From an optimization exercise on the open Yosys and OpenROAD flow, aimed at small area; shortcuts taken in it are not production practice. In this exercise RTL edits were held to simulation tests only and were not proved equivalent to the original. The series may have gaps, and a smaller design here may also do less where the tests do not look. Power figures rest on the tool's default switching activity, not on a simulated workload.

===== flow/run.sh =====
#!/bin/bash
# The standard layout (standard.sh: standard synthesis, floorplan,
# placement, CTS, routing), with the ports buffered by the smallest buffer
# instead of the one buffer_ports picks on its own.
set -euo pipefail
export BUFFER_PORTS_ARGS="-buffer_cell sky130_fd_sc_hd__buf_1"
bash standard.sh synth > synth.log 2>&1
bash standard.sh finish > finish.log 2>&1

===== standard.sh =====
#!/bin/bash
# synth_recipe.tcl (not shown) runs the flow's synth.tcl, then flattens the netlist and writes it again
# the make line also repeats each setting of config.mk as NAME=value (left out here)
make -C /OpenROAD-flow-scripts/flow DESIGN_CONFIG=/design/flow/config.mk WORK_HOME=/design/flow/orfs CLKGATE_MAP_FILE= SYNTH_SCRIPT=/design/flow/synth_recipe.tcl "${@:-finish}"

===== config.mk =====
export PLATFORM = sky130hd
export DESIGN_NAME = MAC
export DESIGN_NICKNAME = MAC
export VERILOG_FILES = /design/flow/design.v
export SDC_FILE = /design/flow/constraint.sdc
export NUM_CORES = 4
export LEC_CHECK = 0
export ABC_CLOCK_PERIOD_IN_PS = 8500
export CAP_MARGIN = 20
export CORE_MARGIN = 2
export CORE_UTILIZATION = 55
export CTS_CLUSTER_DIAMETER = 70
export CTS_CLUSTER_SIZE = 25
export PLACE_DENSITY = 0.7
export SLEW_MARGIN = 20
export SYNTH_HIERARCHICAL = 1
export SYNTH_MINIMUM_KEEP_SIZE = 0

===== constraint.sdc =====
create_clock -name core_clock -period 8.5 [get_ports {clk}]
set_input_delay 1.7000 -clock core_clock [delete_from_list [all_inputs] [get_ports {clk}]]
set_output_delay 1.7000 -clock core_clock [all_outputs]
set_load 0.01 [all_outputs]

===== design.v =====
`timescale 1ns / 1ps
module mult_add(
input CLK,
input CE,
input SCLR,
input [15 : 0] A,
input [15 : 0] B,
input [27 : 0] C,
output reg [32 : 0] P
    );
reg [15 : 0] a_r;
reg [15 : 0] b_r;
wire e1 = CE & ~SCLR;
wire e0 = ~(CE | SCLR);
wire [15 : 0] a_d, b_d;
wire [32 : 0] p_d;
wire one0 = b_r[0] ^ 1'b0;
wire two0 = (b_r[1] & ~b_r[0] & ~1'b0) | (~b_r[1] & b_r[0] & 1'b0);
wire none0 = ~one0;
wire ntwo0 = ~two0;
wire ng0 = b_r[1] & ~(b_r[0] & 1'b0);
wire nx0_0; xn u_x0_0 (.a(a_r[0]), .b(ng0), .y(nx0_0));
wire nx0_1; xn u_x0_1 (.a(a_r[1]), .b(ng0), .y(nx0_1));
wire nx0_2; xn u_x0_2 (.a(a_r[2]), .b(ng0), .y(nx0_2));
wire nx0_3; xn u_x0_3 (.a(a_r[3]), .b(ng0), .y(nx0_3));
wire nx0_4; xn u_x0_4 (.a(a_r[4]), .b(ng0), .y(nx0_4));
wire nx0_5; xn u_x0_5 (.a(a_r[5]), .b(ng0), .y(nx0_5));
wire nx0_6; xn u_x0_6 (.a(a_r[6]), .b(ng0), .y(nx0_6));
wire nx0_7; xn u_x0_7 (.a(a_r[7]), .b(ng0), .y(nx0_7));
wire nx0_8; xn u_x0_8 (.a(a_r[8]), .b(ng0), .y(nx0_8));
wire nx0_9; xn u_x0_9 (.a(a_r[9]), .b(ng0), .y(nx0_9));
wire nx0_10; xn u_x0_10 (.a(a_r[10]), .b(ng0), .y(nx0_10));
wire nx0_11; xn u_x0_11 (.a(a_r[11]), .b(ng0), .y(nx0_11));
wire nx0_12; xn u_x0_12 (.a(a_r[12]), .b(ng0), .y(nx0_12));
wire nx0_13; xn u_x0_13 (.a(a_r[13]), .b(ng0), .y(nx0_13));
wire nx0_14; xn u_x0_14 (.a(a_r[14]), .b(ng0), .y(nx0_14));
wire nx0_15; xn u_x0_15 (.a(a_r[15]), .b(ng0), .y(nx0_15));
wire pp0_0 = (one0 & ~nx0_0) | (two0 & ng0);
wire pp0_1; bpp u_pp0_1 (.na(none0), .nb(ntwo0), .xa(nx0_1), .xb(nx0_0), .pp(pp0_1));
wire pp0_2; bpp u_pp0_2 (.na(none0), .nb(ntwo0), .xa(nx0_2), .xb(nx0_1), .pp(pp0_2));
wire pp0_3; bpp u_pp0_3 (.na(none0), .nb(ntwo0), .xa(nx0_3), .xb(nx0_2), .pp(pp0_3));
wire pp0_4; bpp u_pp0_4 (.na(none0), .nb(ntwo0), .xa(nx0_4), .xb(nx0_3), .pp(pp0_4));
wire pp0_5; bpp u_pp0_5 (.na(none0), .nb(ntwo0), .xa(nx0_5), .xb(nx0_4), .pp(pp0_5));
wire pp0_6; bpp u_pp0_6 (.na(none0), .nb(ntwo0), .xa(nx0_6), .xb(nx0_5), .pp(pp0_6));
wire pp0_7; bpp u_pp0_7 (.na(none0), .nb(ntwo0), .xa(nx0_7), .xb(nx0_6), .pp(pp0_7));
wire pp0_8; bpp u_pp0_8 (.na(none0), .nb(ntwo0), .xa(nx0_8), .xb(nx0_7), .pp(pp0_8));
wire pp0_9; bpp u_pp0_9 (.na(none0), .nb(ntwo0), .xa(nx0_9), .xb(nx0_8), .pp(pp0_9));
wire pp0_10; bpp u_pp0_10 (.na(none0), .nb(ntwo0), .xa(nx0_10), .xb(nx0_9), .pp(pp0_10));
wire pp0_11; bpp u_pp0_11 (.na(none0), .nb(ntwo0), .xa(nx0_11), .xb(nx0_10), .pp(pp0_11));
wire pp0_12; bpp u_pp0_12 (.na(none0), .nb(ntwo0), .xa(nx0_12), .xb(nx0_11), .pp(pp0_12));
wire pp0_13; bpp u_pp0_13 (.na(none0), .nb(ntwo0), .xa(nx0_13), .xb(nx0_12), .pp(pp0_13));
wire pp0_14; bpp u_pp0_14 (.na(none0), .nb(ntwo0), .xa(nx0_14), .xb(nx0_13), .pp(pp0_14));
wire pp0_15; bpp u_pp0_15 (.na(none0), .nb(ntwo0), .xa(nx0_15), .xb(nx0_14), .pp(pp0_15));
wire pp0_16 = ~((one0 | two0) & ~nx0_15);
wire one1 = b_r[2] ^ b_r[1];
wire two1 = (b_r[3] & ~b_r[2] & ~b_r[1]) | (~b_r[3] & b_r[2] & b_r[1]);
wire none1 = ~one1;
wire ntwo1 = ~two1;
wire ng1 = b_r[3] & ~(b_r[2] & b_r[1]);
wire nx1_0; xn u_x1_0 (.a(a_r[0]), .b(ng1), .y(nx1_0));
wire nx1_1; xn u_x1_1 (.a(a_r[1]), .b(ng1), .y(nx1_1));
wire nx1_2; xn u_x1_2 (.a(a_r[2]), .b(ng1), .y(nx1_2));
wire nx1_3; xn u_x1_3 (.a(a_r[3]), .b(ng1), .y(nx1_3));
wire nx1_4; xn u_x1_4 (.a(a_r[4]), .b(ng1), .y(nx1_4));
wire nx1_5; xn u_x1_5 (.a(a_r[5]), .b(ng1), .y(nx1_5));
wire nx1_6; xn u_x1_6 (.a(a_r[6]), .b(ng1), .y(nx1_6));
wire nx1_7; xn u_x1_7 (.a(a_r[7]), .b(ng1), .y(nx1_7));
wire nx1_8; xn u_x1_8 (.a(a_r[8]), .b(ng1), .y(nx1_8));
wire nx1_9; xn u_x1_9 (.a(a_r[9]), .b(ng1), .y(nx1_9));
wire nx1_10; xn u_x1_10 (.a(a_r[10]), .b(ng1), .y(nx1_10));
wire nx1_11; xn u_x1_11 (.a(a_r[11]), .b(ng1), .y(nx1_11));
wire nx1_12; xn u_x1_12 (.a(a_r[12]), .b(ng1), .y(nx1_12));
wire nx1_13; xn u_x1_13 (.a(a_r[13]), .b(ng1), .y(nx1_13));
wire nx1_14; xn u_x1_14 (.a(a_r[14]), .b(ng1), .y(nx1_14));
wire nx1_15; xn u_x1_15 (.a(a_r[15]), .b(ng1), .y(nx1_15));
wire pp1_0 = (one1 & ~nx1_0) | (two1 & ng1);
wire pp1_1; bpp u_pp1_1 (.na(none1), .nb(ntwo1), .xa(nx1_1), .xb(nx1_0), .pp(pp1_1));
wire pp1_2; bpp u_pp1_2 (.na(none1), .nb(ntwo1), .xa(nx1_2), .xb(nx1_1), .pp(pp1_2));
wire pp1_3; bpp u_pp1_3 (.na(none1), .nb(ntwo1), .xa(nx1_3), .xb(nx1_2), .pp(pp1_3));
wire pp1_4; bpp u_pp1_4 (.na(none1), .nb(ntwo1), .xa(nx1_4), .xb(nx1_3), .pp(pp1_4));
wire pp1_5; bpp u_pp1_5 (.na(none1), .nb(ntwo1), .xa(nx1_5), .xb(nx1_4), .pp(pp1_5));
wire pp1_6; bpp u_pp1_6 (.na(none1), .nb(ntwo1), .xa(nx1_6), .xb(nx1_5), .pp(pp1_6));
wire pp1_7; bpp u_pp1_7 (.na(none1), .nb(ntwo1), .xa(nx1_7), .xb(nx1_6), .pp(pp1_7));
wire pp1_8; bpp u_pp1_8 (.na(none1), .nb(ntwo1), .xa(nx1_8), .xb(nx1_7), .pp(pp1_8));
wire pp1_9; bpp u_pp1_9 (.na(none1), .nb(ntwo1), .xa(nx1_9), .xb(nx1_8), .pp(pp1_9));
wire pp1_10; bpp u_pp1_10 (.na(none1), .nb(ntwo1), .xa(nx1_10), .xb(nx1_9), .pp(pp1_10));
wire pp1_11; bpp u_pp1_11 (.na(none1), .nb(ntwo1), .xa(nx1_11), .xb(nx1_10), .pp(pp1_11));
wire pp1_12; bpp u_pp1_12 (.na(none1), .nb(ntwo1), .xa(nx1_12), .xb(nx1_11), .pp(pp1_12));
wire pp1_13; bpp u_pp1_13 (.na(none1), .nb(ntwo1), .xa(nx1_13), .xb(nx1_12), .pp(pp1_13));
wire pp1_14; bpp u_pp1_14 (.na(none1), .nb(ntwo1), .xa(nx1_14), .xb(nx1_13), .pp(pp1_14));
wire pp1_15; bpp u_pp1_15 (.na(none1), .nb(ntwo1), .xa(nx1_15), .xb(nx1_14), .pp(pp1_15));
wire pp1_16 = ~((one1 | two1) & ~nx1_15);
wire one2 = b_r[4] ^ b_r[3];
wire two2 = (b_r[5] & ~b_r[4] & ~b_r[3]) | (~b_r[5] & b_r[4] & b_r[3]);
wire none2 = ~one2;
wire ntwo2 = ~two2;
wire ng2 = b_r[5] & ~(b_r[4] & b_r[3]);
wire nx2_0; xn u_x2_0 (.a(a_r[0]), .b(ng2), .y(nx2_0));
wire nx2_1; xn u_x2_1 (.a(a_r[1]), .b(ng2), .y(nx2_1));
wire nx2_2; xn u_x2_2 (.a(a_r[2]), .b(ng2), .y(nx2_2));
wire nx2_3; xn u_x2_3 (.a(a_r[3]), .b(ng2), .y(nx2_3));
wire nx2_4; xn u_x2_4 (.a(a_r[4]), .b(ng2), .y(nx2_4));
wire nx2_5; xn u_x2_5 (.a(a_r[5]), .b(ng2), .y(nx2_5));
wire nx2_6; xn u_x2_6 (.a(a_r[6]), .b(ng2), .y(nx2_6));
wire nx2_7; xn u_x2_7 (.a(a_r[7]), .b(ng2), .y(nx2_7));
wire nx2_8; xn u_x2_8 (.a(a_r[8]), .b(ng2), .y(nx2_8));
wire nx2_9; xn u_x2_9 (.a(a_r[9]), .b(ng2), .y(nx2_9));
wire nx2_10; xn u_x2_10 (.a(a_r[10]), .b(ng2), .y(nx2_10));
wire nx2_11; xn u_x2_11 (.a(a_r[11]), .b(ng2), .y(nx2_11));
wire nx2_12; xn u_x2_12 (.a(a_r[12]), .b(ng2), .y(nx2_12));
wire nx2_13; xn u_x2_13 (.a(a_r[13]), .b(ng2), .y(nx2_13));
wire nx2_14; xn u_x2_14 (.a(a_r[14]), .b(ng2), .y(nx2_14));
wire nx2_15; xn u_x2_15 (.a(a_r[15]), .b(ng2), .y(nx2_15));
wire pp2_0 = (one2 & ~nx2_0) | (two2 & ng2);
wire pp2_1; bpp u_pp2_1 (.na(none2), .nb(ntwo2), .xa(nx2_1), .xb(nx2_0), .pp(pp2_1));
wire pp2_2; bpp u_pp2_2 (.na(none2), .nb(ntwo2), .xa(nx2_2), .xb(nx2_1), .pp(pp2_2));
wire pp2_3; bpp u_pp2_3 (.na(none2), .nb(ntwo2), .xa(nx2_3), .xb(nx2_2), .pp(pp2_3));
wire pp2_4; bpp u_pp2_4 (.na(none2), .nb(ntwo2), .xa(nx2_4), .xb(nx2_3), .pp(pp2_4));
wire pp2_5; bpp u_pp2_5 (.na(none2), .nb(ntwo2), .xa(nx2_5), .xb(nx2_4), .pp(pp2_5));
wire pp2_6; bpp u_pp2_6 (.na(none2), .nb(ntwo2), .xa(nx2_6), .xb(nx2_5), .pp(pp2_6));
wire pp2_7; bpp u_pp2_7 (.na(none2), .nb(ntwo2), .xa(nx2_7), .xb(nx2_6), .pp(pp2_7));
wire pp2_8; bpp u_pp2_8 (.na(none2), .nb(ntwo2), .xa(nx2_8), .xb(nx2_7), .pp(pp2_8));
wire pp2_9; bpp u_pp2_9 (.na(none2), .nb(ntwo2), .xa(nx2_9), .xb(nx2_8), .pp(pp2_9));
wire pp2_10; bpp u_pp2_10 (.na(none2), .nb(ntwo2), .xa(nx2_10), .xb(nx2_9), .pp(pp2_10));
wire pp2_11; bpp u_pp2_11 (.na(none2), .nb(ntwo2), .xa(nx2_11), .xb(nx2_10), .pp(pp2_11));
wire pp2_12; bpp u_pp2_12 (.na(none2), .nb(ntwo2), .xa(nx2_12), .xb(nx2_11), .pp(pp2_12));
wire pp2_13; bpp u_pp2_13 (.na(none2), .nb(ntwo2), .xa(nx2_13), .xb(nx2_12), .pp(pp2_13));
wire pp2_14; bpp u_pp2_14 (.na(none2), .nb(ntwo2), .xa(nx2_14), .xb(nx2_13), .pp(pp2_14));
wire pp2_15; bpp u_pp2_15 (.na(none2), .nb(ntwo2), .xa(nx2_15), .xb(nx2_14), .pp(pp2_15));
wire pp2_16 = ~((one2 | two2) & ~nx2_15);
wire one3 = b_r[6] ^ b_r[5];
wire two3 = (b_r[7] & ~b_r[6] & ~b_r[5]) | (~b_r[7] & b_r[6] & b_r[5]);
wire none3 = ~one3;
wire ntwo3 = ~two3;
wire ng3 = b_r[7] & ~(b_r[6] & b_r[5]);
wire nx3_0; xn u_x3_0 (.a(a_r[0]), .b(ng3), .y(nx3_0));
wire nx3_1; xn u_x3_1 (.a(a_r[1]), .b(ng3), .y(nx3_1));
wire nx3_2; xn u_x3_2 (.a(a_r[2]), .b(ng3), .y(nx3_2));
wire nx3_3; xn u_x3_3 (.a(a_r[3]), .b(ng3), .y(nx3_3));
wire nx3_4; xn u_x3_4 (.a(a_r[4]), .b(ng3), .y(nx3_4));
wire nx3_5; xn u_x3_5 (.a(a_r[5]), .b(ng3), .y(nx3_5));
wire nx3_6; xn u_x3_6 (.a(a_r[6]), .b(ng3), .y(nx3_6));
wire nx3_7; xn u_x3_7 (.a(a_r[7]), .b(ng3), .y(nx3_7));
wire nx3_8; xn u_x3_8 (.a(a_r[8]), .b(ng3), .y(nx3_8));
wire nx3_9; xn u_x3_9 (.a(a_r[9]), .b(ng3), .y(nx3_9));
wire nx3_10; xn u_x3_10 (.a(a_r[10]), .b(ng3), .y(nx3_10));
wire nx3_11; xn u_x3_11 (.a(a_r[11]), .b(ng3), .y(nx3_11));
wire nx3_12; xn u_x3_12 (.a(a_r[12]), .b(ng3), .y(nx3_12));
wire nx3_13; xn u_x3_13 (.a(a_r[13]), .b(ng3), .y(nx3_13));
wire nx3_14; xn u_x3_14 (.a(a_r[14]), .b(ng3), .y(nx3_14));
wire nx3_15; xn u_x3_15 (.a(a_r[15]), .b(ng3), .y(nx3_15));
wire pp3_0 = (one3 & ~nx3_0) | (two3 & ng3);
wire pp3_1; bpp u_pp3_1 (.na(none3), .nb(ntwo3), .xa(nx3_1), .xb(nx3_0), .pp(pp3_1));
wire pp3_2; bpp u_pp3_2 (.na(none3), .nb(ntwo3), .xa(nx3_2), .xb(nx3_1), .pp(pp3_2));
wire pp3_3; bpp u_pp3_3 (.na(none3), .nb(ntwo3), .xa(nx3_3), .xb(nx3_2), .pp(pp3_3));
wire pp3_4; bpp u_pp3_4 (.na(none3), .nb(ntwo3), .xa(nx3_4), .xb(nx3_3), .pp(pp3_4));
wire pp3_5; bpp u_pp3_5 (.na(none3), .nb(ntwo3), .xa(nx3_5), .xb(nx3_4), .pp(pp3_5));
wire pp3_6; bpp u_pp3_6 (.na(none3), .nb(ntwo3), .xa(nx3_6), .xb(nx3_5), .pp(pp3_6));
wire pp3_7; bpp u_pp3_7 (.na(none3), .nb(ntwo3), .xa(nx3_7), .xb(nx3_6), .pp(pp3_7));
wire pp3_8; bpp u_pp3_8 (.na(none3), .nb(ntwo3), .xa(nx3_8), .xb(nx3_7), .pp(pp3_8));
wire pp3_9; bpp u_pp3_9 (.na(none3), .nb(ntwo3), .xa(nx3_9), .xb(nx3_8), .pp(pp3_9));
wire pp3_10; bpp u_pp3_10 (.na(none3), .nb(ntwo3), .xa(nx3_10), .xb(nx3_9), .pp(pp3_10));
wire pp3_11; bpp u_pp3_11 (.na(none3), .nb(ntwo3), .xa(nx3_11), .xb(nx3_10), .pp(pp3_11));
wire pp3_12; bpp u_pp3_12 (.na(none3), .nb(ntwo3), .xa(nx3_12), .xb(nx3_11), .pp(pp3_12));
wire pp3_13; bpp u_pp3_13 (.na(none3), .nb(ntwo3), .xa(nx3_13), .xb(nx3_12), .pp(pp3_13));
wire pp3_14; bpp u_pp3_14 (.na(none3), .nb(ntwo3), .xa(nx3_14), .xb(nx3_13), .pp(pp3_14));
wire pp3_15; bpp u_pp3_15 (.na(none3), .nb(ntwo3), .xa(nx3_15), .xb(nx3_14), .pp(pp3_15));
wire pp3_16 = ~((one3 | two3) & ~nx3_15);
wire one4 = b_r[8] ^ b_r[7];
wire two4 = (b_r[9] & ~b_r[8] & ~b_r[7]) | (~b_r[9] & b_r[8] & b_r[7]);
wire none4 = ~one4;
wire ntwo4 = ~two4;
wire ng4 = b_r[9] & ~(b_r[8] & b_r[7]);
wire nx4_0; xn u_x4_0 (.a(a_r[0]), .b(ng4), .y(nx4_0));
wire nx4_1; xn u_x4_1 (.a(a_r[1]), .b(ng4), .y(nx4_1));
wire nx4_2; xn u_x4_2 (.a(a_r[2]), .b(ng4), .y(nx4_2));
wire nx4_3; xn u_x4_3 (.a(a_r[3]), .b(ng4), .y(nx4_3));
wire nx4_4; xn u_x4_4 (.a(a_r[4]), .b(ng4), .y(nx4_4));
wire nx4_5; xn u_x4_5 (.a(a_r[5]), .b(ng4), .y(nx4_5));
wire nx4_6; xn u_x4_6 (.a(a_r[6]), .b(ng4), .y(nx4_6));
wire nx4_7; xn u_x4_7 (.a(a_r[7]), .b(ng4), .y(nx4_7));
wire nx4_8; xn u_x4_8 (.a(a_r[8]), .b(ng4), .y(nx4_8));
wire nx4_9; xn u_x4_9 (.a(a_r[9]), .b(ng4), .y(nx4_9));
wire nx4_10; xn u_x4_10 (.a(a_r[10]), .b(ng4), .y(nx4_10));
wire nx4_11; xn u_x4_11 (.a(a_r[11]), .b(ng4), .y(nx4_11));
wire nx4_12; xn u_x4_12 (.a(a_r[12]), .b(ng4), .y(nx4_12));
wire nx4_13; xn u_x4_13 (.a(a_r[13]), .b(ng4), .y(nx4_13));
wire nx4_14; xn u_x4_14 (.a(a_r[14]), .b(ng4), .y(nx4_14));
wire nx4_15; xn u_x4_15 (.a(a_r[15]), .b(ng4), .y(nx4_15));
wire pp4_0 = (one4 & ~nx4_0) | (two4 & ng4);
wire pp4_1; bpp u_pp4_1 (.na(none4), .nb(ntwo4), .xa(nx4_1), .xb(nx4_0), .pp(pp4_1));
wire pp4_2; bpp u_pp4_2 (.na(none4), .nb(ntwo4), .xa(nx4_2), .xb(nx4_1), .pp(pp4_2));
wire pp4_3; bpp u_pp4_3 (.na(none4), .nb(ntwo4), .xa(nx4_3), .xb(nx4_2), .pp(pp4_3));
wire pp4_4; bpp u_pp4_4 (.na(none4), .nb(ntwo4), .xa(nx4_4), .xb(nx4_3), .pp(pp4_4));
wire pp4_5; bpp u_pp4_5 (.na(none4), .nb(ntwo4), .xa(nx4_5), .xb(nx4_4), .pp(pp4_5));
wire pp4_6; bpp u_pp4_6 (.na(none4), .nb(ntwo4), .xa(nx4_6), .xb(nx4_5), .pp(pp4_6));
wire pp4_7; bpp u_pp4_7 (.na(none4), .nb(ntwo4), .xa(nx4_7), .xb(nx4_6), .pp(pp4_7));
wire pp4_8; bpp u_pp4_8 (.na(none4), .nb(ntwo4), .xa(nx4_8), .xb(nx4_7), .pp(pp4_8));
wire pp4_9; bpp u_pp4_9 (.na(none4), .nb(ntwo4), .xa(nx4_9), .xb(nx4_8), .pp(pp4_9));
wire pp4_10; bpp u_pp4_10 (.na(none4), .nb(ntwo4), .xa(nx4_10), .xb(nx4_9), .pp(pp4_10));
wire pp4_11; bpp u_pp4_11 (.na(none4), .nb(ntwo4), .xa(nx4_11), .xb(nx4_10), .pp(pp4_11));
wire pp4_12; bpp u_pp4_12 (.na(none4), .nb(ntwo4), .xa(nx4_12), .xb(nx4_11), .pp(pp4_12));
wire pp4_13; bpp u_pp4_13 (.na(none4), .nb(ntwo4), .xa(nx4_13), .xb(nx4_12), .pp(pp4_13));
wire pp4_14; bpp u_pp4_14 (.na(none4), .nb(ntwo4), .xa(nx4_14), .xb(nx4_13), .pp(pp4_14));
wire pp4_15; bpp u_pp4_15 (.na(none4), .nb(ntwo4), .xa(nx4_15), .xb(nx4_14), .pp(pp4_15));
wire pp4_16 = ~((one4 | two4) & ~nx4_15);
wire one5 = b_r[10] ^ b_r[9];
wire two5 = (b_r[11] & ~b_r[10] & ~b_r[9]) | (~b_r[11] & b_r[10] & b_r[9]);
wire none5 = ~one5;
wire ntwo5 = ~two5;
wire ng5 = b_r[11] & ~(b_r[10] & b_r[9]);
wire nx5_0; xn u_x5_0 (.a(a_r[0]), .b(ng5), .y(nx5_0));
wire nx5_1; xn u_x5_1 (.a(a_r[1]), .b(ng5), .y(nx5_1));
wire nx5_2; xn u_x5_2 (.a(a_r[2]), .b(ng5), .y(nx5_2));
wire nx5_3; xn u_x5_3 (.a(a_r[3]), .b(ng5), .y(nx5_3));
wire nx5_4; xn u_x5_4 (.a(a_r[4]), .b(ng5), .y(nx5_4));
wire nx5_5; xn u_x5_5 (.a(a_r[5]), .b(ng5), .y(nx5_5));
wire nx5_6; xn u_x5_6 (.a(a_r[6]), .b(ng5), .y(nx5_6));
wire nx5_7; xn u_x5_7 (.a(a_r[7]), .b(ng5), .y(nx5_7));
wire nx5_8; xn u_x5_8 (.a(a_r[8]), .b(ng5), .y(nx5_8));
wire nx5_9; xn u_x5_9 (.a(a_r[9]), .b(ng5), .y(nx5_9));
wire nx5_10; xn u_x5_10 (.a(a_r[10]), .b(ng5), .y(nx5_10));
wire nx5_11; xn u_x5_11 (.a(a_r[11]), .b(ng5), .y(nx5_11));
wire nx5_12; xn u_x5_12 (.a(a_r[12]), .b(ng5), .y(nx5_12));
wire nx5_13; xn u_x5_13 (.a(a_r[13]), .b(ng5), .y(nx5_13));
wire nx5_14; xn u_x5_14 (.a(a_r[14]), .b(ng5), .y(nx5_14));
wire nx5_15; xn u_x5_15 (.a(a_r[15]), .b(ng5), .y(nx5_15));
wire pp5_0 = (one5 & ~nx5_0) | (two5 & ng5);
wire pp5_1; bpp u_pp5_1 (.na(none5), .nb(ntwo5), .xa(nx5_1), .xb(nx5_0), .pp(pp5_1));
wire pp5_2; bpp u_pp5_2 (.na(none5), .nb(ntwo5), .xa(nx5_2), .xb(nx5_1), .pp(pp5_2));
wire pp5_3; bpp u_pp5_3 (.na(none5), .nb(ntwo5), .xa(nx5_3), .xb(nx5_2), .pp(pp5_3));
wire pp5_4; bpp u_pp5_4 (.na(none5), .nb(ntwo5), .xa(nx5_4), .xb(nx5_3), .pp(pp5_4));
wire pp5_5; bpp u_pp5_5 (.na(none5), .nb(ntwo5), .xa(nx5_5), .xb(nx5_4), .pp(pp5_5));
wire pp5_6; bpp u_pp5_6 (.na(none5), .nb(ntwo5), .xa(nx5_6), .xb(nx5_5), .pp(pp5_6));
wire pp5_7; bpp u_pp5_7 (.na(none5), .nb(ntwo5), .xa(nx5_7), .xb(nx5_6), .pp(pp5_7));
wire pp5_8; bpp u_pp5_8 (.na(none5), .nb(ntwo5), .xa(nx5_8), .xb(nx5_7), .pp(pp5_8));
wire pp5_9; bpp u_pp5_9 (.na(none5), .nb(ntwo5), .xa(nx5_9), .xb(nx5_8), .pp(pp5_9));
wire pp5_10; bpp u_pp5_10 (.na(none5), .nb(ntwo5), .xa(nx5_10), .xb(nx5_9), .pp(pp5_10));
wire pp5_11; bpp u_pp5_11 (.na(none5), .nb(ntwo5), .xa(nx5_11), .xb(nx5_10), .pp(pp5_11));
wire pp5_12; bpp u_pp5_12 (.na(none5), .nb(ntwo5), .xa(nx5_12), .xb(nx5_11), .pp(pp5_12));
wire pp5_13; bpp u_pp5_13 (.na(none5), .nb(ntwo5), .xa(nx5_13), .xb(nx5_12), .pp(pp5_13));
wire pp5_14; bpp u_pp5_14 (.na(none5), .nb(ntwo5), .xa(nx5_14), .xb(nx5_13), .pp(pp5_14));
wire pp5_15; bpp u_pp5_15 (.na(none5), .nb(ntwo5), .xa(nx5_15), .xb(nx5_14), .pp(pp5_15));
wire pp5_16 = ~((one5 | two5) & ~nx5_15);
wire one6 = b_r[12] ^ b_r[11];
wire two6 = (b_r[13] & ~b_r[12] & ~b_r[11]) | (~b_r[13] & b_r[12] & b_r[11]);
wire none6 = ~one6;
wire ntwo6 = ~two6;
wire ng6 = b_r[13] & ~(b_r[12] & b_r[11]);
wire nx6_0; xn u_x6_0 (.a(a_r[0]), .b(ng6), .y(nx6_0));
wire nx6_1; xn u_x6_1 (.a(a_r[1]), .b(ng6), .y(nx6_1));
wire nx6_2; xn u_x6_2 (.a(a_r[2]), .b(ng6), .y(nx6_2));
wire nx6_3; xn u_x6_3 (.a(a_r[3]), .b(ng6), .y(nx6_3));
wire nx6_4; xn u_x6_4 (.a(a_r[4]), .b(ng6), .y(nx6_4));
wire nx6_5; xn u_x6_5 (.a(a_r[5]), .b(ng6), .y(nx6_5));
wire nx6_6; xn u_x6_6 (.a(a_r[6]), .b(ng6), .y(nx6_6));
wire nx6_7; xn u_x6_7 (.a(a_r[7]), .b(ng6), .y(nx6_7));
wire nx6_8; xn u_x6_8 (.a(a_r[8]), .b(ng6), .y(nx6_8));
wire nx6_9; xn u_x6_9 (.a(a_r[9]), .b(ng6), .y(nx6_9));
wire nx6_10; xn u_x6_10 (.a(a_r[10]), .b(ng6), .y(nx6_10));
wire nx6_11; xn u_x6_11 (.a(a_r[11]), .b(ng6), .y(nx6_11));
wire nx6_12; xn u_x6_12 (.a(a_r[12]), .b(ng6), .y(nx6_12));
wire nx6_13; xn u_x6_13 (.a(a_r[13]), .b(ng6), .y(nx6_13));
wire nx6_14; xn u_x6_14 (.a(a_r[14]), .b(ng6), .y(nx6_14));
wire nx6_15; xn u_x6_15 (.a(a_r[15]), .b(ng6), .y(nx6_15));
wire pp6_0 = (one6 & ~nx6_0) | (two6 & ng6);
wire pp6_1; bpp u_pp6_1 (.na(none6), .nb(ntwo6), .xa(nx6_1), .xb(nx6_0), .pp(pp6_1));
wire pp6_2; bpp u_pp6_2 (.na(none6), .nb(ntwo6), .xa(nx6_2), .xb(nx6_1), .pp(pp6_2));
wire pp6_3; bpp u_pp6_3 (.na(none6), .nb(ntwo6), .xa(nx6_3), .xb(nx6_2), .pp(pp6_3));
wire pp6_4; bpp u_pp6_4 (.na(none6), .nb(ntwo6), .xa(nx6_4), .xb(nx6_3), .pp(pp6_4));
wire pp6_5; bpp u_pp6_5 (.na(none6), .nb(ntwo6), .xa(nx6_5), .xb(nx6_4), .pp(pp6_5));
wire pp6_6; bpp u_pp6_6 (.na(none6), .nb(ntwo6), .xa(nx6_6), .xb(nx6_5), .pp(pp6_6));
wire pp6_7; bpp u_pp6_7 (.na(none6), .nb(ntwo6), .xa(nx6_7), .xb(nx6_6), .pp(pp6_7));
wire pp6_8; bpp u_pp6_8 (.na(none6), .nb(ntwo6), .xa(nx6_8), .xb(nx6_7), .pp(pp6_8));
wire pp6_9; bpp u_pp6_9 (.na(none6), .nb(ntwo6), .xa(nx6_9), .xb(nx6_8), .pp(pp6_9));
wire pp6_10; bpp u_pp6_10 (.na(none6), .nb(ntwo6), .xa(nx6_10), .xb(nx6_9), .pp(pp6_10));
wire pp6_11; bpp u_pp6_11 (.na(none6), .nb(ntwo6), .xa(nx6_11), .xb(nx6_10), .pp(pp6_11));
wire pp6_12; bpp u_pp6_12 (.na(none6), .nb(ntwo6), .xa(nx6_12), .xb(nx6_11), .pp(pp6_12));
wire pp6_13; bpp u_pp6_13 (.na(none6), .nb(ntwo6), .xa(nx6_13), .xb(nx6_12), .pp(pp6_13));
wire pp6_14; bpp u_pp6_14 (.na(none6), .nb(ntwo6), .xa(nx6_14), .xb(nx6_13), .pp(pp6_14));
wire pp6_15; bpp u_pp6_15 (.na(none6), .nb(ntwo6), .xa(nx6_15), .xb(nx6_14), .pp(pp6_15));
wire pp6_16 = ~((one6 | two6) & ~nx6_15);
wire one7 = b_r[14] ^ b_r[13];
wire two7 = (b_r[15] & ~b_r[14] & ~b_r[13]) | (~b_r[15] & b_r[14] & b_r[13]);
wire none7 = ~one7;
wire ntwo7 = ~two7;
wire ng7 = b_r[15] & ~(b_r[14] & b_r[13]);
wire nx7_0; xn u_x7_0 (.a(a_r[0]), .b(ng7), .y(nx7_0));
wire nx7_1; xn u_x7_1 (.a(a_r[1]), .b(ng7), .y(nx7_1));
wire nx7_2; xn u_x7_2 (.a(a_r[2]), .b(ng7), .y(nx7_2));
wire nx7_3; xn u_x7_3 (.a(a_r[3]), .b(ng7), .y(nx7_3));
wire nx7_4; xn u_x7_4 (.a(a_r[4]), .b(ng7), .y(nx7_4));
wire nx7_5; xn u_x7_5 (.a(a_r[5]), .b(ng7), .y(nx7_5));
wire nx7_6; xn u_x7_6 (.a(a_r[6]), .b(ng7), .y(nx7_6));
wire nx7_7; xn u_x7_7 (.a(a_r[7]), .b(ng7), .y(nx7_7));
wire nx7_8; xn u_x7_8 (.a(a_r[8]), .b(ng7), .y(nx7_8));
wire nx7_9; xn u_x7_9 (.a(a_r[9]), .b(ng7), .y(nx7_9));
wire nx7_10; xn u_x7_10 (.a(a_r[10]), .b(ng7), .y(nx7_10));
wire nx7_11; xn u_x7_11 (.a(a_r[11]), .b(ng7), .y(nx7_11));
wire nx7_12; xn u_x7_12 (.a(a_r[12]), .b(ng7), .y(nx7_12));
wire nx7_13; xn u_x7_13 (.a(a_r[13]), .b(ng7), .y(nx7_13));
wire nx7_14; xn u_x7_14 (.a(a_r[14]), .b(ng7), .y(nx7_14));
wire nx7_15; xn u_x7_15 (.a(a_r[15]), .b(ng7), .y(nx7_15));
wire pp7_0 = (one7 & ~nx7_0) | (two7 & ng7);
wire pp7_1; bpp u_pp7_1 (.na(none7), .nb(ntwo7), .xa(nx7_1), .xb(nx7_0), .pp(pp7_1));
wire pp7_2; bpp u_pp7_2 (.na(none7), .nb(ntwo7), .xa(nx7_2), .xb(nx7_1), .pp(pp7_2));
wire pp7_3; bpp u_pp7_3 (.na(none7), .nb(ntwo7), .xa(nx7_3), .xb(nx7_2), .pp(pp7_3));
wire pp7_4; bpp u_pp7_4 (.na(none7), .nb(ntwo7), .xa(nx7_4), .xb(nx7_3), .pp(pp7_4));
wire pp7_5; bpp u_pp7_5 (.na(none7), .nb(ntwo7), .xa(nx7_5), .xb(nx7_4), .pp(pp7_5));
wire pp7_6; bpp u_pp7_6 (.na(none7), .nb(ntwo7), .xa(nx7_6), .xb(nx7_5), .pp(pp7_6));
wire pp7_7; bpp u_pp7_7 (.na(none7), .nb(ntwo7), .xa(nx7_7), .xb(nx7_6), .pp(pp7_7));
wire pp7_8; bpp u_pp7_8 (.na(none7), .nb(ntwo7), .xa(nx7_8), .xb(nx7_7), .pp(pp7_8));
wire pp7_9; bpp u_pp7_9 (.na(none7), .nb(ntwo7), .xa(nx7_9), .xb(nx7_8), .pp(pp7_9));
wire pp7_10; bpp u_pp7_10 (.na(none7), .nb(ntwo7), .xa(nx7_10), .xb(nx7_9), .pp(pp7_10));
wire pp7_11; bpp u_pp7_11 (.na(none7), .nb(ntwo7), .xa(nx7_11), .xb(nx7_10), .pp(pp7_11));
wire pp7_12; bpp u_pp7_12 (.na(none7), .nb(ntwo7), .xa(nx7_12), .xb(nx7_11), .pp(pp7_12));
wire pp7_13; bpp u_pp7_13 (.na(none7), .nb(ntwo7), .xa(nx7_13), .xb(nx7_12), .pp(pp7_13));
wire pp7_14; bpp u_pp7_14 (.na(none7), .nb(ntwo7), .xa(nx7_14), .xb(nx7_13), .pp(pp7_14));
wire pp7_15; bpp u_pp7_15 (.na(none7), .nb(ntwo7), .xa(nx7_15), .xb(nx7_14), .pp(pp7_15));
wire pp7_16 = ~((one7 | two7) & ~nx7_15);
wire c27n = ~C[27];
wire s1, c2; fa u_s1 (.a(C[0]), .b(ng0), .ci(pp0_0), .s(s1), .co(c2));
wire s3, c4; fa u_s3 (.a(C[1]), .b(pp0_1), .ci(c2), .s(s3), .co(c4));
wire s5, c6; fa u_s5 (.a(C[2]), .b(ng1), .ci(pp0_2), .s(s5), .co(c6));
wire s7, c8; fa u_s7 (.a(pp1_0), .b(s5), .ci(c4), .s(s7), .co(c8));
wire s9, c10; fa u_s9 (.a(C[3]), .b(pp0_3), .ci(pp1_1), .s(s9), .co(c10));
wire s11, c12; fa u_s11 (.a(c6), .b(s9), .ci(c8), .s(s11), .co(c12));
wire s13, c14; fa u_s13 (.a(C[4]), .b(ng2), .ci(pp0_4), .s(s13), .co(c14));
wire s15, c16; fa u_s15 (.a(pp1_2), .b(pp2_0), .ci(c10), .s(s15), .co(c16));
wire s17, c18; fa u_s17 (.a(s13), .b(s15), .ci(c12), .s(s17), .co(c18));
wire s19, c20; fa u_s19 (.a(C[5]), .b(pp0_5), .ci(pp1_3), .s(s19), .co(c20));
wire s21, c22; fa u_s21 (.a(pp2_1), .b(c14), .ci(s19), .s(s21), .co(c22));
wire s23, c24; fa u_s23 (.a(c16), .b(s21), .ci(c18), .s(s23), .co(c24));
wire s25, c26; fa u_s25 (.a(C[6]), .b(ng3), .ci(pp0_6), .s(s25), .co(c26));
wire s27, c28; fa u_s27 (.a(pp1_4), .b(pp2_2), .ci(pp3_0), .s(s27), .co(c28));
wire s29, c30; fa u_s29 (.a(c20), .b(s25), .ci(s27), .s(s29), .co(c30));
wire s31, c32; fa u_s31 (.a(c22), .b(s29), .ci(c24), .s(s31), .co(c32));
wire s33, c34; fa u_s33 (.a(C[7]), .b(pp0_7), .ci(pp1_5), .s(s33), .co(c34));
wire s35, c36; fa u_s35 (.a(pp2_3), .b(pp3_1), .ci(c26), .s(s35), .co(c36));
wire s37, c38; fa u_s37 (.a(c28), .b(s33), .ci(c30), .s(s37), .co(c38));
wire s39, c40; fa u_s39 (.a(s35), .b(s37), .ci(c32), .s(s39), .co(c40));
wire s41, c42; fa u_s41 (.a(C[8]), .b(ng4), .ci(pp0_8), .s(s41), .co(c42));
wire s43, c44; fa u_s43 (.a(pp1_6), .b(pp2_4), .ci(pp3_2), .s(s43), .co(c44));
wire s45, c46; fa u_s45 (.a(pp4_0), .b(c34), .ci(s41), .s(s45), .co(c46));
wire s47, c48; fa u_s47 (.a(s43), .b(c36), .ci(s45), .s(s47), .co(c48));
wire s49, c50; fa u_s49 (.a(c38), .b(s47), .ci(c40), .s(s49), .co(c50));
wire s51, c52; fa u_s51 (.a(C[9]), .b(pp0_9), .ci(pp1_7), .s(s51), .co(c52));
wire s53, c54; fa u_s53 (.a(pp2_5), .b(pp3_3), .ci(pp4_1), .s(s53), .co(c54));
wire s55, c56; fa u_s55 (.a(c42), .b(c44), .ci(s51), .s(s55), .co(c56));
wire s57, c58; fa u_s57 (.a(s53), .b(c46), .ci(s55), .s(s57), .co(c58));
wire s59, c60; fa u_s59 (.a(c48), .b(s57), .ci(c50), .s(s59), .co(c60));
wire s61, c62; fa u_s61 (.a(C[10]), .b(ng5), .ci(pp0_10), .s(s61), .co(c62));
wire s63, c64; fa u_s63 (.a(pp1_8), .b(pp2_6), .ci(pp3_4), .s(s63), .co(c64));
wire s65, c66; fa u_s65 (.a(pp4_2), .b(pp5_0), .ci(c52), .s(s65), .co(c66));
wire s67, c68; fa u_s67 (.a(c54), .b(s61), .ci(s63), .s(s67), .co(c68));
wire s69, c70; fa u_s69 (.a(c56), .b(s65), .ci(s67), .s(s69), .co(c70));
wire s71, c72; ha u_s71 (.a(c58), .b(s69), .s(s71), .co(c72));
wire s73, c74; fa u_s73 (.a(C[11]), .b(pp0_11), .ci(pp1_9), .s(s73), .co(c74));
wire s75, c76; fa u_s75 (.a(pp2_7), .b(pp3_5), .ci(pp4_3), .s(s75), .co(c76));
wire s77, c78; fa u_s77 (.a(pp5_1), .b(c62), .ci(c64), .s(s77), .co(c78));
wire s79, c80; fa u_s79 (.a(s73), .b(s75), .ci(c66), .s(s79), .co(c80));
wire s81, c82; fa u_s81 (.a(c68), .b(s77), .ci(s79), .s(s81), .co(c82));
wire s83, c84; ha u_s83 (.a(c70), .b(c72), .s(s83), .co(c84));
wire s85, c86; fa u_s85 (.a(C[12]), .b(ng6), .ci(pp0_12), .s(s85), .co(c86));
wire s87, c88; fa u_s87 (.a(pp1_10), .b(pp2_8), .ci(pp3_6), .s(s87), .co(c88));
wire s89, c90; fa u_s89 (.a(pp4_4), .b(pp5_2), .ci(pp6_0), .s(s89), .co(c90));
wire s91, c92; fa u_s91 (.a(c74), .b(c76), .ci(s85), .s(s91), .co(c92));
wire s93, c94; fa u_s93 (.a(s87), .b(s89), .ci(c78), .s(s93), .co(c94));
wire s95, c96; fa u_s95 (.a(s91), .b(c80), .ci(s93), .s(s95), .co(c96));
wire s97, c98; ha u_s97 (.a(c82), .b(s95), .s(s97), .co(c98));
wire s99, c100; fa u_s99 (.a(C[13]), .b(pp0_13), .ci(pp1_11), .s(s99), .co(c100));
wire s101, c102; fa u_s101 (.a(pp2_9), .b(pp3_7), .ci(pp4_5), .s(s101), .co(c102));
wire s103, c104; fa u_s103 (.a(pp5_3), .b(pp6_1), .ci(c86), .s(s103), .co(c104));
wire s105, c106; fa u_s105 (.a(c88), .b(c90), .ci(s101), .s(s105), .co(c106));
wire s107, c108; fa u_s107 (.a(s99), .b(c92), .ci(s103), .s(s107), .co(c108));
wire s109, c110; fa u_s109 (.a(s105), .b(c94), .ci(s107), .s(s109), .co(c110));
wire s111, c112; ha u_s111 (.a(c96), .b(s109), .s(s111), .co(c112));
wire s113, c114; fa u_s113 (.a(C[14]), .b(ng7), .ci(pp0_14), .s(s113), .co(c114));
wire s115, c116; fa u_s115 (.a(pp1_12), .b(pp2_10), .ci(pp3_8), .s(s115), .co(c116));
wire s117, c118; fa u_s117 (.a(pp4_6), .b(pp5_4), .ci(pp6_2), .s(s117), .co(c118));
wire s119, c120; fa u_s119 (.a(pp7_0), .b(c100), .ci(c102), .s(s119), .co(c120));
wire s121, c122; fa u_s121 (.a(s113), .b(s115), .ci(s117), .s(s121), .co(c122));
wire s123, c124; fa u_s123 (.a(c104), .b(c106), .ci(s119), .s(s123), .co(c124));
wire s125, c126; fa u_s125 (.a(s121), .b(c108), .ci(s123), .s(s125), .co(c126));
wire s127, c128; ha u_s127 (.a(c110), .b(s125), .s(s127), .co(c128));
wire s129, c130; fa u_s129 (.a(C[15]), .b(pp0_15), .ci(pp1_13), .s(s129), .co(c130));
wire s131, c132; fa u_s131 (.a(pp2_11), .b(pp3_9), .ci(pp4_7), .s(s131), .co(c132));
wire s133, c134; fa u_s133 (.a(pp5_5), .b(pp6_3), .ci(pp7_1), .s(s133), .co(c134));
wire s135, c136; fa u_s135 (.a(c114), .b(c116), .ci(c118), .s(s135), .co(c136));
wire s137, c138; fa u_s137 (.a(s129), .b(s131), .ci(s133), .s(s137), .co(c138));
wire s139, c140; fa u_s139 (.a(c120), .b(c122), .ci(s135), .s(s139), .co(c140));
wire s141, c142; fa u_s141 (.a(s137), .b(c124), .ci(s139), .s(s141), .co(c142));
wire s143, c144; ha u_s143 (.a(c126), .b(s141), .s(s143), .co(c144));
wire s145, c146; fa1 u_s145 (.a(C[16]), .b(pp0_16), .s(s145), .co(c146));
wire s147, c148; fa u_s147 (.a(pp1_14), .b(pp2_12), .ci(pp3_10), .s(s147), .co(c148));
wire s149, c150; fa u_s149 (.a(pp4_8), .b(pp5_6), .ci(pp6_4), .s(s149), .co(c150));
wire s151, c152; fa u_s151 (.a(pp7_2), .b(c130), .ci(c132), .s(s151), .co(c152));
wire s153, c154; fa u_s153 (.a(c134), .b(s145), .ci(s147), .s(s153), .co(c154));
wire s155, c156; fa u_s155 (.a(s149), .b(c136), .ci(c138), .s(s155), .co(c156));
wire s157, c158; fa u_s157 (.a(s151), .b(s153), .ci(c140), .s(s157), .co(c158));
wire s159, c160; fa u_s159 (.a(s155), .b(c142), .ci(s157), .s(s159), .co(c160));
wire s161, c162; fa1 u_s161 (.a(C[17]), .b(pp1_15), .s(s161), .co(c162));
wire s163, c164; fa u_s163 (.a(pp2_13), .b(pp3_11), .ci(pp4_9), .s(s163), .co(c164));
wire s165, c166; fa u_s165 (.a(pp5_7), .b(pp6_5), .ci(pp7_3), .s(s165), .co(c166));
wire s167, c168; fa u_s167 (.a(c146), .b(c148), .ci(c150), .s(s167), .co(c168));
wire s169, c170; fa u_s169 (.a(s161), .b(s163), .ci(s165), .s(s169), .co(c170));
wire s171, c172; fa u_s171 (.a(c152), .b(c154), .ci(s167), .s(s171), .co(c172));
wire s173, c174; fa u_s173 (.a(s169), .b(c156), .ci(s171), .s(s173), .co(c174));
wire s175, c176; ha u_s175 (.a(c158), .b(s173), .s(s175), .co(c176));
wire s177, c178; fa u_s177 (.a(C[18]), .b(pp1_16), .ci(pp2_14), .s(s177), .co(c178));
wire s179, c180; fa u_s179 (.a(pp3_12), .b(pp4_10), .ci(pp5_8), .s(s179), .co(c180));
wire s181, c182; fa u_s181 (.a(pp6_6), .b(pp7_4), .ci(c162), .s(s181), .co(c182));
wire s183, c184; fa u_s183 (.a(c164), .b(c166), .ci(s177), .s(s183), .co(c184));
wire s185, c186; fa u_s185 (.a(s179), .b(c168), .ci(c170), .s(s185), .co(c186));
wire s187, c188; fa u_s187 (.a(s181), .b(s183), .ci(c172), .s(s187), .co(c188));
wire s189, c190; fa u_s189 (.a(s185), .b(c174), .ci(s187), .s(s189), .co(c190));
wire s191, c192; fa1 u_s191 (.a(C[19]), .b(pp2_15), .s(s191), .co(c192));
wire s193, c194; fa u_s193 (.a(pp3_13), .b(pp4_11), .ci(pp5_9), .s(s193), .co(c194));
wire s195, c196; fa u_s195 (.a(pp6_7), .b(pp7_5), .ci(c178), .s(s195), .co(c196));
wire s197, c198; fa u_s197 (.a(c180), .b(s191), .ci(s193), .s(s197), .co(c198));
wire s199, c200; fa u_s199 (.a(c182), .b(c184), .ci(s195), .s(s199), .co(c200));
wire s201, c202; fa u_s201 (.a(s197), .b(c186), .ci(s199), .s(s201), .co(c202));
wire s203, c204; ha u_s203 (.a(c188), .b(s201), .s(s203), .co(c204));
wire s205, c206; fa u_s205 (.a(C[20]), .b(pp2_16), .ci(pp3_14), .s(s205), .co(c206));
wire s207, c208; fa u_s207 (.a(pp4_12), .b(pp5_10), .ci(pp6_8), .s(s207), .co(c208));
wire s209, c210; fa u_s209 (.a(pp7_6), .b(c192), .ci(c194), .s(s209), .co(c210));
wire s211, c212; fa u_s211 (.a(s205), .b(s207), .ci(c196), .s(s211), .co(c212));
wire s213, c214; fa u_s213 (.a(c198), .b(s209), .ci(c200), .s(s213), .co(c214));
wire s215, c216; fa u_s215 (.a(s211), .b(c202), .ci(s213), .s(s215), .co(c216));
wire s217, c218; fa1 u_s217 (.a(C[21]), .b(pp3_15), .s(s217), .co(c218));
wire s219, c220; fa u_s219 (.a(pp4_13), .b(pp5_11), .ci(pp6_9), .s(s219), .co(c220));
wire s221, c222; fa u_s221 (.a(pp7_7), .b(c206), .ci(c208), .s(s221), .co(c222));
wire s223, c224; fa u_s223 (.a(s217), .b(s219), .ci(c210), .s(s223), .co(c224));
wire s225, c226; fa u_s225 (.a(s221), .b(c212), .ci(s223), .s(s225), .co(c226));
wire s227, c228; ha u_s227 (.a(c214), .b(s225), .s(s227), .co(c228));
wire s229, c230; fa u_s229 (.a(C[22]), .b(pp3_16), .ci(pp4_14), .s(s229), .co(c230));
wire s231, c232; fa u_s231 (.a(pp5_12), .b(pp6_10), .ci(pp7_8), .s(s231), .co(c232));
wire s233, c234; fa u_s233 (.a(c218), .b(c220), .ci(s229), .s(s233), .co(c234));
wire s235, c236; fa u_s235 (.a(s231), .b(c222), .ci(s233), .s(s235), .co(c236));
wire s237, c238; fa u_s237 (.a(c224), .b(s235), .ci(c226), .s(s237), .co(c238));
wire s239, c240; fa1 u_s239 (.a(C[23]), .b(pp4_15), .s(s239), .co(c240));
wire s241, c242; fa u_s241 (.a(pp5_13), .b(pp6_11), .ci(pp7_9), .s(s241), .co(c242));
wire s243, c244; fa u_s243 (.a(c230), .b(c232), .ci(s239), .s(s243), .co(c244));
wire s245, c246; fa u_s245 (.a(s241), .b(c234), .ci(s243), .s(s245), .co(c246));
wire s247, c248; ha u_s247 (.a(c236), .b(s245), .s(s247), .co(c248));
wire s249, c250; fa u_s249 (.a(C[24]), .b(pp4_16), .ci(pp5_14), .s(s249), .co(c250));
wire s251, c252; fa u_s251 (.a(pp6_12), .b(pp7_10), .ci(c240), .s(s251), .co(c252));
wire s253, c254; fa u_s253 (.a(c242), .b(s249), .ci(c244), .s(s253), .co(c254));
wire s255, c256; fa u_s255 (.a(s251), .b(c246), .ci(s253), .s(s255), .co(c256));
wire s257, c258; fa1 u_s257 (.a(C[25]), .b(pp5_15), .s(s257), .co(c258));
wire s259, c260; fa u_s259 (.a(pp6_13), .b(pp7_11), .ci(c250), .s(s259), .co(c260));
wire s261, c262; fa u_s261 (.a(s257), .b(c252), .ci(s259), .s(s261), .co(c262));
wire s263, c264; ha u_s263 (.a(c254), .b(s261), .s(s263), .co(c264));
wire s265, c266; fa u_s265 (.a(C[26]), .b(pp5_16), .ci(pp6_14), .s(s265), .co(c266));
wire s267, c268; fa u_s267 (.a(pp7_12), .b(c258), .ci(s265), .s(s267), .co(c268));
wire s269, c270; fa u_s269 (.a(c260), .b(s267), .ci(c262), .s(s269), .co(c270));
wire s271, c272; fa u_s271 (.a(c27n), .b(pp6_15), .ci(pp7_13), .s(s271), .co(c272));
wire s273, c274; fa u_s273 (.a(c266), .b(s271), .ci(c268), .s(s273), .co(c274));
wire s275, c276; fa u_s275 (.a(pp6_16), .b(pp7_14), .ci(c272), .s(s275), .co(c276));
wire s277 = ~pp7_15;
wire c278 = pp7_15;
wire g10, p10; ha u_gp10 (.a(s71), .b(c60), .s(p10), .co(g10));
wire g11, p11; ha u_gp11 (.a(s81), .b(s83), .s(p11), .co(g11));
wire g12, p12; ha u_gp12 (.a(c84), .b(s97), .s(p12), .co(g12));
wire g13, p13; ha u_gp13 (.a(c98), .b(s111), .s(p13), .co(g13));
wire g14, p14; ha u_gp14 (.a(c112), .b(s127), .s(p14), .co(g14));
wire g15, p15; ha u_gp15 (.a(c128), .b(s143), .s(p15), .co(g15));
wire g16, p16; ha u_gp16 (.a(c144), .b(s159), .s(p16), .co(g16));
wire g17, p17; ha u_gp17 (.a(s175), .b(c160), .s(p17), .co(g17));
wire g18, p18; ha u_gp18 (.a(c176), .b(s189), .s(p18), .co(g18));
wire g19, p19; ha u_gp19 (.a(s203), .b(c190), .s(p19), .co(g19));
wire g20, p20; ha u_gp20 (.a(c204), .b(s215), .s(p20), .co(g20));
wire g21, p21; ha u_gp21 (.a(s227), .b(c216), .s(p21), .co(g21));
wire g22, p22; ha u_gp22 (.a(c228), .b(s237), .s(p22), .co(g22));
wire g23, p23; ha u_gp23 (.a(s247), .b(c238), .s(p23), .co(g23));
wire g24, p24; ha u_gp24 (.a(c248), .b(s255), .s(p24), .co(g24));
wire g25, p25; ha u_gp25 (.a(s263), .b(c256), .s(p25), .co(g25));
wire g26, p26; ha u_gp26 (.a(c264), .b(s269), .s(p26), .co(g26));
wire g27, p27; ha u_gp27 (.a(s273), .b(c270), .s(p27), .co(g27));
wire g28, p28; ha u_gp28 (.a(s275), .b(c274), .s(p28), .co(g28));
wire g29, p29; ha u_gp29 (.a(s277), .b(c276), .s(p29), .co(g29));
wire g30, p30; ha u_gp30 (.a(c278), .b(pp7_16), .s(p30), .co(g30));
wire g31 = 1'b0;
wire p31 = 1'b1;
wire g32 = 1'b0;
wire p32 = 1'b1;
wire G279 = g11 | (p11 & g10);
wire P280 = p11 & p10;
wire G281 = g13 | (p13 & g12);
wire P282 = p13 & p12;
wire G283 = g15 | (p15 & g14);
wire P284 = p15 & p14;
wire G285 = g17 | (p17 & g16);
wire P286 = p17 & p16;
wire G287 = g19 | (p19 & g18);
wire P288 = p19 & p18;
wire G289 = g21 | (p21 & g20);
wire P290 = p21 & p20;
wire G291 = g23 | (p23 & g22);
wire P292 = p23 & p22;
wire G293 = g25 | (p25 & g24);
wire P294 = p25 & p24;
wire G295 = g27 | (p27 & g26);
wire P296 = p27 & p26;
wire G297 = g29 | (p29 & g28);
wire P298 = p29 & p28;
wire G299 = g31 | (p31 & g30);
wire P300 = p31 & p30;
wire G301 = G281 | (P282 & G279);
wire P302 = P282 & P280;
wire G303 = G285 | (P286 & G283);
wire P304 = P286 & P284;
wire G305 = G289 | (P290 & G287);
wire P306 = P290 & P288;
wire G307 = G293 | (P294 & G291);
wire P308 = P294 & P292;
wire G309 = G297 | (P298 & G295);
wire P310 = P298 & P296;
wire G311 = G303 | (P304 & G301);
wire P312 = P304 & P302;
wire G313 = G307 | (P308 & G305);
wire P314 = P308 & P306;
wire G315 = G313 | (P314 & G311);
wire P316 = P314 & P312;
wire G317 = G305 | (P306 & G311);
wire P318 = P306 & P312;
wire G319 = G309 | (P310 & G315);
wire P320 = P310 & P316;
wire G321 = G283 | (P284 & G301);
wire P322 = P284 & P302;
wire G323 = G287 | (P288 & G311);
wire P324 = P288 & P312;
wire G325 = G291 | (P292 & G317);
wire P326 = P292 & P318;
wire G327 = G295 | (P296 & G315);
wire P328 = P296 & P316;
wire G329 = G299 | (P300 & G319);
wire P330 = P300 & P320;
wire G331 = g12 | (p12 & G279);
wire P332 = p12 & P280;
wire G333 = g14 | (p14 & G301);
wire P334 = p14 & P302;
wire G335 = g16 | (p16 & G321);
wire P336 = p16 & P322;
wire G337 = g18 | (p18 & G311);
wire P338 = p18 & P312;
wire G339 = g20 | (p20 & G323);
wire P340 = p20 & P324;
wire G341 = g22 | (p22 & G317);
wire P342 = p22 & P318;
wire G343 = g24 | (p24 & G325);
wire P344 = p24 & P326;
wire G345 = g26 | (p26 & G315);
wire P346 = p26 & P316;
wire G347 = g28 | (p28 & G327);
wire P348 = p28 & P328;
wire G349 = g30 | (p30 & G319);
wire P350 = p30 & P320;
wire G351 = g32 | (p32 & G329);
wire P352 = p32 & P330;
wire o353; xo u_o353 (.a(p11), .b(g10), .y(o353));
wire o354; xo u_o354 (.a(p12), .b(G279), .y(o354));
wire o355; xo u_o355 (.a(p13), .b(G331), .y(o355));
wire o356; xo u_o356 (.a(p14), .b(G301), .y(o356));
wire o357; xo u_o357 (.a(p15), .b(G333), .y(o357));
wire o358; xo u_o358 (.a(p16), .b(G321), .y(o358));
wire o359; xo u_o359 (.a(p17), .b(G335), .y(o359));
wire o360; xo u_o360 (.a(p18), .b(G311), .y(o360));
wire o361; xo u_o361 (.a(p19), .b(G337), .y(o361));
wire o362; xo u_o362 (.a(p20), .b(G323), .y(o362));
wire o363; xo u_o363 (.a(p21), .b(G339), .y(o363));
wire o364; xo u_o364 (.a(p22), .b(G317), .y(o364));
wire o365; xo u_o365 (.a(p23), .b(G341), .y(o365));
wire o366; xo u_o366 (.a(p24), .b(G325), .y(o366));
wire o367; xo u_o367 (.a(p25), .b(G343), .y(o367));
wire o368; xo u_o368 (.a(p26), .b(G315), .y(o368));
wire o369; xo u_o369 (.a(p27), .b(G345), .y(o369));
wire o370; xo u_o370 (.a(p28), .b(G327), .y(o370));
wire o371; xo u_o371 (.a(p29), .b(G347), .y(o371));
wire o372; xo u_o372 (.a(p30), .b(G319), .y(o372));
wire o373 = p31 ^ G349;
wire o374 = p32 ^ G329;
wire [32:0] sum = {o374, o373, o372, o371, o370, o369, o368, o367, o366, o365, o364, o363, o362, o361, o360, o359, o358, o357, o356, o355, o354, o353, p10, s59, s49, s39, s31, s23, s17, s11, s7, s3, s1};
genvar i;
generate for (i = 0; i < 16; i = i + 1) begin : ab_in
    rmux u_a (.e1(e1), .d(A[i]), .e0(e0), .q(a_r[i]), .y(a_d[i]));
    rmux u_b (.e1(e1), .d(B[i]), .e0(e0), .q(b_r[i]), .y(b_d[i]));
end
for (i = 0; i < 33; i = i + 1) begin : p_in
    rmux u_p (.e1(e1), .d(sum[i]), .e0(e0), .q(P[i]), .y(p_d[i]));
end
endgenerate
always @ (posedge CLK)
begin
    a_r <= a_d;
    b_r <= b_d;
    P <= p_d;
end
endmodule
module rmux(input e1, input d, input e0, input q, output y);
assign y = (e1 & d) | (e0 & q);
endmodule
module bpp(input na, input nb, input xa, input xb, output pp);
assign pp = ~((na | xa) & (nb | xb));
endmodule
module fa(input a, input b, input ci, output s, output co);
assign s = a ^ b ^ ci;
assign co = (a & b) | (a & ci) | (b & ci);
endmodule
module fa1(input a, input b, output s, output co);
xn u_s (.a(a), .b(b), .y(s));
or2 u_c (.a(a), .b(b), .y(co));
endmodule
module or2(input a, input b, output y);
assign y = a | b;
endmodule
module ha(input a, input b, output s, output co);
assign s = a ^ b;
assign co = a & b;
endmodule
module xo(input a, input b, output y);
assign y = a ^ b;
endmodule
module xn(input a, input b, output y);
assign y = ~(a ^ b);
endmodule
`timescale 1ns / 1ps
module MAC(
input clk,
input rst,
input [16 - 1 : 0] mac_en, 
input [16 * 16 - 1 : 0] img,
input [16 / 8 * 16 - 1 : 0] ker,
input [16 * 28 - 1 : 0] partial_output, 
output [16 * 33 - 1 : 0] result, 
output reg result_vld,
output partial_output_prepare
    );
integer j;
genvar i;
reg [1 : 0] mac_en_d [0:16-1];
always @ (posedge clk)
begin
    if (rst)
    for (j=0;j<16;j=j+1)
        mac_en_d[j] <= 0;
    else
    for (j=0;j<16;j=j+1)
        mac_en_d[j] <= {mac_en_d[j][0],mac_en[j]};
end 
assign partial_output_prepare = mac_en_d[0][1];
always @ (posedge clk)
begin
    result_vld <= mac_en_d[0][1];
end
generate for (i = 0; i < 16; i=i+1) begin :mult_add
    mult_add u_mult_add (
      .CLK(clk),     
      .CE(mac_en[i]||mac_en_d[i][1]),       
      .SCLR(rst),   
      .A(img[i * 16 +: 16]),         
      .B(ker[(i/8) *16 +: 16]),         
      .C({partial_output[i*28 +: 28]}),         
      .P(result[i*33 +: 33])         
    );
end
endgenerate 
endmodule

### Met3 routing, run 1

Drawn at 1 px/micron.
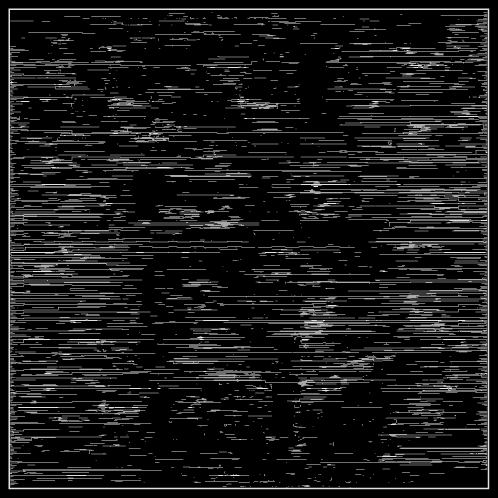
main direction: horizontal
longest straight run: 260 microns
wire length on this layer: 48.7 mm
share of all routed wire: 11%
met3 Usage GRT: 11.3%
total wire length after detailed routing: 461,000 microns
overall via count from detail_route: 105,000

### Register map, names as in the netlist, run 1

Drawn at 1 px/micron. Other sequential cells in the stronger grey, the rest of the logic in the fainter grey.
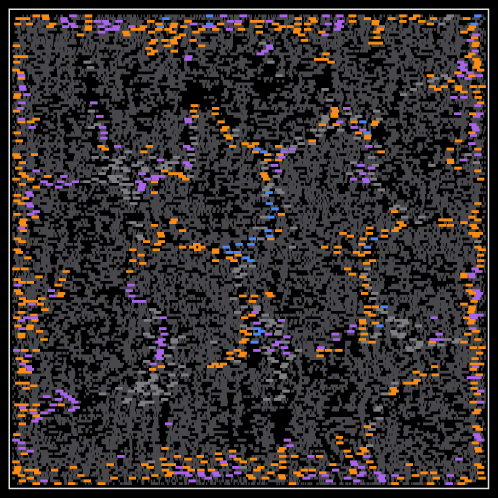
[`mult_add.u_mult_add.P`] orange | flops: 528 | where: all over the die
[`mac_en_d`] blue | flops: 32
[`mult_add.u_mult_add.a_r`] purple | flops: 256 | where: all over the die
not coloured: 257
core utilization of the finished layout: 62.2%
Register Area: 21,500 sq um
sequential share of cell area: 15.5%
seq pwr: 7.33 mW

### Placed cells, one colour a class, run 1

Drawn at 1 px/micron.
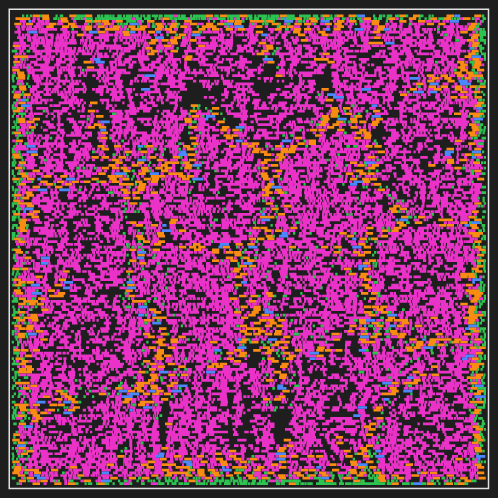
[registers] orange | cells: 1,073
[remaining logic cells] magenta | cells: 10,128
[remaining buffers and delay cells] green | cells: 1,526
[clock drivers and dummy loads] blue | cells: 180
standard cell core area: 223,000 sq um
standard-cell row count: 173

[run 1: report_power, final]
part	total, mW	switching, mW	leakage (nW)	internal [mW]
sequential	7.33	1.23	8.87	6.10
combinational	32.8	18.3	42.4	14.5
clock	5.18	2.69	1.80	2.49
total	45.3	22.2	53.1	23.0
[run 1: worst paths after layout]
check	slack (ns)	cells after the start	to
worst min register to register	0.44	1	mac_en_d[1][1]$_SDFF_PP0_
worst min-delay path	0.44	1	mac_en_d[1][1]$_SDFF_PP0_
worst max-delay path	0.77	20	mult_add[2].u_mult_add.P[21]$_DFF_P_
worst max register to register	0.77	20	mult_add[2].u_mult_add.P[21]$_DFF_P_
[run 1: layout make-up]
type                    instances  area share [%]
multi-input cells            9760            73.1
flip-flops and latches       1073            15.5
repair buffers               1526            4.83
well taps                    2975            2.69
clock buffers                 103            1.78
inverters                     368           0.997
clock inverters                77           0.945
diodes                         77           0.139
[run 1: Yosys stat by module (local to each module, per instance), a selection]
module    times used  area [sq um]
mult_add          16          2120
MAC                1           983
fa              1936          20.0
ha               512          12.5
rmux            1040          8.76
xo               320          8.76
xn              2144          8.76
or2               96          6.26
[run 1: sequential cells by signal, indices dropped and copies added, names as in the netlist]
register,count
mult_add.u_mult_add.P,528
mult_add.u_mult_add.a_r,256
mult_add.u_mult_add.b_r,256
mac_en_d,32
result_vld,1
[run 1: kinds of logic after synthesis]
| family | synth area share (%) |
|---|---|
| flip-flops | 17.4 |
| adder cells (fa/ha/maj) | 37.7 |
| XOR/XNOR | 17.5 |
| AND/OR/NAND/NOR | 3.68 |
| AO/OA/AOI/OAI | 22.6 |
| buffers and inverters | 1.14 |
[run 1: metal layers]
layer / track usage, % / wire length, microns
met5: 0 / 505
met2: 60.4 / 203000
met4: 25.6 / 35200
met3: 11.3 / 48700
met1: 49.3 / 173000
[run 1: stage by stage]
stage / setup WS, ns / std cells / hold WS [ns] / util [%] / cell area (sq um)
5_1_grt: 0.447 / 15900 / 0.440 / 62.2 / 138000
6_report: 0.775 / 16000 / 0.440 / 62.2 / 139000
4_1_cts: 0.857 / 15900 / 0.446 / 62.0 / 138000
2_1_floorplan: 1.18 / 11200 / 0.389 / - / 123000
3_5_place_dp: 0.527 / 15700 / 0.428 / 60.3 / 134000
3_3_place_gp: 0.595 / 15700 / 0.418 / 60.3 / 134000
==> summary.md, run 1 <==
| Metric | Value |
|---|---|
| Pin count of the biggest net entering global routing | `66` |
| IR drop worst, VDD | `~0.40 mV` |
| Final Skew | `0.0372 ns` |
| Startpoint of the lowest-slack register-to-register path | `mult_add[2].u_mult_add.b_r[1]$_DFF_P_` |
| Drt pass-1 iters | `6` |
| Most common cell after layout, fill and taps aside | `sky130_fd_sc_hd__xnor2_1` |
| EDFF count, synth | `0` |
| HPWL Detailed | `374,000 microns` |
| Vertical die dimension | `478 microns` |
| Largest cells by area after synthesis | `sky130_fd_sc_hd__fa_1, sky130_fd_sc_hd__dfxtp_1, sky130_fd_sc_hd__xnor2_1` |
| Final critical delay including setup and external delays | `around 7.7 ns` |
| Hold WC Path Type | `flip-flop to flip-flop` |
| FF+latch count, synth | `1,073` |
| Synth Flop Type | `sky130_fd_sc_hd__dfxtp_1` |
| Post-layout power | `45.3 mW` |
| Cell taking the most area after synthesis | `sky130_fd_sc_hd__fa_1` |
| Setup repair after global routing missed its margin | `false` |
| Critical path, cell by cell | `nand2_1, o22ai_1, fa_1, fa_1, fa_1, fa_1, fa_1, fa_1, fa_1, fa_1, fa_1, ha_1, a21o_1, a22oi_2, o21a_2, inv_2, a21o_1, a31o_1, xor2_1, a22o_1` |
| Fraction of synthesized cell area taken by the top area cell type | `a little under a third` |
| P per Cell Area | `327 nW/um^2` |
| Antenna-violating nets left | `0` |
| Synth warn | `9` |
| Leakage | `approximately 53 nW` |
| Net count of the finished layout | `16,100` |
| Total nets after synthesis | `14,500` |
| Measured slew at the worst slew-check pin | `1.14 ns` |
| Critical path launch point | `mult_add[2].u_mult_add.b_r[1]$_DFF_P_` |
| Async S/R FF share, synth | `0%` |
| Clock Latency Late Sink | `~0.80 ns` |
| Ratio of cells with drive above 1 in the final layout | `5.46%` |
| Fill cell instance count of the final layout | `about 19,000` |
| Data required time at the worst endpoint | `9.19 ns` |
| Final hold violation count | `0` |
| Outcome | `timing/DRC/antenna clean` |
| Ports placed on the boundary | `1,284` |
| GP Congestion | `1.01` |
| Area growth, synth to finish | `12.2%` |
| Critical-path cell with the highest stage delay | `sky130_fd_sc_hd__dfxtp_1` |
| Critical path start-end classification | `flip-flop to flip-flop` |
| Final setup viols | `0` |
| Number of DRC markers in iteration 0 | `10,200` |
| Root Buffer Master | `sky130_fd_sc_hd__clkbuf_16` |
| Total area of multi-input combinational cells | `101,000 sq um` |
| Average routed wire per standard cell | `28.9 microns` |
| Residual overflow from global routing | `0` |
| Floorplan die width | `478 microns` |
| Post-Synthesis Cells | `11,200` |
| Kind of end point of the critical path | `flip-flop` |
| Hold Buf Count CTS | `0` |
| TritonCTS clock tree | `yes` |
| Sequential fraction of the synthesis area | `17.4%` |
| Leading post-synthesis cells by instance count | `sky130_fd_sc_hd__xnor2_1, sky130_fd_sc_hd__fa_1, sky130_fd_sc_hd__o22ai_1` |
| # DRC | `0` |
| CTS resizes | `0` |
| Clock-pin slew of the registers on the worst-case setup and hold paths | `0.10 ns` |
| Max Root-Sink Buffers | `3` |
| Initial core utilization | `55.4%` |
| Routed via count divided by cell count | `6.57` |
| Die Footprint | `228,000 sq um` |
| Largest fanout of any net on the critical path | `23` |
| Total negative slack | `0 ns` |
| Number of distinct library cell variants in the gate-level netlist after synthesis | `37` |
| Post-CTS setup buffers | `0` |
| Combined area of all synthesized cells | `123,000 sq um` |
| Maximum capacitance violations | `0` |
| Syn_area_per_cell | `11.0 sq um` |
| Vias in the first global route | `107,000` |
| H-tree level count | `3` |
| Fmax | `129 MHz` |
| Share of the cycle needed by the critical path after routing | `roughly nine tenths` |
| Total CTS buffers | `between 90 and 100` |
| Number of antenna violations at the first check in global routing | `~140` |
| Source of the worst hold timing path | `mac_en_d[1][0]$_SDFF_PP0_` |
| CP Launch Type | `flip-flop` |
### Supply network, run 1

Drawn at 1 px/micron. Pins as bars on the die edge.
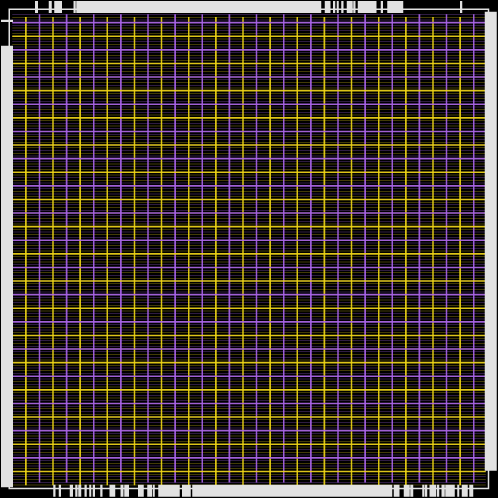

==> run 2: changes to the inputs <==
--- a/config.mk
+++ b/config.mk
@@ -9,8 +9,8 @@
 export CAP_MARGIN = 20
 export CORE_MARGIN = 2
-export CORE_UTILIZATION = 55
+export CORE_UTILIZATION = 65
 export CTS_CLUSTER_DIAMETER = 70
 export CTS_CLUSTER_SIZE = 25
-export PLACE_DENSITY = 0.7
+export PLACE_DENSITY = 0.8
 export SLEW_MARGIN = 20
 export SYNTH_HIERARCHICAL = 1
### Supply network, run 2

Drawn at 1 px/micron. Pins as bars on the die edge.
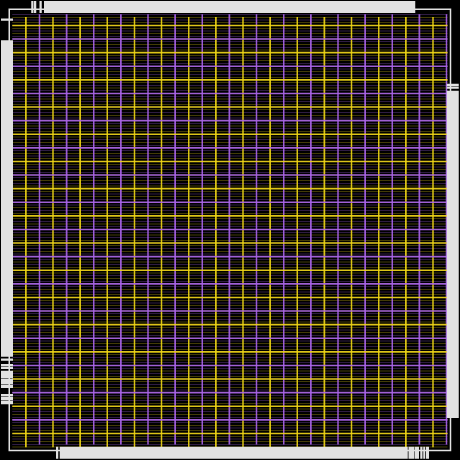
[VSS] yellow
[VDD] purple
met1 rails: 160
met5 straps: 31
rows: 159
signal pins: 1,284
floorplan die width: 440 microns
IR drop worst, VDD: 0.538 mV
standard cell core area: 188,000 sq um
vertical die dimension: 440 microns

### Met3 routing, run 2

Drawn at 1 px/micron.
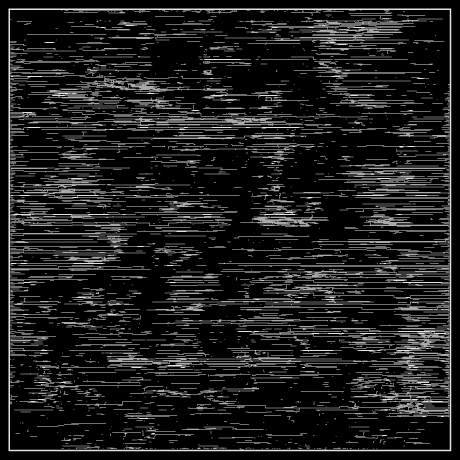
wire length on this layer: 50.6 mm
longest straight run: 153 microns
nets with wire on the layer: 2,566
share of all routed wire: 11%
overall via count from detail_route: 108,000
met3 Usage GRT: 13.8%
total wire length after detailed routing: 449,000 microns

==> summary.md, run 2 <==
| Metric | Value |
|---|---|
| Max stage delay on crit path | `0.80 ns (was 1.05 ns)` |
| Kind of end point of the critical path | `flip-flop (unchanged)` |
| # DRC | `0 (unchanged)` |
| Number of flip-flops under the largest register name | `528 (unchanged)` |
| Measured slew at the worst slew-check pin | `1.25 ns (was 1.14 ns)` |
| Number of distinct library cell variants in the gate-level netlist after synthesis | `37 (unchanged)` |
| EDFF count, synth | `0 (unchanged)` |
| Synth warn | `9 (unchanged)` |
| Global router's overall resource usage | `45.7% (was 39.6%)` |
| Leading post-synthesis cells by instance count | `sky130_fd_sc_hd__xnor2_1, sky130_fd_sc_hd__fa_1, sky130_fd_sc_hd__o22ai_1 (unchanged)` |
| Max Root-Sink Buffers | `3 (unchanged)` |
| I/O Buffers | `1,283 (unchanged)` |
| P per Cell Area | `329 nW/um^2 (was 327 nW/um^2)` |
| Global-route wire length before repair | `672,000 microns (was 684,000 microns)` |
| FF+latch count, synth | `1,073 (unchanged)` |
| Area growth, synth to finish | `11.5% (was 12.2%)` |
| H-tree level count | `3 (unchanged)` |
| Total negative slack | `0 ns (unchanged)` |
| Max Transition Viols Final | `0 (unchanged)` |
| CP Launch Type | `flip-flop (unchanged)` |
| Number of DRC markers in iteration 0 | `11,700 (was 10,200)` |
| Hold WC Path Type | `flip-flop to flip-flop (unchanged)` |
| Largest cells by area after synthesis | `sky130_fd_sc_hd__fa_1, sky130_fd_sc_hd__dfxtp_1, sky130_fd_sc_hd__xnor2_1 (unchanged)` |
| Top reg by flops | `mult_add.u_mult_add.P (unchanged)` |
| Post-Synthesis Cells | `11,200 (unchanged)` |
| Most instantiated library cell after synthesis | `sky130_fd_sc_hd__xnor2_1 (unchanged)` |
| Critical-path cell with the highest stage delay | `sky130_fd_sc_hd__nor2_2 (was sky130_fd_sc_hd__dfxtp_1)` |
| Total nets after synthesis | `14,500 (unchanged)` |
| Critical Path Most Common Cell | `sky130_fd_sc_hd__fa_1 (unchanged)` |
| Setup repair after global routing missed its margin | `false (unchanged)` |
| Routed via count divided by cell count | `6.94 (was 6.57)` |
| Final setup viols | `0 (unchanged)` |
| TritonCTS clock tree | `yes (unchanged)` |
| Outcome | `timing/DRC/antenna clean (unchanged)` |
| Combined area of all synthesized cells | `123,000 sq um (unchanged)` |
| Buffers & Inverters on Critical Path | `1 (unchanged)` |
| Pin count of the biggest net entering global routing | `66 (unchanged)` |
| Drt pass-1 iters | `8 (was 6)` |
| Clock-pin slew of the registers on the worst-case setup and hold paths | `0.10 ns (about the same)` |
| Vias in the first global route | `109,000 (was 107,000)` |
| Data required time at the worst endpoint | `9.20 ns (was 9.19 ns)` |
| Syn_area_per_cell | `11.0 sq um (unchanged)` |
| Share of the cycle needed by the critical path after routing | `89.9% (was 90.9%)` |
| Final hold violation count | `0 (unchanged)` |
| Total area of multi-input combinational cells | `101,000 sq um (unchanged)` |
| Die Footprint | `193,000 sq um (was 228,000 sq um)` |
| Antenna-violating nets left | `0 (unchanged)` |
| Largest registers ranked by flip-flop count | `mult_add.u_mult_add.P x528, mult_add.u_mult_add.a_r x256, mult_add.u_mult_add.b_r x256 (unchanged)` |
| Worst-case headroom to the max-slew limit | `17.0% (was 23.9%)` |
| Fill cell instance count of the final layout | `13,700 (was 18,700)` |
| Async S/R FF share, synth | `0% (unchanged)` |
| Number of antenna violations at the first check in global routing | `170 (was 142)` |
| CTS resizes | `0 (unchanged)` |
| Sequential fraction of the synthesis area | `17.4% (unchanged)` |
| Critical path, cell by cell | `ha_1, nor2_2, fa_1, fa_1, fa_1, fa_1, fa_1, fa_1, fa_1, fa_1, fa_1, ha_1, a21o_1, a22oi_2, o21a_2, inv_2, a21o_1, a31o_1, xor2_1, a22o_1 (was nand2_1, o22ai_1, fa_1, fa_1, fa_1, fa_1, fa_1, fa_1, fa_1, fa_1, fa_1, ha_1, a21o_1, a22oi_2, o21a_2, inv_2, a21o_1, a31o_1, xor2_1, a22o_1)` |
| Leading cell types in the layout, fill and taps excluded | `sky130_fd_sc_hd__xnor2_1, sky130_fd_sc_hd__fa_1, sky130_fd_sc_hd__o22ai_1 (unchanged)` |
| Cell taking the most area after synthesis | `sky130_fd_sc_hd__fa_1 (unchanged)` |
| Ratio of cells with drive above 1 in the final layout | `5.06% (was 5.46%)` |
| Most common cell after layout, fill and taps aside | `sky130_fd_sc_hd__xnor2_1 (unchanged)` |
| Residual overflow from global routing | `0 (unchanged)` |
| Leakage | `52.8 nW (was 53.1 nW)` |
| Average routed wire per standard cell | `29.0 microns (was 28.9 microns)` |
| Ports placed on the boundary | `1,284 (unchanged)` |
| GP Congestion | `1.05 (was 1.01)` |
| Core utilization of the finished layout | `73.2% (was 62.2%)` |
| Critical path start-end classification | `flip-flop to flip-flop (unchanged)` |
| Root Buffer Master | `sky130_fd_sc_hd__clkbuf_16 (unchanged)` |
| HPWL Detailed | `359,000 microns (was 374,000 microns)` |
| Arrival time of data at the critical path endpoint | `8.34 ns (was 8.42 ns)` |
| Fraction of synthesized cell area taken by the top area cell type | `31.4% (unchanged)` |
| Clock Latency Late Sink | `0.81 ns (was 0.80 ns)` |
| Post-CTS setup buffers | `0 (unchanged)` |
| Final critical delay including setup and external delays | `7.64 ns (was 7.73 ns)` |
| Initial core utilization | `65.6% (was 55.4%)` |
| Fmax | `131 MHz (was 129 MHz)` |
| Hold Buf Count CTS | `0 (unchanged)` |
| Post-layout power | `45.3 mW (about the same)` |
| Standard-cell row count | `159 (was 173)` |
| Largest fanout of any net on the critical path | `23 (unchanged)` |
| Synth Flop Type | `sky130_fd_sc_hd__dfxtp_1 (unchanged)` |
| Worst path top cell family by delay | `adder cells (unchanged)` |
| Maximum capacitance violations | `0 (unchanged)` |
| Net count of the finished layout | `16,100 (about the same)` |
### The clock network, run 2

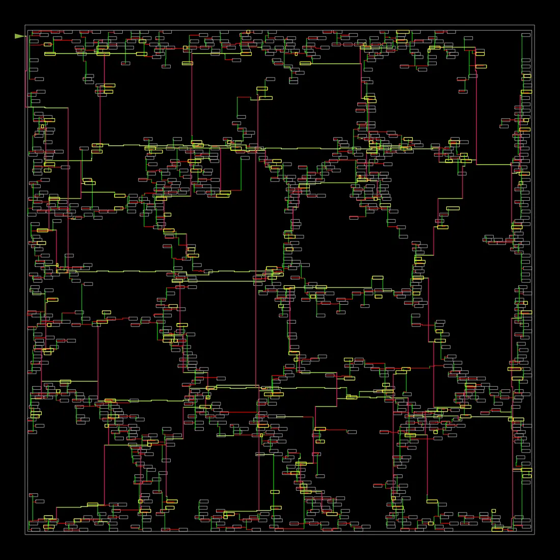
total CTS buffers: 93
Final Skew: 0.0407 ns
clkbuf count: 98
Clock Power: 5.10 mW
TritonCTS Sinks: 1,073

### Register map, names as in the netlist, run 2

Drawn at 1 px/micron. Other sequential cells in the stronger grey, the rest of the logic in the fainter grey.
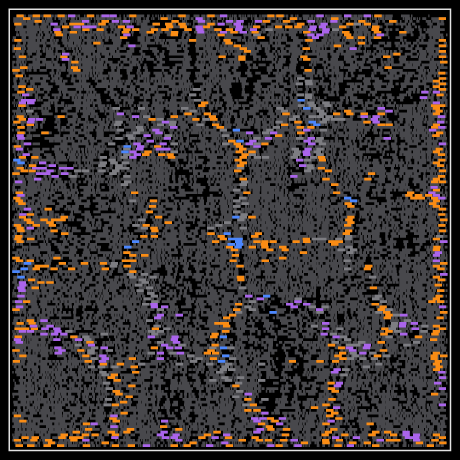
[`mac_en_d`] blue | flops: 32
[`mult_add.u_mult_add.a_r`] purple | flops: 256 | where: all over the die
[`mult_add.u_mult_add.P`] orange | flops: 528 | where: all over the die
not coloured: 257
seq pwr: 7.25 mW
Register Area: 21,500 sq um

run 2: cell counts after synthesis:
No cell type changed its count.
run 2: metrics by stage:
stage,std cells,worst slack (ns),hold slack (ns),cell area [sq um]
after detailed placement,15200,0.551,0.431,133000
after global placement,15200,0.670,0.419,133000
after CTS,15400,0.840,0.447,137000
after global routing,15500,0.545,0.459,138000
after floorplan,11200,1.18,0.389,123000
final,15500,0.859,0.444,138000
run 2: kinds of logic after synthesis:
group	Yosys count	synth area share [%]
and+or+nand+nor	880	3.68
buffers and inverters	371	1.14
DFF	1073	17.4
xor gates and xnor gates	2464	17.5
adders and majority gates	2560	37.7
AOI/OAI and AO/OA	3856	22.6
run 2: path summary, 6_finish.rpt:
kind / from / endpoint / slack [ns] / cells after the start
setup reg to reg: mult_add[2].u_mult_add.b_r[1]$_DFF_P_ / mult_add[2].u_mult_add.P[21]$_DFF_P_ / 0.86 / 20
hold reg to reg: mac_en_d[3][0]$_SDFF_PP0_ / mac_en_d[3][1]$_SDFF_PP0_ / 0.44 / 1
setup / recovery: mult_add[2].u_mult_add.b_r[1]$_DFF_P_ / mult_add[2].u_mult_add.P[21]$_DFF_P_ / 0.86 / 20
hold / removal: mac_en_d[3][0]$_SDFF_PP0_ / mac_en_d[3][1]$_SDFF_PP0_ / 0.44 / 1
run 2: where the power goes:
group	internal [mW]	switching (mW)	total, mW
registers	6.10	1.15	7.25
clock network	2.42	2.68	5.10
logic	14.4	18.6	33.0
run 2: modules after synthesis, one instance, submodules excluded, excerpt:
module | times used | cell area (sq um)
MAC | 1 | 983
fa | 1936 | 20.0
ha | 512 | 12.5
mult_add | 16 | 2120
or2 | 96 | 6.26
rmux | 1040 | 8.76
xn | 2144 | 8.76
xo | 320 | 8.76
run 2: layer usage:
metal	vias up	routed length, microns	global-route usage, %
met5	-	694	0.918
met4	70	46700	38.1
met3	1800	50600	13.8
met2	6801	195000	67.8
met1	53600	157000	54.7
li1	45300	-	-
run 2: cell type report:
class | count | share of cell area (%)
inverters | 368 | 1.00
diodes | 149 | 0.271
multi-input cells | 9760 | 73.6
well taps | 2495 | 2.27
clock buffers | 98 | 1.75
flip-flops and latches | 1073 | 15.6
repair buffers | 1488 | 4.65
clock inverters | 76 | 0.873
### Placed cells, one colour a class, run 2

Drawn at 1 px/micron.
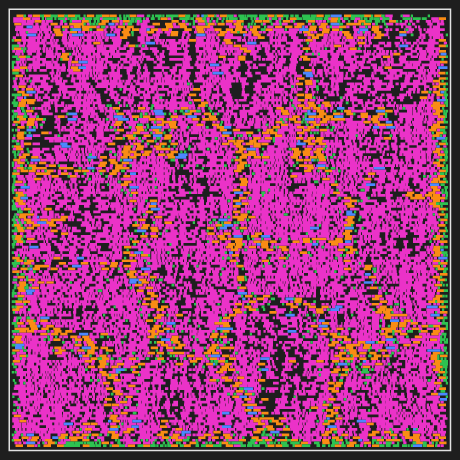

==> run 3: changes to the inputs <==
--- a/design.v
+++ b/design.v
@@ -15,9 +15,8 @@
 wire [15 : 0] a_d, b_d;
 wire [32 : 0] p_d;
-wire one0 = b_r[0] ^ 1'b0;
-wire two0 = (b_r[1] & ~b_r[0] & ~1'b0) | (~b_r[1] & b_r[0] & 1'b0);
-wire none0 = ~one0;
-wire ntwo0 = ~two0;
+wire none0 = ~b_r[0];
+wire ntwo0 = ~((b_r[1] & ~b_r[0] & ~1'b0) | (~b_r[1] & b_r[0] & 1'b0));
 wire ng0 = b_r[1] & ~(b_r[0] & 1'b0);
+wire pg0 = ~ng0;
 wire nx0_0; xn u_x0_0 (.a(a_r[0]), .b(ng0), .y(nx0_0));
 wire nx0_1; xn u_x0_1 (.a(a_r[1]), .b(ng0), .y(nx0_1));
@@ -36,5 +35,5 @@
 wire nx0_14; xn u_x0_14 (.a(a_r[14]), .b(ng0), .y(nx0_14));
 wire nx0_15; xn u_x0_15 (.a(a_r[15]), .b(ng0), .y(nx0_15));
-wire pp0_0 = (one0 & ~nx0_0) | (two0 & ng0);
+wire pp0_0; bpp u_pp0_0 (.na(none0), .nb(ntwo0), .xa(nx0_0), .xb(pg0), .pp(pp0_0));
 wire pp0_1; bpp u_pp0_1 (.na(none0), .nb(ntwo0), .xa(nx0_1), .xb(nx0_0), .pp(pp0_1));
 wire pp0_2; bpp u_pp0_2 (.na(none0), .nb(ntwo0), .xa(nx0_2), .xb(nx0_1), .pp(pp0_2));
@@ -52,10 +51,9 @@
 wire pp0_14; bpp u_pp0_14 (.na(none0), .nb(ntwo0), .xa(nx0_14), .xb(nx0_13), .pp(pp0_14));
 wire pp0_15; bpp u_pp0_15 (.na(none0), .nb(ntwo0), .xa(nx0_15), .xb(nx0_14), .pp(pp0_15));
-wire pp0_16 = ~((one0 | two0) & ~nx0_15);
-wire one1 = b_r[2] ^ b_r[1];
-wire two1 = (b_r[3] & ~b_r[2] & ~b_r[1]) | (~b_r[3] & b_r[2] & b_r[1]);
-wire none1 = ~one1;
-wire ntwo1 = ~two1;
+wire pp0_16 = (none0 & ntwo0) | nx0_15;
+wire none1; xn u_none1 (.a(b_r[2]), .b(b_r[1]), .y(none1));
+wire ntwo1 = ~((b_r[3] & ~b_r[2] & ~b_r[1]) | (~b_r[3] & b_r[2] & b_r[1]));
 wire ng1 = b_r[3] & ~(b_r[2] & b_r[1]);
+wire pg1 = ~ng1;
 wire nx1_0; xn u_x1_0 (.a(a_r[0]), .b(ng1), .y(nx1_0));
 wire nx1_1; xn u_x1_1 (.a(a_r[1]), .b(ng1), .y(nx1_1));
@@ -74,5 +72,5 @@
 wire nx1_14; xn u_x1_14 (.a(a_r[14]), .b(ng1), .y(nx1_14));
 wire nx1_15; xn u_x1_15 (.a(a_r[15]), .b(ng1), .y(nx1_15));
-wire pp1_0 = (one1 & ~nx1_0) | (two1 & ng1);
+wire pp1_0; bpp u_pp1_0 (.na(none1), .nb(ntwo1), .xa(nx1_0), .xb(pg1), .pp(pp1_0));
 wire pp1_1; bpp u_pp1_1 (.na(none1), .nb(ntwo1), .xa(nx1_1), .xb(nx1_0), .pp(pp1_1));
 wire pp1_2; bpp u_pp1_2 (.na(none1), .nb(ntwo1), .xa(nx1_2), .xb(nx1_1), .pp(pp1_2));
@@ -90,10 +88,9 @@
 wire pp1_14; bpp u_pp1_14 (.na(none1), .nb(ntwo1), .xa(nx1_14), .xb(nx1_13), .pp(pp1_14));
 wire pp1_15; bpp u_pp1_15 (.na(none1), .nb(ntwo1), .xa(nx1_15), .xb(nx1_14), .pp(pp1_15));
-wire pp1_16 = ~((one1 | two1) & ~nx1_15);
-wire one2 = b_r[4] ^ b_r[3];
-wire two2 = (b_r[5] & ~b_r[4] & ~b_r[3]) | (~b_r[5] & b_r[4] & b_r[3]);
-wire none2 = ~one2;
-wire ntwo2 = ~two2;
+wire pp1_16 = (none1 & ntwo1) | nx1_15;
+wire none2; xn u_none2 (.a(b_r[4]), .b(b_r[3]), .y(none2));
+wire ntwo2 = ~((b_r[5] & ~b_r[4] & ~b_r[3]) | (~b_r[5] & b_r[4] & b_r[3]));
 wire ng2 = b_r[5] & ~(b_r[4] & b_r[3]);
+wire pg2 = ~ng2;
 wire nx2_0; xn u_x2_0 (.a(a_r[0]), .b(ng2), .y(nx2_0));
 wire nx2_1; xn u_x2_1 (.a(a_r[1]), .b(ng2), .y(nx2_1));
@@ -112,5 +109,5 @@
 wire nx2_14; xn u_x2_14 (.a(a_r[14]), .b(ng2), .y(nx2_14));
 wire nx2_15; xn u_x2_15 (.a(a_r[15]), .b(ng2), .y(nx2_15));
-wire pp2_0 = (one2 & ~nx2_0) | (two2 & ng2);
+wire pp2_0; bpp u_pp2_0 (.na(none2), .nb(ntwo2), .xa(nx2_0), .xb(pg2), .pp(pp2_0));
 wire pp2_1; bpp u_pp2_1 (.na(none2), .nb(ntwo2), .xa(nx2_1), .xb(nx2_0), .pp(pp2_1));
 wire pp2_2; bpp u_pp2_2 (.na(none2), .nb(ntwo2), .xa(nx2_2), .xb(nx2_1), .pp(pp2_2));
@@ -128,10 +125,9 @@
 wire pp2_14; bpp u_pp2_14 (.na(none2), .nb(ntwo2), .xa(nx2_14), .xb(nx2_13), .pp(pp2_14));
 wire pp2_15; bpp u_pp2_15 (.na(none2), .nb(ntwo2), .xa(nx2_15), .xb(nx2_14), .pp(pp2_15));
-wire pp2_16 = ~((one2 | two2) & ~nx2_15);
-wire one3 = b_r[6] ^ b_r[5];
-wire two3 = (b_r[7] & ~b_r[6] & ~b_r[5]) | (~b_r[7] & b_r[6] & b_r[5]);
-wire none3 = ~one3;
-wire ntwo3 = ~two3;
+wire pp2_16 = (none2 & ntwo2) | nx2_15;
+wire none3; xn u_none3 (.a(b_r[6]), .b(b_r[5]), .y(none3));
+wire ntwo3 = ~((b_r[7] & ~b_r[6] & ~b_r[5]) | (~b_r[7] & b_r[6] & b_r[5]));
 wire ng3 = b_r[7] & ~(b_r[6] & b_r[5]);
+wire pg3 = ~ng3;
 wire nx3_0; xn u_x3_0 (.a(a_r[0]), .b(ng3), .y(nx3_0));
 wire nx3_1; xn u_x3_1 (.a(a_r[1]), .b(ng3), .y(nx3_1));
@@ -150,5 +146,5 @@
 wire nx3_14; xn u_x3_14 (.a(a_r[14]), .b(ng3), .y(nx3_14));
 wire nx3_15; xn u_x3_15 (.a(a_r[15]), .b(ng3), .y(nx3_15));
-wire pp3_0 = (one3 & ~nx3_0) | (two3 & ng3);
+wire pp3_0; bpp u_pp3_0 (.na(none3), .nb(ntwo3), .xa(nx3_0), .xb(pg3), .pp(pp3_0));
 wire pp3_1; bpp u_pp3_1 (.na(none3), .nb(ntwo3), .xa(nx3_1), .xb(nx3_0), .pp(pp3_1));
 wire pp3_2; bpp u_pp3_2 (.na(none3), .nb(ntwo3), .xa(nx3_2), .xb(nx3_1), .pp(pp3_2));
@@ -166,10 +162,9 @@
 wire pp3_14; bpp u_pp3_14 (.na(none3), .nb(ntwo3), .xa(nx3_14), .xb(nx3_13), .pp(pp3_14));
 wire pp3_15; bpp u_pp3_15 (.na(none3), .nb(ntwo3), .xa(nx3_15), .xb(nx3_14), .pp(pp3_15));
-wire pp3_16 = ~((one3 | two3) & ~nx3_15);
-wire one4 = b_r[8] ^ b_r[7];
-wire two4 = (b_r[9] & ~b_r[8] & ~b_r[7]) | (~b_r[9] & b_r[8] & b_r[7]);
-wire none4 = ~one4;
-wire ntwo4 = ~two4;
+wire pp3_16 = (none3 & ntwo3) | nx3_15;
+wire none4; xn u_none4 (.a(b_r[8]), .b(b_r[7]), .y(none4));
+wire ntwo4 = ~((b_r[9] & ~b_r[8] & ~b_r[7]) | (~b_r[9] & b_r[8] & b_r[7]));
 wire ng4 = b_r[9] & ~(b_r[8] & b_r[7]);
+wire pg4 = ~ng4;
 wire nx4_0; xn u_x4_0 (.a(a_r[0]), .b(ng4), .y(nx4_0));
 wire nx4_1; xn u_x4_1 (.a(a_r[1]), .b(ng4), .y(nx4_1));
@@ -188,5 +183,5 @@
 wire nx4_14; xn u_x4_14 (.a(a_r[14]), .b(ng4), .y(nx4_14));
 wire nx4_15; xn u_x4_15 (.a(a_r[15]), .b(ng4), .y(nx4_15));
-wire pp4_0 = (one4 & ~nx4_0) | (two4 & ng4);
+wire pp4_0; bpp u_pp4_0 (.na(none4), .nb(ntwo4), .xa(nx4_0), .xb(pg4), .pp(pp4_0));
 wire pp4_1; bpp u_pp4_1 (.na(none4), .nb(ntwo4), .xa(nx4_1), .xb(nx4_0), .pp(pp4_1));
 wire pp4_2; bpp u_pp4_2 (.na(none4), .nb(ntwo4), .xa(nx4_2), .xb(nx4_1), .pp(pp4_2));
@@ -204,10 +199,9 @@
 wire pp4_14; bpp u_pp4_14 (.na(none4), .nb(ntwo4), .xa(nx4_14), .xb(nx4_13), .pp(pp4_14));
 wire pp4_15; bpp u_pp4_15 (.na(none4), .nb(ntwo4), .xa(nx4_15), .xb(nx4_14), .pp(pp4_15));
-wire pp4_16 = ~((one4 | two4) & ~nx4_15);
-wire one5 = b_r[10] ^ b_r[9];
-wire two5 = (b_r[11] & ~b_r[10] & ~b_r[9]) | (~b_r[11] & b_r[10] & b_r[9]);
-wire none5 = ~one5;
-wire ntwo5 = ~two5;
+wire pp4_16 = (none4 & ntwo4) | nx4_15;
+wire none5; xn u_none5 (.a(b_r[10]), .b(b_r[9]), .y(none5));
+wire ntwo5 = ~((b_r[11] & ~b_r[10] & ~b_r[9]) | (~b_r[11] & b_r[10] & b_r[9]));
 wire ng5 = b_r[11] & ~(b_r[10] & b_r[9]);
+wire pg5 = ~ng5;
 wire nx5_0; xn u_x5_0 (.a(a_r[0]), .b(ng5), .y(nx5_0));
 wire nx5_1; xn u_x5_1 (.a(a_r[1]), .b(ng5), .y(nx5_1));
@@ -226,5 +220,5 @@
 wire nx5_14; xn u_x5_14 (.a(a_r[14]), .b(ng5), .y(nx5_14));
 wire nx5_15; xn u_x5_15 (.a(a_r[15]), .b(ng5), .y(nx5_15));
-wire pp5_0 = (one5 & ~nx5_0) | (two5 & ng5);
+wire pp5_0; bpp u_pp5_0 (.na(none5), .nb(ntwo5), .xa(nx5_0), .xb(pg5), .pp(pp5_0));
 wire pp5_1; bpp u_pp5_1 (.na(none5), .nb(ntwo5), .xa(nx5_1), .xb(nx5_0), .pp(pp5_1));
 wire pp5_2; bpp u_pp5_2 (.na(none5), .nb(ntwo5), .xa(nx5_2), .xb(nx5_1), .pp(pp5_2));
@@ -242,10 +236,9 @@
 wire pp5_14; bpp u_pp5_14 (.na(none5), .nb(ntwo5), .xa(nx5_14), .xb(nx5_13), .pp(pp5_14));
 wire pp5_15; bpp u_pp5_15 (.na(none5), .nb(ntwo5), .xa(nx5_15), .xb(nx5_14), .pp(pp5_15));
-wire pp5_16 = ~((one5 | two5) & ~nx5_15);
-wire one6 = b_r[12] ^ b_r[11];
-wire two6 = (b_r[13] & ~b_r[12] & ~b_r[11]) | (~b_r[13] & b_r[12] & b_r[11]);
-wire none6 = ~one6;
-wire ntwo6 = ~two6;
+wire pp5_16 = (none5 & ntwo5) | nx5_15;
+wire none6; xn u_none6 (.a(b_r[12]), .b(b_r[11]), .y(none6));
+wire ntwo6 = ~((b_r[13] & ~b_r[12] & ~b_r[11]) | (~b_r[13] & b_r[12] & b_r[11]));
 wire ng6 = b_r[13] & ~(b_r[12] & b_r[11]);
+wire pg6 = ~ng6;
 wire nx6_0; xn u_x6_0 (.a(a_r[0]), .b(ng6), .y(nx6_0));
 wire nx6_1; xn u_x6_1 (.a(a_r[1]), .b(ng6), .y(nx6_1));
@@ -264,5 +257,5 @@
 wire nx6_14; xn u_x6_14 (.a(a_r[14]), .b(ng6), .y(nx6_14));
 wire nx6_15; xn u_x6_15 (.a(a_r[15]), .b(ng6), .y(nx6_15));
-wire pp6_0 = (one6 & ~nx6_0) | (two6 & ng6);
+wire pp6_0; bpp u_pp6_0 (.na(none6), .nb(ntwo6), .xa(nx6_0), .xb(pg6), .pp(pp6_0));
 wire pp6_1; bpp u_pp6_1 (.na(none6), .nb(ntwo6), .xa(nx6_1), .xb(nx6_0), .pp(pp6_1));
 wire pp6_2; bpp u_pp6_2 (.na(none6), .nb(ntwo6), .xa(nx6_2), .xb(nx6_1), .pp(pp6_2));
@@ -280,10 +273,9 @@
 wire pp6_14; bpp u_pp6_14 (.na(none6), .nb(ntwo6), .xa(nx6_14), .xb(nx6_13), .pp(pp6_14));
 wire pp6_15; bpp u_pp6_15 (.na(none6), .nb(ntwo6), .xa(nx6_15), .xb(nx6_14), .pp(pp6_15));
-wire pp6_16 = ~((one6 | two6) & ~nx6_15);
-wire one7 = b_r[14] ^ b_r[13];
-wire two7 = (b_r[15] & ~b_r[14] & ~b_r[13]) | (~b_r[15] & b_r[14] & b_r[13]);
-wire none7 = ~one7;
-wire ntwo7 = ~two7;
+wire pp6_16 = (none6 & ntwo6) | nx6_15;
+wire none7; xn u_none7 (.a(b_r[14]), .b(b_r[13]), .y(none7));
+wire ntwo7 = ~((b_r[15] & ~b_r[14] & ~b_r[13]) | (~b_r[15] & b_r[14] & b_r[13]));
 wire ng7 = b_r[15] & ~(b_r[14] & b_r[13]);
+wire pg7 = ~ng7;
 wire nx7_0; xn u_x7_0 (.a(a_r[0]), .b(ng7), .y(nx7_0));
 wire nx7_1; xn u_x7_1 (.a(a_r[1]), .b(ng7), .y(nx7_1));
@@ -302,5 +294,5 @@
 wire nx7_14; xn u_x7_14 (.a(a_r[14]), .b(ng7), .y(nx7_14));
 wire nx7_15; xn u_x7_15 (.a(a_r[15]), .b(ng7), .y(nx7_15));
-wire pp7_0 = (one7 & ~nx7_0) | (two7 & ng7);
+wire pp7_0; bpp u_pp7_0 (.na(none7), .nb(ntwo7), .xa(nx7_0), .xb(pg7), .pp(pp7_0));
 wire pp7_1; bpp u_pp7_1 (.na(none7), .nb(ntwo7), .xa(nx7_1), .xb(nx7_0), .pp(pp7_1));
 wire pp7_2; bpp u_pp7_2 (.na(none7), .nb(ntwo7), .xa(nx7_2), .xb(nx7_1), .pp(pp7_2));
@@ -318,5 +310,5 @@
 wire pp7_14; bpp u_pp7_14 (.na(none7), .nb(ntwo7), .xa(nx7_14), .xb(nx7_13), .pp(pp7_14));
 wire pp7_15; bpp u_pp7_15 (.na(none7), .nb(ntwo7), .xa(nx7_15), .xb(nx7_14), .pp(pp7_15));
-wire pp7_16 = ~((one7 | two7) & ~nx7_15);
+wire pp7_16 = (none7 & ntwo7) | nx7_15;
 wire c27n = ~C[27];
 wire s1, c2; fa u_s1 (.a(C[0]), .b(ng0), .ci(pp0_0), .s(s1), .co(c2));
### Placed cells, one colour a class, run 3

Drawn at 1 px/micron.
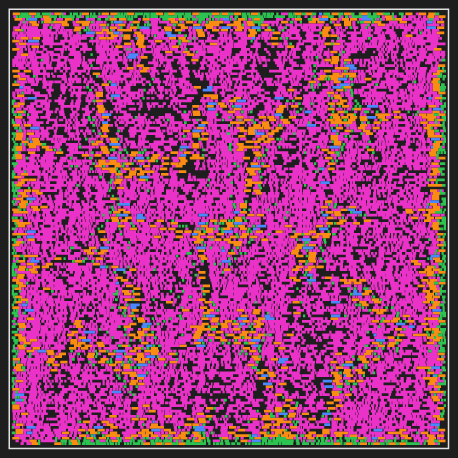
[remaining buffers and delay cells] green | cells: 1,603
[clock drivers and dummy loads] blue | cells: 167
[registers] orange | cells: 1,073
[remaining logic cells] magenta | cells: 10,128
sequential share of cell area: 15.7%
core utilization of the finished layout: 73.0%
standard-cell row count: 159

### Supply network, run 3

Drawn at 1 px/micron. Pins as bars on the die edge.
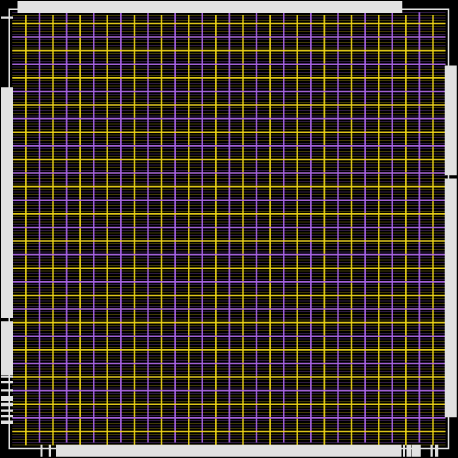
[VDD] purple
[VSS] yellow
rows: 159
signal pins: 1,284
met5 straps: 31
met4 straps: 31
vertical die dimension: 438 microns
standard cell core area: 187,000 sq um

### Met3 routing, run 3

Drawn at 1 px/micron.
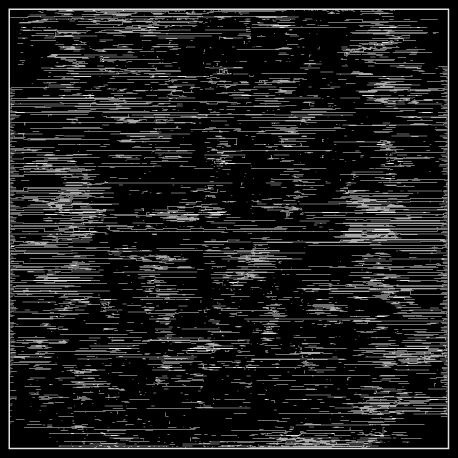
main direction: horizontal
wire length on this layer: 50.5 mm
longest straight run: 139 microns
nets with wire on the layer: 2,534
share of all routed wire: 11%
overall via count from detail_route: 107,000
met3 Usage GRT: 14.3%
total wire length after detailed routing: 442,000 microns

### Register map, names as in the netlist, run 3

Drawn at 1 px/micron. Other sequential cells in the stronger grey, the rest of the logic in the fainter grey.
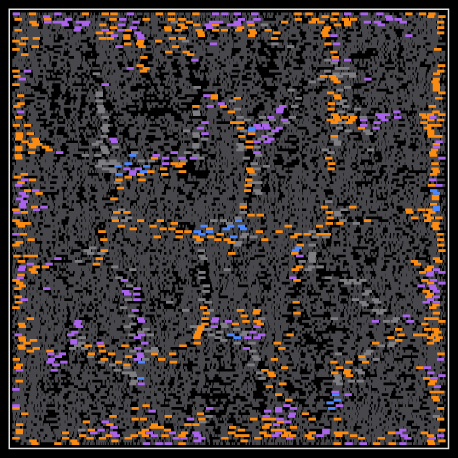
[`mac_en_d`] blue | flops: 32
[`mult_add.u_mult_add.P`] orange | flops: 528 | where: all over the die
[`mult_add.u_mult_add.a_r`] purple | flops: 256 | where: all over the die
not coloured: 257
seq pwr: 7.30 mW
Register Area: 21,500 sq um

==> summary.md, run 3 <==
| Metric | Value |
|---|---|
| Outcome | `timing/DRC/antenna clean (unchanged)` |
| Largest cells by area after synthesis | `sky130_fd_sc_hd__fa_1, sky130_fd_sc_hd__dfxtp_1, sky130_fd_sc_hd__xnor2_1 (unchanged)` |
| H-tree level count | `3 (unchanged)` |
| Kind of end point of the critical path | `flip-flop (unchanged)` |
| Root Buffer Master | `sky130_fd_sc_hd__clkbuf_16 (unchanged)` |
| Post-Synthesis Cells | `11,200 (unchanged)` |
| Setup repair after global routing missed its margin | `false (unchanged)` |
| Total negative slack | `0 ns (unchanged)` |
| Area growth, synth to finish | `11.8% (was 11.5%)` |
| Largest fanout of any net on the critical path | `17 (was 23)` |
| CP endpoint | `mult_add[14].u_mult_add.P[21]$_DFF_P_ (was mult_add[2].u_mult_add.P[21]$_DFF_P_)` |
| Number of DRC markers in iteration 0 | `12,300 (was 11,700)` |
| Die Footprint | `192,000 sq um (was 193,000 sq um)` |
| TritonCTS clock tree | `yes (unchanged)` |
| PnR worst setup slack | `1.08 ns (was 0.859 ns)` |
| Final hold violation count | `0 (unchanged)` |
| HPWL Detailed | `350,000 microns (was 359,000 microns)` |
| Sequential fraction of the synthesis area | `17.6% (was 17.4%)` |
| Number of cells on the worst hold path | `1 (unchanged)` |
| Post-CTS setup buffers | `0 (unchanged)` |
| Worst-case headroom to the max-slew limit | `16.2% (was 17.0%)` |
| Fraction of synthesized cell area taken by the top area cell type | `31.7% (was 31.4%)` |
| Pin count of the biggest net entering global routing | `66 (unchanged)` |
| Worst R2R End | `mult_add[14].u_mult_add.P[21]$_DFF_P_ (was mult_add[2].u_mult_add.P[21]$_DFF_P_)` |
| Fmax | `135 MHz (was 131 MHz)` |
| Critical path launch point | `mult_add[14].u_mult_add.b_r[0]$_DFF_P_ (was mult_add[2].u_mult_add.b_r[1]$_DFF_P_)` |
| Max Transition Viols Final | `0 (unchanged)` |
| Max Root-Sink Buffers | `3 (unchanged)` |
| Synth Flop Type | `sky130_fd_sc_hd__dfxtp_1 (unchanged)` |
| Total CTS buffers | `89 (was 93)` |
| Hold-critical path endpoint | `mac_en_d[5][1]$_SDFF_PP0_ (was mac_en_d[3][1]$_SDFF_PP0_)` |
| Routed via count divided by cell count | `6.86 (was 6.94)` |
| Final Skew | `0.0398 ns (was 0.0407 ns)` |
| Final critical delay including setup and external delays | `7.42 ns (was 7.64 ns)` |
| Measured slew at the worst slew-check pin | `1.26 ns (was 1.25 ns)` |
| Total nets after synthesis | `14,400 (was 14,500)` |
| Vias in the first global route | `107,000 (was 109,000)` |
| Worst Reg-to-Reg Cells | `22 (was 20)` |
| Number of antenna violations at the first check in global routing | `143 (was 170)` |
| Most instantiated library cell after synthesis | `sky130_fd_sc_hd__xnor2_1 (unchanged)` |
| Number of distinct library cell variants in the gate-level netlist after synthesis | `35 (was 37)` |
| Residual overflow from global routing | `0 (unchanged)` |
| Largest registers ranked by flip-flop count | `mult_add.u_mult_add.P x528, mult_add.u_mult_add.a_r x256, mult_add.u_mult_add.b_r x256 (unchanged)` |
| CP Launch Type | `flip-flop (unchanged)` |
| Share of the cycle needed by the critical path after routing | `87.3% (was 89.9%)` |
| Net count of the finished layout | `16,100 (about the same)` |
| Most common cell after layout, fill and taps aside | `sky130_fd_sc_hd__xnor2_1 (unchanged)` |
| Critical path, cell by cell | `inv_1, nand2_1, o22ai_1, fa_1, fa_1, fa_1, fa_1, fa_1, fa_1, fa_1, fa_1, fa_1, fa_1, ha_1, a21o_1, a22oi_2, o21a_2, inv_2, a21o_1, a31o_1, xor2_1, a22o_1 (was ha_1, nor2_2, fa_1, fa_1, fa_1, fa_1, fa_1, fa_1, fa_1, fa_1, fa_1, ha_1, a21o_1, a22oi_2, o21a_2, inv_2, a21o_1, a31o_1, xor2_1, a22o_1)` |
| Critical-path cell with the highest stage delay | `sky130_fd_sc_hd__fa_1 (was sky130_fd_sc_hd__nor2_2)` |
| Pre-CTS WS | `0.472 ns (was 0.551 ns)` |
| Ports placed on the boundary | `1,284 (unchanged)` |
| Final setup viols | `0 (unchanged)` |
| Leakage | `52.9 nW (was 52.8 nW)` |
| Async S/R FF share, synth | `0% (unchanged)` |
| Startpoint of the lowest-slack register-to-register path | `mult_add[14].u_mult_add.b_r[0]$_DFF_P_ (was mult_add[2].u_mult_add.b_r[1]$_DFF_P_)` |
| Number of flip-flops under the largest register name | `528 (unchanged)` |
| Cell taking the most area after synthesis | `sky130_fd_sc_hd__fa_1 (unchanged)` |
| Source of the worst hold timing path | `mac_en_d[5][0]$_SDFF_PP0_ (was mac_en_d[3][0]$_SDFF_PP0_)` |
| Leading cell types in the layout, fill and taps excluded | `sky130_fd_sc_hd__xnor2_1, sky130_fd_sc_hd__o22ai_1, sky130_fd_sc_hd__fa_1 (was sky130_fd_sc_hd__xnor2_1, sky130_fd_sc_hd__fa_1, sky130_fd_sc_hd__o22ai_1)` |
| GP Congestion | `1.07 (was 1.05)` |
| Floorplan die width | `438 microns (was 440 microns)` |
| FF+latch count, synth | `1,073 (unchanged)` |
| Arrival time of data at the critical path endpoint | `8.08 ns (was 8.34 ns)` |
| Top reg by flops | `mult_add.u_mult_add.P (unchanged)` |
| Hold Buf Count CTS | `0 (unchanged)` |
| Critical path start-end classification | `flip-flop to flip-flop (unchanged)` |
==> run 3: cell count changes in the layout (fill, tap and decap cells not counted), sizes merged, moves of 96 or more <==
cell / change
inv: -117
buf: +107
ha: -112
o32ai: -112
nor2: +96
nand2: +176
o22ai: +128
xnor2: +112
==> run 3: critical path, delay by kind of cell (launching register included) <==
family          cells  cell delay (ns)
compound gates      7             1.70
xor+xnor            1             0.17
fa+ha+maj          11             4.36
buf+inv             2             0.27
flops               1             0.37
simple gates        1             0.44
==> run 3: layout make-up <==
type / instances / area [sq um]
Multi-Input combinational cell: 9856 / 100000
Fill cell: 13800 / 50700
Sequential cell: 1073 / 21500
Timing Repair Buffer: 1603 / 7240
Tap cell: 2495 / 3120
Clock buffer: 98 / 2350
Clock inverter: 69 / 1130
Inverter: 272 / 1020
Antenna cell: 118 / 295
==> run 3: logic make-up after synthesis <==
kind of cell | after synthesis | synth area share [%]
AO/OA/AOI/OAI | 3872 | 22.6
XOR/XNOR | 2576 | 18.4
adder cells (fa/ha/maj) | 2448 | 36.9
buffers and inverters | 275 | 0.853
AND/OR/NAND/NOR | 960 | 3.63
flip-flops | 1073 | 17.6
==> run 3: Yosys stat by module (local to each module, per instance), excerpt <==
module / cell area, sq um / copies in the design
rmux: 8.76 / 1040
xo: 8.76 / 320
bpp: 6.26 / 2048
or2: 6.26 / 96
fa: 20.0 / 1936
xn: 8.76 / 2256
ha: 12.5 / 512
mult_add: 1940 / 16
MAC: 983 / 1
==> run 3: metrics by stage <==
| step | hold slack [ns] | util, % | total power [mW] | instance area [sq um] | instances |
|---|---|---|---|---|---|
| CTS | 0.441 | 72.8 | 44.4 | 136000 | 15500 |
| floorplan | 0.389 | - | 30.9 | 122000 | 11200 |
| global placement | 0.417 | 71.0 | 37.8 | 133000 | 15300 |
| detailed placement | 0.427 | 71.0 | 39.2 | 133000 | 15300 |
| finish | 0.434 | 73.0 | 45.0 | 137000 | 15600 |
| global route | 0.447 | 72.9 | 48.5 | 137000 | 15500 |
==> run 3: layer usage <==
layer	part of all wire, %	global-route usage (%)	up-vias
met5	0.11	0.149	-
met4	9.7	37.2	72
met3	11	14.3	1655
met2	44	67.7	6970
met1	35	54.2	52900
li1	-	-	45300
==> run 3: where the power goes <==
part	leakage (nW)	internal [mW]	switching (mW)
sequential	8.87	6.09	1.21
combinational	42.4	14.4	18.3
clock	1.67	2.41	2.51
### The clock network, run 3

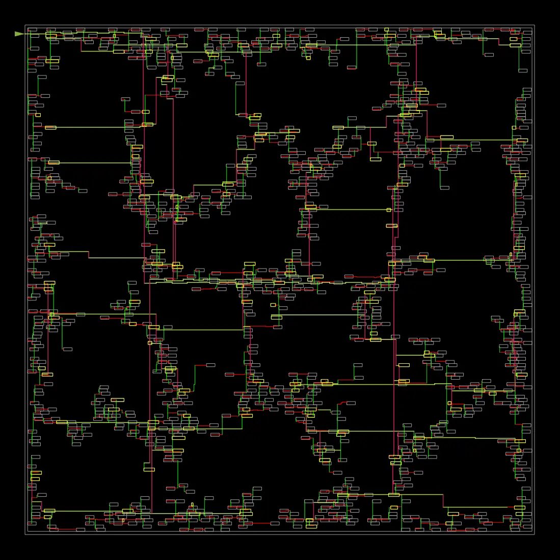

==> run 4: changes to the inputs <==
--- a/design.v
+++ b/design.v
@@ -347,5 +347,5 @@
 wire s67, c68; fa u_s67 (.a(c54), .b(s61), .ci(s63), .s(s67), .co(c68));
 wire s69, c70; fa u_s69 (.a(c56), .b(s65), .ci(s67), .s(s69), .co(c70));
-wire s71, c72; ha u_s71 (.a(c58), .b(s69), .s(s71), .co(c72));
+wire s71, c72; fa u_s71 (.a(c58), .b(s69), .ci(c60), .s(s71), .co(c72));
 wire s73, c74; fa u_s73 (.a(C[11]), .b(pp0_11), .ci(pp1_9), .s(s73), .co(c74));
 wire s75, c76; fa u_s75 (.a(pp2_7), .b(pp3_5), .ci(pp4_3), .s(s75), .co(c76));
@@ -353,5 +353,5 @@
 wire s79, c80; fa u_s79 (.a(s73), .b(s75), .ci(c66), .s(s79), .co(c80));
 wire s81, c82; fa u_s81 (.a(c68), .b(s77), .ci(s79), .s(s81), .co(c82));
-wire s83, c84; ha u_s83 (.a(c70), .b(c72), .s(s83), .co(c84));
+wire s83, c84; fa u_s83 (.a(c70), .b(s81), .ci(c72), .s(s83), .co(c84));
 wire s85, c86; fa u_s85 (.a(C[12]), .b(ng6), .ci(pp0_12), .s(s85), .co(c86));
 wire s87, c88; fa u_s87 (.a(pp1_10), .b(pp2_8), .ci(pp3_6), .s(s87), .co(c88));
@@ -452,7 +452,5 @@
 wire s277 = ~pp7_15;
 wire c278 = pp7_15;
-wire g10, p10; ha u_gp10 (.a(s71), .b(c60), .s(p10), .co(g10));
-wire g11, p11; ha u_gp11 (.a(s81), .b(s83), .s(p11), .co(g11));
-wire g12, p12; ha u_gp12 (.a(c84), .b(s97), .s(p12), .co(g12));
+wire g12, p12; ha u_gp12 (.a(s97), .b(c84), .s(p12), .co(g12));
 wire g13, p13; ha u_gp13 (.a(c98), .b(s111), .s(p13), .co(g13));
 wire g14, p14; ha u_gp14 (.a(c112), .b(s127), .s(p14), .co(g14));
@@ -477,101 +475,93 @@
 wire g32 = 1'b0;
 wire p32 = 1'b1;
-wire G279 = g11 | (p11 & g10);
-wire P280 = p11 & p10;
-wire G281 = g13 | (p13 & g12);
-wire P282 = p13 & p12;
-wire G283 = g15 | (p15 & g14);
-wire P284 = p15 & p14;
-wire G285 = g17 | (p17 & g16);
-wire P286 = p17 & p16;
-wire G287 = g19 | (p19 & g18);
-wire P288 = p19 & p18;
-wire G289 = g21 | (p21 & g20);
-wire P290 = p21 & p20;
-wire G291 = g23 | (p23 & g22);
-wire P292 = p23 & p22;
-wire G293 = g25 | (p25 & g24);
-wire P294 = p25 & p24;
-wire G295 = g27 | (p27 & g26);
-wire P296 = p27 & p26;
-wire G297 = g29 | (p29 & g28);
-wire P298 = p29 & p28;
-wire G299 = g31 | (p31 & g30);
-wire P300 = p31 & p30;
-wire G301 = G281 | (P282 & G279);
-wire P302 = P282 & P280;
-wire G303 = G285 | (P286 & G283);
-wire P304 = P286 & P284;
-wire G305 = G289 | (P290 & G287);
-wire P306 = P290 & P288;
-wire G307 = G293 | (P294 & G291);
-wire P308 = P294 & P292;
-wire G309 = G297 | (P298 & G295);
-wire P310 = P298 & P296;
-wire G311 = G303 | (P304 & G301);
-wire P312 = P304 & P302;
-wire G313 = G307 | (P308 & G305);
-wire P314 = P308 & P306;
-wire G315 = G313 | (P314 & G311);
-wire P316 = P314 & P312;
-wire G317 = G305 | (P306 & G311);
-wire P318 = P306 & P312;
-wire G319 = G309 | (P310 & G315);
-wire P320 = P310 & P316;
-wire G321 = G283 | (P284 & G301);
-wire P322 = P284 & P302;
-wire G323 = G287 | (P288 & G311);
-wire P324 = P288 & P312;
-wire G325 = G291 | (P292 & G317);
-wire P326 = P292 & P318;
-wire G327 = G295 | (P296 & G315);
-wire P328 = P296 & P316;
-wire G329 = G299 | (P300 & G319);
-wire P330 = P300 & P320;
-wire G331 = g12 | (p12 & G279);
-wire P332 = p12 & P280;
-wire G333 = g14 | (p14 & G301);
-wire P334 = p14 & P302;
-wire G335 = g16 | (p16 & G321);
-wire P336 = p16 & P322;
-wire G337 = g18 | (p18 & G311);
-wire P338 = p18 & P312;
-wire G339 = g20 | (p20 & G323);
-wire P340 = p20 & P324;
-wire G341 = g22 | (p22 & G317);
-wire P342 = p22 & P318;
-wire G343 = g24 | (p24 & G325);
-wire P344 = p24 & P326;
-wire G345 = g26 | (p26 & G315);
-wire P346 = p26 & P316;
-wire G347 = g28 | (p28 & G327);
-wire P348 = p28 & P328;
-wire G349 = g30 | (p30 & G319);
-wire P350 = p30 & P320;
-wire G351 = g32 | (p32 & G329);
-wire P352 = p32 & P330;
-wire o353; xo u_o353 (.a(p11), .b(g10), .y(o353));
-wire o354; xo u_o354 (.a(p12), .b(G279), .y(o354));
-wire o355; xo u_o355 (.a(p13), .b(G331), .y(o355));
-wire o356; xo u_o356 (.a(p14), .b(G301), .y(o356));
-wire o357; xo u_o357 (.a(p15), .b(G333), .y(o357));
-wire o358; xo u_o358 (.a(p16), .b(G321), .y(o358));
-wire o359; xo u_o359 (.a(p17), .b(G335), .y(o359));
-wire o360; xo u_o360 (.a(p18), .b(G311), .y(o360));
-wire o361; xo u_o361 (.a(p19), .b(G337), .y(o361));
-wire o362; xo u_o362 (.a(p20), .b(G323), .y(o362));
-wire o363; xo u_o363 (.a(p21), .b(G339), .y(o363));
-wire o364; xo u_o364 (.a(p22), .b(G317), .y(o364));
-wire o365; xo u_o365 (.a(p23), .b(G341), .y(o365));
-wire o366; xo u_o366 (.a(p24), .b(G325), .y(o366));
-wire o367; xo u_o367 (.a(p25), .b(G343), .y(o367));
-wire o368; xo u_o368 (.a(p26), .b(G315), .y(o368));
-wire o369; xo u_o369 (.a(p27), .b(G345), .y(o369));
-wire o370; xo u_o370 (.a(p28), .b(G327), .y(o370));
-wire o371; xo u_o371 (.a(p29), .b(G347), .y(o371));
-wire o372; xo u_o372 (.a(p30), .b(G319), .y(o372));
-wire o373 = p31 ^ G349;
-wire o374 = p32 ^ G329;
-wire [32:0] sum = {o374, o373, o372, o371, o370, o369, o368, o367, o366, o365, o364, o363, o362, o361, o360, o359, o358, o357, o356, o355, o354, o353, p10, s59, s49, s39, s31, s23, s17, s11, s7, s3, s1};
+wire G279 = g13 | (p13 & g12);
+wire P280 = p13 & p12;
+wire G281 = g15 | (p15 & g14);
+wire P282 = p15 & p14;
+wire G283 = g17 | (p17 & g16);
+wire P284 = p17 & p16;
+wire G285 = g19 | (p19 & g18);
+wire P286 = p19 & p18;
+wire G287 = g21 | (p21 & g20);
+wire P288 = p21 & p20;
+wire G289 = g23 | (p23 & g22);
+wire P290 = p23 & p22;
+wire G291 = g25 | (p25 & g24);
+wire P292 = p25 & p24;
+wire G293 = g27 | (p27 & g26);
+wire P294 = p27 & p26;
+wire G295 = g29 | (p29 & g28);
+wire P296 = p29 & p28;
+wire G297 = g31 | (p31 & g30);
+wire P298 = p31 & p30;
+wire G299 = G281 | (P282 & G279);
+wire P300 = P282 & P280;
+wire G301 = G285 | (P286 & G283);
+wire P302 = P286 & P284;
+wire G303 = G289 | (P290 & G287);
+wire P304 = P290 & P288;
+wire G305 = G293 | (P294 & G291);
+wire P306 = P294 & P292;
+wire G307 = G297 | (P298 & G295);
+wire P308 = P298 & P296;
+wire G309 = G301 | (P302 & G299);
+wire P310 = P302 & P300;
+wire G311 = G305 | (P306 & G303);
+wire P312 = P306 & P304;
+wire G313 = G311 | (P312 & G309);
+wire P314 = P312 & P310;
+wire G315 = G303 | (P304 & G309);
+wire P316 = P304 & P310;
+wire G317 = G307 | (P308 & G313);
+wire P318 = P308 & P314;
+wire G319 = G283 | (P284 & G299);
+wire P320 = P284 & P300;
+wire G321 = G287 | (P288 & G309);
+wire P322 = P288 & P310;
+wire G323 = G291 | (P292 & G315);
+wire P324 = P292 & P316;
+wire G325 = G295 | (P296 & G313);
+wire P326 = P296 & P314;
+wire G327 = g14 | (p14 & G279);
+wire P328 = p14 & P280;
+wire G329 = g16 | (p16 & G299);
+wire P330 = p16 & P300;
+wire G331 = g18 | (p18 & G319);
+wire P332 = p18 & P320;
+wire G333 = g20 | (p20 & G309);
+wire P334 = p20 & P310;
+wire G335 = g22 | (p22 & G321);
+wire P336 = p22 & P322;
+wire G337 = g24 | (p24 & G315);
+wire P338 = p24 & P316;
+wire G339 = g26 | (p26 & G323);
+wire P340 = p26 & P324;
+wire G341 = g28 | (p28 & G313);
+wire P342 = p28 & P314;
+wire G343 = g30 | (p30 & G325);
+wire P344 = p30 & P326;
+wire G345 = g32 | (p32 & G317);
+wire P346 = p32 & P318;
+wire o347; xo u_o347 (.a(p13), .b(g12), .y(o347));
+wire o348; xo u_o348 (.a(p14), .b(G279), .y(o348));
+wire o349; xo u_o349 (.a(p15), .b(G327), .y(o349));
+wire o350; xo u_o350 (.a(p16), .b(G299), .y(o350));
+wire o351; xo u_o351 (.a(p17), .b(G329), .y(o351));
+wire o352; xo u_o352 (.a(p18), .b(G319), .y(o352));
+wire o353; xo u_o353 (.a(p19), .b(G331), .y(o353));
+wire o354; xo u_o354 (.a(p20), .b(G309), .y(o354));
+wire o355; xo u_o355 (.a(p21), .b(G333), .y(o355));
+wire o356; xo u_o356 (.a(p22), .b(G321), .y(o356));
+wire o357; xo u_o357 (.a(p23), .b(G335), .y(o357));
+wire o358; xo u_o358 (.a(p24), .b(G315), .y(o358));
+wire o359; xo u_o359 (.a(p25), .b(G337), .y(o359));
+wire o360; xo u_o360 (.a(p26), .b(G323), .y(o360));
+wire o361; xo u_o361 (.a(p27), .b(G339), .y(o361));
+wire o362; xo u_o362 (.a(p28), .b(G313), .y(o362));
+wire o363; xo u_o363 (.a(p29), .b(G341), .y(o363));
+wire o364; xo u_o364 (.a(p30), .b(G325), .y(o364));
+wire o365 = p31 ^ G343;
+wire o366 = p32 ^ G317;
+wire [32:0] sum = {o366, o365, o364, o363, o362, o361, o360, o359, o358, o357, o356, o355, o354, o353, o352, o351, o350, o349, o348, o347, p12, s83, s71, s59, s49, s39, s31, s23, s17, s11, s7, s3, s1};
 genvar i;
 generate for (i = 0; i < 16; i = i + 1) begin : ab_in
### The clock network, run 4

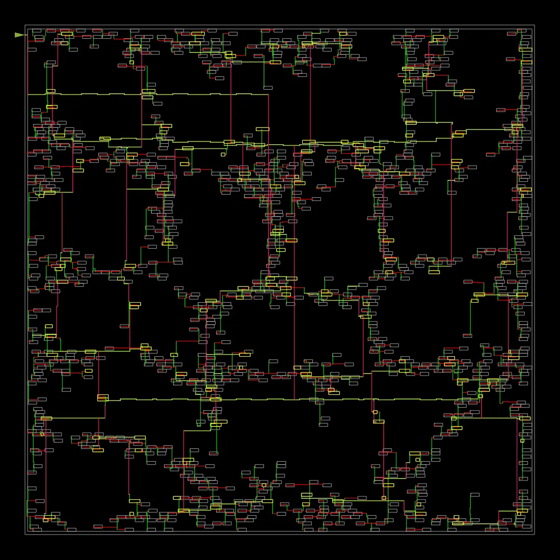
total CTS buffers: 94
Final Skew: 0.0494 ns
Clock Latency Late Sink: 0.81 ns

### Met3 routing, run 4

Drawn at 1 px/micron.
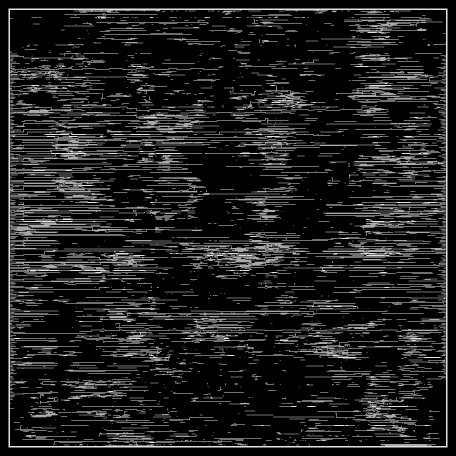
wire length on this layer: 51.2 mm
longest straight run: 118 microns
nets with wire on the layer: 2,604
overall via count from detail_route: 108,000
met3 Usage GRT: 13.0%

==> summary.md, run 4 <==
| Metric | Value |
|---|---|
| Sequential share of power | `15.8% (was 16.2%)` |
| Share of synthesized cell area in full adder, half adder and majority cells | `37.1% (was 36.9%)` |
| Net switching component of the power | `22.5 mW (was 22.0 mW)` |
| CP Launch Type | `input pin (was flip-flop)` |
| CTS resizes | `0 (unchanged)` |
| Share of cell area taken by muxes after synthesis | `0% (unchanged)` |
| Number of flip-flops under the largest register name | `528 (unchanged)` |
| TritonCTS clock tree | `yes (unchanged)` |
| Synth Area in Compound Gates | `22.5% (was 22.6%)` |
| Cell taking the most area after synthesis | `sky130_fd_sc_hd__fa_1 (unchanged)` |
| Most instantiated library cell after synthesis | `sky130_fd_sc_hd__xnor2_1 (unchanged)` |
| Final setup viols | `0 (unchanged)` |
| Async S/R FF share, synth | `0% (unchanged)` |
| Max Root-Sink Buffers | `3 (unchanged)` |
| Most common cell after layout, fill and taps aside | `sky130_fd_sc_hd__xnor2_1 (unchanged)` |
| Ports placed on the boundary | `1,284 (unchanged)` |
| Average routed wire per standard cell | `28.7 microns (was 28.4 microns)` |
| Critical path launch point | `partial_output[252] (was mult_add[14].u_mult_add.b_r[0]$_DFF_P_)` |
| Fmax | `124 MHz (was 135 MHz)` |
| Leading post-synthesis cells by instance count | `sky130_fd_sc_hd__xnor2_1, sky130_fd_sc_hd__o22ai_1, sky130_fd_sc_hd__fa_1 (unchanged)` |
| Number of distinct library cell variants in the gate-level netlist after synthesis | `32 (was 35)` |
| Share of power burned in the clock network | `10.9% (was 11.0%)` |
| Syn_area_per_cell | `10.9 sq um (about the same)` |
| Number of antenna violations at the first check in global routing | `132 (was 143)` |
| Arrival time of data at the critical path endpoint | `8.77 ns (was 8.08 ns)` |
| Sequential fraction of the synthesis area | `17.7% (was 17.6%)` |
| Buffers & Inverters on Critical Path | `2 (unchanged)` |
| Root Buffer Master | `sky130_fd_sc_hd__clkbuf_16 (unchanged)` |
| Number of DRC markers in iteration 0 | `12,300 (unchanged)` |
| Synth Flop Type | `sky130_fd_sc_hd__dfxtp_1 (unchanged)` |
| Post-Synthesis Cells | `11,100 (was 11,200)` |
| P per Cell Area | `335 nW/um^2 (was 329 nW/um^2)` |
| Antenna-violating nets left | `0 (unchanged)` |
| Die Footprint | `190,000 sq um (was 192,000 sq um)` |
| Post-Synth XOR/XNOR Area | `18.4% (about the same)` |
| Final instance area | `137,000 sq um (about the same)` |
| Largest fanout of any net on the critical path | `4 (was 17)` |
| Worst path top cell family by delay | `adder cells (unchanged)` |
| Standard-cell row count | `158 (was 159)` |
| I/O Buffers | `1,283 (unchanged)` |
| Largest registers ranked by flip-flop count | `mult_add.u_mult_add.P x528, mult_add.u_mult_add.a_r x256, mult_add.u_mult_add.b_r x256 (unchanged)` |
| Total nets after synthesis | `14,200 (was 14,400)` |
| Max Transition Viols Final | `0 (unchanged)` |
| Instance area at placement | `133,000 sq um (about the same)` |
| Ratio of cells with drive above 1 in the final layout | `6.22% (was 5.04%)` |
| Outcome | `timing/DRC/antenna clean (unchanged)` |
| Top reg by flops | `mult_add.u_mult_add.P (unchanged)` |
| Combinational gate power | `33.6 mW (was 32.7 mW)` |
| Area growth, synth to finish | `12.8% (was 11.8%)` |
| Portion of total power attributed to combinational logic | `73.3% (was 72.8%)` |
| Share of the cycle needed by the critical path after routing | `95.1% (was 87.3%)` |
| Routed via count divided by cell count | `6.91 (was 6.86)` |
| Fraction of synthesized cell area taken by the top area cell type | `32.5% (was 31.7%)` |
| CP endpoint | `mult_add[9].u_mult_add.P[25]$_DFF_P_ (was mult_add[14].u_mult_add.P[21]$_DFF_P_)` |
| Worst R2R End | `mult_add[7].u_mult_add.P[25]$_DFF_P_ (was mult_add[14].u_mult_add.P[21]$_DFF_P_)` |
| Critical path, cell by cell | `buf_1, fa_1, fa_1, fa_1, fa_1, fa_1, fa_1, fa_1, fa_1, fa_1, fa_1, fa_1, fa_1, ha_1, a21o_1, a31o_4, a32o_2, a21oi_2, inv_2, a21o_1, xor2_1, a22o_1 (was inv_1, nand2_1, o22ai_1, fa_1, fa_1, fa_1, fa_1, fa_1, fa_1, fa_1, fa_1, fa_1, fa_1, ha_1, a21o_1, a22oi_2, o21a_2, inv_2, a21o_1, a31o_1, xor2_1, a22o_1)` |
| Largest power group | `combinational logic (unchanged)` |
| Measured slew at the worst slew-check pin | `1.11 ns (was 1.26 ns)` |
| EDFF count, synth | `0 (unchanged)` |
| HPWL Detailed | `354,000 microns (was 350,000 microns)` |
| IR drop worst, VDD | `0.622 mV (was 0.504 mV)` |
| Initial core utilization | `65.4% (was 65.3%)` |
| Global-route wire length before repair | `669,000 microns (was 663,000 microns)` |
| Pin count of the biggest net entering global routing | `66 (unchanged)` |
| Leakage | `52.5 nW (was 52.9 nW)` |
| Final critical delay including setup and external delays | `8.08 ns (was 7.42 ns)` |
| Critical-path cell with the highest stage delay | `sky130_fd_sc_hd__fa_1 (unchanged)` |
| Residual overflow from global routing | `0 (unchanged)` |
| Register-to-register path setup slack | `0.48 ns (was 1.08 ns)` |
| Worst Reg-to-Reg Cells | `24 (was 22)` |
| Clock Power | `5.01 mW (was 4.93 mW)` |
### Register map, names as in the netlist, run 4

Drawn at 1 px/micron. Other sequential cells in the stronger grey, the rest of the logic in the fainter grey.
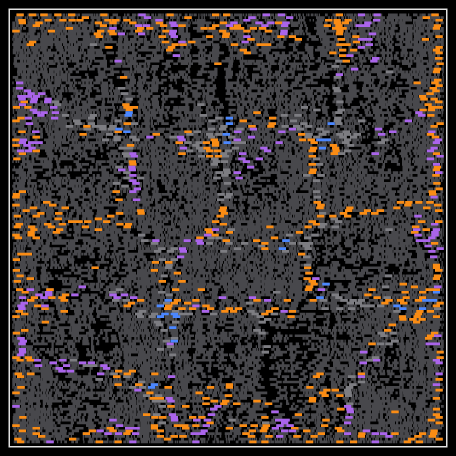
[`mac_en_d`] blue | flops: 32
[`mult_add.u_mult_add.a_r`] purple | flops: 256 | where: all over the die
[`mult_add.u_mult_add.P`] orange | flops: 528 | where: all over the die
seq pwr: 7.23 mW
sequential share of cell area: 15.7%
Register Area: 21,500 sq um

### Supply network, run 4

Drawn at 1 px/micron. Pins as bars on the die edge.
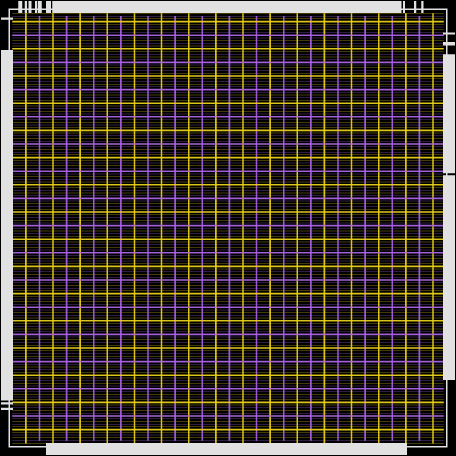
[VDD] purple
[VSS] yellow
met1 rails: 159
met5 straps: 31
rows: 158
met4 straps: 31
floorplan die width: 436 microns
standard cell core area: 185,000 sq um

-- run 4: cell count changes in the layout (fill, tap and decap cells not counted), moves of 48 or more --
cell	previous run	this run
sky130_fd_sc_hd__buf_4	320	451
sky130_fd_sc_hd__a21o_1	288	240
sky130_fd_sc_hd__nor2_1	272	320
sky130_fd_sc_hd__o21ai_0	16	80
sky130_fd_sc_hd__ha_1	512	448
-- run 4: per-stage QoR --
stage / setup slack, ns / setup TNS [ns] / power [mW] / hold slack, ns
4_1_cts: 0.343 / 0 / 45.3 / 0.404
2_1_floorplan: 0.398 / 0 / 30.7 / 0.389
3_5_place_dp: -0.198 / -7.53 / 39.9 / 0.392
5_1_grt: 0.217 / 0 / 49.2 / 0.410
3_3_place_gp: -0.0707 / -0.396 / 38.3 / 0.394
6_report: 0.418 / 0 / 45.8 / 0.410
-- run 4: cell type report --
type,instances,area (sq um)
clock inverter,72,1110
tap,2480,3100
antenna,105,263
sequential,1073,21500
timing repair buffer,1734,8210
multi-input combinational,9744,99100
inverter,256,961
clock buffer,104,2480
fill,13400,48700
-- run 4: cell families after synthesis --
kind of cell               after synthesis
AOI/OAI and AO/OA                     3856
xor gates and xnor gates              2544
adders and majority gates             2416
buffers and inverters                  259
DFF                                   1073
and+or+nand+nor                        928
-- run 4: worst min path at each step --
| stage | from | to | slack [ns] | cells after the start |
|---|---|---|---|---|
| floorplan | mac_en_d[0][1]$_SDFF_PP0_ | result_vld$_DFF_P_ | 0.39 | 0 |
| global placement | mac_en_d[0][1]$_SDFF_PP0_ | result_vld$_DFF_P_ | 0.39 | 0 |
| detailed placement | mac_en_d[0][1]$_SDFF_PP0_ | result_vld$_DFF_P_ | 0.39 | 0 |
| CTS | mac_en_d[0][1]$_SDFF_PP0_ | result_vld$_DFF_P_ | 0.40 | 0 |
| global route | mac_en_d[0][1]$_SDFF_PP0_ | result_vld$_DFF_P_ | 0.41 | 0 |
| finish | mac_en_d[0][1]$_SDFF_PP0_ | result_vld$_DFF_P_ | 0.41 | 0 |
-- run 4: layer usage --
layer / track usage [%] / vias up / share of wire (%)
li1: - / 45100 / -
met1: 55.6 / 53400 / 34
met2: 68.9 / 7248 / 43
met3: 13.0 / 1813 / 11
met4: 38.7 / 58 / 11
met5: 0 / - / 0.081
### Placed cells, one colour a class, run 4

Drawn at 1 px/micron.
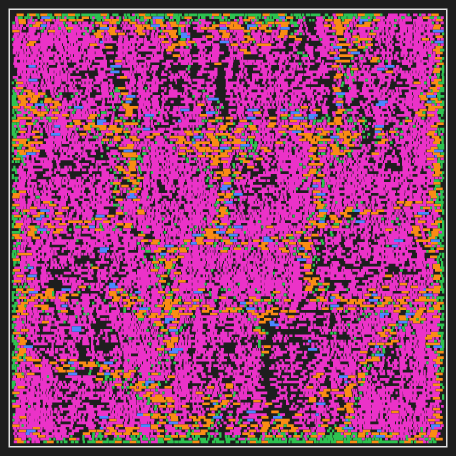

==> run 5: changes to the inputs <==
--- a/config.mk
+++ b/config.mk
@@ -9,8 +9,8 @@
 export CAP_MARGIN = 20
 export CORE_MARGIN = 2
-export CORE_UTILIZATION = 65
+export CORE_UTILIZATION = 75
 export CTS_CLUSTER_DIAMETER = 70
 export CTS_CLUSTER_SIZE = 25
-export PLACE_DENSITY = 0.8
+export PLACE_DENSITY = 0.88
 export SLEW_MARGIN = 20
 export SYNTH_HIERARCHICAL = 1
### Placed cells, one colour a class, run 5

Drawn at 1 px/micron.
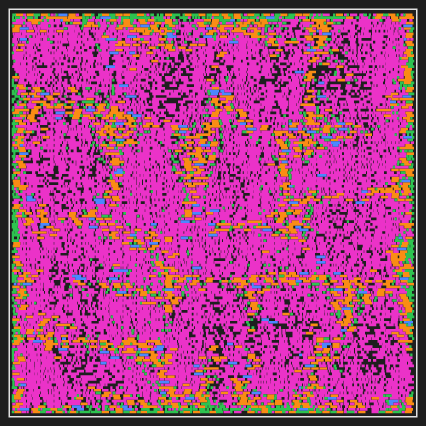
[registers] orange | cells: 1,073
[clock drivers and dummy loads] blue | cells: 166
[remaining logic cells] magenta | cells: 10,000
[remaining buffers and delay cells] green | cells: 1,721
core utilization of the finished layout: 84.8%
standard cell core area: 161,000 sq um
sequential share of cell area: 15.8%
standard-cell row count: 147

### Supply network, run 5

Drawn at 1 px/micron. Pins as bars on the die edge.
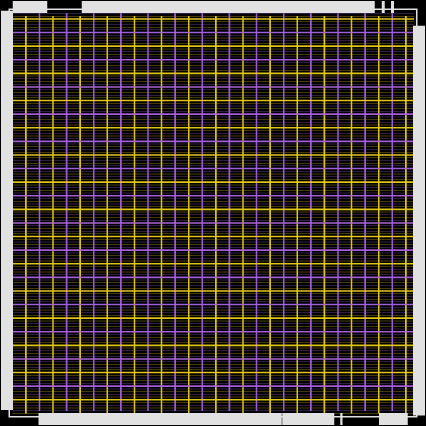
[VSS] yellow
[VDD] purple
met5 straps: 29
met1 rails: 148
IR drop worst, VDD: 0.544 mV
vertical die dimension: 406 microns
floorplan die width: 406 microns

==> summary.md, run 5 <==
| Metric | Value |
|---|---|
| Outcome | `timing/DRC/antenna clean (unchanged)` |
| CP Launch Type | `flip-flop (was input pin)` |
| Critical path depth in cells | `24 (was 22)` |
| Async S/R FF share, synth | `0% (unchanged)` |
| Leading post-synthesis cells by instance count | `sky130_fd_sc_hd__xnor2_1, sky130_fd_sc_hd__o22ai_1, sky130_fd_sc_hd__fa_1 (unchanged)` |
| Root Buffer Master | `sky130_fd_sc_hd__clkbuf_16 (unchanged)` |
| Share of the cycle needed by the critical path after routing | `97.6% (was 95.1%)` |
| Synth Flop Type | `sky130_fd_sc_hd__dfxtp_1 (unchanged)` |
| Final critical delay including setup and external delays | `8.30 ns (was 8.08 ns)` |
| Number of DRC markers in iteration 0 | `17,700 (was 12,300)` |
| Pre-CTS WS | `-0.227 ns (was -0.198 ns)` |
| Worst Reg-to-Reg Cells | `24 (unchanged)` |
| Maximum capacitance violations | `0 (unchanged)` |
| Critical Path Most Common Cell | `sky130_fd_sc_hd__fa_1 (unchanged)` |
| Critical path start-end classification | `flip-flop to flip-flop (was input pin to flip-flop)` |
| Final Skew | `0.0614 ns (was 0.0494 ns)` |
| Ports placed on the boundary | `1,284 (unchanged)` |
| P per Cell Area | `341 nW/um^2 (was 335 nW/um^2)` |
| Data required time at the worst endpoint | `9.19 ns (about the same)` |
| Pin count of the biggest net entering global routing | `66 (unchanged)` |
| Final setup viols | `0 (unchanged)` |
| Ratio of cells with drive above 1 in the final layout | `5.98% (was 6.22%)` |
| Combined area of all synthesized cells | `121,000 sq um (unchanged)` |
| # DRC | `0 (unchanged)` |
| Leakage | `52.3 nW (was 52.5 nW)` |
| Total nets after synthesis | `14,200 (unchanged)` |
| Source of the worst hold timing path | `mac_en_d[10][0]$_SDFF_PP0_ (was mac_en_d[0][1]$_SDFF_PP0_)` |
| PnR worst setup slack | `0.205 ns (was 0.418 ns)` |
| FF+latch count, synth | `1,073 (unchanged)` |
| GP Congestion | `1.08 (was 1.04)` |
| Fraction of synthesized cell area taken by the top area cell type | `32.5% (unchanged)` |
| Routed via count divided by cell count | `7.43 (was 6.91)` |
| Sequential fraction of the synthesis area | `17.7% (unchanged)` |
| Global router's overall resource usage | `56.3% (was 46.2%)` |
| Synth warn | `9 (unchanged)` |
| Clock-pin slew of the registers on the worst-case setup and hold paths | `0.10 ns (was 0.08 ns)` |
| Critical path, cell by cell | `buf_4, xnor2_1, o22ai_1, fa_1, fa_1, fa_1, fa_1, fa_1, fa_1, fa_1, fa_1, fa_1, fa_1, fa_1, fa_1, ha_1, a21o_1, a31o_4, a32o_2, a21oi_2, inv_2, a21o_1, xor2_1, a22o_1 (was buf_1, fa_1, fa_1, fa_1, fa_1, fa_1, fa_1, fa_1, fa_1, fa_1, fa_1, fa_1, fa_1, ha_1, a21o_1, a31o_4, a32o_2, a21oi_2, inv_2, a21o_1, xor2_1, a22o_1)` |
| Max stage delay on crit path | `0.53 ns (was 0.50 ns)` |
| Arrival time of data at the critical path endpoint | `8.98 ns (was 8.77 ns)` |
| Post-layout power | `46.4 mW (was 45.8 mW)` |
| Final hold violation count | `0 (unchanged)` |
| CP endpoint | `mult_add[5].u_mult_add.P[25]$_DFF_P_ (was mult_add[9].u_mult_add.P[25]$_DFF_P_)` |
| Average routed wire per standard cell | `30.8 microns (was 28.7 microns)` |
| Int Pwr | `23.1 mW (was 23.4 mW)` |
| Buffers & Inverters on Critical Path | `2 (unchanged)` |
| Max Root-Sink Buffers | `3 (unchanged)` |
| Most instantiated library cell after synthesis | `sky130_fd_sc_hd__xnor2_1 (unchanged)` |
| Setup repair after global routing missed its margin | `false (unchanged)` |
| Number of antenna violations at the first check in global routing | `191 (was 132)` |
| Total CTS buffers | `89 (was 94)` |
| Max Transition Viols Final | `0 (unchanged)` |
| Net count of the finished layout | `16,100 (about the same)` |
| Share of power burned in the clock network | `10.4% (was 10.9%)` |
| Net switching component of the power | `23.3 mW (was 22.5 mW)` |
| Clock Latency Late Sink | `0.81 ns (about the same)` |
| I/O Buffers | `1,283 (unchanged)` |
| Total negative slack | `0 ns (unchanged)` |
| Critical-path cell with the highest stage delay | `sky130_fd_sc_hd__dfxtp_1 (was sky130_fd_sc_hd__fa_1)` |
| Final instance area | `136,000 sq um (was 137,000 sq um)` |
| Portion of total power attributed to combinational logic | `73.8% (was 73.3%)` |
| Combinational gate power | `34.2 mW (was 33.6 mW)` |
| TritonCTS Sinks | `1,073 (unchanged)` |
| Most common cell after layout, fill and taps aside | `sky130_fd_sc_hd__xnor2_1 (unchanged)` |
| Post-layout instance count excluding filler cells | `15,300 (was 15,600)` |
| Number of distinct library cell variants in the gate-level netlist after synthesis | `32 (unchanged)` |
| Vias in the first global route | `115,000 (was 109,000)` |
| Antenna-violating nets left | `0 (unchanged)` |
| Drt pass-1 iters | `12 (unchanged)` |
| Top reg by flops | `mult_add.u_mult_add.P (unchanged)` |
| Largest registers ranked by flip-flop count | `mult_add.u_mult_add.P x528, mult_add.u_mult_add.a_r x256, mult_add.u_mult_add.b_r x256 (unchanged)` |
| Hold WC Path Type | `flip-flop to flip-flop (unchanged)` |
| Post-Synthesis Cells | `11,100 (unchanged)` |
| Residual overflow from global routing | `0 (unchanged)` |
| Cell taking the most area after synthesis | `sky130_fd_sc_hd__fa_1 (unchanged)` |
| Worst hold slack | `0.446 ns (was 0.410 ns)` |
| Worst path top cell family by delay | `adder cells (unchanged)` |
| Area growth, synth to finish | `12.3% (was 12.8%)` |
| TritonCTS clock tree | `yes (unchanged)` |
| Initial core utilization | `75.5% (was 65.4%)` |
| EDFF count, synth | `0 (unchanged)` |
| Fmax | `121 MHz (was 124 MHz)` |
| Kind of end point of the critical path | `flip-flop (unchanged)` |
| Hold-critical path endpoint | `mac_en_d[10][1]$_SDFF_PP0_ (was result_vld$_DFF_P_)` |
| Number of flip-flops under the largest register name | `528 (unchanged)` |
| Worst-case headroom to the max-slew limit | `15.1% (was 25.7%)` |
| Startpoint of the lowest-slack register-to-register path | `mult_add[5].u_mult_add.b_r[1]$_DFF_P_ (was mult_add[7].u_mult_add.b_r[1]$_DFF_P_)` |
| Critical path launch point | `mult_add[5].u_mult_add.b_r[1]$_DFF_P_ (was partial_output[252])` |
| Instance area at placement | `132,000 sq um (was 133,000 sq um)` |
| Measured slew at the worst slew-check pin | `1.27 ns (was 1.11 ns)` |
| Sequential share of power | `15.8% (about the same)` |
| Switching portion of total power | `50.2% (was 49.0%)` |
| Largest cells by area after synthesis | `sky130_fd_sc_hd__fa_1, sky130_fd_sc_hd__dfxtp_1, sky130_fd_sc_hd__xnor2_1 (unchanged)` |
| H-tree level count | `3 (unchanged)` |
| HPWL Detailed | `357,000 microns (was 354,000 microns)` |
| Number of cells on the worst hold path | `1 (was 0)` |
| Syn_area_per_cell | `10.9 sq um (unchanged)` |
| Global-route wire length before repair | `698,000 microns (was 669,000 microns)` |
| Post-CTS setup buffers | `0 (unchanged)` |
| Clock Power | `4.83 mW (was 5.01 mW)` |
| Die Footprint | `165,000 sq um (was 190,000 sq um)` |
### Met3 routing, run 5

Drawn at 1 px/micron.
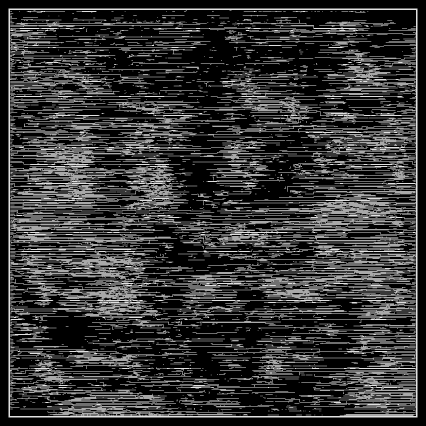
main direction: horizontal
share of all routed wire: 17%
overall via count from detail_route: 114,000
met3 Usage GRT: 28.3%
total wire length after detailed routing: 472,000 microns

### Register map, names as in the netlist, run 5

Drawn at 1 px/micron. Other sequential cells in the stronger grey, the rest of the logic in the fainter grey.
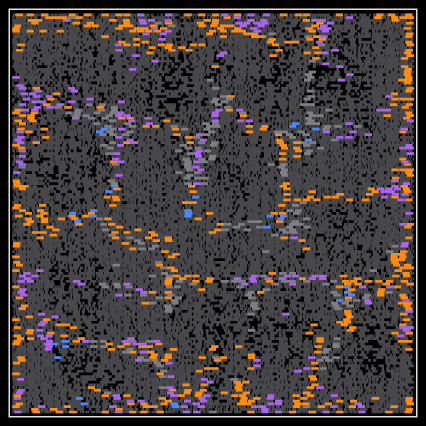
[`mac_en_d`] blue | flops: 32 | where: all over the die
[`mult_add.u_mult_add.a_r`] purple | flops: 256 | where: all over the die
[`mult_add.u_mult_add.P`] orange | flops: 528 | where: all over the die
seq pwr: 7.31 mW
Register Area: 21,500 sq um

==> run 5: cell counts after synthesis <==
No cell type changed its count.
==> run 5: cells by family after synthesis <==
logic type                 Yosys count  synth area share (%)
AOI/OAI and AO/OA                 3856                  22.5
xor gates and xnor gates          2544                  18.4
adders and majority gates         2416                  37.1
DFF                               1073                  17.7
and+or+nand+nor                    928                  3.47
buffers and inverters              259                 0.811
==> run 5: area by class of cell <==
class                   instances  area [sq um]
repair buffers               1721          8120
well taps                    2160          2700
fillers                      8700         24400
clock buffers                  97          2340
multi-input cells            9744         99100
flip-flops and latches       1073         21500
inverters                     256           961
clock inverters                69          1030
diodes                        169           423
==> run 5: routing by layer <==
layer  GRT usage [%]  up-vias  part of all wire (%)
li1                -    45100                     -
met1            62.2    54500                    30
met2            79.3    10500                    41
met3            28.3     3445                    17
met4            50.6      108                    12
met5            1.37        -                  0.21
==> run 5: repair_timing <==
| action | in CTS | in global routing |
|---|---|---|
| gates resized for setup | 0 | 1 |
| endpoints found under the setup margin | 0 | 2 |
| hold buffers | 0 | 0 |
| endpoints found under the hold margin | 0 | 0 |
==> run 5: worst register-to-register path: stages (launching register included) <==
cell                      delay, ns
sky130_fd_sc_hd__dfxtp_1       0.53
sky130_fd_sc_hd__buf_4         0.30
sky130_fd_sc_hd__xnor2_1       0.18
sky130_fd_sc_hd__o22ai_1       0.26
sky130_fd_sc_hd__fa_1          0.46
sky130_fd_sc_hd__fa_1          0.48
sky130_fd_sc_hd__fa_1          0.45
sky130_fd_sc_hd__fa_1          0.41
sky130_fd_sc_hd__fa_1          0.39
sky130_fd_sc_hd__fa_1          0.40
sky130_fd_sc_hd__fa_1          0.42
sky130_fd_sc_hd__fa_1          0.39
sky130_fd_sc_hd__fa_1          0.38
sky130_fd_sc_hd__fa_1          0.41
sky130_fd_sc_hd__fa_1          0.40
sky130_fd_sc_hd__fa_1          0.40
sky130_fd_sc_hd__ha_1          0.24
sky130_fd_sc_hd__a21o_1        0.20
sky130_fd_sc_hd__a31o_4        0.29
sky130_fd_sc_hd__a32o_2        0.31
sky130_fd_sc_hd__a21oi_2       0.26
sky130_fd_sc_hd__inv_2         0.07
sky130_fd_sc_hd__a21o_1        0.19
sky130_fd_sc_hd__xor2_1        0.16
sky130_fd_sc_hd__a22o_1        0.22
### The clock network, run 5

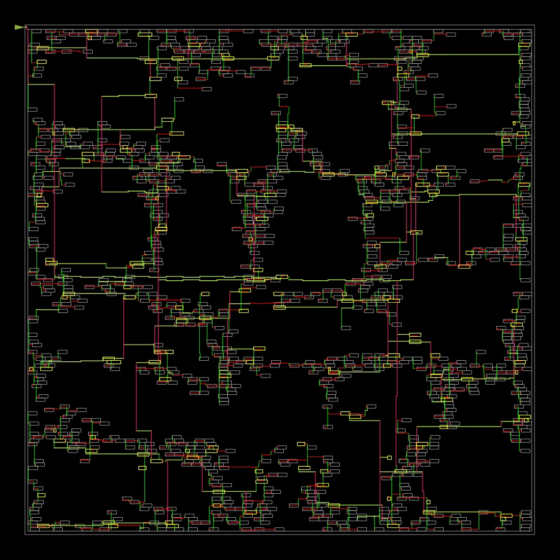

==> run 6: changes to the inputs <==
--- a/design.v
+++ b/design.v
@@ -15,8 +15,9 @@
 wire [15 : 0] a_d, b_d;
 wire [32 : 0] p_d;
-wire none0 = ~b_r[0];
-wire ntwo0 = ~((b_r[1] & ~b_r[0] & ~1'b0) | (~b_r[1] & b_r[0] & 1'b0));
+wire one0 = b_r[0] ^ 1'b0;
+wire two0 = (b_r[1] & ~b_r[0] & ~1'b0) | (~b_r[1] & b_r[0] & 1'b0);
+wire none0 = ~one0;
+wire ntwo0 = ~two0;
 wire ng0 = b_r[1] & ~(b_r[0] & 1'b0);
-wire pg0 = ~ng0;
 wire nx0_0; xn u_x0_0 (.a(a_r[0]), .b(ng0), .y(nx0_0));
 wire nx0_1; xn u_x0_1 (.a(a_r[1]), .b(ng0), .y(nx0_1));
@@ -35,5 +36,5 @@
 wire nx0_14; xn u_x0_14 (.a(a_r[14]), .b(ng0), .y(nx0_14));
 wire nx0_15; xn u_x0_15 (.a(a_r[15]), .b(ng0), .y(nx0_15));
-wire pp0_0; bpp u_pp0_0 (.na(none0), .nb(ntwo0), .xa(nx0_0), .xb(pg0), .pp(pp0_0));
+wire pp0_0 = (one0 & ~nx0_0) | (two0 & ng0);
 wire pp0_1; bpp u_pp0_1 (.na(none0), .nb(ntwo0), .xa(nx0_1), .xb(nx0_0), .pp(pp0_1));
 wire pp0_2; bpp u_pp0_2 (.na(none0), .nb(ntwo0), .xa(nx0_2), .xb(nx0_1), .pp(pp0_2));
@@ -51,9 +52,10 @@
 wire pp0_14; bpp u_pp0_14 (.na(none0), .nb(ntwo0), .xa(nx0_14), .xb(nx0_13), .pp(pp0_14));
 wire pp0_15; bpp u_pp0_15 (.na(none0), .nb(ntwo0), .xa(nx0_15), .xb(nx0_14), .pp(pp0_15));
-wire pp0_16 = (none0 & ntwo0) | nx0_15;
-wire none1; xn u_none1 (.a(b_r[2]), .b(b_r[1]), .y(none1));
-wire ntwo1 = ~((b_r[3] & ~b_r[2] & ~b_r[1]) | (~b_r[3] & b_r[2] & b_r[1]));
+wire pp0_16 = ~((one0 | two0) & ~nx0_15);
+wire one1 = b_r[2] ^ b_r[1];
+wire two1 = (b_r[3] & ~b_r[2] & ~b_r[1]) | (~b_r[3] & b_r[2] & b_r[1]);
+wire none1 = ~one1;
+wire ntwo1 = ~two1;
 wire ng1 = b_r[3] & ~(b_r[2] & b_r[1]);
-wire pg1 = ~ng1;
 wire nx1_0; xn u_x1_0 (.a(a_r[0]), .b(ng1), .y(nx1_0));
 wire nx1_1; xn u_x1_1 (.a(a_r[1]), .b(ng1), .y(nx1_1));
@@ -72,5 +74,5 @@
 wire nx1_14; xn u_x1_14 (.a(a_r[14]), .b(ng1), .y(nx1_14));
 wire nx1_15; xn u_x1_15 (.a(a_r[15]), .b(ng1), .y(nx1_15));
-wire pp1_0; bpp u_pp1_0 (.na(none1), .nb(ntwo1), .xa(nx1_0), .xb(pg1), .pp(pp1_0));
+wire pp1_0 = (one1 & ~nx1_0) | (two1 & ng1);
 wire pp1_1; bpp u_pp1_1 (.na(none1), .nb(ntwo1), .xa(nx1_1), .xb(nx1_0), .pp(pp1_1));
 wire pp1_2; bpp u_pp1_2 (.na(none1), .nb(ntwo1), .xa(nx1_2), .xb(nx1_1), .pp(pp1_2));
@@ -88,9 +90,10 @@
 wire pp1_14; bpp u_pp1_14 (.na(none1), .nb(ntwo1), .xa(nx1_14), .xb(nx1_13), .pp(pp1_14));
 wire pp1_15; bpp u_pp1_15 (.na(none1), .nb(ntwo1), .xa(nx1_15), .xb(nx1_14), .pp(pp1_15));
-wire pp1_16 = (none1 & ntwo1) | nx1_15;
-wire none2; xn u_none2 (.a(b_r[4]), .b(b_r[3]), .y(none2));
-wire ntwo2 = ~((b_r[5] & ~b_r[4] & ~b_r[3]) | (~b_r[5] & b_r[4] & b_r[3]));
+wire pp1_16 = ~((one1 | two1) & ~nx1_15);
+wire one2 = b_r[4] ^ b_r[3];
+wire two2 = (b_r[5] & ~b_r[4] & ~b_r[3]) | (~b_r[5] & b_r[4] & b_r[3]);
+wire none2 = ~one2;
+wire ntwo2 = ~two2;
 wire ng2 = b_r[5] & ~(b_r[4] & b_r[3]);
-wire pg2 = ~ng2;
 wire nx2_0; xn u_x2_0 (.a(a_r[0]), .b(ng2), .y(nx2_0));
 wire nx2_1; xn u_x2_1 (.a(a_r[1]), .b(ng2), .y(nx2_1));
@@ -109,5 +112,5 @@
 wire nx2_14; xn u_x2_14 (.a(a_r[14]), .b(ng2), .y(nx2_14));
 wire nx2_15; xn u_x2_15 (.a(a_r[15]), .b(ng2), .y(nx2_15));
-wire pp2_0; bpp u_pp2_0 (.na(none2), .nb(ntwo2), .xa(nx2_0), .xb(pg2), .pp(pp2_0));
+wire pp2_0 = (one2 & ~nx2_0) | (two2 & ng2);
 wire pp2_1; bpp u_pp2_1 (.na(none2), .nb(ntwo2), .xa(nx2_1), .xb(nx2_0), .pp(pp2_1));
 wire pp2_2; bpp u_pp2_2 (.na(none2), .nb(ntwo2), .xa(nx2_2), .xb(nx2_1), .pp(pp2_2));
@@ -125,9 +128,10 @@
 wire pp2_14; bpp u_pp2_14 (.na(none2), .nb(ntwo2), .xa(nx2_14), .xb(nx2_13), .pp(pp2_14));
 wire pp2_15; bpp u_pp2_15 (.na(none2), .nb(ntwo2), .xa(nx2_15), .xb(nx2_14), .pp(pp2_15));
-wire pp2_16 = (none2 & ntwo2) | nx2_15;
-wire none3; xn u_none3 (.a(b_r[6]), .b(b_r[5]), .y(none3));
-wire ntwo3 = ~((b_r[7] & ~b_r[6] & ~b_r[5]) | (~b_r[7] & b_r[6] & b_r[5]));
+wire pp2_16 = ~((one2 | two2) & ~nx2_15);
+wire one3 = b_r[6] ^ b_r[5];
+wire two3 = (b_r[7] & ~b_r[6] & ~b_r[5]) | (~b_r[7] & b_r[6] & b_r[5]);
+wire none3 = ~one3;
+wire ntwo3 = ~two3;
 wire ng3 = b_r[7] & ~(b_r[6] & b_r[5]);
-wire pg3 = ~ng3;
 wire nx3_0; xn u_x3_0 (.a(a_r[0]), .b(ng3), .y(nx3_0));
 wire nx3_1; xn u_x3_1 (.a(a_r[1]), .b(ng3), .y(nx3_1));
@@ -146,5 +150,5 @@
 wire nx3_14; xn u_x3_14 (.a(a_r[14]), .b(ng3), .y(nx3_14));
 wire nx3_15; xn u_x3_15 (.a(a_r[15]), .b(ng3), .y(nx3_15));
-wire pp3_0; bpp u_pp3_0 (.na(none3), .nb(ntwo3), .xa(nx3_0), .xb(pg3), .pp(pp3_0));
+wire pp3_0 = (one3 & ~nx3_0) | (two3 & ng3);
 wire pp3_1; bpp u_pp3_1 (.na(none3), .nb(ntwo3), .xa(nx3_1), .xb(nx3_0), .pp(pp3_1));
 wire pp3_2; bpp u_pp3_2 (.na(none3), .nb(ntwo3), .xa(nx3_2), .xb(nx3_1), .pp(pp3_2));
@@ -162,9 +166,10 @@
 wire pp3_14; bpp u_pp3_14 (.na(none3), .nb(ntwo3), .xa(nx3_14), .xb(nx3_13), .pp(pp3_14));
 wire pp3_15; bpp u_pp3_15 (.na(none3), .nb(ntwo3), .xa(nx3_15), .xb(nx3_14), .pp(pp3_15));
-wire pp3_16 = (none3 & ntwo3) | nx3_15;
-wire none4; xn u_none4 (.a(b_r[8]), .b(b_r[7]), .y(none4));
-wire ntwo4 = ~((b_r[9] & ~b_r[8] & ~b_r[7]) | (~b_r[9] & b_r[8] & b_r[7]));
+wire pp3_16 = ~((one3 | two3) & ~nx3_15);
+wire one4 = b_r[8] ^ b_r[7];
+wire two4 = (b_r[9] & ~b_r[8] & ~b_r[7]) | (~b_r[9] & b_r[8] & b_r[7]);
+wire none4 = ~one4;
+wire ntwo4 = ~two4;
 wire ng4 = b_r[9] & ~(b_r[8] & b_r[7]);
-wire pg4 = ~ng4;
 wire nx4_0; xn u_x4_0 (.a(a_r[0]), .b(ng4), .y(nx4_0));
 wire nx4_1; xn u_x4_1 (.a(a_r[1]), .b(ng4), .y(nx4_1));
@@ -183,5 +188,5 @@
 wire nx4_14; xn u_x4_14 (.a(a_r[14]), .b(ng4), .y(nx4_14));
 wire nx4_15; xn u_x4_15 (.a(a_r[15]), .b(ng4), .y(nx4_15));
-wire pp4_0; bpp u_pp4_0 (.na(none4), .nb(ntwo4), .xa(nx4_0), .xb(pg4), .pp(pp4_0));
+wire pp4_0 = (one4 & ~nx4_0) | (two4 & ng4);
 wire pp4_1; bpp u_pp4_1 (.na(none4), .nb(ntwo4), .xa(nx4_1), .xb(nx4_0), .pp(pp4_1));
 wire pp4_2; bpp u_pp4_2 (.na(none4), .nb(ntwo4), .xa(nx4_2), .xb(nx4_1), .pp(pp4_2));
@@ -199,9 +204,10 @@
 wire pp4_14; bpp u_pp4_14 (.na(none4), .nb(ntwo4), .xa(nx4_14), .xb(nx4_13), .pp(pp4_14));
 wire pp4_15; bpp u_pp4_15 (.na(none4), .nb(ntwo4), .xa(nx4_15), .xb(nx4_14), .pp(pp4_15));
-wire pp4_16 = (none4 & ntwo4) | nx4_15;
-wire none5; xn u_none5 (.a(b_r[10]), .b(b_r[9]), .y(none5));
-wire ntwo5 = ~((b_r[11] & ~b_r[10] & ~b_r[9]) | (~b_r[11] & b_r[10] & b_r[9]));
+wire pp4_16 = ~((one4 | two4) & ~nx4_15);
+wire one5 = b_r[10] ^ b_r[9];
+wire two5 = (b_r[11] & ~b_r[10] & ~b_r[9]) | (~b_r[11] & b_r[10] & b_r[9]);
+wire none5 = ~one5;
+wire ntwo5 = ~two5;
 wire ng5 = b_r[11] & ~(b_r[10] & b_r[9]);
-wire pg5 = ~ng5;
 wire nx5_0; xn u_x5_0 (.a(a_r[0]), .b(ng5), .y(nx5_0));
 wire nx5_1; xn u_x5_1 (.a(a_r[1]), .b(ng5), .y(nx5_1));
@@ -220,5 +226,5 @@
 wire nx5_14; xn u_x5_14 (.a(a_r[14]), .b(ng5), .y(nx5_14));
 wire nx5_15; xn u_x5_15 (.a(a_r[15]), .b(ng5), .y(nx5_15));
-wire pp5_0; bpp u_pp5_0 (.na(none5), .nb(ntwo5), .xa(nx5_0), .xb(pg5), .pp(pp5_0));
+wire pp5_0 = (one5 & ~nx5_0) | (two5 & ng5);
 wire pp5_1; bpp u_pp5_1 (.na(none5), .nb(ntwo5), .xa(nx5_1), .xb(nx5_0), .pp(pp5_1));
 wire pp5_2; bpp u_pp5_2 (.na(none5), .nb(ntwo5), .xa(nx5_2), .xb(nx5_1), .pp(pp5_2));
@@ -236,9 +242,10 @@
 wire pp5_14; bpp u_pp5_14 (.na(none5), .nb(ntwo5), .xa(nx5_14), .xb(nx5_13), .pp(pp5_14));
 wire pp5_15; bpp u_pp5_15 (.na(none5), .nb(ntwo5), .xa(nx5_15), .xb(nx5_14), .pp(pp5_15));
-wire pp5_16 = (none5 & ntwo5) | nx5_15;
-wire none6; xn u_none6 (.a(b_r[12]), .b(b_r[11]), .y(none6));
-wire ntwo6 = ~((b_r[13] & ~b_r[12] & ~b_r[11]) | (~b_r[13] & b_r[12] & b_r[11]));
+wire pp5_16 = ~((one5 | two5) & ~nx5_15);
+wire one6 = b_r[12] ^ b_r[11];
+wire two6 = (b_r[13] & ~b_r[12] & ~b_r[11]) | (~b_r[13] & b_r[12] & b_r[11]);
+wire none6 = ~one6;
+wire ntwo6 = ~two6;
 wire ng6 = b_r[13] & ~(b_r[12] & b_r[11]);
-wire pg6 = ~ng6;
 wire nx6_0; xn u_x6_0 (.a(a_r[0]), .b(ng6), .y(nx6_0));
 wire nx6_1; xn u_x6_1 (.a(a_r[1]), .b(ng6), .y(nx6_1));
@@ -257,5 +264,5 @@
 wire nx6_14; xn u_x6_14 (.a(a_r[14]), .b(ng6), .y(nx6_14));
 wire nx6_15; xn u_x6_15 (.a(a_r[15]), .b(ng6), .y(nx6_15));
-wire pp6_0; bpp u_pp6_0 (.na(none6), .nb(ntwo6), .xa(nx6_0), .xb(pg6), .pp(pp6_0));
+wire pp6_0 = (one6 & ~nx6_0) | (two6 & ng6);
 wire pp6_1; bpp u_pp6_1 (.na(none6), .nb(ntwo6), .xa(nx6_1), .xb(nx6_0), .pp(pp6_1));
 wire pp6_2; bpp u_pp6_2 (.na(none6), .nb(ntwo6), .xa(nx6_2), .xb(nx6_1), .pp(pp6_2));
@@ -273,9 +280,10 @@
 wire pp6_14; bpp u_pp6_14 (.na(none6), .nb(ntwo6), .xa(nx6_14), .xb(nx6_13), .pp(pp6_14));
 wire pp6_15; bpp u_pp6_15 (.na(none6), .nb(ntwo6), .xa(nx6_15), .xb(nx6_14), .pp(pp6_15));
-wire pp6_16 = (none6 & ntwo6) | nx6_15;
-wire none7; xn u_none7 (.a(b_r[14]), .b(b_r[13]), .y(none7));
-wire ntwo7 = ~((b_r[15] & ~b_r[14] & ~b_r[13]) | (~b_r[15] & b_r[14] & b_r[13]));
+wire pp6_16 = ~((one6 | two6) & ~nx6_15);
+wire one7 = b_r[14] ^ b_r[13];
+wire two7 = (b_r[15] & ~b_r[14] & ~b_r[13]) | (~b_r[15] & b_r[14] & b_r[13]);
+wire none7 = ~one7;
+wire ntwo7 = ~two7;
 wire ng7 = b_r[15] & ~(b_r[14] & b_r[13]);
-wire pg7 = ~ng7;
 wire nx7_0; xn u_x7_0 (.a(a_r[0]), .b(ng7), .y(nx7_0));
 wire nx7_1; xn u_x7_1 (.a(a_r[1]), .b(ng7), .y(nx7_1));
@@ -294,5 +302,5 @@
 wire nx7_14; xn u_x7_14 (.a(a_r[14]), .b(ng7), .y(nx7_14));
 wire nx7_15; xn u_x7_15 (.a(a_r[15]), .b(ng7), .y(nx7_15));
-wire pp7_0; bpp u_pp7_0 (.na(none7), .nb(ntwo7), .xa(nx7_0), .xb(pg7), .pp(pp7_0));
+wire pp7_0 = (one7 & ~nx7_0) | (two7 & ng7);
 wire pp7_1; bpp u_pp7_1 (.na(none7), .nb(ntwo7), .xa(nx7_1), .xb(nx7_0), .pp(pp7_1));
 wire pp7_2; bpp u_pp7_2 (.na(none7), .nb(ntwo7), .xa(nx7_2), .xb(nx7_1), .pp(pp7_2));
@@ -310,5 +318,5 @@
 wire pp7_14; bpp u_pp7_14 (.na(none7), .nb(ntwo7), .xa(nx7_14), .xb(nx7_13), .pp(pp7_14));
 wire pp7_15; bpp u_pp7_15 (.na(none7), .nb(ntwo7), .xa(nx7_15), .xb(nx7_14), .pp(pp7_15));
-wire pp7_16 = (none7 & ntwo7) | nx7_15;
+wire pp7_16 = ~((one7 | two7) & ~nx7_15);
 wire c27n = ~C[27];
 wire s1, c2; fa u_s1 (.a(C[0]), .b(ng0), .ci(pp0_0), .s(s1), .co(c2));
@@ -452,27 +460,46 @@
 wire s277 = ~pp7_15;
 wire c278 = pp7_15;
-wire g12, p12; ha u_gp12 (.a(s97), .b(c84), .s(p12), .co(g12));
-wire g13, p13; ha u_gp13 (.a(c98), .b(s111), .s(p13), .co(g13));
-wire g14, p14; ha u_gp14 (.a(c112), .b(s127), .s(p14), .co(g14));
-wire g15, p15; ha u_gp15 (.a(c128), .b(s143), .s(p15), .co(g15));
-wire g16, p16; ha u_gp16 (.a(c144), .b(s159), .s(p16), .co(g16));
-wire g17, p17; ha u_gp17 (.a(s175), .b(c160), .s(p17), .co(g17));
-wire g18, p18; ha u_gp18 (.a(c176), .b(s189), .s(p18), .co(g18));
-wire g19, p19; ha u_gp19 (.a(s203), .b(c190), .s(p19), .co(g19));
-wire g20, p20; ha u_gp20 (.a(c204), .b(s215), .s(p20), .co(g20));
-wire g21, p21; ha u_gp21 (.a(s227), .b(c216), .s(p21), .co(g21));
-wire g22, p22; ha u_gp22 (.a(c228), .b(s237), .s(p22), .co(g22));
-wire g23, p23; ha u_gp23 (.a(s247), .b(c238), .s(p23), .co(g23));
-wire g24, p24; ha u_gp24 (.a(c248), .b(s255), .s(p24), .co(g24));
-wire g25, p25; ha u_gp25 (.a(s263), .b(c256), .s(p25), .co(g25));
-wire g26, p26; ha u_gp26 (.a(c264), .b(s269), .s(p26), .co(g26));
-wire g27, p27; ha u_gp27 (.a(s273), .b(c270), .s(p27), .co(g27));
-wire g28, p28; ha u_gp28 (.a(s275), .b(c274), .s(p28), .co(g28));
-wire g29, p29; ha u_gp29 (.a(s277), .b(c276), .s(p29), .co(g29));
-wire g30, p30; ha u_gp30 (.a(c278), .b(pp7_16), .s(p30), .co(g30));
-wire g31 = 1'b0;
-wire p31 = 1'b1;
-wire g32 = 1'b0;
-wire p32 = 1'b1;
+wire g12 = s97 & c84;
+wire p12 = s97 ^ c84;
+wire g13 = c98 & s111;
+wire p13 = c98 ^ s111;
+wire g14 = c112 & s127;
+wire p14 = c112 ^ s127;
+wire g15 = c128 & s143;
+wire p15 = c128 ^ s143;
+wire g16 = c144 & s159;
+wire p16 = c144 ^ s159;
+wire g17 = s175 & c160;
+wire p17 = s175 ^ c160;
+wire g18 = c176 & s189;
+wire p18 = c176 ^ s189;
+wire g19 = s203 & c190;
+wire p19 = s203 ^ c190;
+wire g20 = c204 & s215;
+wire p20 = c204 ^ s215;
+wire g21 = s227 & c216;
+wire p21 = s227 ^ c216;
+wire g22 = c228 & s237;
+wire p22 = c228 ^ s237;
+wire g23 = s247 & c238;
+wire p23 = s247 ^ c238;
+wire g24 = c248 & s255;
+wire p24 = c248 ^ s255;
+wire g25 = s263 & c256;
+wire p25 = s263 ^ c256;
+wire g26 = c264 & s269;
+wire p26 = c264 ^ s269;
+wire g27 = s273 & c270;
+wire p27 = s273 ^ c270;
+wire g28 = s275 & c274;
+wire p28 = s275 ^ c274;
+wire g29 = s277 & c276;
+wire p29 = s277 ^ c276;
+wire g30 = c278 & pp7_16;
+wire p30 = c278 ^ pp7_16;
+wire g31 = 1'b0 & 1'b1;
+wire p31 = 1'b0 ^ 1'b1;
+wire g32 = 1'b0 & 1'b1;
+wire p32 = 1'b0 ^ 1'b1;
 wire G279 = g13 | (p13 & g12);
 wire P280 = p13 & p12;
@@ -543,22 +570,22 @@
 wire G345 = g32 | (p32 & G317);
 wire P346 = p32 & P318;
-wire o347; xo u_o347 (.a(p13), .b(g12), .y(o347));
-wire o348; xo u_o348 (.a(p14), .b(G279), .y(o348));
-wire o349; xo u_o349 (.a(p15), .b(G327), .y(o349));
-wire o350; xo u_o350 (.a(p16), .b(G299), .y(o350));
-wire o351; xo u_o351 (.a(p17), .b(G329), .y(o351));
-wire o352; xo u_o352 (.a(p18), .b(G319), .y(o352));
-wire o353; xo u_o353 (.a(p19), .b(G331), .y(o353));
-wire o354; xo u_o354 (.a(p20), .b(G309), .y(o354));
-wire o355; xo u_o355 (.a(p21), .b(G333), .y(o355));
-wire o356; xo u_o356 (.a(p22), .b(G321), .y(o356));
-wire o357; xo u_o357 (.a(p23), .b(G335), .y(o357));
-wire o358; xo u_o358 (.a(p24), .b(G315), .y(o358));
-wire o359; xo u_o359 (.a(p25), .b(G337), .y(o359));
-wire o360; xo u_o360 (.a(p26), .b(G323), .y(o360));
-wire o361; xo u_o361 (.a(p27), .b(G339), .y(o361));
-wire o362; xo u_o362 (.a(p28), .b(G313), .y(o362));
-wire o363; xo u_o363 (.a(p29), .b(G341), .y(o363));
-wire o364; xo u_o364 (.a(p30), .b(G325), .y(o364));
+wire o347 = p13 ^ g12;
+wire o348 = p14 ^ G279;
+wire o349 = p15 ^ G327;
+wire o350 = p16 ^ G299;
+wire o351 = p17 ^ G329;
+wire o352 = p18 ^ G319;
+wire o353 = p19 ^ G331;
+wire o354 = p20 ^ G309;
+wire o355 = p21 ^ G333;
+wire o356 = p22 ^ G321;
+wire o357 = p23 ^ G335;
+wire o358 = p24 ^ G315;
+wire o359 = p25 ^ G337;
+wire o360 = p26 ^ G323;
+wire o361 = p27 ^ G339;
+wire o362 = p28 ^ G313;
+wire o363 = p29 ^ G341;
+wire o364 = p30 ^ G325;
 wire o365 = p31 ^ G343;
 wire o366 = p32 ^ G317;
@@ -601,7 +628,4 @@
 assign co = a & b;
 endmodule
-module xo(input a, input b, output y);
-assign y = a ^ b;
-endmodule
 module xn(input a, input b, output y);
 assign y = ~(a ^ b);
--- a/config.mk
+++ b/config.mk
@@ -9,8 +9,8 @@
 export CAP_MARGIN = 20
 export CORE_MARGIN = 2
-export CORE_UTILIZATION = 75
-export CTS_CLUSTER_DIAMETER = 70
-export CTS_CLUSTER_SIZE = 25
-export PLACE_DENSITY = 0.88
+export CORE_UTILIZATION = 55
+export CTS_CLUSTER_DIAMETER = 100
+export CTS_CLUSTER_SIZE = 30
+export PLACE_DENSITY = 0.7
 export SLEW_MARGIN = 20
 export SYNTH_HIERARCHICAL = 1
### The clock network, run 6

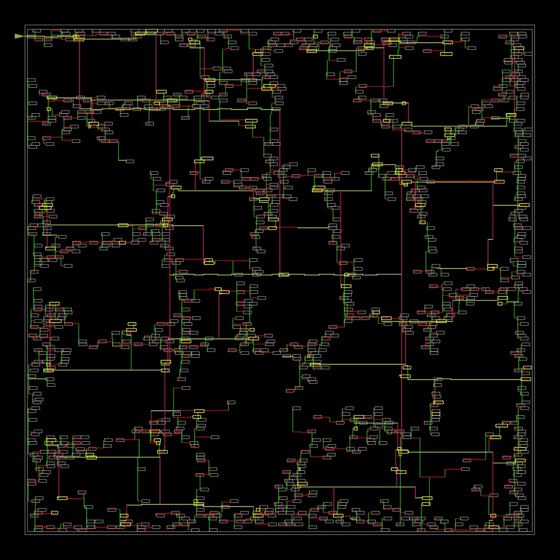
Clock Latency Late Sink: 0.78 ns
clkbuf count: 76
number of sequential storage elements: 1,073
Final Skew: 0.0539 ns
total CTS buffers: 71

### Supply network, run 6

Drawn at 1 px/micron. Pins as bars on the die edge.
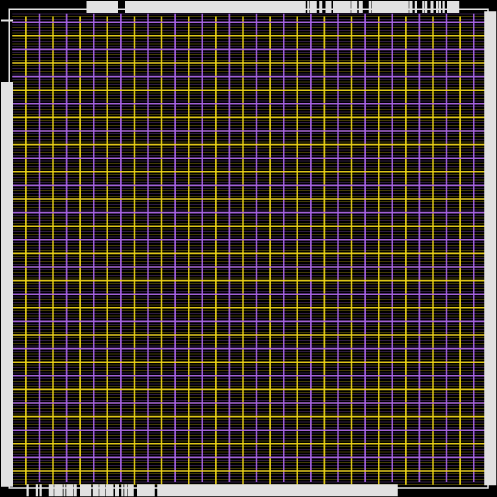
[VSS] yellow
[VDD] purple
signal pins: 1,284
met4 straps: 34
met5 straps: 34
rows: 173
met1 rails: 174
IR drop worst, VDD: 0.277 mV
standard cell core area: 223,000 sq um

==> summary.md, run 6 <==
| Metric | Value |
|---|---|
| Outcome | `timing/DRC/antenna clean (unchanged)` |
| Max stage delay on crit path | `0.48 ns (was 0.53 ns)` |
| Post-Synthesis Cells | `11,000 (was 11,100)` |
| Floorplan die width | `477 microns (was 406 microns)` |
| Total nets after synthesis | `14,400 (was 14,200)` |
| Final critical delay including setup and external delays | `8.35 ns (was 8.30 ns)` |
| Leakage | `52.2 nW (was 52.3 nW)` |
| Post-Synth XOR/XNOR Area | `16.1% (was 18.4%)` |
| Worst hold slack | `0.437 ns (was 0.446 ns)` |
| Root Buffer Master | `sky130_fd_sc_hd__clkbuf_16 (unchanged)` |
| Antenna-violating nets left | `0 (unchanged)` |
| Drt pass-1 iters | `5 (was 12)` |
| Fill cell instance count of the final layout | `18,700 (was 8,700)` |
| Share of power burned in the clock network | `9.8% (was 10.4%)` |
| Fraction of the mapped netlist area in simple logic gates | `3.01% (was 3.47%)` |
| Total negative slack | `0 ns (unchanged)` |
| Net count of the finished layout | `16,300 (was 16,100)` |
| FF+latch count, synth | `1,073 (unchanged)` |
| Global router's overall resource usage | `40.4% (was 56.3%)` |
| Fmax | `120 MHz (was 121 MHz)` |
| H-tree level count | `3 (unchanged)` |
| Hold WC Path Type | `flip-flop to flip-flop (unchanged)` |
| Vias in the first global route | `106,000 (was 115,000)` |
| Startpoint of the lowest-slack register-to-register path | `mult_add[0].u_mult_add.b_r[1]$_DFF_P_ (was mult_add[5].u_mult_add.b_r[1]$_DFF_P_)` |
| PnR worst setup slack | `0.148 ns (was 0.205 ns)` |
| Post-layout power | `44.0 mW (was 46.4 mW)` |
| Sequential fraction of the synthesis area | `17.4% (was 17.7%)` |
| Largest fanout of any net on the critical path | `2 (was 8)` |
| Number of cells on the worst hold path | `1 (unchanged)` |
| Number of antenna violations at the first check in global routing | `160 (was 191)` |
| Synth warn | `9 (unchanged)` |
| TritonCTS clock tree | `yes (unchanged)` |
| Worst-case headroom to the max-slew limit | `24.1% (was 15.1%)` |
| Portion of total power attributed to combinational logic | `73.8% (about the same)` |
| Largest cells by area after synthesis | `sky130_fd_sc_hd__fa_1, sky130_fd_sc_hd__dfxtp_1, sky130_fd_sc_hd__xnor2_1 (unchanged)` |
| Kind of end point of the critical path | `flip-flop (unchanged)` |
| Critical-path cell with the highest stage delay | `sky130_fd_sc_hd__fa_1 (was sky130_fd_sc_hd__dfxtp_1)` |
| Fraction of synthesized cell area taken by the top area cell type | `34.6% (was 32.5%)` |
| Final hold violation count | `0 (unchanged)` |
| Average routed wire per standard cell | `29.2 microns (was 30.8 microns)` |
| # DRC | `0 (unchanged)` |
| Synth Flop Type | `sky130_fd_sc_hd__dfxtp_1 (unchanged)` |
| Arrival time of data at the critical path endpoint | `9.01 ns (was 8.98 ns)` |
| Standard-cell row count | `173 (was 147)` |
| Net switching component of the power | `21.3 mW (was 23.3 mW)` |
| Worst path top cell family by delay | `adder cells (unchanged)` |
| EDFF count, synth | `0 (unchanged)` |
| Die Footprint | `228,000 sq um (was 165,000 sq um)` |
| Leading post-synthesis cells by instance count | `sky130_fd_sc_hd__xnor2_1, sky130_fd_sc_hd__fa_1, sky130_fd_sc_hd__o22ai_1 (was sky130_fd_sc_hd__xnor2_1, sky130_fd_sc_hd__o22ai_1, sky130_fd_sc_hd__fa_1)` |
| Int Pwr | `22.7 mW (was 23.1 mW)` |
| Total area of multi-input combinational cells | `101,000 sq um (was 99,100 sq um)` |
| Maximum capacitance violations | `0 (unchanged)` |
| HPWL Detailed | `386,000 microns (was 357,000 microns)` |
| Share of the cycle needed by the critical path after routing | `98.3% (was 97.6%)` |
| CP Launch Type | `input pin (was flip-flop)` |
| Max Root-Sink Buffers | `3 (unchanged)` |
| GP Congestion | `1.04 (was 1.08)` |
| Max Transition Viols Final | `0 (unchanged)` |
| Area growth, synth to finish | `13.2% (was 12.3%)` |
| Critical path, cell by cell | `buf_1, fa_1, fa_2, fa_1, fa_1, fa_1, fa_1, fa_1, fa_1, fa_1, fa_1, fa_2, fa_1, ha_1, fa_2, a211oi_4, o211ai_1, and4b_2, or2_1, fa_1, xor2_1, a22o_1 (was buf_4, xnor2_1, o22ai_1, fa_1, fa_1, fa_1, fa_1, fa_1, fa_1, fa_1, fa_1, fa_1, fa_1, fa_1, fa_1, ha_1, a21o_1, a31o_4, a32o_2, a21oi_2, inv_2, a21o_1, xor2_1, a22o_1)` |
| Ratio of cells with drive above 1 in the final layout | `7.23% (was 5.98%)` |
| Source of the worst hold timing path | `mac_en_d[4][0]$_SDFF_PP0_ (was mac_en_d[10][0]$_SDFF_PP0_)` |
| Clock-pin slew of the registers on the worst-case setup and hold paths | `0.11 ns (was 0.10 ns)` |
| Cell taking the most area after synthesis | `sky130_fd_sc_hd__fa_1 (unchanged)` |
| I/O Buffers | `1,283 (unchanged)` |
| Pin count of the biggest net entering global routing | `66 (unchanged)` |
| Hold Buf Count CTS | `0 (unchanged)` |
| Most common cell after layout, fill and taps aside | `sky130_fd_sc_hd__xnor2_1 (unchanged)` |
| Share of synthesized cell area in full adder, half adder and majority cells | `40.1% (was 37.1%)` |
| Register-to-register path setup slack | `0.32 ns (was 0.20 ns)` |
| TritonCTS Sinks | `1,073 (unchanged)` |
| Share of cell area taken by muxes after synthesis | `0% (unchanged)` |
| P per Cell Area | `316 nW/um^2 (was 341 nW/um^2)` |
| Measured slew at the worst slew-check pin | `1.14 ns (was 1.27 ns)` |
| Leading cell types in the layout, fill and taps excluded | `sky130_fd_sc_hd__xnor2_1, sky130_fd_sc_hd__fa_1, sky130_fd_sc_hd__o22ai_1 (was sky130_fd_sc_hd__xnor2_1, sky130_fd_sc_hd__o22ai_1, sky130_fd_sc_hd__fa_1)` |
| Number of flip-flops under the largest register name | `528 (unchanged)` |
| Final setup viols | `0 (unchanged)` |
| Worst R2R End | `mult_add[0].u_mult_add.P[29]$_DFF_P_ (was mult_add[5].u_mult_add.P[25]$_DFF_P_)` |
| Dominant combinational cell family by area after synthesis | `adder cells (unchanged)` |
| Switching portion of total power | `48.4% (was 50.2%)` |
| Pre-CTS WS | `-0.742 ns (was -0.227 ns)` |
| Number of DRC markers in iteration 0 | `9,984 (was 17,700)` |
| Largest registers ranked by flip-flop count | `mult_add.u_mult_add.P x528, mult_add.u_mult_add.a_r x256, mult_add.u_mult_add.b_r x256 (unchanged)` |
| Top reg by flops | `mult_add.u_mult_add.P (unchanged)` |
| Critical Path Most Common Cell | `sky130_fd_sc_hd__fa_1 (unchanged)` |
| Hold-critical path endpoint | `mac_en_d[4][1]$_SDFF_PP0_ (was mac_en_d[10][1]$_SDFF_PP0_)` |
| Syn_area_per_cell | `11.2 sq um (was 10.9 sq um)` |
| Buffers & Inverters on Critical Path | `1 (was 2)` |
| Vertical die dimension | `477 microns (was 406 microns)` |
| Initial core utilization | `55.4% (was 75.5%)` |
| Ports placed on the boundary | `1,284 (unchanged)` |
| Synth Area in Compound Gates | `21.6% (was 22.5%)` |
| Data required time at the worst endpoint | `9.15 ns (was 9.19 ns)` |
| Combined area of all synthesized cells | `123,000 sq um (was 121,000 sq um)` |
| Number of distinct library cell variants in the gate-level netlist after synthesis | `32 (unchanged)` |
| Worst Reg-to-Reg Cells | `23 (was 24)` |
| Residual overflow from global routing | `0 (unchanged)` |
| Sequential share of power | `16.4% (was 15.8%)` |
| Critical path start-end classification | `input pin to flip-flop (was flip-flop to flip-flop)` |
| Global-route wire length before repair | `691,000 microns (was 698,000 microns)` |
| Most instantiated library cell after synthesis | `sky130_fd_sc_hd__xnor2_1 (unchanged)` |
| Async S/R FF share, synth | `0% (unchanged)` |
| Routed via count divided by cell count | `6.56 (was 7.43)` |
### Register map, names as in the netlist, run 6

Drawn at 1 px/micron. Other sequential cells in the stronger grey, the rest of the logic in the fainter grey.
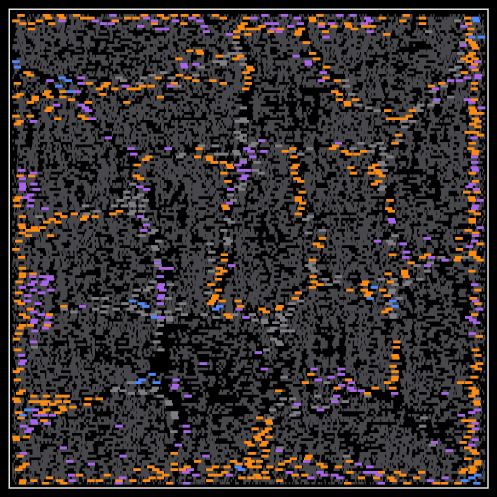
[`mult_add.u_mult_add.a_r`] purple | flops: 256 | where: all over the die
[`mult_add.u_mult_add.P`] orange | flops: 528 | where: all over the die
[`mac_en_d`] blue | flops: 32 | where: all over the die
Register Area: 21,500 sq um
core utilization of the finished layout: 62.7%
sequential share of cell area: 15.4%

### Met3 routing, run 6

Drawn at 1 px/micron.
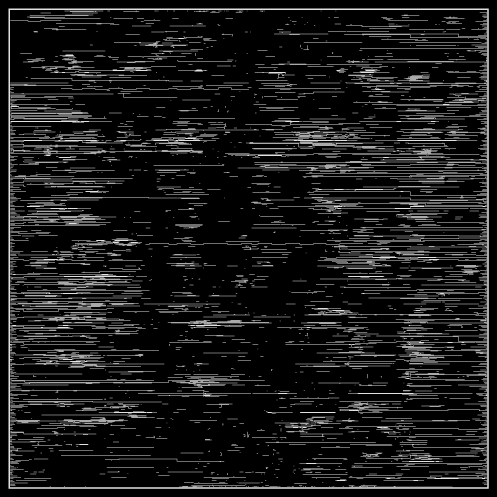
longest straight run: 187 microns
share of all routed wire: 11%
main direction: horizontal
overall via count from detail_route: 105,000
total wire length after detailed routing: 468,000 microns
met3 Usage GRT: 10.7%

## run 6: cell families after synthesis
group | count (synthesis)
flops | 1073
xor+xnor | 2272
buf+inv | 547
compound gates | 3712
simple gates | 704
fa+ha+maj | 2672
## run 6: worst max-delay path by stage
stage,endpoint,cells after the start,slack [ns],startpoint
floorplan,mult_add[0].u_mult_add.P[29]$_DFF_P_,21,0.02,partial_output[0]
global placement,mult_add[7].u_mult_add.P[29]$_DFF_P_,22,-0.67,partial_output[196]
detailed placement,mult_add[7].u_mult_add.P[29]$_DFF_P_,22,-0.74,partial_output[196]
CTS,mult_add[9].u_mult_add.P[30]$_DFF_P_,23,0.07,mult_add[9].u_mult_add.b_r[2]$_DFF_P_
global route,mult_add[7].u_mult_add.P[29]$_DFF_P_,22,-0.04,partial_output[196]
finish,mult_add[9].u_mult_add.P[29]$_DFF_P_,22,0.15,partial_output[252]
## run 6: routing by layer
metal / vias up / track usage, % / share of wire, %
met4: 68 / 26.4 / 7.7
met5: - / 0 / 0.096
li1: 44700 / - / -
met1: 53100 / 51.6 / 38
met3: 1139 / 10.7 / 11
met2: 5835 / 60.7 / 44
## run 6: area by class of cell
class	instances	area share, %
diodes	119	0.213
clock buffers	76	1.31
well taps	2975	2.67
flip-flops and latches	1073	15.4
repair buffers	1793	6.21
clock inverters	54	0.683
multi-input cells	9360	72.1
inverters	544	1.46
## run 6: per-module statistics from Yosys (local to each module, per instance), a selection
module | cell area, sq um | cells
mult_add | 2530 | 224
MAC | 983 | 84
fa | 20.0 | 1
ha | 12.5 | 1
rmux | 8.76 | 1
xn | 8.76 | 1
bpp | 6.26 | 1
or2 | 6.26 | 1
## run 6: repair_timing
item | CTS | global route
endpoints found under the setup margin | 0 | 27
resized for setup | 0 | 18
setup buffers | 0 | 2
endpoints found under the hold margin | 0 | 0
## run 6: per-stage QoR
step,cell area [sq um],cells
3_5_place_dp,136000,15700
5_1_grt,139000,16000
4_1_cts,139000,15900
3_3_place_gp,136000,15700
6_report,140000,16000
2_1_floorplan,123000,11000
## run 6: power groups by stage
stage                     combinational (mW)  sequential (mW)  clock, mW
after global routing                    36.3             7.27       4.56
after floorplan                         22.4             7.30          0
after detailed placement                32.0             7.27          0
final                                   32.5             7.20       4.32
after global placement                  31.0             7.25          0
after CTS                               32.3             7.16       4.40
### Placed cells, one colour a class, run 6

Drawn at 1 px/micron.
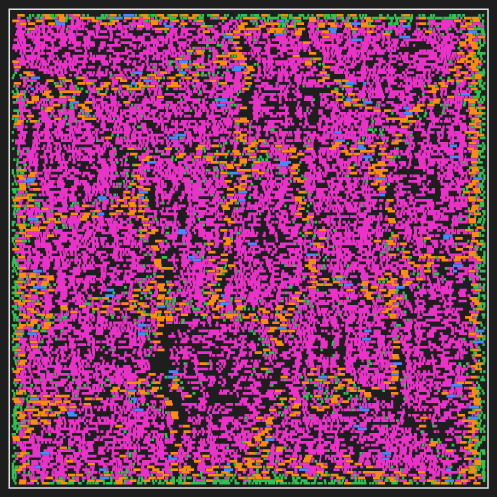

==> run 7: changes to the inputs <==
--- a/design.v
+++ b/design.v
@@ -361,5 +361,5 @@
 wire s79, c80; fa u_s79 (.a(s73), .b(s75), .ci(c66), .s(s79), .co(c80));
 wire s81, c82; fa u_s81 (.a(c68), .b(s77), .ci(s79), .s(s81), .co(c82));
-wire s83, c84; fa u_s83 (.a(c70), .b(s81), .ci(c72), .s(s83), .co(c84));
+wire s83, c84; ha u_s83 (.a(c70), .b(s81), .s(s83), .co(c84));
 wire s85, c86; fa u_s85 (.a(C[12]), .b(ng6), .ci(pp0_12), .s(s85), .co(c86));
 wire s87, c88; fa u_s87 (.a(pp1_10), .b(pp2_8), .ci(pp3_6), .s(s87), .co(c88));
@@ -460,135 +460,122 @@
 wire s277 = ~pp7_15;
 wire c278 = pp7_15;
-wire g12 = s97 & c84;
-wire p12 = s97 ^ c84;
-wire g13 = c98 & s111;
-wire p13 = c98 ^ s111;
-wire g14 = c112 & s127;
-wire p14 = c112 ^ s127;
-wire g15 = c128 & s143;
-wire p15 = c128 ^ s143;
-wire g16 = c144 & s159;
-wire p16 = c144 ^ s159;
-wire g17 = s175 & c160;
-wire p17 = s175 ^ c160;
-wire g18 = c176 & s189;
-wire p18 = c176 ^ s189;
-wire g19 = s203 & c190;
-wire p19 = s203 ^ c190;
-wire g20 = c204 & s215;
-wire p20 = c204 ^ s215;
-wire g21 = s227 & c216;
-wire p21 = s227 ^ c216;
-wire g22 = c228 & s237;
-wire p22 = c228 ^ s237;
-wire g23 = s247 & c238;
-wire p23 = s247 ^ c238;
-wire g24 = c248 & s255;
-wire p24 = c248 ^ s255;
-wire g25 = s263 & c256;
-wire p25 = s263 ^ c256;
-wire g26 = c264 & s269;
-wire p26 = c264 ^ s269;
-wire g27 = s273 & c270;
-wire p27 = s273 ^ c270;
-wire g28 = s275 & c274;
-wire p28 = s275 ^ c274;
-wire g29 = s277 & c276;
-wire p29 = s277 ^ c276;
-wire g30 = c278 & pp7_16;
-wire p30 = c278 ^ pp7_16;
-wire g31 = 1'b0 & 1'b1;
-wire p31 = 1'b0 ^ 1'b1;
-wire g32 = 1'b0 & 1'b1;
-wire p32 = 1'b0 ^ 1'b1;
-wire G279 = g13 | (p13 & g12);
-wire P280 = p13 & p12;
-wire G281 = g15 | (p15 & g14);
-wire P282 = p15 & p14;
-wire G283 = g17 | (p17 & g16);
-wire P284 = p17 & p16;
-wire G285 = g19 | (p19 & g18);
-wire P286 = p19 & p18;
-wire G287 = g21 | (p21 & g20);
-wire P288 = p21 & p20;
-wire G289 = g23 | (p23 & g22);
-wire P290 = p23 & p22;
-wire G291 = g25 | (p25 & g24);
-wire P292 = p25 & p24;
-wire G293 = g27 | (p27 & g26);
-wire P294 = p27 & p26;
-wire G295 = g29 | (p29 & g28);
-wire P296 = p29 & p28;
-wire G297 = g31 | (p31 & g30);
-wire P298 = p31 & p30;
-wire G299 = G281 | (P282 & G279);
-wire P300 = P282 & P280;
-wire G301 = G285 | (P286 & G283);
-wire P302 = P286 & P284;
-wire G303 = G289 | (P290 & G287);
-wire P304 = P290 & P288;
-wire G305 = G293 | (P294 & G291);
-wire P306 = P294 & P292;
-wire G307 = G297 | (P298 & G295);
-wire P308 = P298 & P296;
-wire G309 = G301 | (P302 & G299);
-wire P310 = P302 & P300;
-wire G311 = G305 | (P306 & G303);
-wire P312 = P306 & P304;
-wire G313 = G311 | (P312 & G309);
-wire P314 = P312 & P310;
-wire G315 = G303 | (P304 & G309);
-wire P316 = P304 & P310;
-wire G317 = G307 | (P308 & G313);
-wire P318 = P308 & P314;
-wire G319 = G283 | (P284 & G299);
-wire P320 = P284 & P300;
-wire G321 = G287 | (P288 & G309);
-wire P322 = P288 & P310;
-wire G323 = G291 | (P292 & G315);
-wire P324 = P292 & P316;
-wire G325 = G295 | (P296 & G313);
-wire P326 = P296 & P314;
-wire G327 = g14 | (p14 & G279);
-wire P328 = p14 & P280;
-wire G329 = g16 | (p16 & G299);
-wire P330 = p16 & P300;
-wire G331 = g18 | (p18 & G319);
-wire P332 = p18 & P320;
-wire G333 = g20 | (p20 & G309);
-wire P334 = p20 & P310;
-wire G335 = g22 | (p22 & G321);
-wire P336 = p22 & P322;
-wire G337 = g24 | (p24 & G315);
-wire P338 = p24 & P316;
-wire G339 = g26 | (p26 & G323);
-wire P340 = p26 & P324;
-wire G341 = g28 | (p28 & G313);
-wire P342 = p28 & P314;
-wire G343 = g30 | (p30 & G325);
-wire P344 = p30 & P326;
-wire G345 = g32 | (p32 & G317);
-wire P346 = p32 & P318;
-wire o347 = p13 ^ g12;
-wire o348 = p14 ^ G279;
-wire o349 = p15 ^ G327;
-wire o350 = p16 ^ G299;
-wire o351 = p17 ^ G329;
-wire o352 = p18 ^ G319;
-wire o353 = p19 ^ G331;
-wire o354 = p20 ^ G309;
-wire o355 = p21 ^ G333;
-wire o356 = p22 ^ G321;
-wire o357 = p23 ^ G335;
-wire o358 = p24 ^ G315;
-wire o359 = p25 ^ G337;
-wire o360 = p26 ^ G323;
-wire o361 = p27 ^ G339;
-wire o362 = p28 ^ G313;
-wire o363 = p29 ^ G341;
-wire o364 = p30 ^ G325;
-wire o365 = p31 ^ G343;
-wire o366 = p32 ^ G317;
-wire [32:0] sum = {o366, o365, o364, o363, o362, o361, o360, o359, o358, o357, o356, o355, o354, o353, o352, o351, o350, o349, o348, o347, p12, s83, s71, s59, s49, s39, s31, s23, s17, s11, s7, s3, s1};
+wire g11, p11; ha u_gp11 (.a(s83), .b(c72), .s(p11), .co(g11));
+wire g12, p12; ha u_gp12 (.a(c84), .b(s97), .s(p12), .co(g12));
+wire g13, p13; ha u_gp13 (.a(c98), .b(s111), .s(p13), .co(g13));
+wire g14, p14; ha u_gp14 (.a(c112), .b(s127), .s(p14), .co(g14));
+wire g15, p15; ha u_gp15 (.a(c128), .b(s143), .s(p15), .co(g15));
+wire g16, p16; ha u_gp16 (.a(c144), .b(s159), .s(p16), .co(g16));
+wire g17, p17; ha u_gp17 (.a(s175), .b(c160), .s(p17), .co(g17));
+wire g18, p18; ha u_gp18 (.a(c176), .b(s189), .s(p18), .co(g18));
+wire g19, p19; ha u_gp19 (.a(s203), .b(c190), .s(p19), .co(g19));
+wire g20, p20; ha u_gp20 (.a(c204), .b(s215), .s(p20), .co(g20));
+wire g21, p21; ha u_gp21 (.a(s227), .b(c216), .s(p21), .co(g21));
+wire g22, p22; ha u_gp22 (.a(c228), .b(s237), .s(p22), .co(g22));
+wire g23, p23; ha u_gp23 (.a(s247), .b(c238), .s(p23), .co(g23));
+wire g24, p24; ha u_gp24 (.a(c248), .b(s255), .s(p24), .co(g24));
+wire g25, p25; ha u_gp25 (.a(s263), .b(c256), .s(p25), .co(g25));
+wire g26, p26; ha u_gp26 (.a(c264), .b(s269), .s(p26), .co(g26));
+wire g27, p27; ha u_gp27 (.a(s273), .b(c270), .s(p27), .co(g27));
+wire g28, p28; ha u_gp28 (.a(s275), .b(c274), .s(p28), .co(g28));
+wire g29, p29; ha u_gp29 (.a(s277), .b(c276), .s(p29), .co(g29));
+wire g30, p30; ha u_gp30 (.a(c278), .b(pp7_16), .s(p30), .co(g30));
+wire g31 = 1'b0;
+wire p31 = 1'b1;
+wire g32 = 1'b0;
+wire p32 = 1'b1;
+wire G279 = g12 | (p12 & g11);
+wire P280 = p12 & p11;
+wire G281 = g14 | (p14 & g13);
+wire P282 = p14 & p13;
+wire G283 = g16 | (p16 & g15);
+wire P284 = p16 & p15;
+wire G285 = g18 | (p18 & g17);
+wire P286 = p18 & p17;
+wire G287 = g20 | (p20 & g19);
+wire P288 = p20 & p19;
+wire G289 = g22 | (p22 & g21);
+wire P290 = p22 & p21;
+wire G291 = g24 | (p24 & g23);
+wire P292 = p24 & p23;
+wire G293 = g26 | (p26 & g25);
+wire P294 = p26 & p25;
+wire G295 = g28 | (p28 & g27);
+wire P296 = p28 & p27;
+wire G297 = g30 | (p30 & g29);
+wire P298 = p30 & p29;
+wire G299 = g32 | (p32 & g31);
+wire P300 = p32 & p31;
+wire G301 = G281 | (P282 & G279);
+wire P302 = P282 & P280;
+wire G303 = G285 | (P286 & G283);
+wire P304 = P286 & P284;
+wire G305 = G289 | (P290 & G287);
+wire P306 = P290 & P288;
+wire G307 = G293 | (P294 & G291);
+wire P308 = P294 & P292;
+wire G309 = G297 | (P298 & G295);
+wire P310 = P298 & P296;
+wire G311 = G303 | (P304 & G301);
+wire P312 = P304 & P302;
+wire G313 = G307 | (P308 & G305);
+wire P314 = P308 & P306;
+wire G315 = G313 | (P314 & G311);
+wire P316 = P314 & P312;
+wire G317 = G305 | (P306 & G311);
+wire P318 = P306 & P312;
+wire G319 = G309 | (P310 & G315);
+wire P320 = P310 & P316;
+wire G321 = G283 | (P284 & G301);
+wire P322 = P284 & P302;
+wire G323 = G287 | (P288 & G311);
+wire P324 = P288 & P312;
+wire G325 = G291 | (P292 & G317);
+wire P326 = P292 & P318;
+wire G327 = G295 | (P296 & G315);
+wire P328 = P296 & P316;
+wire G329 = G299 | (P300 & G319);
+wire P330 = P300 & P320;
+wire G331 = g13 | (p13 & G279);
+wire P332 = p13 & P280;
+wire G333 = g15 | (p15 & G301);
+wire P334 = p15 & P302;
+wire G335 = g17 | (p17 & G321);
+wire P336 = p17 & P322;
+wire G337 = g19 | (p19 & G311);
+wire P338 = p19 & P312;
+wire G339 = g21 | (p21 & G323);
+wire P340 = p21 & P324;
+wire G341 = g23 | (p23 & G317);
+wire P342 = p23 & P318;
+wire G343 = g25 | (p25 & G325);
+wire P344 = p25 & P326;
+wire G345 = g27 | (p27 & G315);
+wire P346 = p27 & P316;
+wire G347 = g29 | (p29 & G327);
+wire P348 = p29 & P328;
+wire G349 = g31 | (p31 & G319);
+wire P350 = p31 & P320;
+wire o351; xo u_o351 (.a(p12), .b(g11), .y(o351));
+wire o352; xo u_o352 (.a(p13), .b(G279), .y(o352));
+wire o353; xo u_o353 (.a(p14), .b(G331), .y(o353));
+wire o354; xo u_o354 (.a(p15), .b(G301), .y(o354));
+wire o355; xo u_o355 (.a(p16), .b(G333), .y(o355));
+wire o356; xo u_o356 (.a(p17), .b(G321), .y(o356));
+wire o357; xo u_o357 (.a(p18), .b(G335), .y(o357));
+wire o358; xo u_o358 (.a(p19), .b(G311), .y(o358));
+wire o359; xo u_o359 (.a(p20), .b(G337), .y(o359));
+wire o360; xo u_o360 (.a(p21), .b(G323), .y(o360));
+wire o361; xo u_o361 (.a(p22), .b(G339), .y(o361));
+wire o362; xo u_o362 (.a(p23), .b(G317), .y(o362));
+wire o363; xo u_o363 (.a(p24), .b(G341), .y(o363));
+wire o364; xo u_o364 (.a(p25), .b(G325), .y(o364));
+wire o365; xo u_o365 (.a(p26), .b(G343), .y(o365));
+wire o366; xo u_o366 (.a(p27), .b(G315), .y(o366));
+wire o367; xo u_o367 (.a(p28), .b(G345), .y(o367));
+wire o368; xo u_o368 (.a(p29), .b(G327), .y(o368));
+wire o369; xo u_o369 (.a(p30), .b(G347), .y(o369));
+wire o370 = p31 ^ G319;
+wire o371 = p32 ^ G349;
+wire [32:0] sum = {o371, o370, o369, o368, o367, o366, o365, o364, o363, o362, o361, o360, o359, o358, o357, o356, o355, o354, o353, o352, o351, p11, s71, s59, s49, s39, s31, s23, s17, s11, s7, s3, s1};
 genvar i;
 generate for (i = 0; i < 16; i = i + 1) begin : ab_in
@@ -628,4 +615,7 @@
 assign co = a & b;
 endmodule
+module xo(input a, input b, output y);
+assign y = a ^ b;
+endmodule
 module xn(input a, input b, output y);
 assign y = ~(a ^ b);
--- a/config.mk
+++ b/config.mk
@@ -10,6 +10,6 @@
 export CORE_MARGIN = 2
 export CORE_UTILIZATION = 55
-export CTS_CLUSTER_DIAMETER = 100
-export CTS_CLUSTER_SIZE = 30
+export CTS_CLUSTER_DIAMETER = 70
+export CTS_CLUSTER_SIZE = 25
 export PLACE_DENSITY = 0.7
 export SLEW_MARGIN = 20
### Placed cells, one colour a class, run 7

Drawn at 1 px/micron.
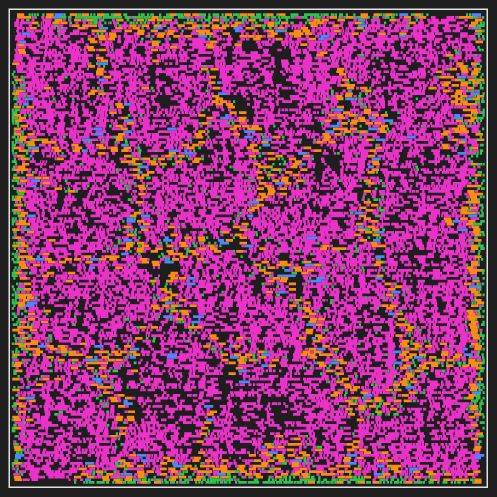
[remaining logic cells] magenta | cells: 10,048
[registers] orange | cells: 1,073
[clock drivers and dummy loads] blue | cells: 185
[remaining buffers and delay cells] green | cells: 1,569
sequential share of cell area: 15.5%
final instance area: 138,000 sq um
standard-cell row count: 173
core utilization of the finished layout: 62.3%

### The clock network, run 7

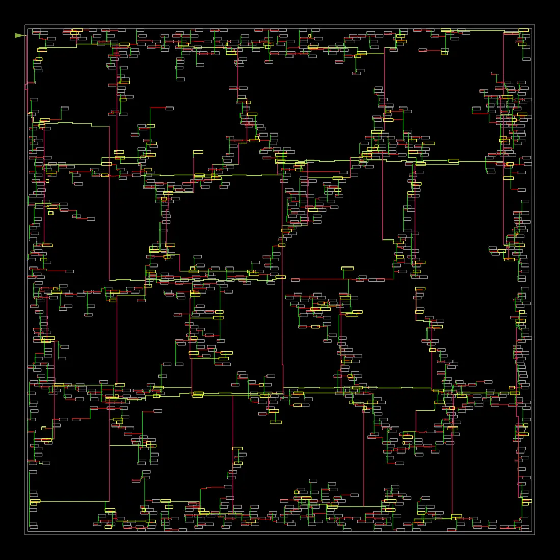
total CTS buffers: 98
clkbuf count: 108
Clock Latency Late Sink: 0.80 ns
Final Skew: 0.0439 ns
Clock Power: 5.30 mW

==> summary.md, run 7 <==
| Metric | Value |
|---|---|
| Top reg by flops | `mult_add.u_mult_add.P (unchanged)` |
| HPWL Detailed | `368,000 microns (was 386,000 microns)` |
| Largest fanout of any net on the critical path | `17 (was 2)` |
| Share of power burned in the clock network | `11.7% (was 9.8%)` |
| Met3 routed wirelength | `46,300 microns (was 50,200 microns)` |
| Pin count of the biggest net entering global routing | `66 (unchanged)` |
| TritonCTS clock tree | `yes (unchanged)` |
| Worst-case headroom to the max-slew limit | `23.1% (was 24.1%)` |
| Average routed wire per standard cell | `28.6 microns (was 29.2 microns)` |
| Worst hold slack | `0.447 ns (was 0.437 ns)` |
| I/O Buffers | `1,283 (unchanged)` |
| Cell taking the most area after synthesis | `sky130_fd_sc_hd__fa_1 (unchanged)` |
| Global router's overall resource usage | `39.5% (was 40.4%)` |
| Post-CTS setup buffers | `0 (unchanged)` |
| Routed wire length on met2 | `203,000 microns (was 204,000 microns)` |
| Root Buffer Master | `sky130_fd_sc_hd__clkbuf_16 (unchanged)` |
| Critical-path cell with the highest stage delay | `sky130_fd_sc_hd__nor2_2 (was sky130_fd_sc_hd__fa_1)` |
| Net count of the finished layout | `16,100 (was 16,300)` |
| Synth Flop Type | `sky130_fd_sc_hd__dfxtp_1 (unchanged)` |
| Total area of multi-input combinational cells | `101,000 sq um (about the same)` |
| Most common cell after layout, fill and taps aside | `sky130_fd_sc_hd__xnor2_1 (unchanged)` |
| Routed via count divided by cell count | `6.56 (about the same)` |
| Outcome | `timing/DRC/antenna clean (unchanged)` |
| Max Transition Viols Final | `0 (unchanged)` |
| Clock buf/inv share | `2.81% (was 1.99%)` |
| Share of cell area taken by muxes after synthesis | `0% (unchanged)` |
| Fraction of synthesized cell area taken by the top area cell type | `31.8% (was 34.6%)` |
| CP Launch Type | `flip-flop (was input pin)` |
| Portion of total power attributed to combinational logic | `72.5% (was 73.8%)` |
| Area growth, synth to finish | `12.6% (was 13.2%)` |
| PnR worst setup slack | `0.681 ns (was 0.148 ns)` |
| Leading cell types in the layout, fill and taps excluded | `sky130_fd_sc_hd__xnor2_1, sky130_fd_sc_hd__fa_1, sky130_fd_sc_hd__o22ai_1 (unchanged)` |
| Post-Synthesis Cells | `11,100 (was 11,000)` |
| Multi-input gate share of total cell area | `72.8% (was 72.1%)` |
| Total inserted antenna cells | `95 (was 119)` |
| Wire length on met1 | `170,000 microns (was 177,000 microns)` |
| Synth Area in Compound Gates | `22.7% (was 21.6%)` |
| Critical path start-end classification | `flip-flop to flip-flop (was input pin to flip-flop)` |
| Drt pass-1 iters | `9 (was 5)` |
| Switching portion of total power | `48.9% (was 48.4%)` |
| Critical Path Most Common Cell | `sky130_fd_sc_hd__fa_1 (unchanged)` |
| Ratio of cells with drive above 1 in the final layout | `5.29% (was 7.23%)` |
| Ports placed on the boundary | `1,284 (unchanged)` |
| Register Area | `21,500 sq um (about the same)` |
| P per Cell Area | `328 nW/um^2 (was 316 nW/um^2)` |
| Largest cells by area after synthesis | `sky130_fd_sc_hd__fa_1, sky130_fd_sc_hd__dfxtp_1, sky130_fd_sc_hd__xnor2_1 (unchanged)` |
| Arrival time of data at the critical path endpoint | `8.47 ns (was 9.01 ns)` |
| Signal buffers share of area | `5.07% (was 6.21%)` |
| Fmax | `128 MHz (was 120 MHz)` |
| Routing layer with the top usage in global route | `met2 (unchanged)` |
| Die Footprint | `227,000 sq um (was 228,000 sq um)` |
| H-tree level count | `3 (unchanged)` |
| Int Pwr | `23.2 mW (was 22.7 mW)` |
| CTS resizes | `0 (unchanged)` |
| Synth warn | `9 (unchanged)` |
| Final hold violation count | `0 (unchanged)` |
| Worst path top cell family by delay | `adder cells (unchanged)` |
| Final setup viols | `0 (unchanged)` |
| Share of synthesized cell area in full adder, half adder and majority cells | `37.8% (was 40.1%)` |
| Total nets after synthesis | `14,400 (about the same)` |
| Clock-pin slew of the registers on the worst-case setup and hold paths | `0.08 ns (was 0.11 ns)` |
| Pre-CTS WS | `0.0755 ns (was -0.742 ns)` |
| Most instantiated library cell after synthesis | `sky130_fd_sc_hd__xnor2_1 (unchanged)` |
| Leading post-synthesis cells by instance count | `sky130_fd_sc_hd__xnor2_1, sky130_fd_sc_hd__fa_1, sky130_fd_sc_hd__o22ai_1 (unchanged)` |
| Dominant combinational cell family by area after synthesis | `adder cells (unchanged)` |
| Measured slew at the worst slew-check pin | `1.15 ns (was 1.14 ns)` |
| Net switching component of the power | `22.2 mW (was 21.3 mW)` |
| Residual overflow from global routing | `0 (unchanged)` |
| Top class by area | `multi-input combinational cells (unchanged)` |
| Max Root-Sink Buffers | `3 (unchanged)` |
| Max stage delay on crit path | `0.82 ns (was 0.48 ns)` |
| Top layer reached by signal wires | `met5 (unchanged)` |
| Hold Buf Count CTS | `0 (unchanged)` |
| Post-Place Cells | `15,700 (about the same)` |
| Async S/R FF share, synth | `0% (unchanged)` |
| Antenna-violating nets left | `0 (unchanged)` |
| Number of distinct library cell variants in the gate-level netlist after synthesis | `30 (was 32)` |
| Sequential fraction of the synthesis area | `17.5% (was 17.4%)` |
| # DRC | `0 (unchanged)` |
| Register-to-register path setup slack | `0.68 ns (was 0.32 ns)` |
| Total number of multi-input combinational cells | `9,712 (was 9,360)` |
| Data required time at the worst endpoint | `9.16 ns (was 9.15 ns)` |
| Number of DRC markers in iteration 0 | `10,000 (was 9,984)` |
| Kind of end point of the critical path | `flip-flop (unchanged)` |
| Syn_area_per_cell | `11.0 sq um (was 11.2 sq um)` |
| Share of the cycle needed by the critical path after routing | `92.0% (was 98.3%)` |
| Vias in the first global route | `107,000 (was 106,000)` |
| Post-Synth XOR/XNOR Area | `17.5% (was 16.1%)` |
| Sequential share of power | `15.8% (was 16.4%)` |
| Num tapcells | `2,975 (unchanged)` |
| Critical path, cell by cell | `ha_1, nor2_2, fa_1, fa_1, fa_1, fa_1, fa_1, fa_1, fa_1, fa_1, fa_1, fa_1, ha_1, a21o_1, a22o_1, a41o_4, a21oi_1, o21ai_1, xor2_1, a22o_1 (was buf_1, fa_1, fa_2, fa_1, fa_1, fa_1, fa_1, fa_1, fa_1, fa_1, fa_1, fa_2, fa_1, ha_1, fa_2, a211oi_4, o211ai_1, and4b_2, or2_1, fa_1, xor2_1, a22o_1)` |
| TritonCTS Sinks | `1,073 (unchanged)` |
| Combined area of all synthesized cells | `123,000 sq um (about the same)` |
| Buffers & Inverters on Critical Path | `0 (was 1)` |
| Fill cell instance count of the final layout | `18,700 (about the same)` |
| Global-route wire length before repair | `683,000 microns (was 691,000 microns)` |
| Number of non-clock inverters | `336 (was 544)` |
| Maximum capacitance violations | `0 (unchanged)` |
| Fraction of met2 tracks used by global routing | `60.6% (was 60.7%)` |
| Met1 Use GR | `49.2% (was 51.6%)` |
| Number of antenna violations at the first check in global routing | `150 (was 160)` |
| Total negative slack | `0 ns (unchanged)` |
| Final critical delay including setup and external delays | `7.82 ns (was 8.35 ns)` |
| GP Congestion | `0.998 (was 1.04)` |
| EDFF count, synth | `0 (unchanged)` |
| Number of sequential storage elements | `1,073 (unchanged)` |
| Leakage | `52.8 nW (was 52.2 nW)` |
| FF+latch count, synth | `1,073 (unchanged)` |
| Setup repair after global routing missed its margin | `false` |
| Number of signal-net buffers in the layout | `1,569 (was 1,793)` |
| Largest registers ranked by flip-flop count | `mult_add.u_mult_add.P x528, mult_add.u_mult_add.a_r x256, mult_add.u_mult_add.b_r x256 (unchanged)` |
| Hold WC Path Type | `flip-flop to flip-flop (unchanged)` |
| Fraction of the mapped netlist area in simple logic gates | `3.49% (was 3.01%)` |
| Number of flip-flops under the largest register name | `528 (unchanged)` |
| Post-layout instance count excluding filler cells | `15,900 (was 16,000)` |
| Initial core utilization | `55.3% (was 55.4%)` |
### Supply network, run 7

Drawn at 1 px/micron. Pins as bars on the die edge.
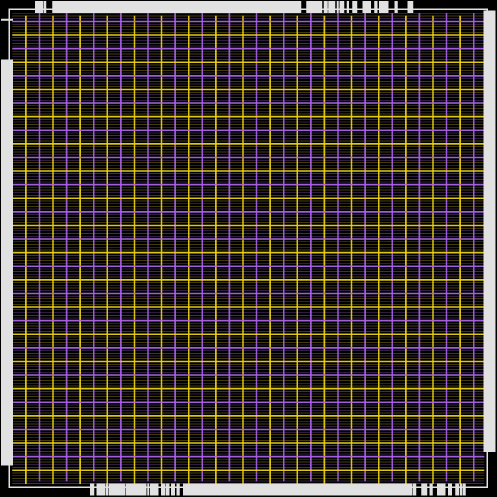
[VDD] purple
[VSS] yellow
signal pins: 1,284
rows: 173
met1 rails: 174
vertical die dimension: 477 microns
IR drop worst, VDD: 0.363 mV
floorplan die width: 477 microns
standard cell core area: 222,000 sq um

### Met3 routing, run 7

Drawn at 1 px/micron.
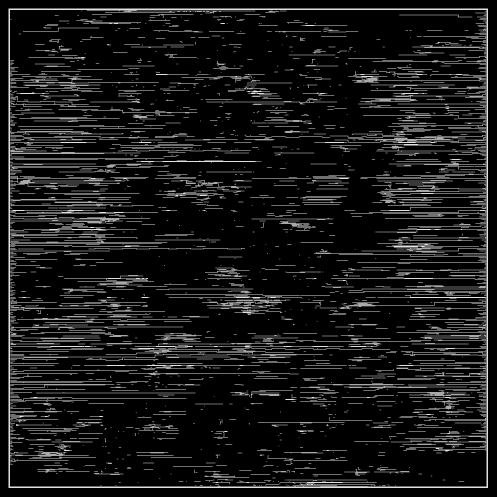
nets with wire on the layer: 2,160
main direction: horizontal
met3 Usage GRT: 10.7%
overall via count from detail_route: 105,000
total wire length after detailed routing: 455,000 microns

-- run 7: cell types whose count changed in the layout (fill, tap and decap cells not counted), moves of 48 or more --
cell                       delta
sky130_fd_sc_hd__xor2_1     +256
sky130_fd_sc_hd__buf_4      -230
sky130_fd_sc_hd__inv_1      -208
sky130_fd_sc_hd__fa_1       -125
sky130_fd_sc_hd__a21o_1      +96
sky130_fd_sc_hd__xnor2_1     -80
sky130_fd_sc_hd__nor2_1      +72
sky130_fd_sc_hd__nand2_1     +64
sky130_fd_sc_hd__fa_2        -51
sky130_fd_sc_hd__ha_1        +48
sky130_fd_sc_hd__o211ai_1    -48
sky130_fd_sc_hd__o21bai_1    +48
-- run 7: power groups by stage --
stage	Clock, mW	Sequential [mW]	Combinational (mW)
6_report	5.30	7.16	32.9
5_1_grt	5.56	7.24	36.4
4_1_cts	5.38	7.13	32.7
3_5_place_dp	0	7.23	32.3
3_3_place_gp	0	7.22	31.4
2_1_floorplan	0	7.27	23.6
-- run 7: Yosys stat by module (local to each module, per instance), excerpt --
| module | cells | area (sq um) | flip-flops and latches | times used |
|---|---|---|---|---|
| MAC | 84 | 983 | 33 | 1 |
| bpp | 1 | 6.26 | 0 | 1920 |
| fa | 1 | 20.0 | 0 | 1952 |
| ha | 1 | 12.5 | 0 | 480 |
| mult_add | 194 | 2100 | 65 | 16 |
| or2 | 1 | 6.26 | 0 | 96 |
| rmux | 1 | 8.76 | 0 | 1040 |
| xn | 1 | 8.76 | 0 | 2144 |
| xo | 1 | 8.76 | 0 | 304 |
-- run 7: worst paths after layout --
path	start	to	cells past startpoint
hold / removal	mac_en_d[12][0]$_SDFF_PP0_	mac_en_d[12][1]$_SDFF_PP0_	1
hold reg to reg	mac_en_d[12][0]$_SDFF_PP0_	mac_en_d[12][1]$_SDFF_PP0_	1
setup reg to reg	mult_add[10].u_mult_add.b_r[1]$_DFF_P_	mult_add[10].u_mult_add.P[26]$_DFF_P_	20
setup / recovery	mult_add[10].u_mult_add.b_r[1]$_DFF_P_	mult_add[10].u_mult_add.P[26]$_DFF_P_	20
-- run 7: per-stage QoR --
stage	instance area [sq um]	power, mW	util, %
after floorplan	123000	30.9	-
after global placement	134000	38.7	60.3
after detailed placement	134000	39.6	60.4
after CTS	138000	45.2	62.1
after global routing	138000	49.2	62.3
final	138000	45.4	62.3
### Register map, names as in the netlist, run 7

Drawn at 1 px/micron. Other sequential cells in the stronger grey, the rest of the logic in the fainter grey.
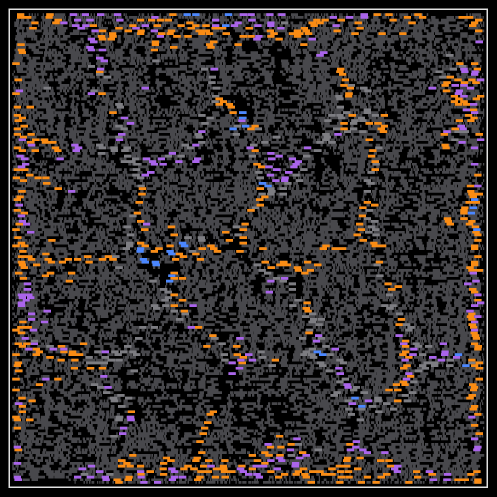

==> run 8: changes to the inputs <==
--- a/design.v
+++ b/design.v
@@ -15,8 +15,6 @@
 wire [15 : 0] a_d, b_d;
 wire [32 : 0] p_d;
-wire one0 = b_r[0] ^ 1'b0;
-wire two0 = (b_r[1] & ~b_r[0] & ~1'b0) | (~b_r[1] & b_r[0] & 1'b0);
-wire none0 = ~one0;
-wire ntwo0 = ~two0;
+wire none0 = ~b_r[0];
+wire ntwo0 = ~((b_r[1] & ~b_r[0] & ~1'b0) | (~b_r[1] & b_r[0] & 1'b0));
 wire ng0 = b_r[1] & ~(b_r[0] & 1'b0);
 wire nx0_0; xn u_x0_0 (.a(a_r[0]), .b(ng0), .y(nx0_0));
@@ -36,5 +34,5 @@
 wire nx0_14; xn u_x0_14 (.a(a_r[14]), .b(ng0), .y(nx0_14));
 wire nx0_15; xn u_x0_15 (.a(a_r[15]), .b(ng0), .y(nx0_15));
-wire pp0_0 = (one0 & ~nx0_0) | (two0 & ng0);
+wire pp0_0 = ~((none0 | nx0_0) & (ntwo0 | ~ng0));
 wire pp0_1; bpp u_pp0_1 (.na(none0), .nb(ntwo0), .xa(nx0_1), .xb(nx0_0), .pp(pp0_1));
 wire pp0_2; bpp u_pp0_2 (.na(none0), .nb(ntwo0), .xa(nx0_2), .xb(nx0_1), .pp(pp0_2));
@@ -52,9 +50,7 @@
 wire pp0_14; bpp u_pp0_14 (.na(none0), .nb(ntwo0), .xa(nx0_14), .xb(nx0_13), .pp(pp0_14));
 wire pp0_15; bpp u_pp0_15 (.na(none0), .nb(ntwo0), .xa(nx0_15), .xb(nx0_14), .pp(pp0_15));
-wire pp0_16 = ~((one0 | two0) & ~nx0_15);
-wire one1 = b_r[2] ^ b_r[1];
-wire two1 = (b_r[3] & ~b_r[2] & ~b_r[1]) | (~b_r[3] & b_r[2] & b_r[1]);
-wire none1 = ~one1;
-wire ntwo1 = ~two1;
+wire pp0_16 = (none0 & ntwo0) | nx0_15;
+wire none1; xn u_none1 (.a(b_r[2]), .b(b_r[1]), .y(none1));
+wire ntwo1 = ~((b_r[3] & ~b_r[2] & ~b_r[1]) | (~b_r[3] & b_r[2] & b_r[1]));
 wire ng1 = b_r[3] & ~(b_r[2] & b_r[1]);
 wire nx1_0; xn u_x1_0 (.a(a_r[0]), .b(ng1), .y(nx1_0));
@@ -74,5 +70,5 @@
 wire nx1_14; xn u_x1_14 (.a(a_r[14]), .b(ng1), .y(nx1_14));
 wire nx1_15; xn u_x1_15 (.a(a_r[15]), .b(ng1), .y(nx1_15));
-wire pp1_0 = (one1 & ~nx1_0) | (two1 & ng1);
+wire pp1_0 = ~((none1 | nx1_0) & (ntwo1 | ~ng1));
 wire pp1_1; bpp u_pp1_1 (.na(none1), .nb(ntwo1), .xa(nx1_1), .xb(nx1_0), .pp(pp1_1));
 wire pp1_2; bpp u_pp1_2 (.na(none1), .nb(ntwo1), .xa(nx1_2), .xb(nx1_1), .pp(pp1_2));
@@ -90,9 +86,7 @@
 wire pp1_14; bpp u_pp1_14 (.na(none1), .nb(ntwo1), .xa(nx1_14), .xb(nx1_13), .pp(pp1_14));
 wire pp1_15; bpp u_pp1_15 (.na(none1), .nb(ntwo1), .xa(nx1_15), .xb(nx1_14), .pp(pp1_15));
-wire pp1_16 = ~((one1 | two1) & ~nx1_15);
-wire one2 = b_r[4] ^ b_r[3];
-wire two2 = (b_r[5] & ~b_r[4] & ~b_r[3]) | (~b_r[5] & b_r[4] & b_r[3]);
-wire none2 = ~one2;
-wire ntwo2 = ~two2;
+wire pp1_16 = (none1 & ntwo1) | nx1_15;
+wire none2; xn u_none2 (.a(b_r[4]), .b(b_r[3]), .y(none2));
+wire ntwo2 = ~((b_r[5] & ~b_r[4] & ~b_r[3]) | (~b_r[5] & b_r[4] & b_r[3]));
 wire ng2 = b_r[5] & ~(b_r[4] & b_r[3]);
 wire nx2_0; xn u_x2_0 (.a(a_r[0]), .b(ng2), .y(nx2_0));
@@ -112,5 +106,5 @@
 wire nx2_14; xn u_x2_14 (.a(a_r[14]), .b(ng2), .y(nx2_14));
 wire nx2_15; xn u_x2_15 (.a(a_r[15]), .b(ng2), .y(nx2_15));
-wire pp2_0 = (one2 & ~nx2_0) | (two2 & ng2);
+wire pp2_0 = ~((none2 | nx2_0) & (ntwo2 | ~ng2));
 wire pp2_1; bpp u_pp2_1 (.na(none2), .nb(ntwo2), .xa(nx2_1), .xb(nx2_0), .pp(pp2_1));
 wire pp2_2; bpp u_pp2_2 (.na(none2), .nb(ntwo2), .xa(nx2_2), .xb(nx2_1), .pp(pp2_2));
@@ -128,9 +122,7 @@
 wire pp2_14; bpp u_pp2_14 (.na(none2), .nb(ntwo2), .xa(nx2_14), .xb(nx2_13), .pp(pp2_14));
 wire pp2_15; bpp u_pp2_15 (.na(none2), .nb(ntwo2), .xa(nx2_15), .xb(nx2_14), .pp(pp2_15));
-wire pp2_16 = ~((one2 | two2) & ~nx2_15);
-wire one3 = b_r[6] ^ b_r[5];
-wire two3 = (b_r[7] & ~b_r[6] & ~b_r[5]) | (~b_r[7] & b_r[6] & b_r[5]);
-wire none3 = ~one3;
-wire ntwo3 = ~two3;
+wire pp2_16 = (none2 & ntwo2) | nx2_15;
+wire none3; xn u_none3 (.a(b_r[6]), .b(b_r[5]), .y(none3));
+wire ntwo3 = ~((b_r[7] & ~b_r[6] & ~b_r[5]) | (~b_r[7] & b_r[6] & b_r[5]));
 wire ng3 = b_r[7] & ~(b_r[6] & b_r[5]);
 wire nx3_0; xn u_x3_0 (.a(a_r[0]), .b(ng3), .y(nx3_0));
@@ -150,5 +142,5 @@
 wire nx3_14; xn u_x3_14 (.a(a_r[14]), .b(ng3), .y(nx3_14));
 wire nx3_15; xn u_x3_15 (.a(a_r[15]), .b(ng3), .y(nx3_15));
-wire pp3_0 = (one3 & ~nx3_0) | (two3 & ng3);
+wire pp3_0 = ~((none3 | nx3_0) & (ntwo3 | ~ng3));
 wire pp3_1; bpp u_pp3_1 (.na(none3), .nb(ntwo3), .xa(nx3_1), .xb(nx3_0), .pp(pp3_1));
 wire pp3_2; bpp u_pp3_2 (.na(none3), .nb(ntwo3), .xa(nx3_2), .xb(nx3_1), .pp(pp3_2));
@@ -166,9 +158,7 @@
 wire pp3_14; bpp u_pp3_14 (.na(none3), .nb(ntwo3), .xa(nx3_14), .xb(nx3_13), .pp(pp3_14));
 wire pp3_15; bpp u_pp3_15 (.na(none3), .nb(ntwo3), .xa(nx3_15), .xb(nx3_14), .pp(pp3_15));
-wire pp3_16 = ~((one3 | two3) & ~nx3_15);
-wire one4 = b_r[8] ^ b_r[7];
-wire two4 = (b_r[9] & ~b_r[8] & ~b_r[7]) | (~b_r[9] & b_r[8] & b_r[7]);
-wire none4 = ~one4;
-wire ntwo4 = ~two4;
+wire pp3_16 = (none3 & ntwo3) | nx3_15;
+wire none4; xn u_none4 (.a(b_r[8]), .b(b_r[7]), .y(none4));
+wire ntwo4 = ~((b_r[9] & ~b_r[8] & ~b_r[7]) | (~b_r[9] & b_r[8] & b_r[7]));
 wire ng4 = b_r[9] & ~(b_r[8] & b_r[7]);
 wire nx4_0; xn u_x4_0 (.a(a_r[0]), .b(ng4), .y(nx4_0));
@@ -188,5 +178,5 @@
 wire nx4_14; xn u_x4_14 (.a(a_r[14]), .b(ng4), .y(nx4_14));
 wire nx4_15; xn u_x4_15 (.a(a_r[15]), .b(ng4), .y(nx4_15));
-wire pp4_0 = (one4 & ~nx4_0) | (two4 & ng4);
+wire pp4_0 = ~((none4 | nx4_0) & (ntwo4 | ~ng4));
 wire pp4_1; bpp u_pp4_1 (.na(none4), .nb(ntwo4), .xa(nx4_1), .xb(nx4_0), .pp(pp4_1));
 wire pp4_2; bpp u_pp4_2 (.na(none4), .nb(ntwo4), .xa(nx4_2), .xb(nx4_1), .pp(pp4_2));
@@ -204,9 +194,7 @@
 wire pp4_14; bpp u_pp4_14 (.na(none4), .nb(ntwo4), .xa(nx4_14), .xb(nx4_13), .pp(pp4_14));
 wire pp4_15; bpp u_pp4_15 (.na(none4), .nb(ntwo4), .xa(nx4_15), .xb(nx4_14), .pp(pp4_15));
-wire pp4_16 = ~((one4 | two4) & ~nx4_15);
-wire one5 = b_r[10] ^ b_r[9];
-wire two5 = (b_r[11] & ~b_r[10] & ~b_r[9]) | (~b_r[11] & b_r[10] & b_r[9]);
-wire none5 = ~one5;
-wire ntwo5 = ~two5;
+wire pp4_16 = (none4 & ntwo4) | nx4_15;
+wire none5; xn u_none5 (.a(b_r[10]), .b(b_r[9]), .y(none5));
+wire ntwo5 = ~((b_r[11] & ~b_r[10] & ~b_r[9]) | (~b_r[11] & b_r[10] & b_r[9]));
 wire ng5 = b_r[11] & ~(b_r[10] & b_r[9]);
 wire nx5_0; xn u_x5_0 (.a(a_r[0]), .b(ng5), .y(nx5_0));
@@ -226,5 +214,5 @@
 wire nx5_14; xn u_x5_14 (.a(a_r[14]), .b(ng5), .y(nx5_14));
 wire nx5_15; xn u_x5_15 (.a(a_r[15]), .b(ng5), .y(nx5_15));
-wire pp5_0 = (one5 & ~nx5_0) | (two5 & ng5);
+wire pp5_0 = ~((none5 | nx5_0) & (ntwo5 | ~ng5));
 wire pp5_1; bpp u_pp5_1 (.na(none5), .nb(ntwo5), .xa(nx5_1), .xb(nx5_0), .pp(pp5_1));
 wire pp5_2; bpp u_pp5_2 (.na(none5), .nb(ntwo5), .xa(nx5_2), .xb(nx5_1), .pp(pp5_2));
@@ -242,9 +230,7 @@
 wire pp5_14; bpp u_pp5_14 (.na(none5), .nb(ntwo5), .xa(nx5_14), .xb(nx5_13), .pp(pp5_14));
 wire pp5_15; bpp u_pp5_15 (.na(none5), .nb(ntwo5), .xa(nx5_15), .xb(nx5_14), .pp(pp5_15));
-wire pp5_16 = ~((one5 | two5) & ~nx5_15);
-wire one6 = b_r[12] ^ b_r[11];
-wire two6 = (b_r[13] & ~b_r[12] & ~b_r[11]) | (~b_r[13] & b_r[12] & b_r[11]);
-wire none6 = ~one6;
-wire ntwo6 = ~two6;
+wire pp5_16 = (none5 & ntwo5) | nx5_15;
+wire none6; xn u_none6 (.a(b_r[12]), .b(b_r[11]), .y(none6));
+wire ntwo6 = ~((b_r[13] & ~b_r[12] & ~b_r[11]) | (~b_r[13] & b_r[12] & b_r[11]));
 wire ng6 = b_r[13] & ~(b_r[12] & b_r[11]);
 wire nx6_0; xn u_x6_0 (.a(a_r[0]), .b(ng6), .y(nx6_0));
@@ -264,5 +250,5 @@
 wire nx6_14; xn u_x6_14 (.a(a_r[14]), .b(ng6), .y(nx6_14));
 wire nx6_15; xn u_x6_15 (.a(a_r[15]), .b(ng6), .y(nx6_15));
-wire pp6_0 = (one6 & ~nx6_0) | (two6 & ng6);
+wire pp6_0 = ~((none6 | nx6_0) & (ntwo6 | ~ng6));
 wire pp6_1; bpp u_pp6_1 (.na(none6), .nb(ntwo6), .xa(nx6_1), .xb(nx6_0), .pp(pp6_1));
 wire pp6_2; bpp u_pp6_2 (.na(none6), .nb(ntwo6), .xa(nx6_2), .xb(nx6_1), .pp(pp6_2));
@@ -280,9 +266,7 @@
 wire pp6_14; bpp u_pp6_14 (.na(none6), .nb(ntwo6), .xa(nx6_14), .xb(nx6_13), .pp(pp6_14));
 wire pp6_15; bpp u_pp6_15 (.na(none6), .nb(ntwo6), .xa(nx6_15), .xb(nx6_14), .pp(pp6_15));
-wire pp6_16 = ~((one6 | two6) & ~nx6_15);
-wire one7 = b_r[14] ^ b_r[13];
-wire two7 = (b_r[15] & ~b_r[14] & ~b_r[13]) | (~b_r[15] & b_r[14] & b_r[13]);
-wire none7 = ~one7;
-wire ntwo7 = ~two7;
+wire pp6_16 = (none6 & ntwo6) | nx6_15;
+wire none7; xn u_none7 (.a(b_r[14]), .b(b_r[13]), .y(none7));
+wire ntwo7 = ~((b_r[15] & ~b_r[14] & ~b_r[13]) | (~b_r[15] & b_r[14] & b_r[13]));
 wire ng7 = b_r[15] & ~(b_r[14] & b_r[13]);
 wire nx7_0; xn u_x7_0 (.a(a_r[0]), .b(ng7), .y(nx7_0));
@@ -302,5 +286,5 @@
 wire nx7_14; xn u_x7_14 (.a(a_r[14]), .b(ng7), .y(nx7_14));
 wire nx7_15; xn u_x7_15 (.a(a_r[15]), .b(ng7), .y(nx7_15));
-wire pp7_0 = (one7 & ~nx7_0) | (two7 & ng7);
+wire pp7_0 = ~((none7 | nx7_0) & (ntwo7 | ~ng7));
 wire pp7_1; bpp u_pp7_1 (.na(none7), .nb(ntwo7), .xa(nx7_1), .xb(nx7_0), .pp(pp7_1));
 wire pp7_2; bpp u_pp7_2 (.na(none7), .nb(ntwo7), .xa(nx7_2), .xb(nx7_1), .pp(pp7_2));
@@ -318,5 +302,5 @@
 wire pp7_14; bpp u_pp7_14 (.na(none7), .nb(ntwo7), .xa(nx7_14), .xb(nx7_13), .pp(pp7_14));
 wire pp7_15; bpp u_pp7_15 (.na(none7), .nb(ntwo7), .xa(nx7_15), .xb(nx7_14), .pp(pp7_15));
-wire pp7_16 = ~((one7 | two7) & ~nx7_15);
+wire pp7_16 = (none7 & ntwo7) | nx7_15;
 wire c27n = ~C[27];
 wire s1, c2; fa u_s1 (.a(C[0]), .b(ng0), .ci(pp0_0), .s(s1), .co(c2));
--- a/config.mk
+++ b/config.mk
@@ -9,8 +9,8 @@
 export CAP_MARGIN = 20
 export CORE_MARGIN = 2
-export CORE_UTILIZATION = 55
+export CORE_UTILIZATION = 65
 export CTS_CLUSTER_DIAMETER = 70
 export CTS_CLUSTER_SIZE = 25
-export PLACE_DENSITY = 0.7
+export PLACE_DENSITY = 0.8
 export SLEW_MARGIN = 20
 export SYNTH_HIERARCHICAL = 1
### Register map, names as in the netlist, run 8

Drawn at 1 px/micron. Other sequential cells in the stronger grey, the rest of the logic in the fainter grey.
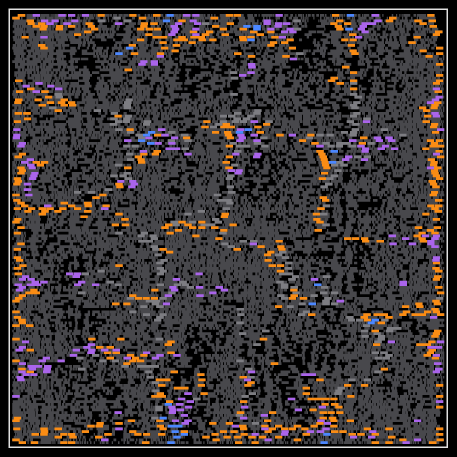
[`mult_add.u_mult_add.P`] orange | flops: 528 | where: all over the die
[`mac_en_d`] blue | flops: 32
[`mult_add.u_mult_add.a_r`] purple | flops: 256 | where: all over the die
core utilization of the finished layout: 73.2%
sequential share of cell area: 15.8%
Register Area: 21,500 sq um

### Placed cells, one colour a class, run 8

Drawn at 1 px/micron.
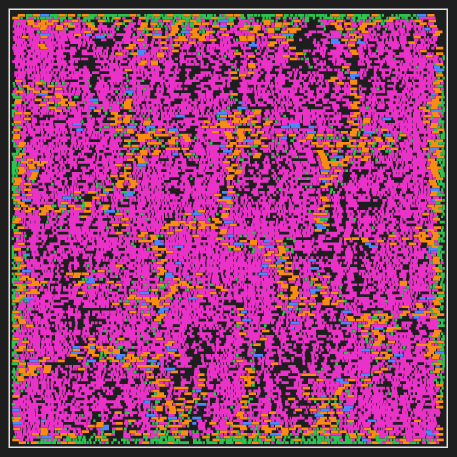
[remaining logic cells] magenta | cells: 9,936
[registers] orange | cells: 1,073
[remaining buffers and delay cells] green | cells: 1,561
[clock drivers and dummy loads] blue | cells: 177
standard cell core area: 186,000 sq um
final instance area: 136,000 sq um
standard-cell row count: 158

==> summary.md, run 8 <==
| Metric | Value |
|---|---|
| Leakage | `51.2 nW (was 52.8 nW)` |
| FF+latch count, synth | `1,073 (unchanged)` |
| Int Pwr | `23.3 mW (was 23.2 mW)` |
| Maximum capacitance violations | `0 (unchanged)` |
| TritonCTS clock tree | `yes (unchanged)` |
| Final setup viols | `0 (unchanged)` |
| Outcome | `timing/DRC/antenna clean (unchanged)` |
| Critical Path Most Common Cell | `sky130_fd_sc_hd__fa_1 (unchanged)` |
| Met3 routed wirelength | `53,000 microns (was 46,300 microns)` |
| Global-route wire length before repair | `675,000 microns (was 683,000 microns)` |
| Worst path top cell family by delay | `adder cells (unchanged)` |
| IR drop worst, VDD | `0.506 mV (was 0.363 mV)` |
| Portion of total power attributed to combinational logic | `73.0% (was 72.5%)` |
| Floorplan die width | `437 microns (was 477 microns)` |
| Root Buffer Master | `sky130_fd_sc_hd__clkbuf_16 (unchanged)` |
| CP Launch Type | `input pin (was flip-flop)` |
| Synth Area in Compound Gates | `22.7% (about the same)` |
| Max Root-Sink Buffers | `3 (unchanged)` |
| Total negative slack | `0 ns (unchanged)` |
| P per Cell Area | `339 nW/um^2 (was 328 nW/um^2)` |
| Most instantiated library cell after synthesis | `sky130_fd_sc_hd__xnor2_1 (unchanged)` |
| EDFF count, synth | `0 (unchanged)` |
| Leading cell types in the layout, fill and taps excluded | `sky130_fd_sc_hd__xnor2_1, sky130_fd_sc_hd__fa_1, sky130_fd_sc_hd__o22ai_1 (unchanged)` |
| Worst hold slack | `0.444 ns (was 0.447 ns)` |
| Hold WC Path Type | `flip-flop to flip-flop (unchanged)` |
| Largest fanout of any net on the critical path | `5 (was 17)` |
| Sequential fraction of the synthesis area | `17.7% (was 17.5%)` |
| Max stage delay on crit path | `0.54 ns (was 0.82 ns)` |
| I/O Buffers | `1,283 (unchanged)` |
| Leading post-synthesis cells by instance count | `sky130_fd_sc_hd__xnor2_1, sky130_fd_sc_hd__fa_1, sky130_fd_sc_hd__o22ai_1 (unchanged)` |
| Initial core utilization | `65.5% (was 55.3%)` |
| Die Footprint | `191,000 sq um (was 227,000 sq um)` |
| Worst-case headroom to the max-slew limit | `17.0% (was 23.1%)` |
| Critical path start-end classification | `input pin to flip-flop (was flip-flop to flip-flop)` |
| Share of synthesized cell area in full adder, half adder and majority cells | `37.1% (was 37.8%)` |
| Average routed wire per standard cell | `29.5 microns (was 28.6 microns)` |
| Wire length on met1 | `157,000 microns (was 170,000 microns)` |
| Number of distinct library cell variants in the gate-level netlist after synthesis | `28 (was 30)` |
| Area growth, synth to finish | `11.6% (was 12.6%)` |
| Async S/R FF share, synth | `0% (unchanged)` |
| GP Congestion | `1.03 (was 0.998)` |
| Antenna-violating nets left | `0 (unchanged)` |
| Pre-CTS WS | `0.0411 ns (was 0.0755 ns)` |
| Net switching component of the power | `22.7 mW (was 22.2 mW)` |
| Residual overflow from global routing | `0 (unchanged)` |
| HPWL Detailed | `358,000 microns (was 368,000 microns)` |
| Switching portion of total power | `49.4% (was 48.9%)` |
| Number of flip-flops under the largest register name | `528 (unchanged)` |
| Synth Flop Type | `sky130_fd_sc_hd__dfxtp_1 (unchanged)` |
| Post-Synthesis Cells | `11,000 (was 11,100)` |
| Number of DRC markers in iteration 0 | `12,100 (was 10,000)` |
| Global router's overall resource usage | `46.7% (was 39.5%)` |
| # DRC | `0 (unchanged)` |
| Total nets after synthesis | `14,200 (was 14,400)` |
| Clock Latency Late Sink | `0.82 ns (was 0.80 ns)` |
| Most common cell after layout, fill and taps aside | `sky130_fd_sc_hd__xnor2_1 (unchanged)` |
| Dominant combinational cell family by area after synthesis | `adder cells (unchanged)` |
| Fill cell instance count of the final layout | `13,500 (was 18,700)` |
| Post-CTS setup buffers | `0 (unchanged)` |
| Top reg by flops | `mult_add.u_mult_add.P (unchanged)` |
| Top layer reached by signal wires | `met5 (unchanged)` |
| Vias in the first global route | `108,000 (was 107,000)` |
| Data required time at the worst endpoint | `9.16 ns (about the same)` |
| Vertical die dimension | `437 microns (was 477 microns)` |
| Share of the cycle needed by the critical path after routing | `92.2% (was 92.0%)` |
| Critical path, cell by cell | `buf_1, fa_1, fa_1, fa_1, fa_1, fa_1, fa_1, fa_1, fa_1, fa_1, fa_1, fa_1, ha_1, a21o_1, a22o_1, a41o_4, a21oi_1, o21bai_1, xor2_1, a22o_1 (was ha_1, nor2_2, fa_1, fa_1, fa_1, fa_1, fa_1, fa_1, fa_1, fa_1, fa_1, fa_1, ha_1, a21o_1, a22o_1, a41o_4, a21oi_1, o21ai_1, xor2_1, a22o_1)` |
| Number of antenna violations at the first check in global routing | `147 (was 150)` |
| Worst Reg-to-Reg Cells | `20 (unchanged)` |
| Post-Place Cells | `15,000 (was 15,700)` |
| Overall via count from detail_route | `107,000 (was 105,000)` |
| Routed via count divided by cell count | `6.95 (was 6.56)` |
| Largest registers ranked by flip-flop count | `mult_add.u_mult_add.P x528, mult_add.u_mult_add.a_r x256, mult_add.u_mult_add.b_r x256 (unchanged)` |
| Largest cells by area after synthesis | `sky130_fd_sc_hd__fa_1, sky130_fd_sc_hd__dfxtp_1, sky130_fd_sc_hd__xnor2_1 (unchanged)` |
| Syn_area_per_cell | `11.0 sq um (about the same)` |
| Post-Synth XOR/XNOR Area | `18.4% (was 17.5%)` |
| Total CTS buffers | `94 (was 98)` |
| PnR worst setup slack | `0.662 ns (was 0.681 ns)` |
| Instance area at placement | `132,000 sq um (was 134,000 sq um)` |
| Net count of the finished layout | `15,900 (was 16,100)` |
| TritonCTS Sinks | `1,073 (unchanged)` |
| Post-layout power | `46.0 mW (was 45.4 mW)` |
| Max Transition Viols Final | `0 (unchanged)` |
| H-tree level count | `3 (unchanged)` |
| Fmax | `128 MHz (about the same)` |
| Final critical delay including setup and external delays | `7.84 ns (was 7.82 ns)` |
| Post-layout instance count excluding filler cells | `15,300 (was 15,900)` |
| Hold Buf Count CTS | `0 (unchanged)` |
| Setup repair after global routing missed its margin | `false (unchanged)` |
| Kind of end point of the critical path | `flip-flop (unchanged)` |
| Routed wire length on met2 | `196,000 microns (was 203,000 microns)` |
| Critical-path cell with the highest stage delay | `sky130_fd_sc_hd__fa_1 (was sky130_fd_sc_hd__nor2_2)` |
| Fraction of the mapped netlist area in simple logic gates | `3.80% (was 3.49%)` |
| Ports placed on the boundary | `1,284 (unchanged)` |
| Buffers & Inverters on Critical Path | `1 (was 0)` |
### Met3 routing, run 8

Drawn at 1 px/micron.
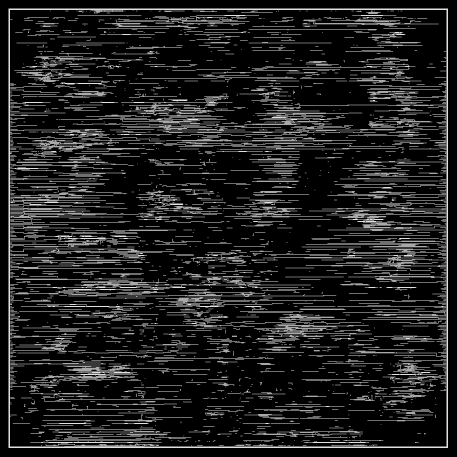
share of all routed wire: 12%
wire length on this layer: 53.0 mm
main direction: horizontal
met3 Usage GRT: 13.8%
total wire length after detailed routing: 453,000 microns

### The clock network, run 8

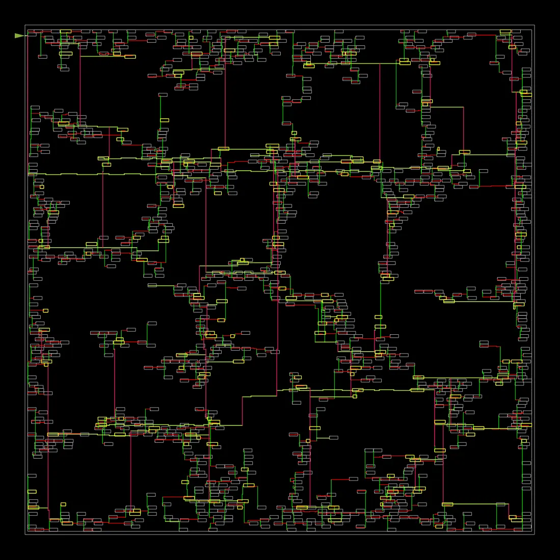
Final Skew: 0.0560 ns
clkbuf count: 98

[run 8: cell count changes after synthesis, sizes merged]
cell   previous run  this run
or3              48         0
o21a             64       128
inv             336       112
xnor2          2144      2256
nor2b           128        64
ha              592       480
o32ai           112         0
and2              0       112
nor3             64         0
o21ai            96       208
nand2           160       336
a21oi           208       144
[run 8: routing by layer]
layer / vias to the layer above / track usage [%]
li1: 44600 / -
met1: 52900 / 56.5
met2: 7266 / 68.9
met3: 1777 / 13.8
met4: 60 / 39.2
met5: - / 0
[run 8: area by class of cell]
cell class / instances / area (sq um) / area share [%]
Multi-Input combinational cell: 9824 / 100000 / 73.6
Sequential cell: 1073 / 21500 / 15.8
Timing Repair Buffer: 1561 / 6920 / 5.10
Tap cell: 2480 / 3100 / 2.28
Clock buffer: 98 / 2400 / 1.77
Clock inverter: 79 / 1190 / 0.878
Inverter: 112 / 420 / 0.310
Antenna cell: 119 / 298 / 0.219
[run 8: power groups by stage]
stage               sequential (mW)  clock, mW  combinational [mW]
floorplan                      7.31          0                24.0
global placement               7.39          0                31.3
detailed placement             7.40          0                32.7
CTS                            7.31       5.07                33.0
global route                   7.45       5.25                36.8
finish                         7.40       5.04                33.6
[run 8: Yosys stat by module, one instance, submodules excluded, a selection]
module    flip-flops and latches  cell area (sq um)
mult_add                      65               1960
MAC                           33                983
fa                             0               20.0
ha                             0               12.5
rmux                           0               8.76
xn                             0               8.76
xo                             0               8.76
bpp                            0               6.26
or2                            0               6.26
[run 8: final timing paths]
kind / from / to / slack, ns
max reg2reg: mult_add[10].u_mult_add.b_r[1]$_DFF_P_ / mult_add[10].u_mult_add.P[26]$_DFF_P_ / 0.67
min: mac_en_d[15][0]$_SDFF_PP0_ / mac_en_d[15][1]$_SDFF_PP0_ / 0.44
min reg2reg: mac_en_d[15][0]$_SDFF_PP0_ / mac_en_d[15][1]$_SDFF_PP0_ / 0.44
max: partial_output[56] / mult_add[2].u_mult_add.P[27]$_DFF_P_ / 0.66
[run 8: kinds of logic (layout without fill, tap and decap cells)]
family / Yosys count / in the layout
compound gates: 3856 / 3856
xor+xnor: 2560 / 2560
fa+ha+maj: 2432 / 2432
flops: 1073 / 1073
simple gates: 976 / 976
buf+inv: 115 / 1850
other cells: 0 / 119
==> run 9: changes to the inputs <==
--- a/config.mk
+++ b/config.mk
@@ -10,6 +10,6 @@
 export CORE_MARGIN = 2
 export CORE_UTILIZATION = 65
-export CTS_CLUSTER_DIAMETER = 70
-export CTS_CLUSTER_SIZE = 25
+export CTS_CLUSTER_DIAMETER = 85
+export CTS_CLUSTER_SIZE = 30
 export PLACE_DENSITY = 0.8
 export SLEW_MARGIN = 20
### Met3 routing, run 9

Drawn at 1 px/micron.
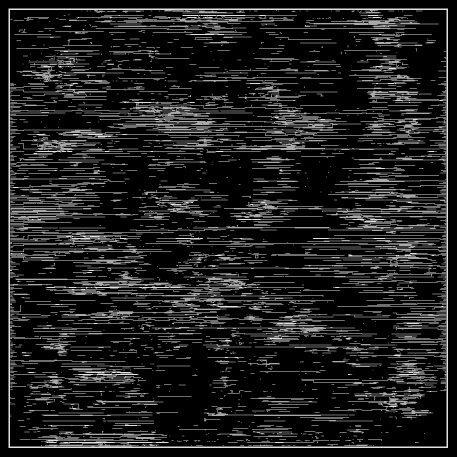
main direction: horizontal
longest straight run: 203 microns
share of all routed wire: 11%
wire length on this layer: 52.0 mm
overall via count from detail_route: 106,000
total wire length after detailed routing: 453,000 microns
met3 Usage GRT: 13.3%

### The clock network, run 9

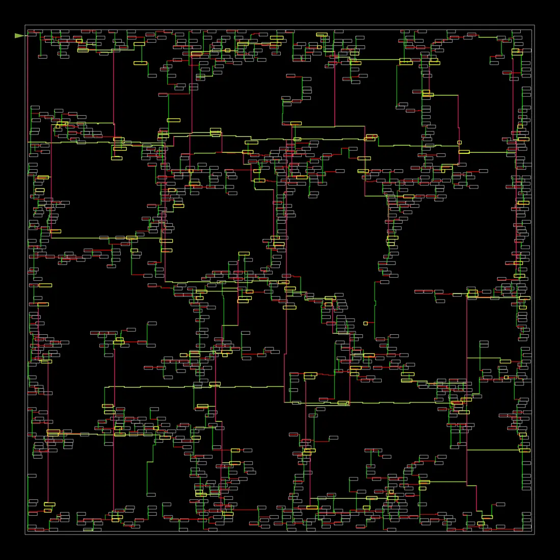
Clock Latency Late Sink: 0.79 ns
Final Skew: 0.0371 ns
Clock Power: 4.52 mW
total CTS buffers: 75
clkbuf count: 80

==> summary.md, run 9 <==
| Metric | Value |
|---|---|
| Final critical delay including setup and external delays | `7.85 ns (was 7.84 ns)` |
| Dominant combinational cell family by area after synthesis | `adder cells (unchanged)` |
| Synth Area in Compound Gates | `22.7% (unchanged)` |
| Routed via count divided by cell count | `6.94 (was 6.95)` |
| Measured slew at the worst slew-check pin | `1.20 ns (was 1.24 ns)` |
| Antenna-violating nets left | `0 (unchanged)` |
| Area growth, synth to finish | `11.2% (was 11.6%)` |
| H-tree level count | `3 (unchanged)` |
| HPWL Detailed | `358,000 microns (unchanged)` |
| CP Launch Type | `input pin (unchanged)` |
| Worst-case headroom to the max-slew limit | `19.8% (was 17.0%)` |
| Largest registers ranked by flip-flop count | `mult_add.u_mult_add.P x528, mult_add.u_mult_add.a_r x256, mult_add.u_mult_add.b_r x256 (unchanged)` |
| Number of distinct library cell variants in the gate-level netlist after synthesis | `28 (unchanged)` |
| Drt pass-1 iters | `6 (was 7)` |
| Leakage | `50.9 nW (was 51.2 nW)` |
| Synth Flop Type | `sky130_fd_sc_hd__dfxtp_1 (unchanged)` |
| Share of the cycle needed by the critical path after routing | `92.4% (was 92.2%)` |
| TritonCTS clock tree | `yes (unchanged)` |
| Post-layout power | `45.5 mW (was 46.0 mW)` |
| Critical path launch point | `partial_output[56] (unchanged)` |
| Worst path top cell family by delay | `adder cells (unchanged)` |
| Instance area at placement | `132,000 sq um (unchanged)` |
| Final setup viols | `0 (unchanged)` |
| Most instantiated library cell after synthesis | `sky130_fd_sc_hd__xnor2_1 (unchanged)` |
| Leading cell types in the layout, fill and taps excluded | `sky130_fd_sc_hd__xnor2_1, sky130_fd_sc_hd__fa_1, sky130_fd_sc_hd__o22ai_1 (unchanged)` |
| Residual overflow from global routing | `0 (unchanged)` |
| Sequential fraction of the synthesis area | `17.7% (unchanged)` |
| Total area of multi-input combinational cells | `100,000 sq um (about the same)` |
| Share of power burned in the clock network | `9.9% (was 10.9%)` |
| Critical path start-end classification | `input pin to flip-flop (unchanged)` |
| Share of synthesized cell area in full adder, half adder and majority cells | `37.1% (unchanged)` |
| Initial core utilization | `65.5% (unchanged)` |
| Hold Buf Count CTS | `0 (unchanged)` |
| Ratio of cells with drive above 1 in the final layout | `4.12% (was 4.40%)` |
| Standard cell core area | `186,000 sq um (unchanged)` |
| Net switching component of the power | `22.6 mW (was 22.7 mW)` |
| CTS resizes | `0 (unchanged)` |
| Fill cell instance count of the final layout | `13,600 (was 13,500)` |
| PnR worst setup slack | `0.649 ns (was 0.662 ns)` |
| Buffers & Inverters on Critical Path | `1 (unchanged)` |
| # DRC | `0 (unchanged)` |
| FF+latch count, synth | `1,073 (unchanged)` |
| Leading post-synthesis cells by instance count | `sky130_fd_sc_hd__xnor2_1, sky130_fd_sc_hd__fa_1, sky130_fd_sc_hd__o22ai_1 (unchanged)` |
| Total nets after synthesis | `14,200 (unchanged)` |
| Share of cell area taken by muxes after synthesis | `0% (unchanged)` |
| Standard-cell row count | `158 (unchanged)` |
| Pin count of the biggest net entering global routing | `66 (unchanged)` |
| Most common cell after layout, fill and taps aside | `sky130_fd_sc_hd__xnor2_1 (unchanged)` |
| Fraction of the mapped netlist area in simple logic gates | `3.80% (unchanged)` |
| TritonCTS Sinks | `1,073 (unchanged)` |
| Clock-pin slew of the registers on the worst-case setup and hold paths | `0.12 ns (was 0.10 ns)` |
| Sequential share of power | `16.3% (was 16.1%)` |
| Global router's overall resource usage | `46.7% (about the same)` |
| Hold WC Path Type | `flip-flop to flip-flop (unchanged)` |
| Critical path, cell by cell | `buf_1, fa_1, fa_1, fa_1, fa_1, fa_1, fa_1, fa_1, fa_1, fa_1, fa_1, fa_1, ha_1, a21o_1, a22o_1, a41o_4, a21oi_1, o21bai_1, xor2_1, a22o_1 (unchanged)` |
| Post-Synth XOR/XNOR Area | `18.4% (unchanged)` |
| Int Pwr | `22.9 mW (was 23.3 mW)` |
| Net count of the finished layout | `15,800 (was 15,900)` |
| Number of antenna violations at the first check in global routing | `151 (was 147)` |
| Largest fanout of any net on the critical path | `5 (unchanged)` |
| P per Cell Area | `336 nW/um^2 (was 339 nW/um^2)` |
| EDFF count, synth | `0 (unchanged)` |
| Max Transition Viols Final | `0 (unchanged)` |
| Register Area | `21,500 sq um (unchanged)` |
| Ports placed on the boundary | `1,284 (unchanged)` |
| Outcome | `timing/DRC/antenna clean (unchanged)` |
| Final hold violation count | `0 (unchanged)` |
| Register-to-register path setup slack | `0.71 ns (was 0.67 ns)` |
| Portion of total power attributed to combinational logic | `73.8% (was 73.0%)` |
| Number of flip-flops under the largest register name | `528 (unchanged)` |
| Number of DRC markers in iteration 0 | `12,300 (was 12,100)` |
| Final instance area | `135,000 sq um (was 136,000 sq um)` |
### Register map, names as in the netlist, run 9

Drawn at 1 px/micron. Other sequential cells in the stronger grey, the rest of the logic in the fainter grey.
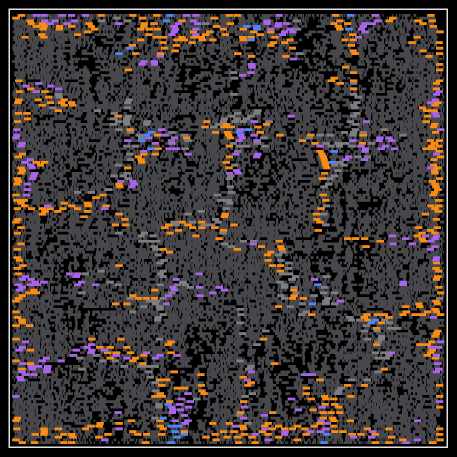
[`mult_add.u_mult_add.a_r`] purple | flops: 256 | where: all over the die
[`mac_en_d`] blue | flops: 32
[`mult_add.u_mult_add.P`] orange | flops: 528 | where: all over the die
core utilization of the finished layout: 72.9%
seq pwr: 7.40 mW
sequential share of cell area: 15.9%

### Supply network, run 9

Drawn at 1 px/micron. Pins as bars on the die edge.
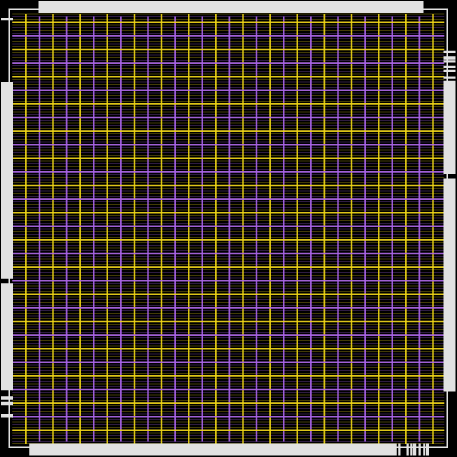
[VDD] purple
[VSS] yellow
rows: 158
met4 straps: 31
met5 straps: 31
signal pins: 1,284
vertical die dimension: 437 microns
floorplan die width: 437 microns
IR drop worst, VDD: 0.510 mV

==> run 9: final timing paths <==
kind	to	depth (start not counted)
max	mult_add[2].u_mult_add.P[27]$_DFF_P_	20
min	mac_en_d[10][1]$_SDFF_PP0_	1
max reg2reg	mult_add[10].u_mult_add.P[26]$_DFF_P_	20
min reg2reg	mac_en_d[10][1]$_SDFF_PP0_	1
==> run 9: cell type report <==
class	instances	share of cell area (%)
Antenna cell	132	0.244
Clock inverter	57	0.792
Clock buffer	80	1.47
Timing Repair Buffer	1561	5.12
Tap cell	2480	2.29
Sequential cell	1073	15.9
Multi-Input combinational cell	9824	73.9
Inverter	112	0.311
==> run 9: worst register-to-register path: stages, from the launching register on <==
cell                      delay [ns]
sky130_fd_sc_hd__dfxtp_1        0.54
sky130_fd_sc_hd__nand2_1        0.18
sky130_fd_sc_hd__and2_1         0.79
sky130_fd_sc_hd__fa_1           0.59
sky130_fd_sc_hd__fa_1           0.42
sky130_fd_sc_hd__fa_1           0.42
sky130_fd_sc_hd__fa_1           0.40
sky130_fd_sc_hd__fa_1           0.40
sky130_fd_sc_hd__fa_1           0.41
sky130_fd_sc_hd__fa_1           0.40
sky130_fd_sc_hd__fa_1           0.39
sky130_fd_sc_hd__fa_1           0.39
sky130_fd_sc_hd__fa_1           0.37
sky130_fd_sc_hd__ha_1           0.22
sky130_fd_sc_hd__a21o_1         0.20
sky130_fd_sc_hd__a22o_1         0.30
sky130_fd_sc_hd__a41o_4         0.35
sky130_fd_sc_hd__a21oi_1        0.35
sky130_fd_sc_hd__o21ai_1        0.16
sky130_fd_sc_hd__xor2_1         0.20
sky130_fd_sc_hd__a22o_1         0.22
==> run 9: power by group through the flow <==
stage               clock network (mW)  logic (mW)  registers (mW)
CTS                               4.54        33.0            7.31
detailed placement                   0        32.7            7.40
floorplan                            0        24.0            7.31
global placement                     0        31.3            7.39
finish                            4.52        33.6            7.40
global route                      4.71        36.8            7.45
==> run 9: per-layer routing <==
metal / vias up / global-route usage, % / routed length [microns]
met1: 52700 / 56.6 / 157000
met2: 7398 / 68.9 / 195000
met5: - / 0 / 299
met4: 46 / 39.2 / 47700
li1: 44500 / - / -
met3: 1763 / 13.3 / 52000
==> run 9: per-stage QoR <==
stage	hold slack, ns	instances
2_1_floorplan	0.389	11000
3_3_place_gp	0.416	15000
3_5_place_dp	0.424	15000
4_1_cts	0.438	15200
5_1_grt	0.445	15300
6_report	0.426	15300
### Placed cells, one colour a class, run 9

Drawn at 1 px/micron.
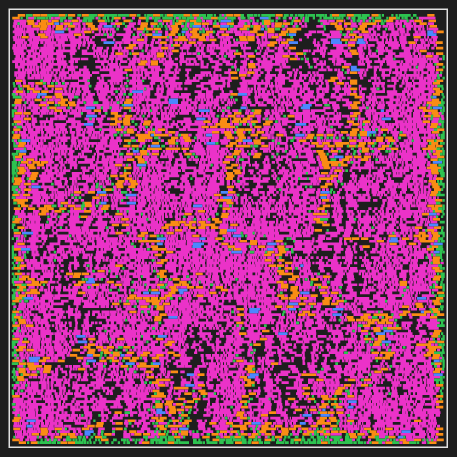

==> run 10: changes to the inputs <==
--- a/config.mk
+++ b/config.mk
@@ -10,5 +10,5 @@
 export CORE_MARGIN = 2
 export CORE_UTILIZATION = 65
-export CTS_CLUSTER_DIAMETER = 85
+export CTS_CLUSTER_DIAMETER = 80
 export CTS_CLUSTER_SIZE = 30
 export PLACE_DENSITY = 0.8
### Placed cells, one colour a class, run 10

Drawn at 1 px/micron.
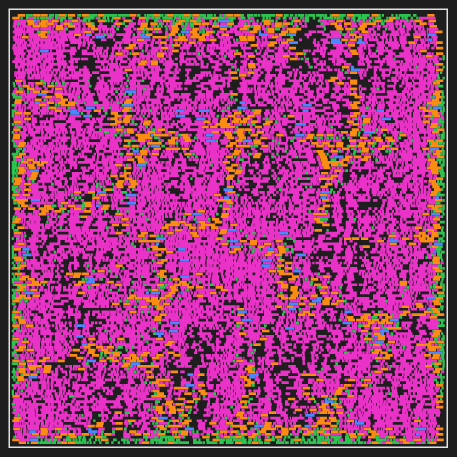
[remaining buffers and delay cells] green | cells: 1,562
[remaining logic cells] magenta | cells: 9,936
[registers] orange | cells: 1,073
[clock drivers and dummy loads] blue | cells: 143
sequential share of cell area: 15.9%
final instance area: 135,000 sq um
core utilization of the finished layout: 72.8%

### Met3 routing, run 10

Drawn at 1 px/micron.
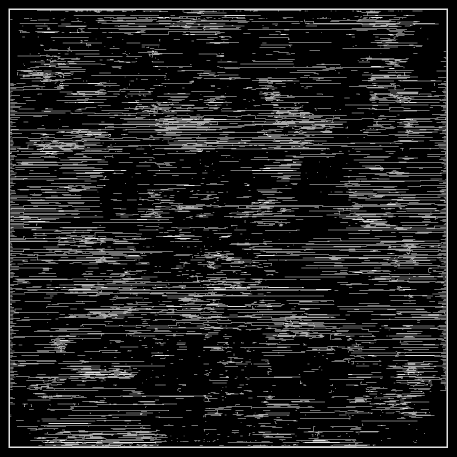
nets with wire on the layer: 2,638
longest straight run: 180 microns
main direction: horizontal
wire length on this layer: 54.2 mm
share of all routed wire: 12%
overall via count from detail_route: 107,000
met3 Usage GRT: 14.1%
total wire length after detailed routing: 453,000 microns

==> summary.md, run 10 <==
| Metric | Value |
|---|---|
| Outcome | `timing/DRC/antenna clean (unchanged)` |
| Number of DRC markers in iteration 0 | `12,300 (about the same)` |
| Fill cell instance count of the final layout | `13,600 (about the same)` |
| Net count of the finished layout | `15,800 (about the same)` |
| Switching portion of total power | `49.6% (about the same)` |
| Combinational gate power | `33.6 mW (about the same)` |
| Critical path, cell by cell | `nand2_1, and2_1, fa_1, fa_1, fa_1, fa_1, fa_1, fa_1, fa_1, fa_1, fa_1, fa_1, ha_1, a21o_1, a22o_1, a41o_4, a21oi_1, o21ai_1, xor2_1, a22o_1 (was buf_1, fa_1, fa_1, fa_1, fa_1, fa_1, fa_1, fa_1, fa_1, fa_1, fa_1, fa_1, ha_1, a21o_1, a22o_1, a41o_4, a21oi_1, o21bai_1, xor2_1, a22o_1)` |
| Total area of multi-input combinational cells | `100,000 sq um (about the same)` |
| Fraction of met2 tracks used by global routing | `69.1% (was 68.9%)` |
| Combined area of all synthesized cells | `122,000 sq um (unchanged)` |
| CTS resizes | `0 (unchanged)` |
| Multi-input gate share of total cell area | `74.0% (was 73.9%)` |
| Vertical die dimension | `437 microns (unchanged)` |
| TritonCTS clock tree | `yes (unchanged)` |
| Buffers & Inverters on Critical Path | `0 (was 1)` |
| Ratio of cells with drive above 1 in the final layout | `4.18% (was 4.12%)` |
| Final critical delay including setup and external delays | `7.80 ns (was 7.85 ns)` |
| Residual overflow from global routing | `0 (unchanged)` |
| EDFF count, synth | `0 (unchanged)` |
| Maximum capacitance violations | `0 (unchanged)` |
| GP Congestion | `1.03 (unchanged)` |
| Number of signal-net buffers in the layout | `1,562 (was 1,561)` |
| Hold Buf Count CTS | `0 (unchanged)` |
| Number of flip-flops under the largest register name | `528 (unchanged)` |
| Met3 routed wirelength | `54,200 microns (was 52,000 microns)` |
| Max Transition Viols Final | `0 (unchanged)` |
| HPWL Detailed | `358,000 microns (unchanged)` |
| Share of the cycle needed by the critical path after routing | `91.7% (was 92.4%)` |
| Critical-path cell with the highest stage delay | `sky130_fd_sc_hd__and2_1 (was sky130_fd_sc_hd__fa_1)` |
| Global router's overall resource usage | `46.7% (about the same)` |
| Syn_area_per_cell | `11.0 sq um (unchanged)` |
| Number of sequential storage elements | `1,073 (unchanged)` |
| Largest power group | `combinational logic (unchanged)` |
| Synth warn | `9 (unchanged)` |
| Wire length on met1 | `156,000 microns (was 157,000 microns)` |
| Portion of total power attributed to combinational logic | `74.0% (was 73.8%)` |
| Root Buffer Master | `sky130_fd_sc_hd__clkbuf_16 (unchanged)` |
| Measured slew at the worst slew-check pin | `1.30 ns (was 1.20 ns)` |
| Fmax | `128 MHz (was 127 MHz)` |
| Critical Path Most Common Cell | `sky130_fd_sc_hd__fa_1 (unchanged)` |
| Share of power burned in the clock network | `9.7% (was 9.9%)` |
| CP Launch Type | `flip-flop (was input pin)` |
| Clkbuf count | `84 (was 80)` |
| Max stage delay on crit path | `0.80 ns (was 0.54 ns)` |
| Number of cells on the worst hold path | `1 (unchanged)` |
| Area growth, synth to finish | `11.2% (about the same)` |
| Routed wire length on met2 | `196,000 microns (was 195,000 microns)` |
| Top class by area | `multi-input combinational cells (unchanged)` |
| Total inserted antenna cells | `120 (was 132)` |
| Floorplan die width | `437 microns (unchanged)` |
| P per Cell Area | `336 nW/um^2 (about the same)` |
| Routed via count divided by cell count | `6.97 (was 6.94)` |
| Final setup viols | `0 (unchanged)` |
| Data required time at the worst endpoint | `9.19 ns (was 9.15 ns)` |
| Initial core utilization | `65.5% (unchanged)` |
| Pin count of the biggest net entering global routing | `66 (unchanged)` |
| Int Pwr | `22.9 mW (about the same)` |
| Total CTS buffers | `78 (was 75)` |
| IR drop worst, VDD | `0.519 mV (was 0.510 mV)` |
| Clock-pin slew of the registers on the worst-case setup and hold paths | `0.11 ns (was 0.12 ns)` |
| Hold WC Path Type | `flip-flop to flip-flop (unchanged)` |
| FF+latch count, synth | `1,073 (unchanged)` |
| Number of distinct library cell variants in the gate-level netlist after synthesis | `28 (unchanged)` |
| Register Area | `21,500 sq um (unchanged)` |
| Clock buf/inv share | `2.20% (was 2.26%)` |
| Setup repair after global routing missed its margin | `false (unchanged)` |
| Arrival time of data at the critical path endpoint | `8.49 ns (was 8.50 ns)` |
| Die Footprint | `191,000 sq um (unchanged)` |
| Net switching component of the power | `22.6 mW (about the same)` |
| Standard cell core area | `186,000 sq um (unchanged)` |
| Ports placed on the boundary | `1,284 (unchanged)` |
| Sequential fraction of the synthesis area | `17.7% (unchanged)` |
| Total nets after synthesis | `14,200 (unchanged)` |
| Antenna-violating nets left | `0 (unchanged)` |
| Sequential share of power | `16.3% (about the same)` |
| H-tree level count | `3 (unchanged)` |
| Average routed wire per standard cell | `29.6 microns (was 29.5 microns)` |
| Total negative slack | `0 ns (unchanged)` |
| Cell taking the most area after synthesis | `sky130_fd_sc_hd__fa_1 (unchanged)` |
| Worst-case headroom to the max-slew limit | `13.6% (was 19.8%)` |
| Leading post-synthesis cells by instance count | `sky130_fd_sc_hd__xnor2_1, sky130_fd_sc_hd__fa_1, sky130_fd_sc_hd__o22ai_1 (unchanged)` |
| Number of non-clock inverters | `112 (unchanged)` |
| Post-Synthesis Cells | `11,000 (unchanged)` |
| # DRC | `0 (unchanged)` |
| Vias in the first global route | `108,000 (about the same)` |
| Leading cell types in the layout, fill and taps excluded | `sky130_fd_sc_hd__xnor2_1, sky130_fd_sc_hd__fa_1, sky130_fd_sc_hd__o22ai_1 (unchanged)` |
| Most common cell after layout, fill and taps aside | `sky130_fd_sc_hd__xnor2_1 (unchanged)` |
| Pre-CTS WS | `0.0411 ns (unchanged)` |
| Worst Reg-to-Reg Cells | `20 (unchanged)` |
| Max Root-Sink Buffers | `3 (unchanged)` |
| Most instantiated library cell after synthesis | `sky130_fd_sc_hd__xnor2_1 (unchanged)` |
| Worst path top cell family by delay | `adder cells (unchanged)` |
| Largest cells by area after synthesis | `sky130_fd_sc_hd__fa_1, sky130_fd_sc_hd__dfxtp_1, sky130_fd_sc_hd__xnor2_1 (unchanged)` |
| Met1 Use GR | `56.2% (was 56.6%)` |
| PnR worst setup slack | `0.702 ns (was 0.649 ns)` |
### The clock network, run 10

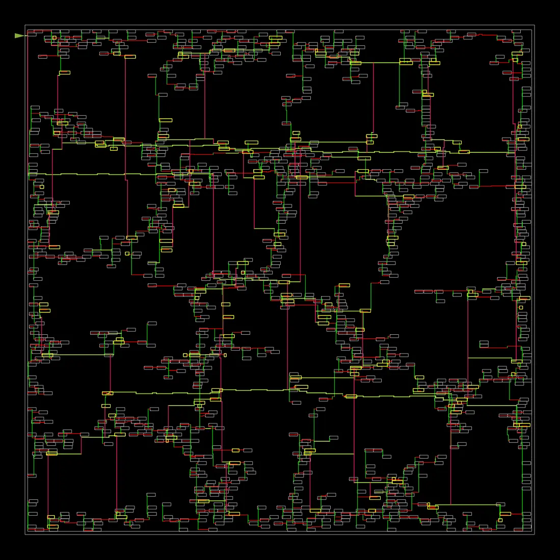
Clock Latency Late Sink: 0.81 ns
Final Skew: 0.0515 ns

### Register map, names as in the netlist, run 10

Drawn at 1 px/micron. Other sequential cells in the stronger grey, the rest of the logic in the fainter grey.
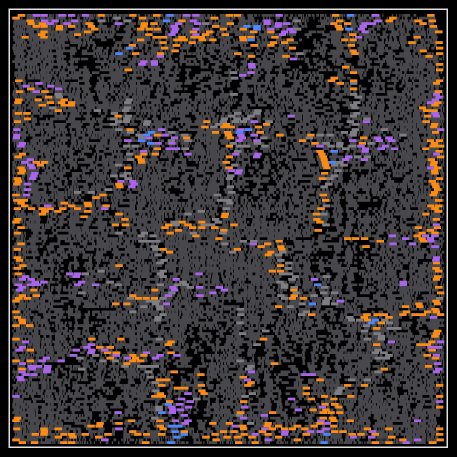
[`mult_add.u_mult_add.P`] orange | flops: 528 | where: all over the die
[`mult_add.u_mult_add.a_r`] purple | flops: 256 | where: all over the die
[`mac_en_d`] blue | flops: 32
seq pwr: 7.39 mW

## run 10: cell types whose count changed in the layout (fill, tap and decap cells not counted), moves of 2 or more
cell,before,now
sky130_fd_sc_hd__clkinvlp_4,1,5
sky130_fd_sc_hd__diode_2,132,120
sky130_fd_sc_hd__inv_6,5,11
sky130_fd_sc_hd__clkinv_2,0,4
sky130_fd_sc_hd__clkinv_16,13,9
sky130_fd_sc_hd__clkbuf_8,1,4
sky130_fd_sc_hd__inv_8,4,2
sky130_fd_sc_hd__inv_12,16,9
## run 10: stage by stage
step / total power, mW / std cells / hold WS [ns] / utilization [%]
after global routing: 48.9 / 15300 / 0.452 / 72.8
after floorplan: 31.3 / 11000 / 0.389 / -
after CTS: 44.8 / 15200 / 0.443 / 72.7
after global placement: 38.7 / 15000 / 0.416 / 71.0
final: 45.5 / 15300 / 0.443 / 72.8
after detailed placement: 40.1 / 15000 / 0.424 / 71.0
## run 10: worst paths after layout
path                                      endpoint  slack, ns                                   start
max          mult_add[10].u_mult_add.P[26]$_DFF_P_       0.70  mult_add[10].u_mult_add.b_r[1]$_DFF_P_
min                     mac_en_d[10][1]$_SDFF_PP0_       0.44              mac_en_d[10][0]$_SDFF_PP0_
max reg2reg  mult_add[10].u_mult_add.P[26]$_DFF_P_       0.70  mult_add[10].u_mult_add.b_r[1]$_DFF_P_
min reg2reg             mac_en_d[10][1]$_SDFF_PP0_       0.44              mac_en_d[10][0]$_SDFF_PP0_
## run 10: per-module statistics from Yosys, one instance, submodules excluded, excerpt
module | copies in the design | cell area, sq um | cells inside | flip-flops and latches
mult_add | 16 | 1960 | 180 | 65
MAC | 1 | 983 | 84 | 33
fa | 1952 | 20.0 | 1 | 0
ha | 480 | 12.5 | 1 | 0
rmux | 1040 | 8.76 | 1 | 0
xn | 2256 | 8.76 | 1 | 0
xo | 304 | 8.76 | 1 | 0
bpp | 1920 | 6.26 | 1 | 0
or2 | 96 | 6.26 | 1 | 0
## run 10: kinds of logic (layout without fill, tap and decap cells)
family / Yosys count / after routing / share of synthesized area (%)
compound gates: 3856 / 3856 / 22.7
xor+xnor: 2560 / 2560 / 18.4
fa+ha+maj: 2432 / 2432 / 37.1
buf+inv: 115 / 1817 / 0.364
flops: 1073 / 1073 / 17.7
other cells: 0 / 120 / 0
simple gates: 976 / 976 / 3.80

==> re-timing with driven ports <==
No port has a modelled driver above. Below, the same layouts with a new extraction and two added sets of constraints. Step 1, drivers: a clkbuf_16 drives clk and a buf_2 each remaining input, both assumed. Step 2 times the ports against the registers' clock, not the clock port: input delays grow and output delays shrink by t, the midpoint of the rising clock arrivals with the driver on. a / b / c = ideal ports / drivers / drivers and shift; a / b = the first two.
run	t, ns	setup WS [ns]	cell pins on the clock port's net
run 1	0.889	0.775 / 0.775 / 0.428	1
run 2	0.891	0.859 / 0.859 / 0.427	1
run 3	0.875	1.080 / 1.080 / 0.397	1
run 4	0.894	0.418 / 0.482 / -0.390	1
run 5	0.878	0.205 / 0.205 / -0.495	1
run 6	0.864	0.148 / 0.236 / -0.628	1
run 7	0.884	0.681 / 0.681 / 0.000	1
run 8	0.893	0.662 / 0.667 / -0.156	1
run 9	0.874	0.649 / 0.709 / -0.151	1
run 10	0.889	0.702 / 0.702 / -0.066	1
Met with ideal ports but missed after step 2: setup timing in 6 of these runs. For run 8, which loses most, drivers alone change the setup slack by +0.005 ns; drivers and shift together by -0.818 ns.
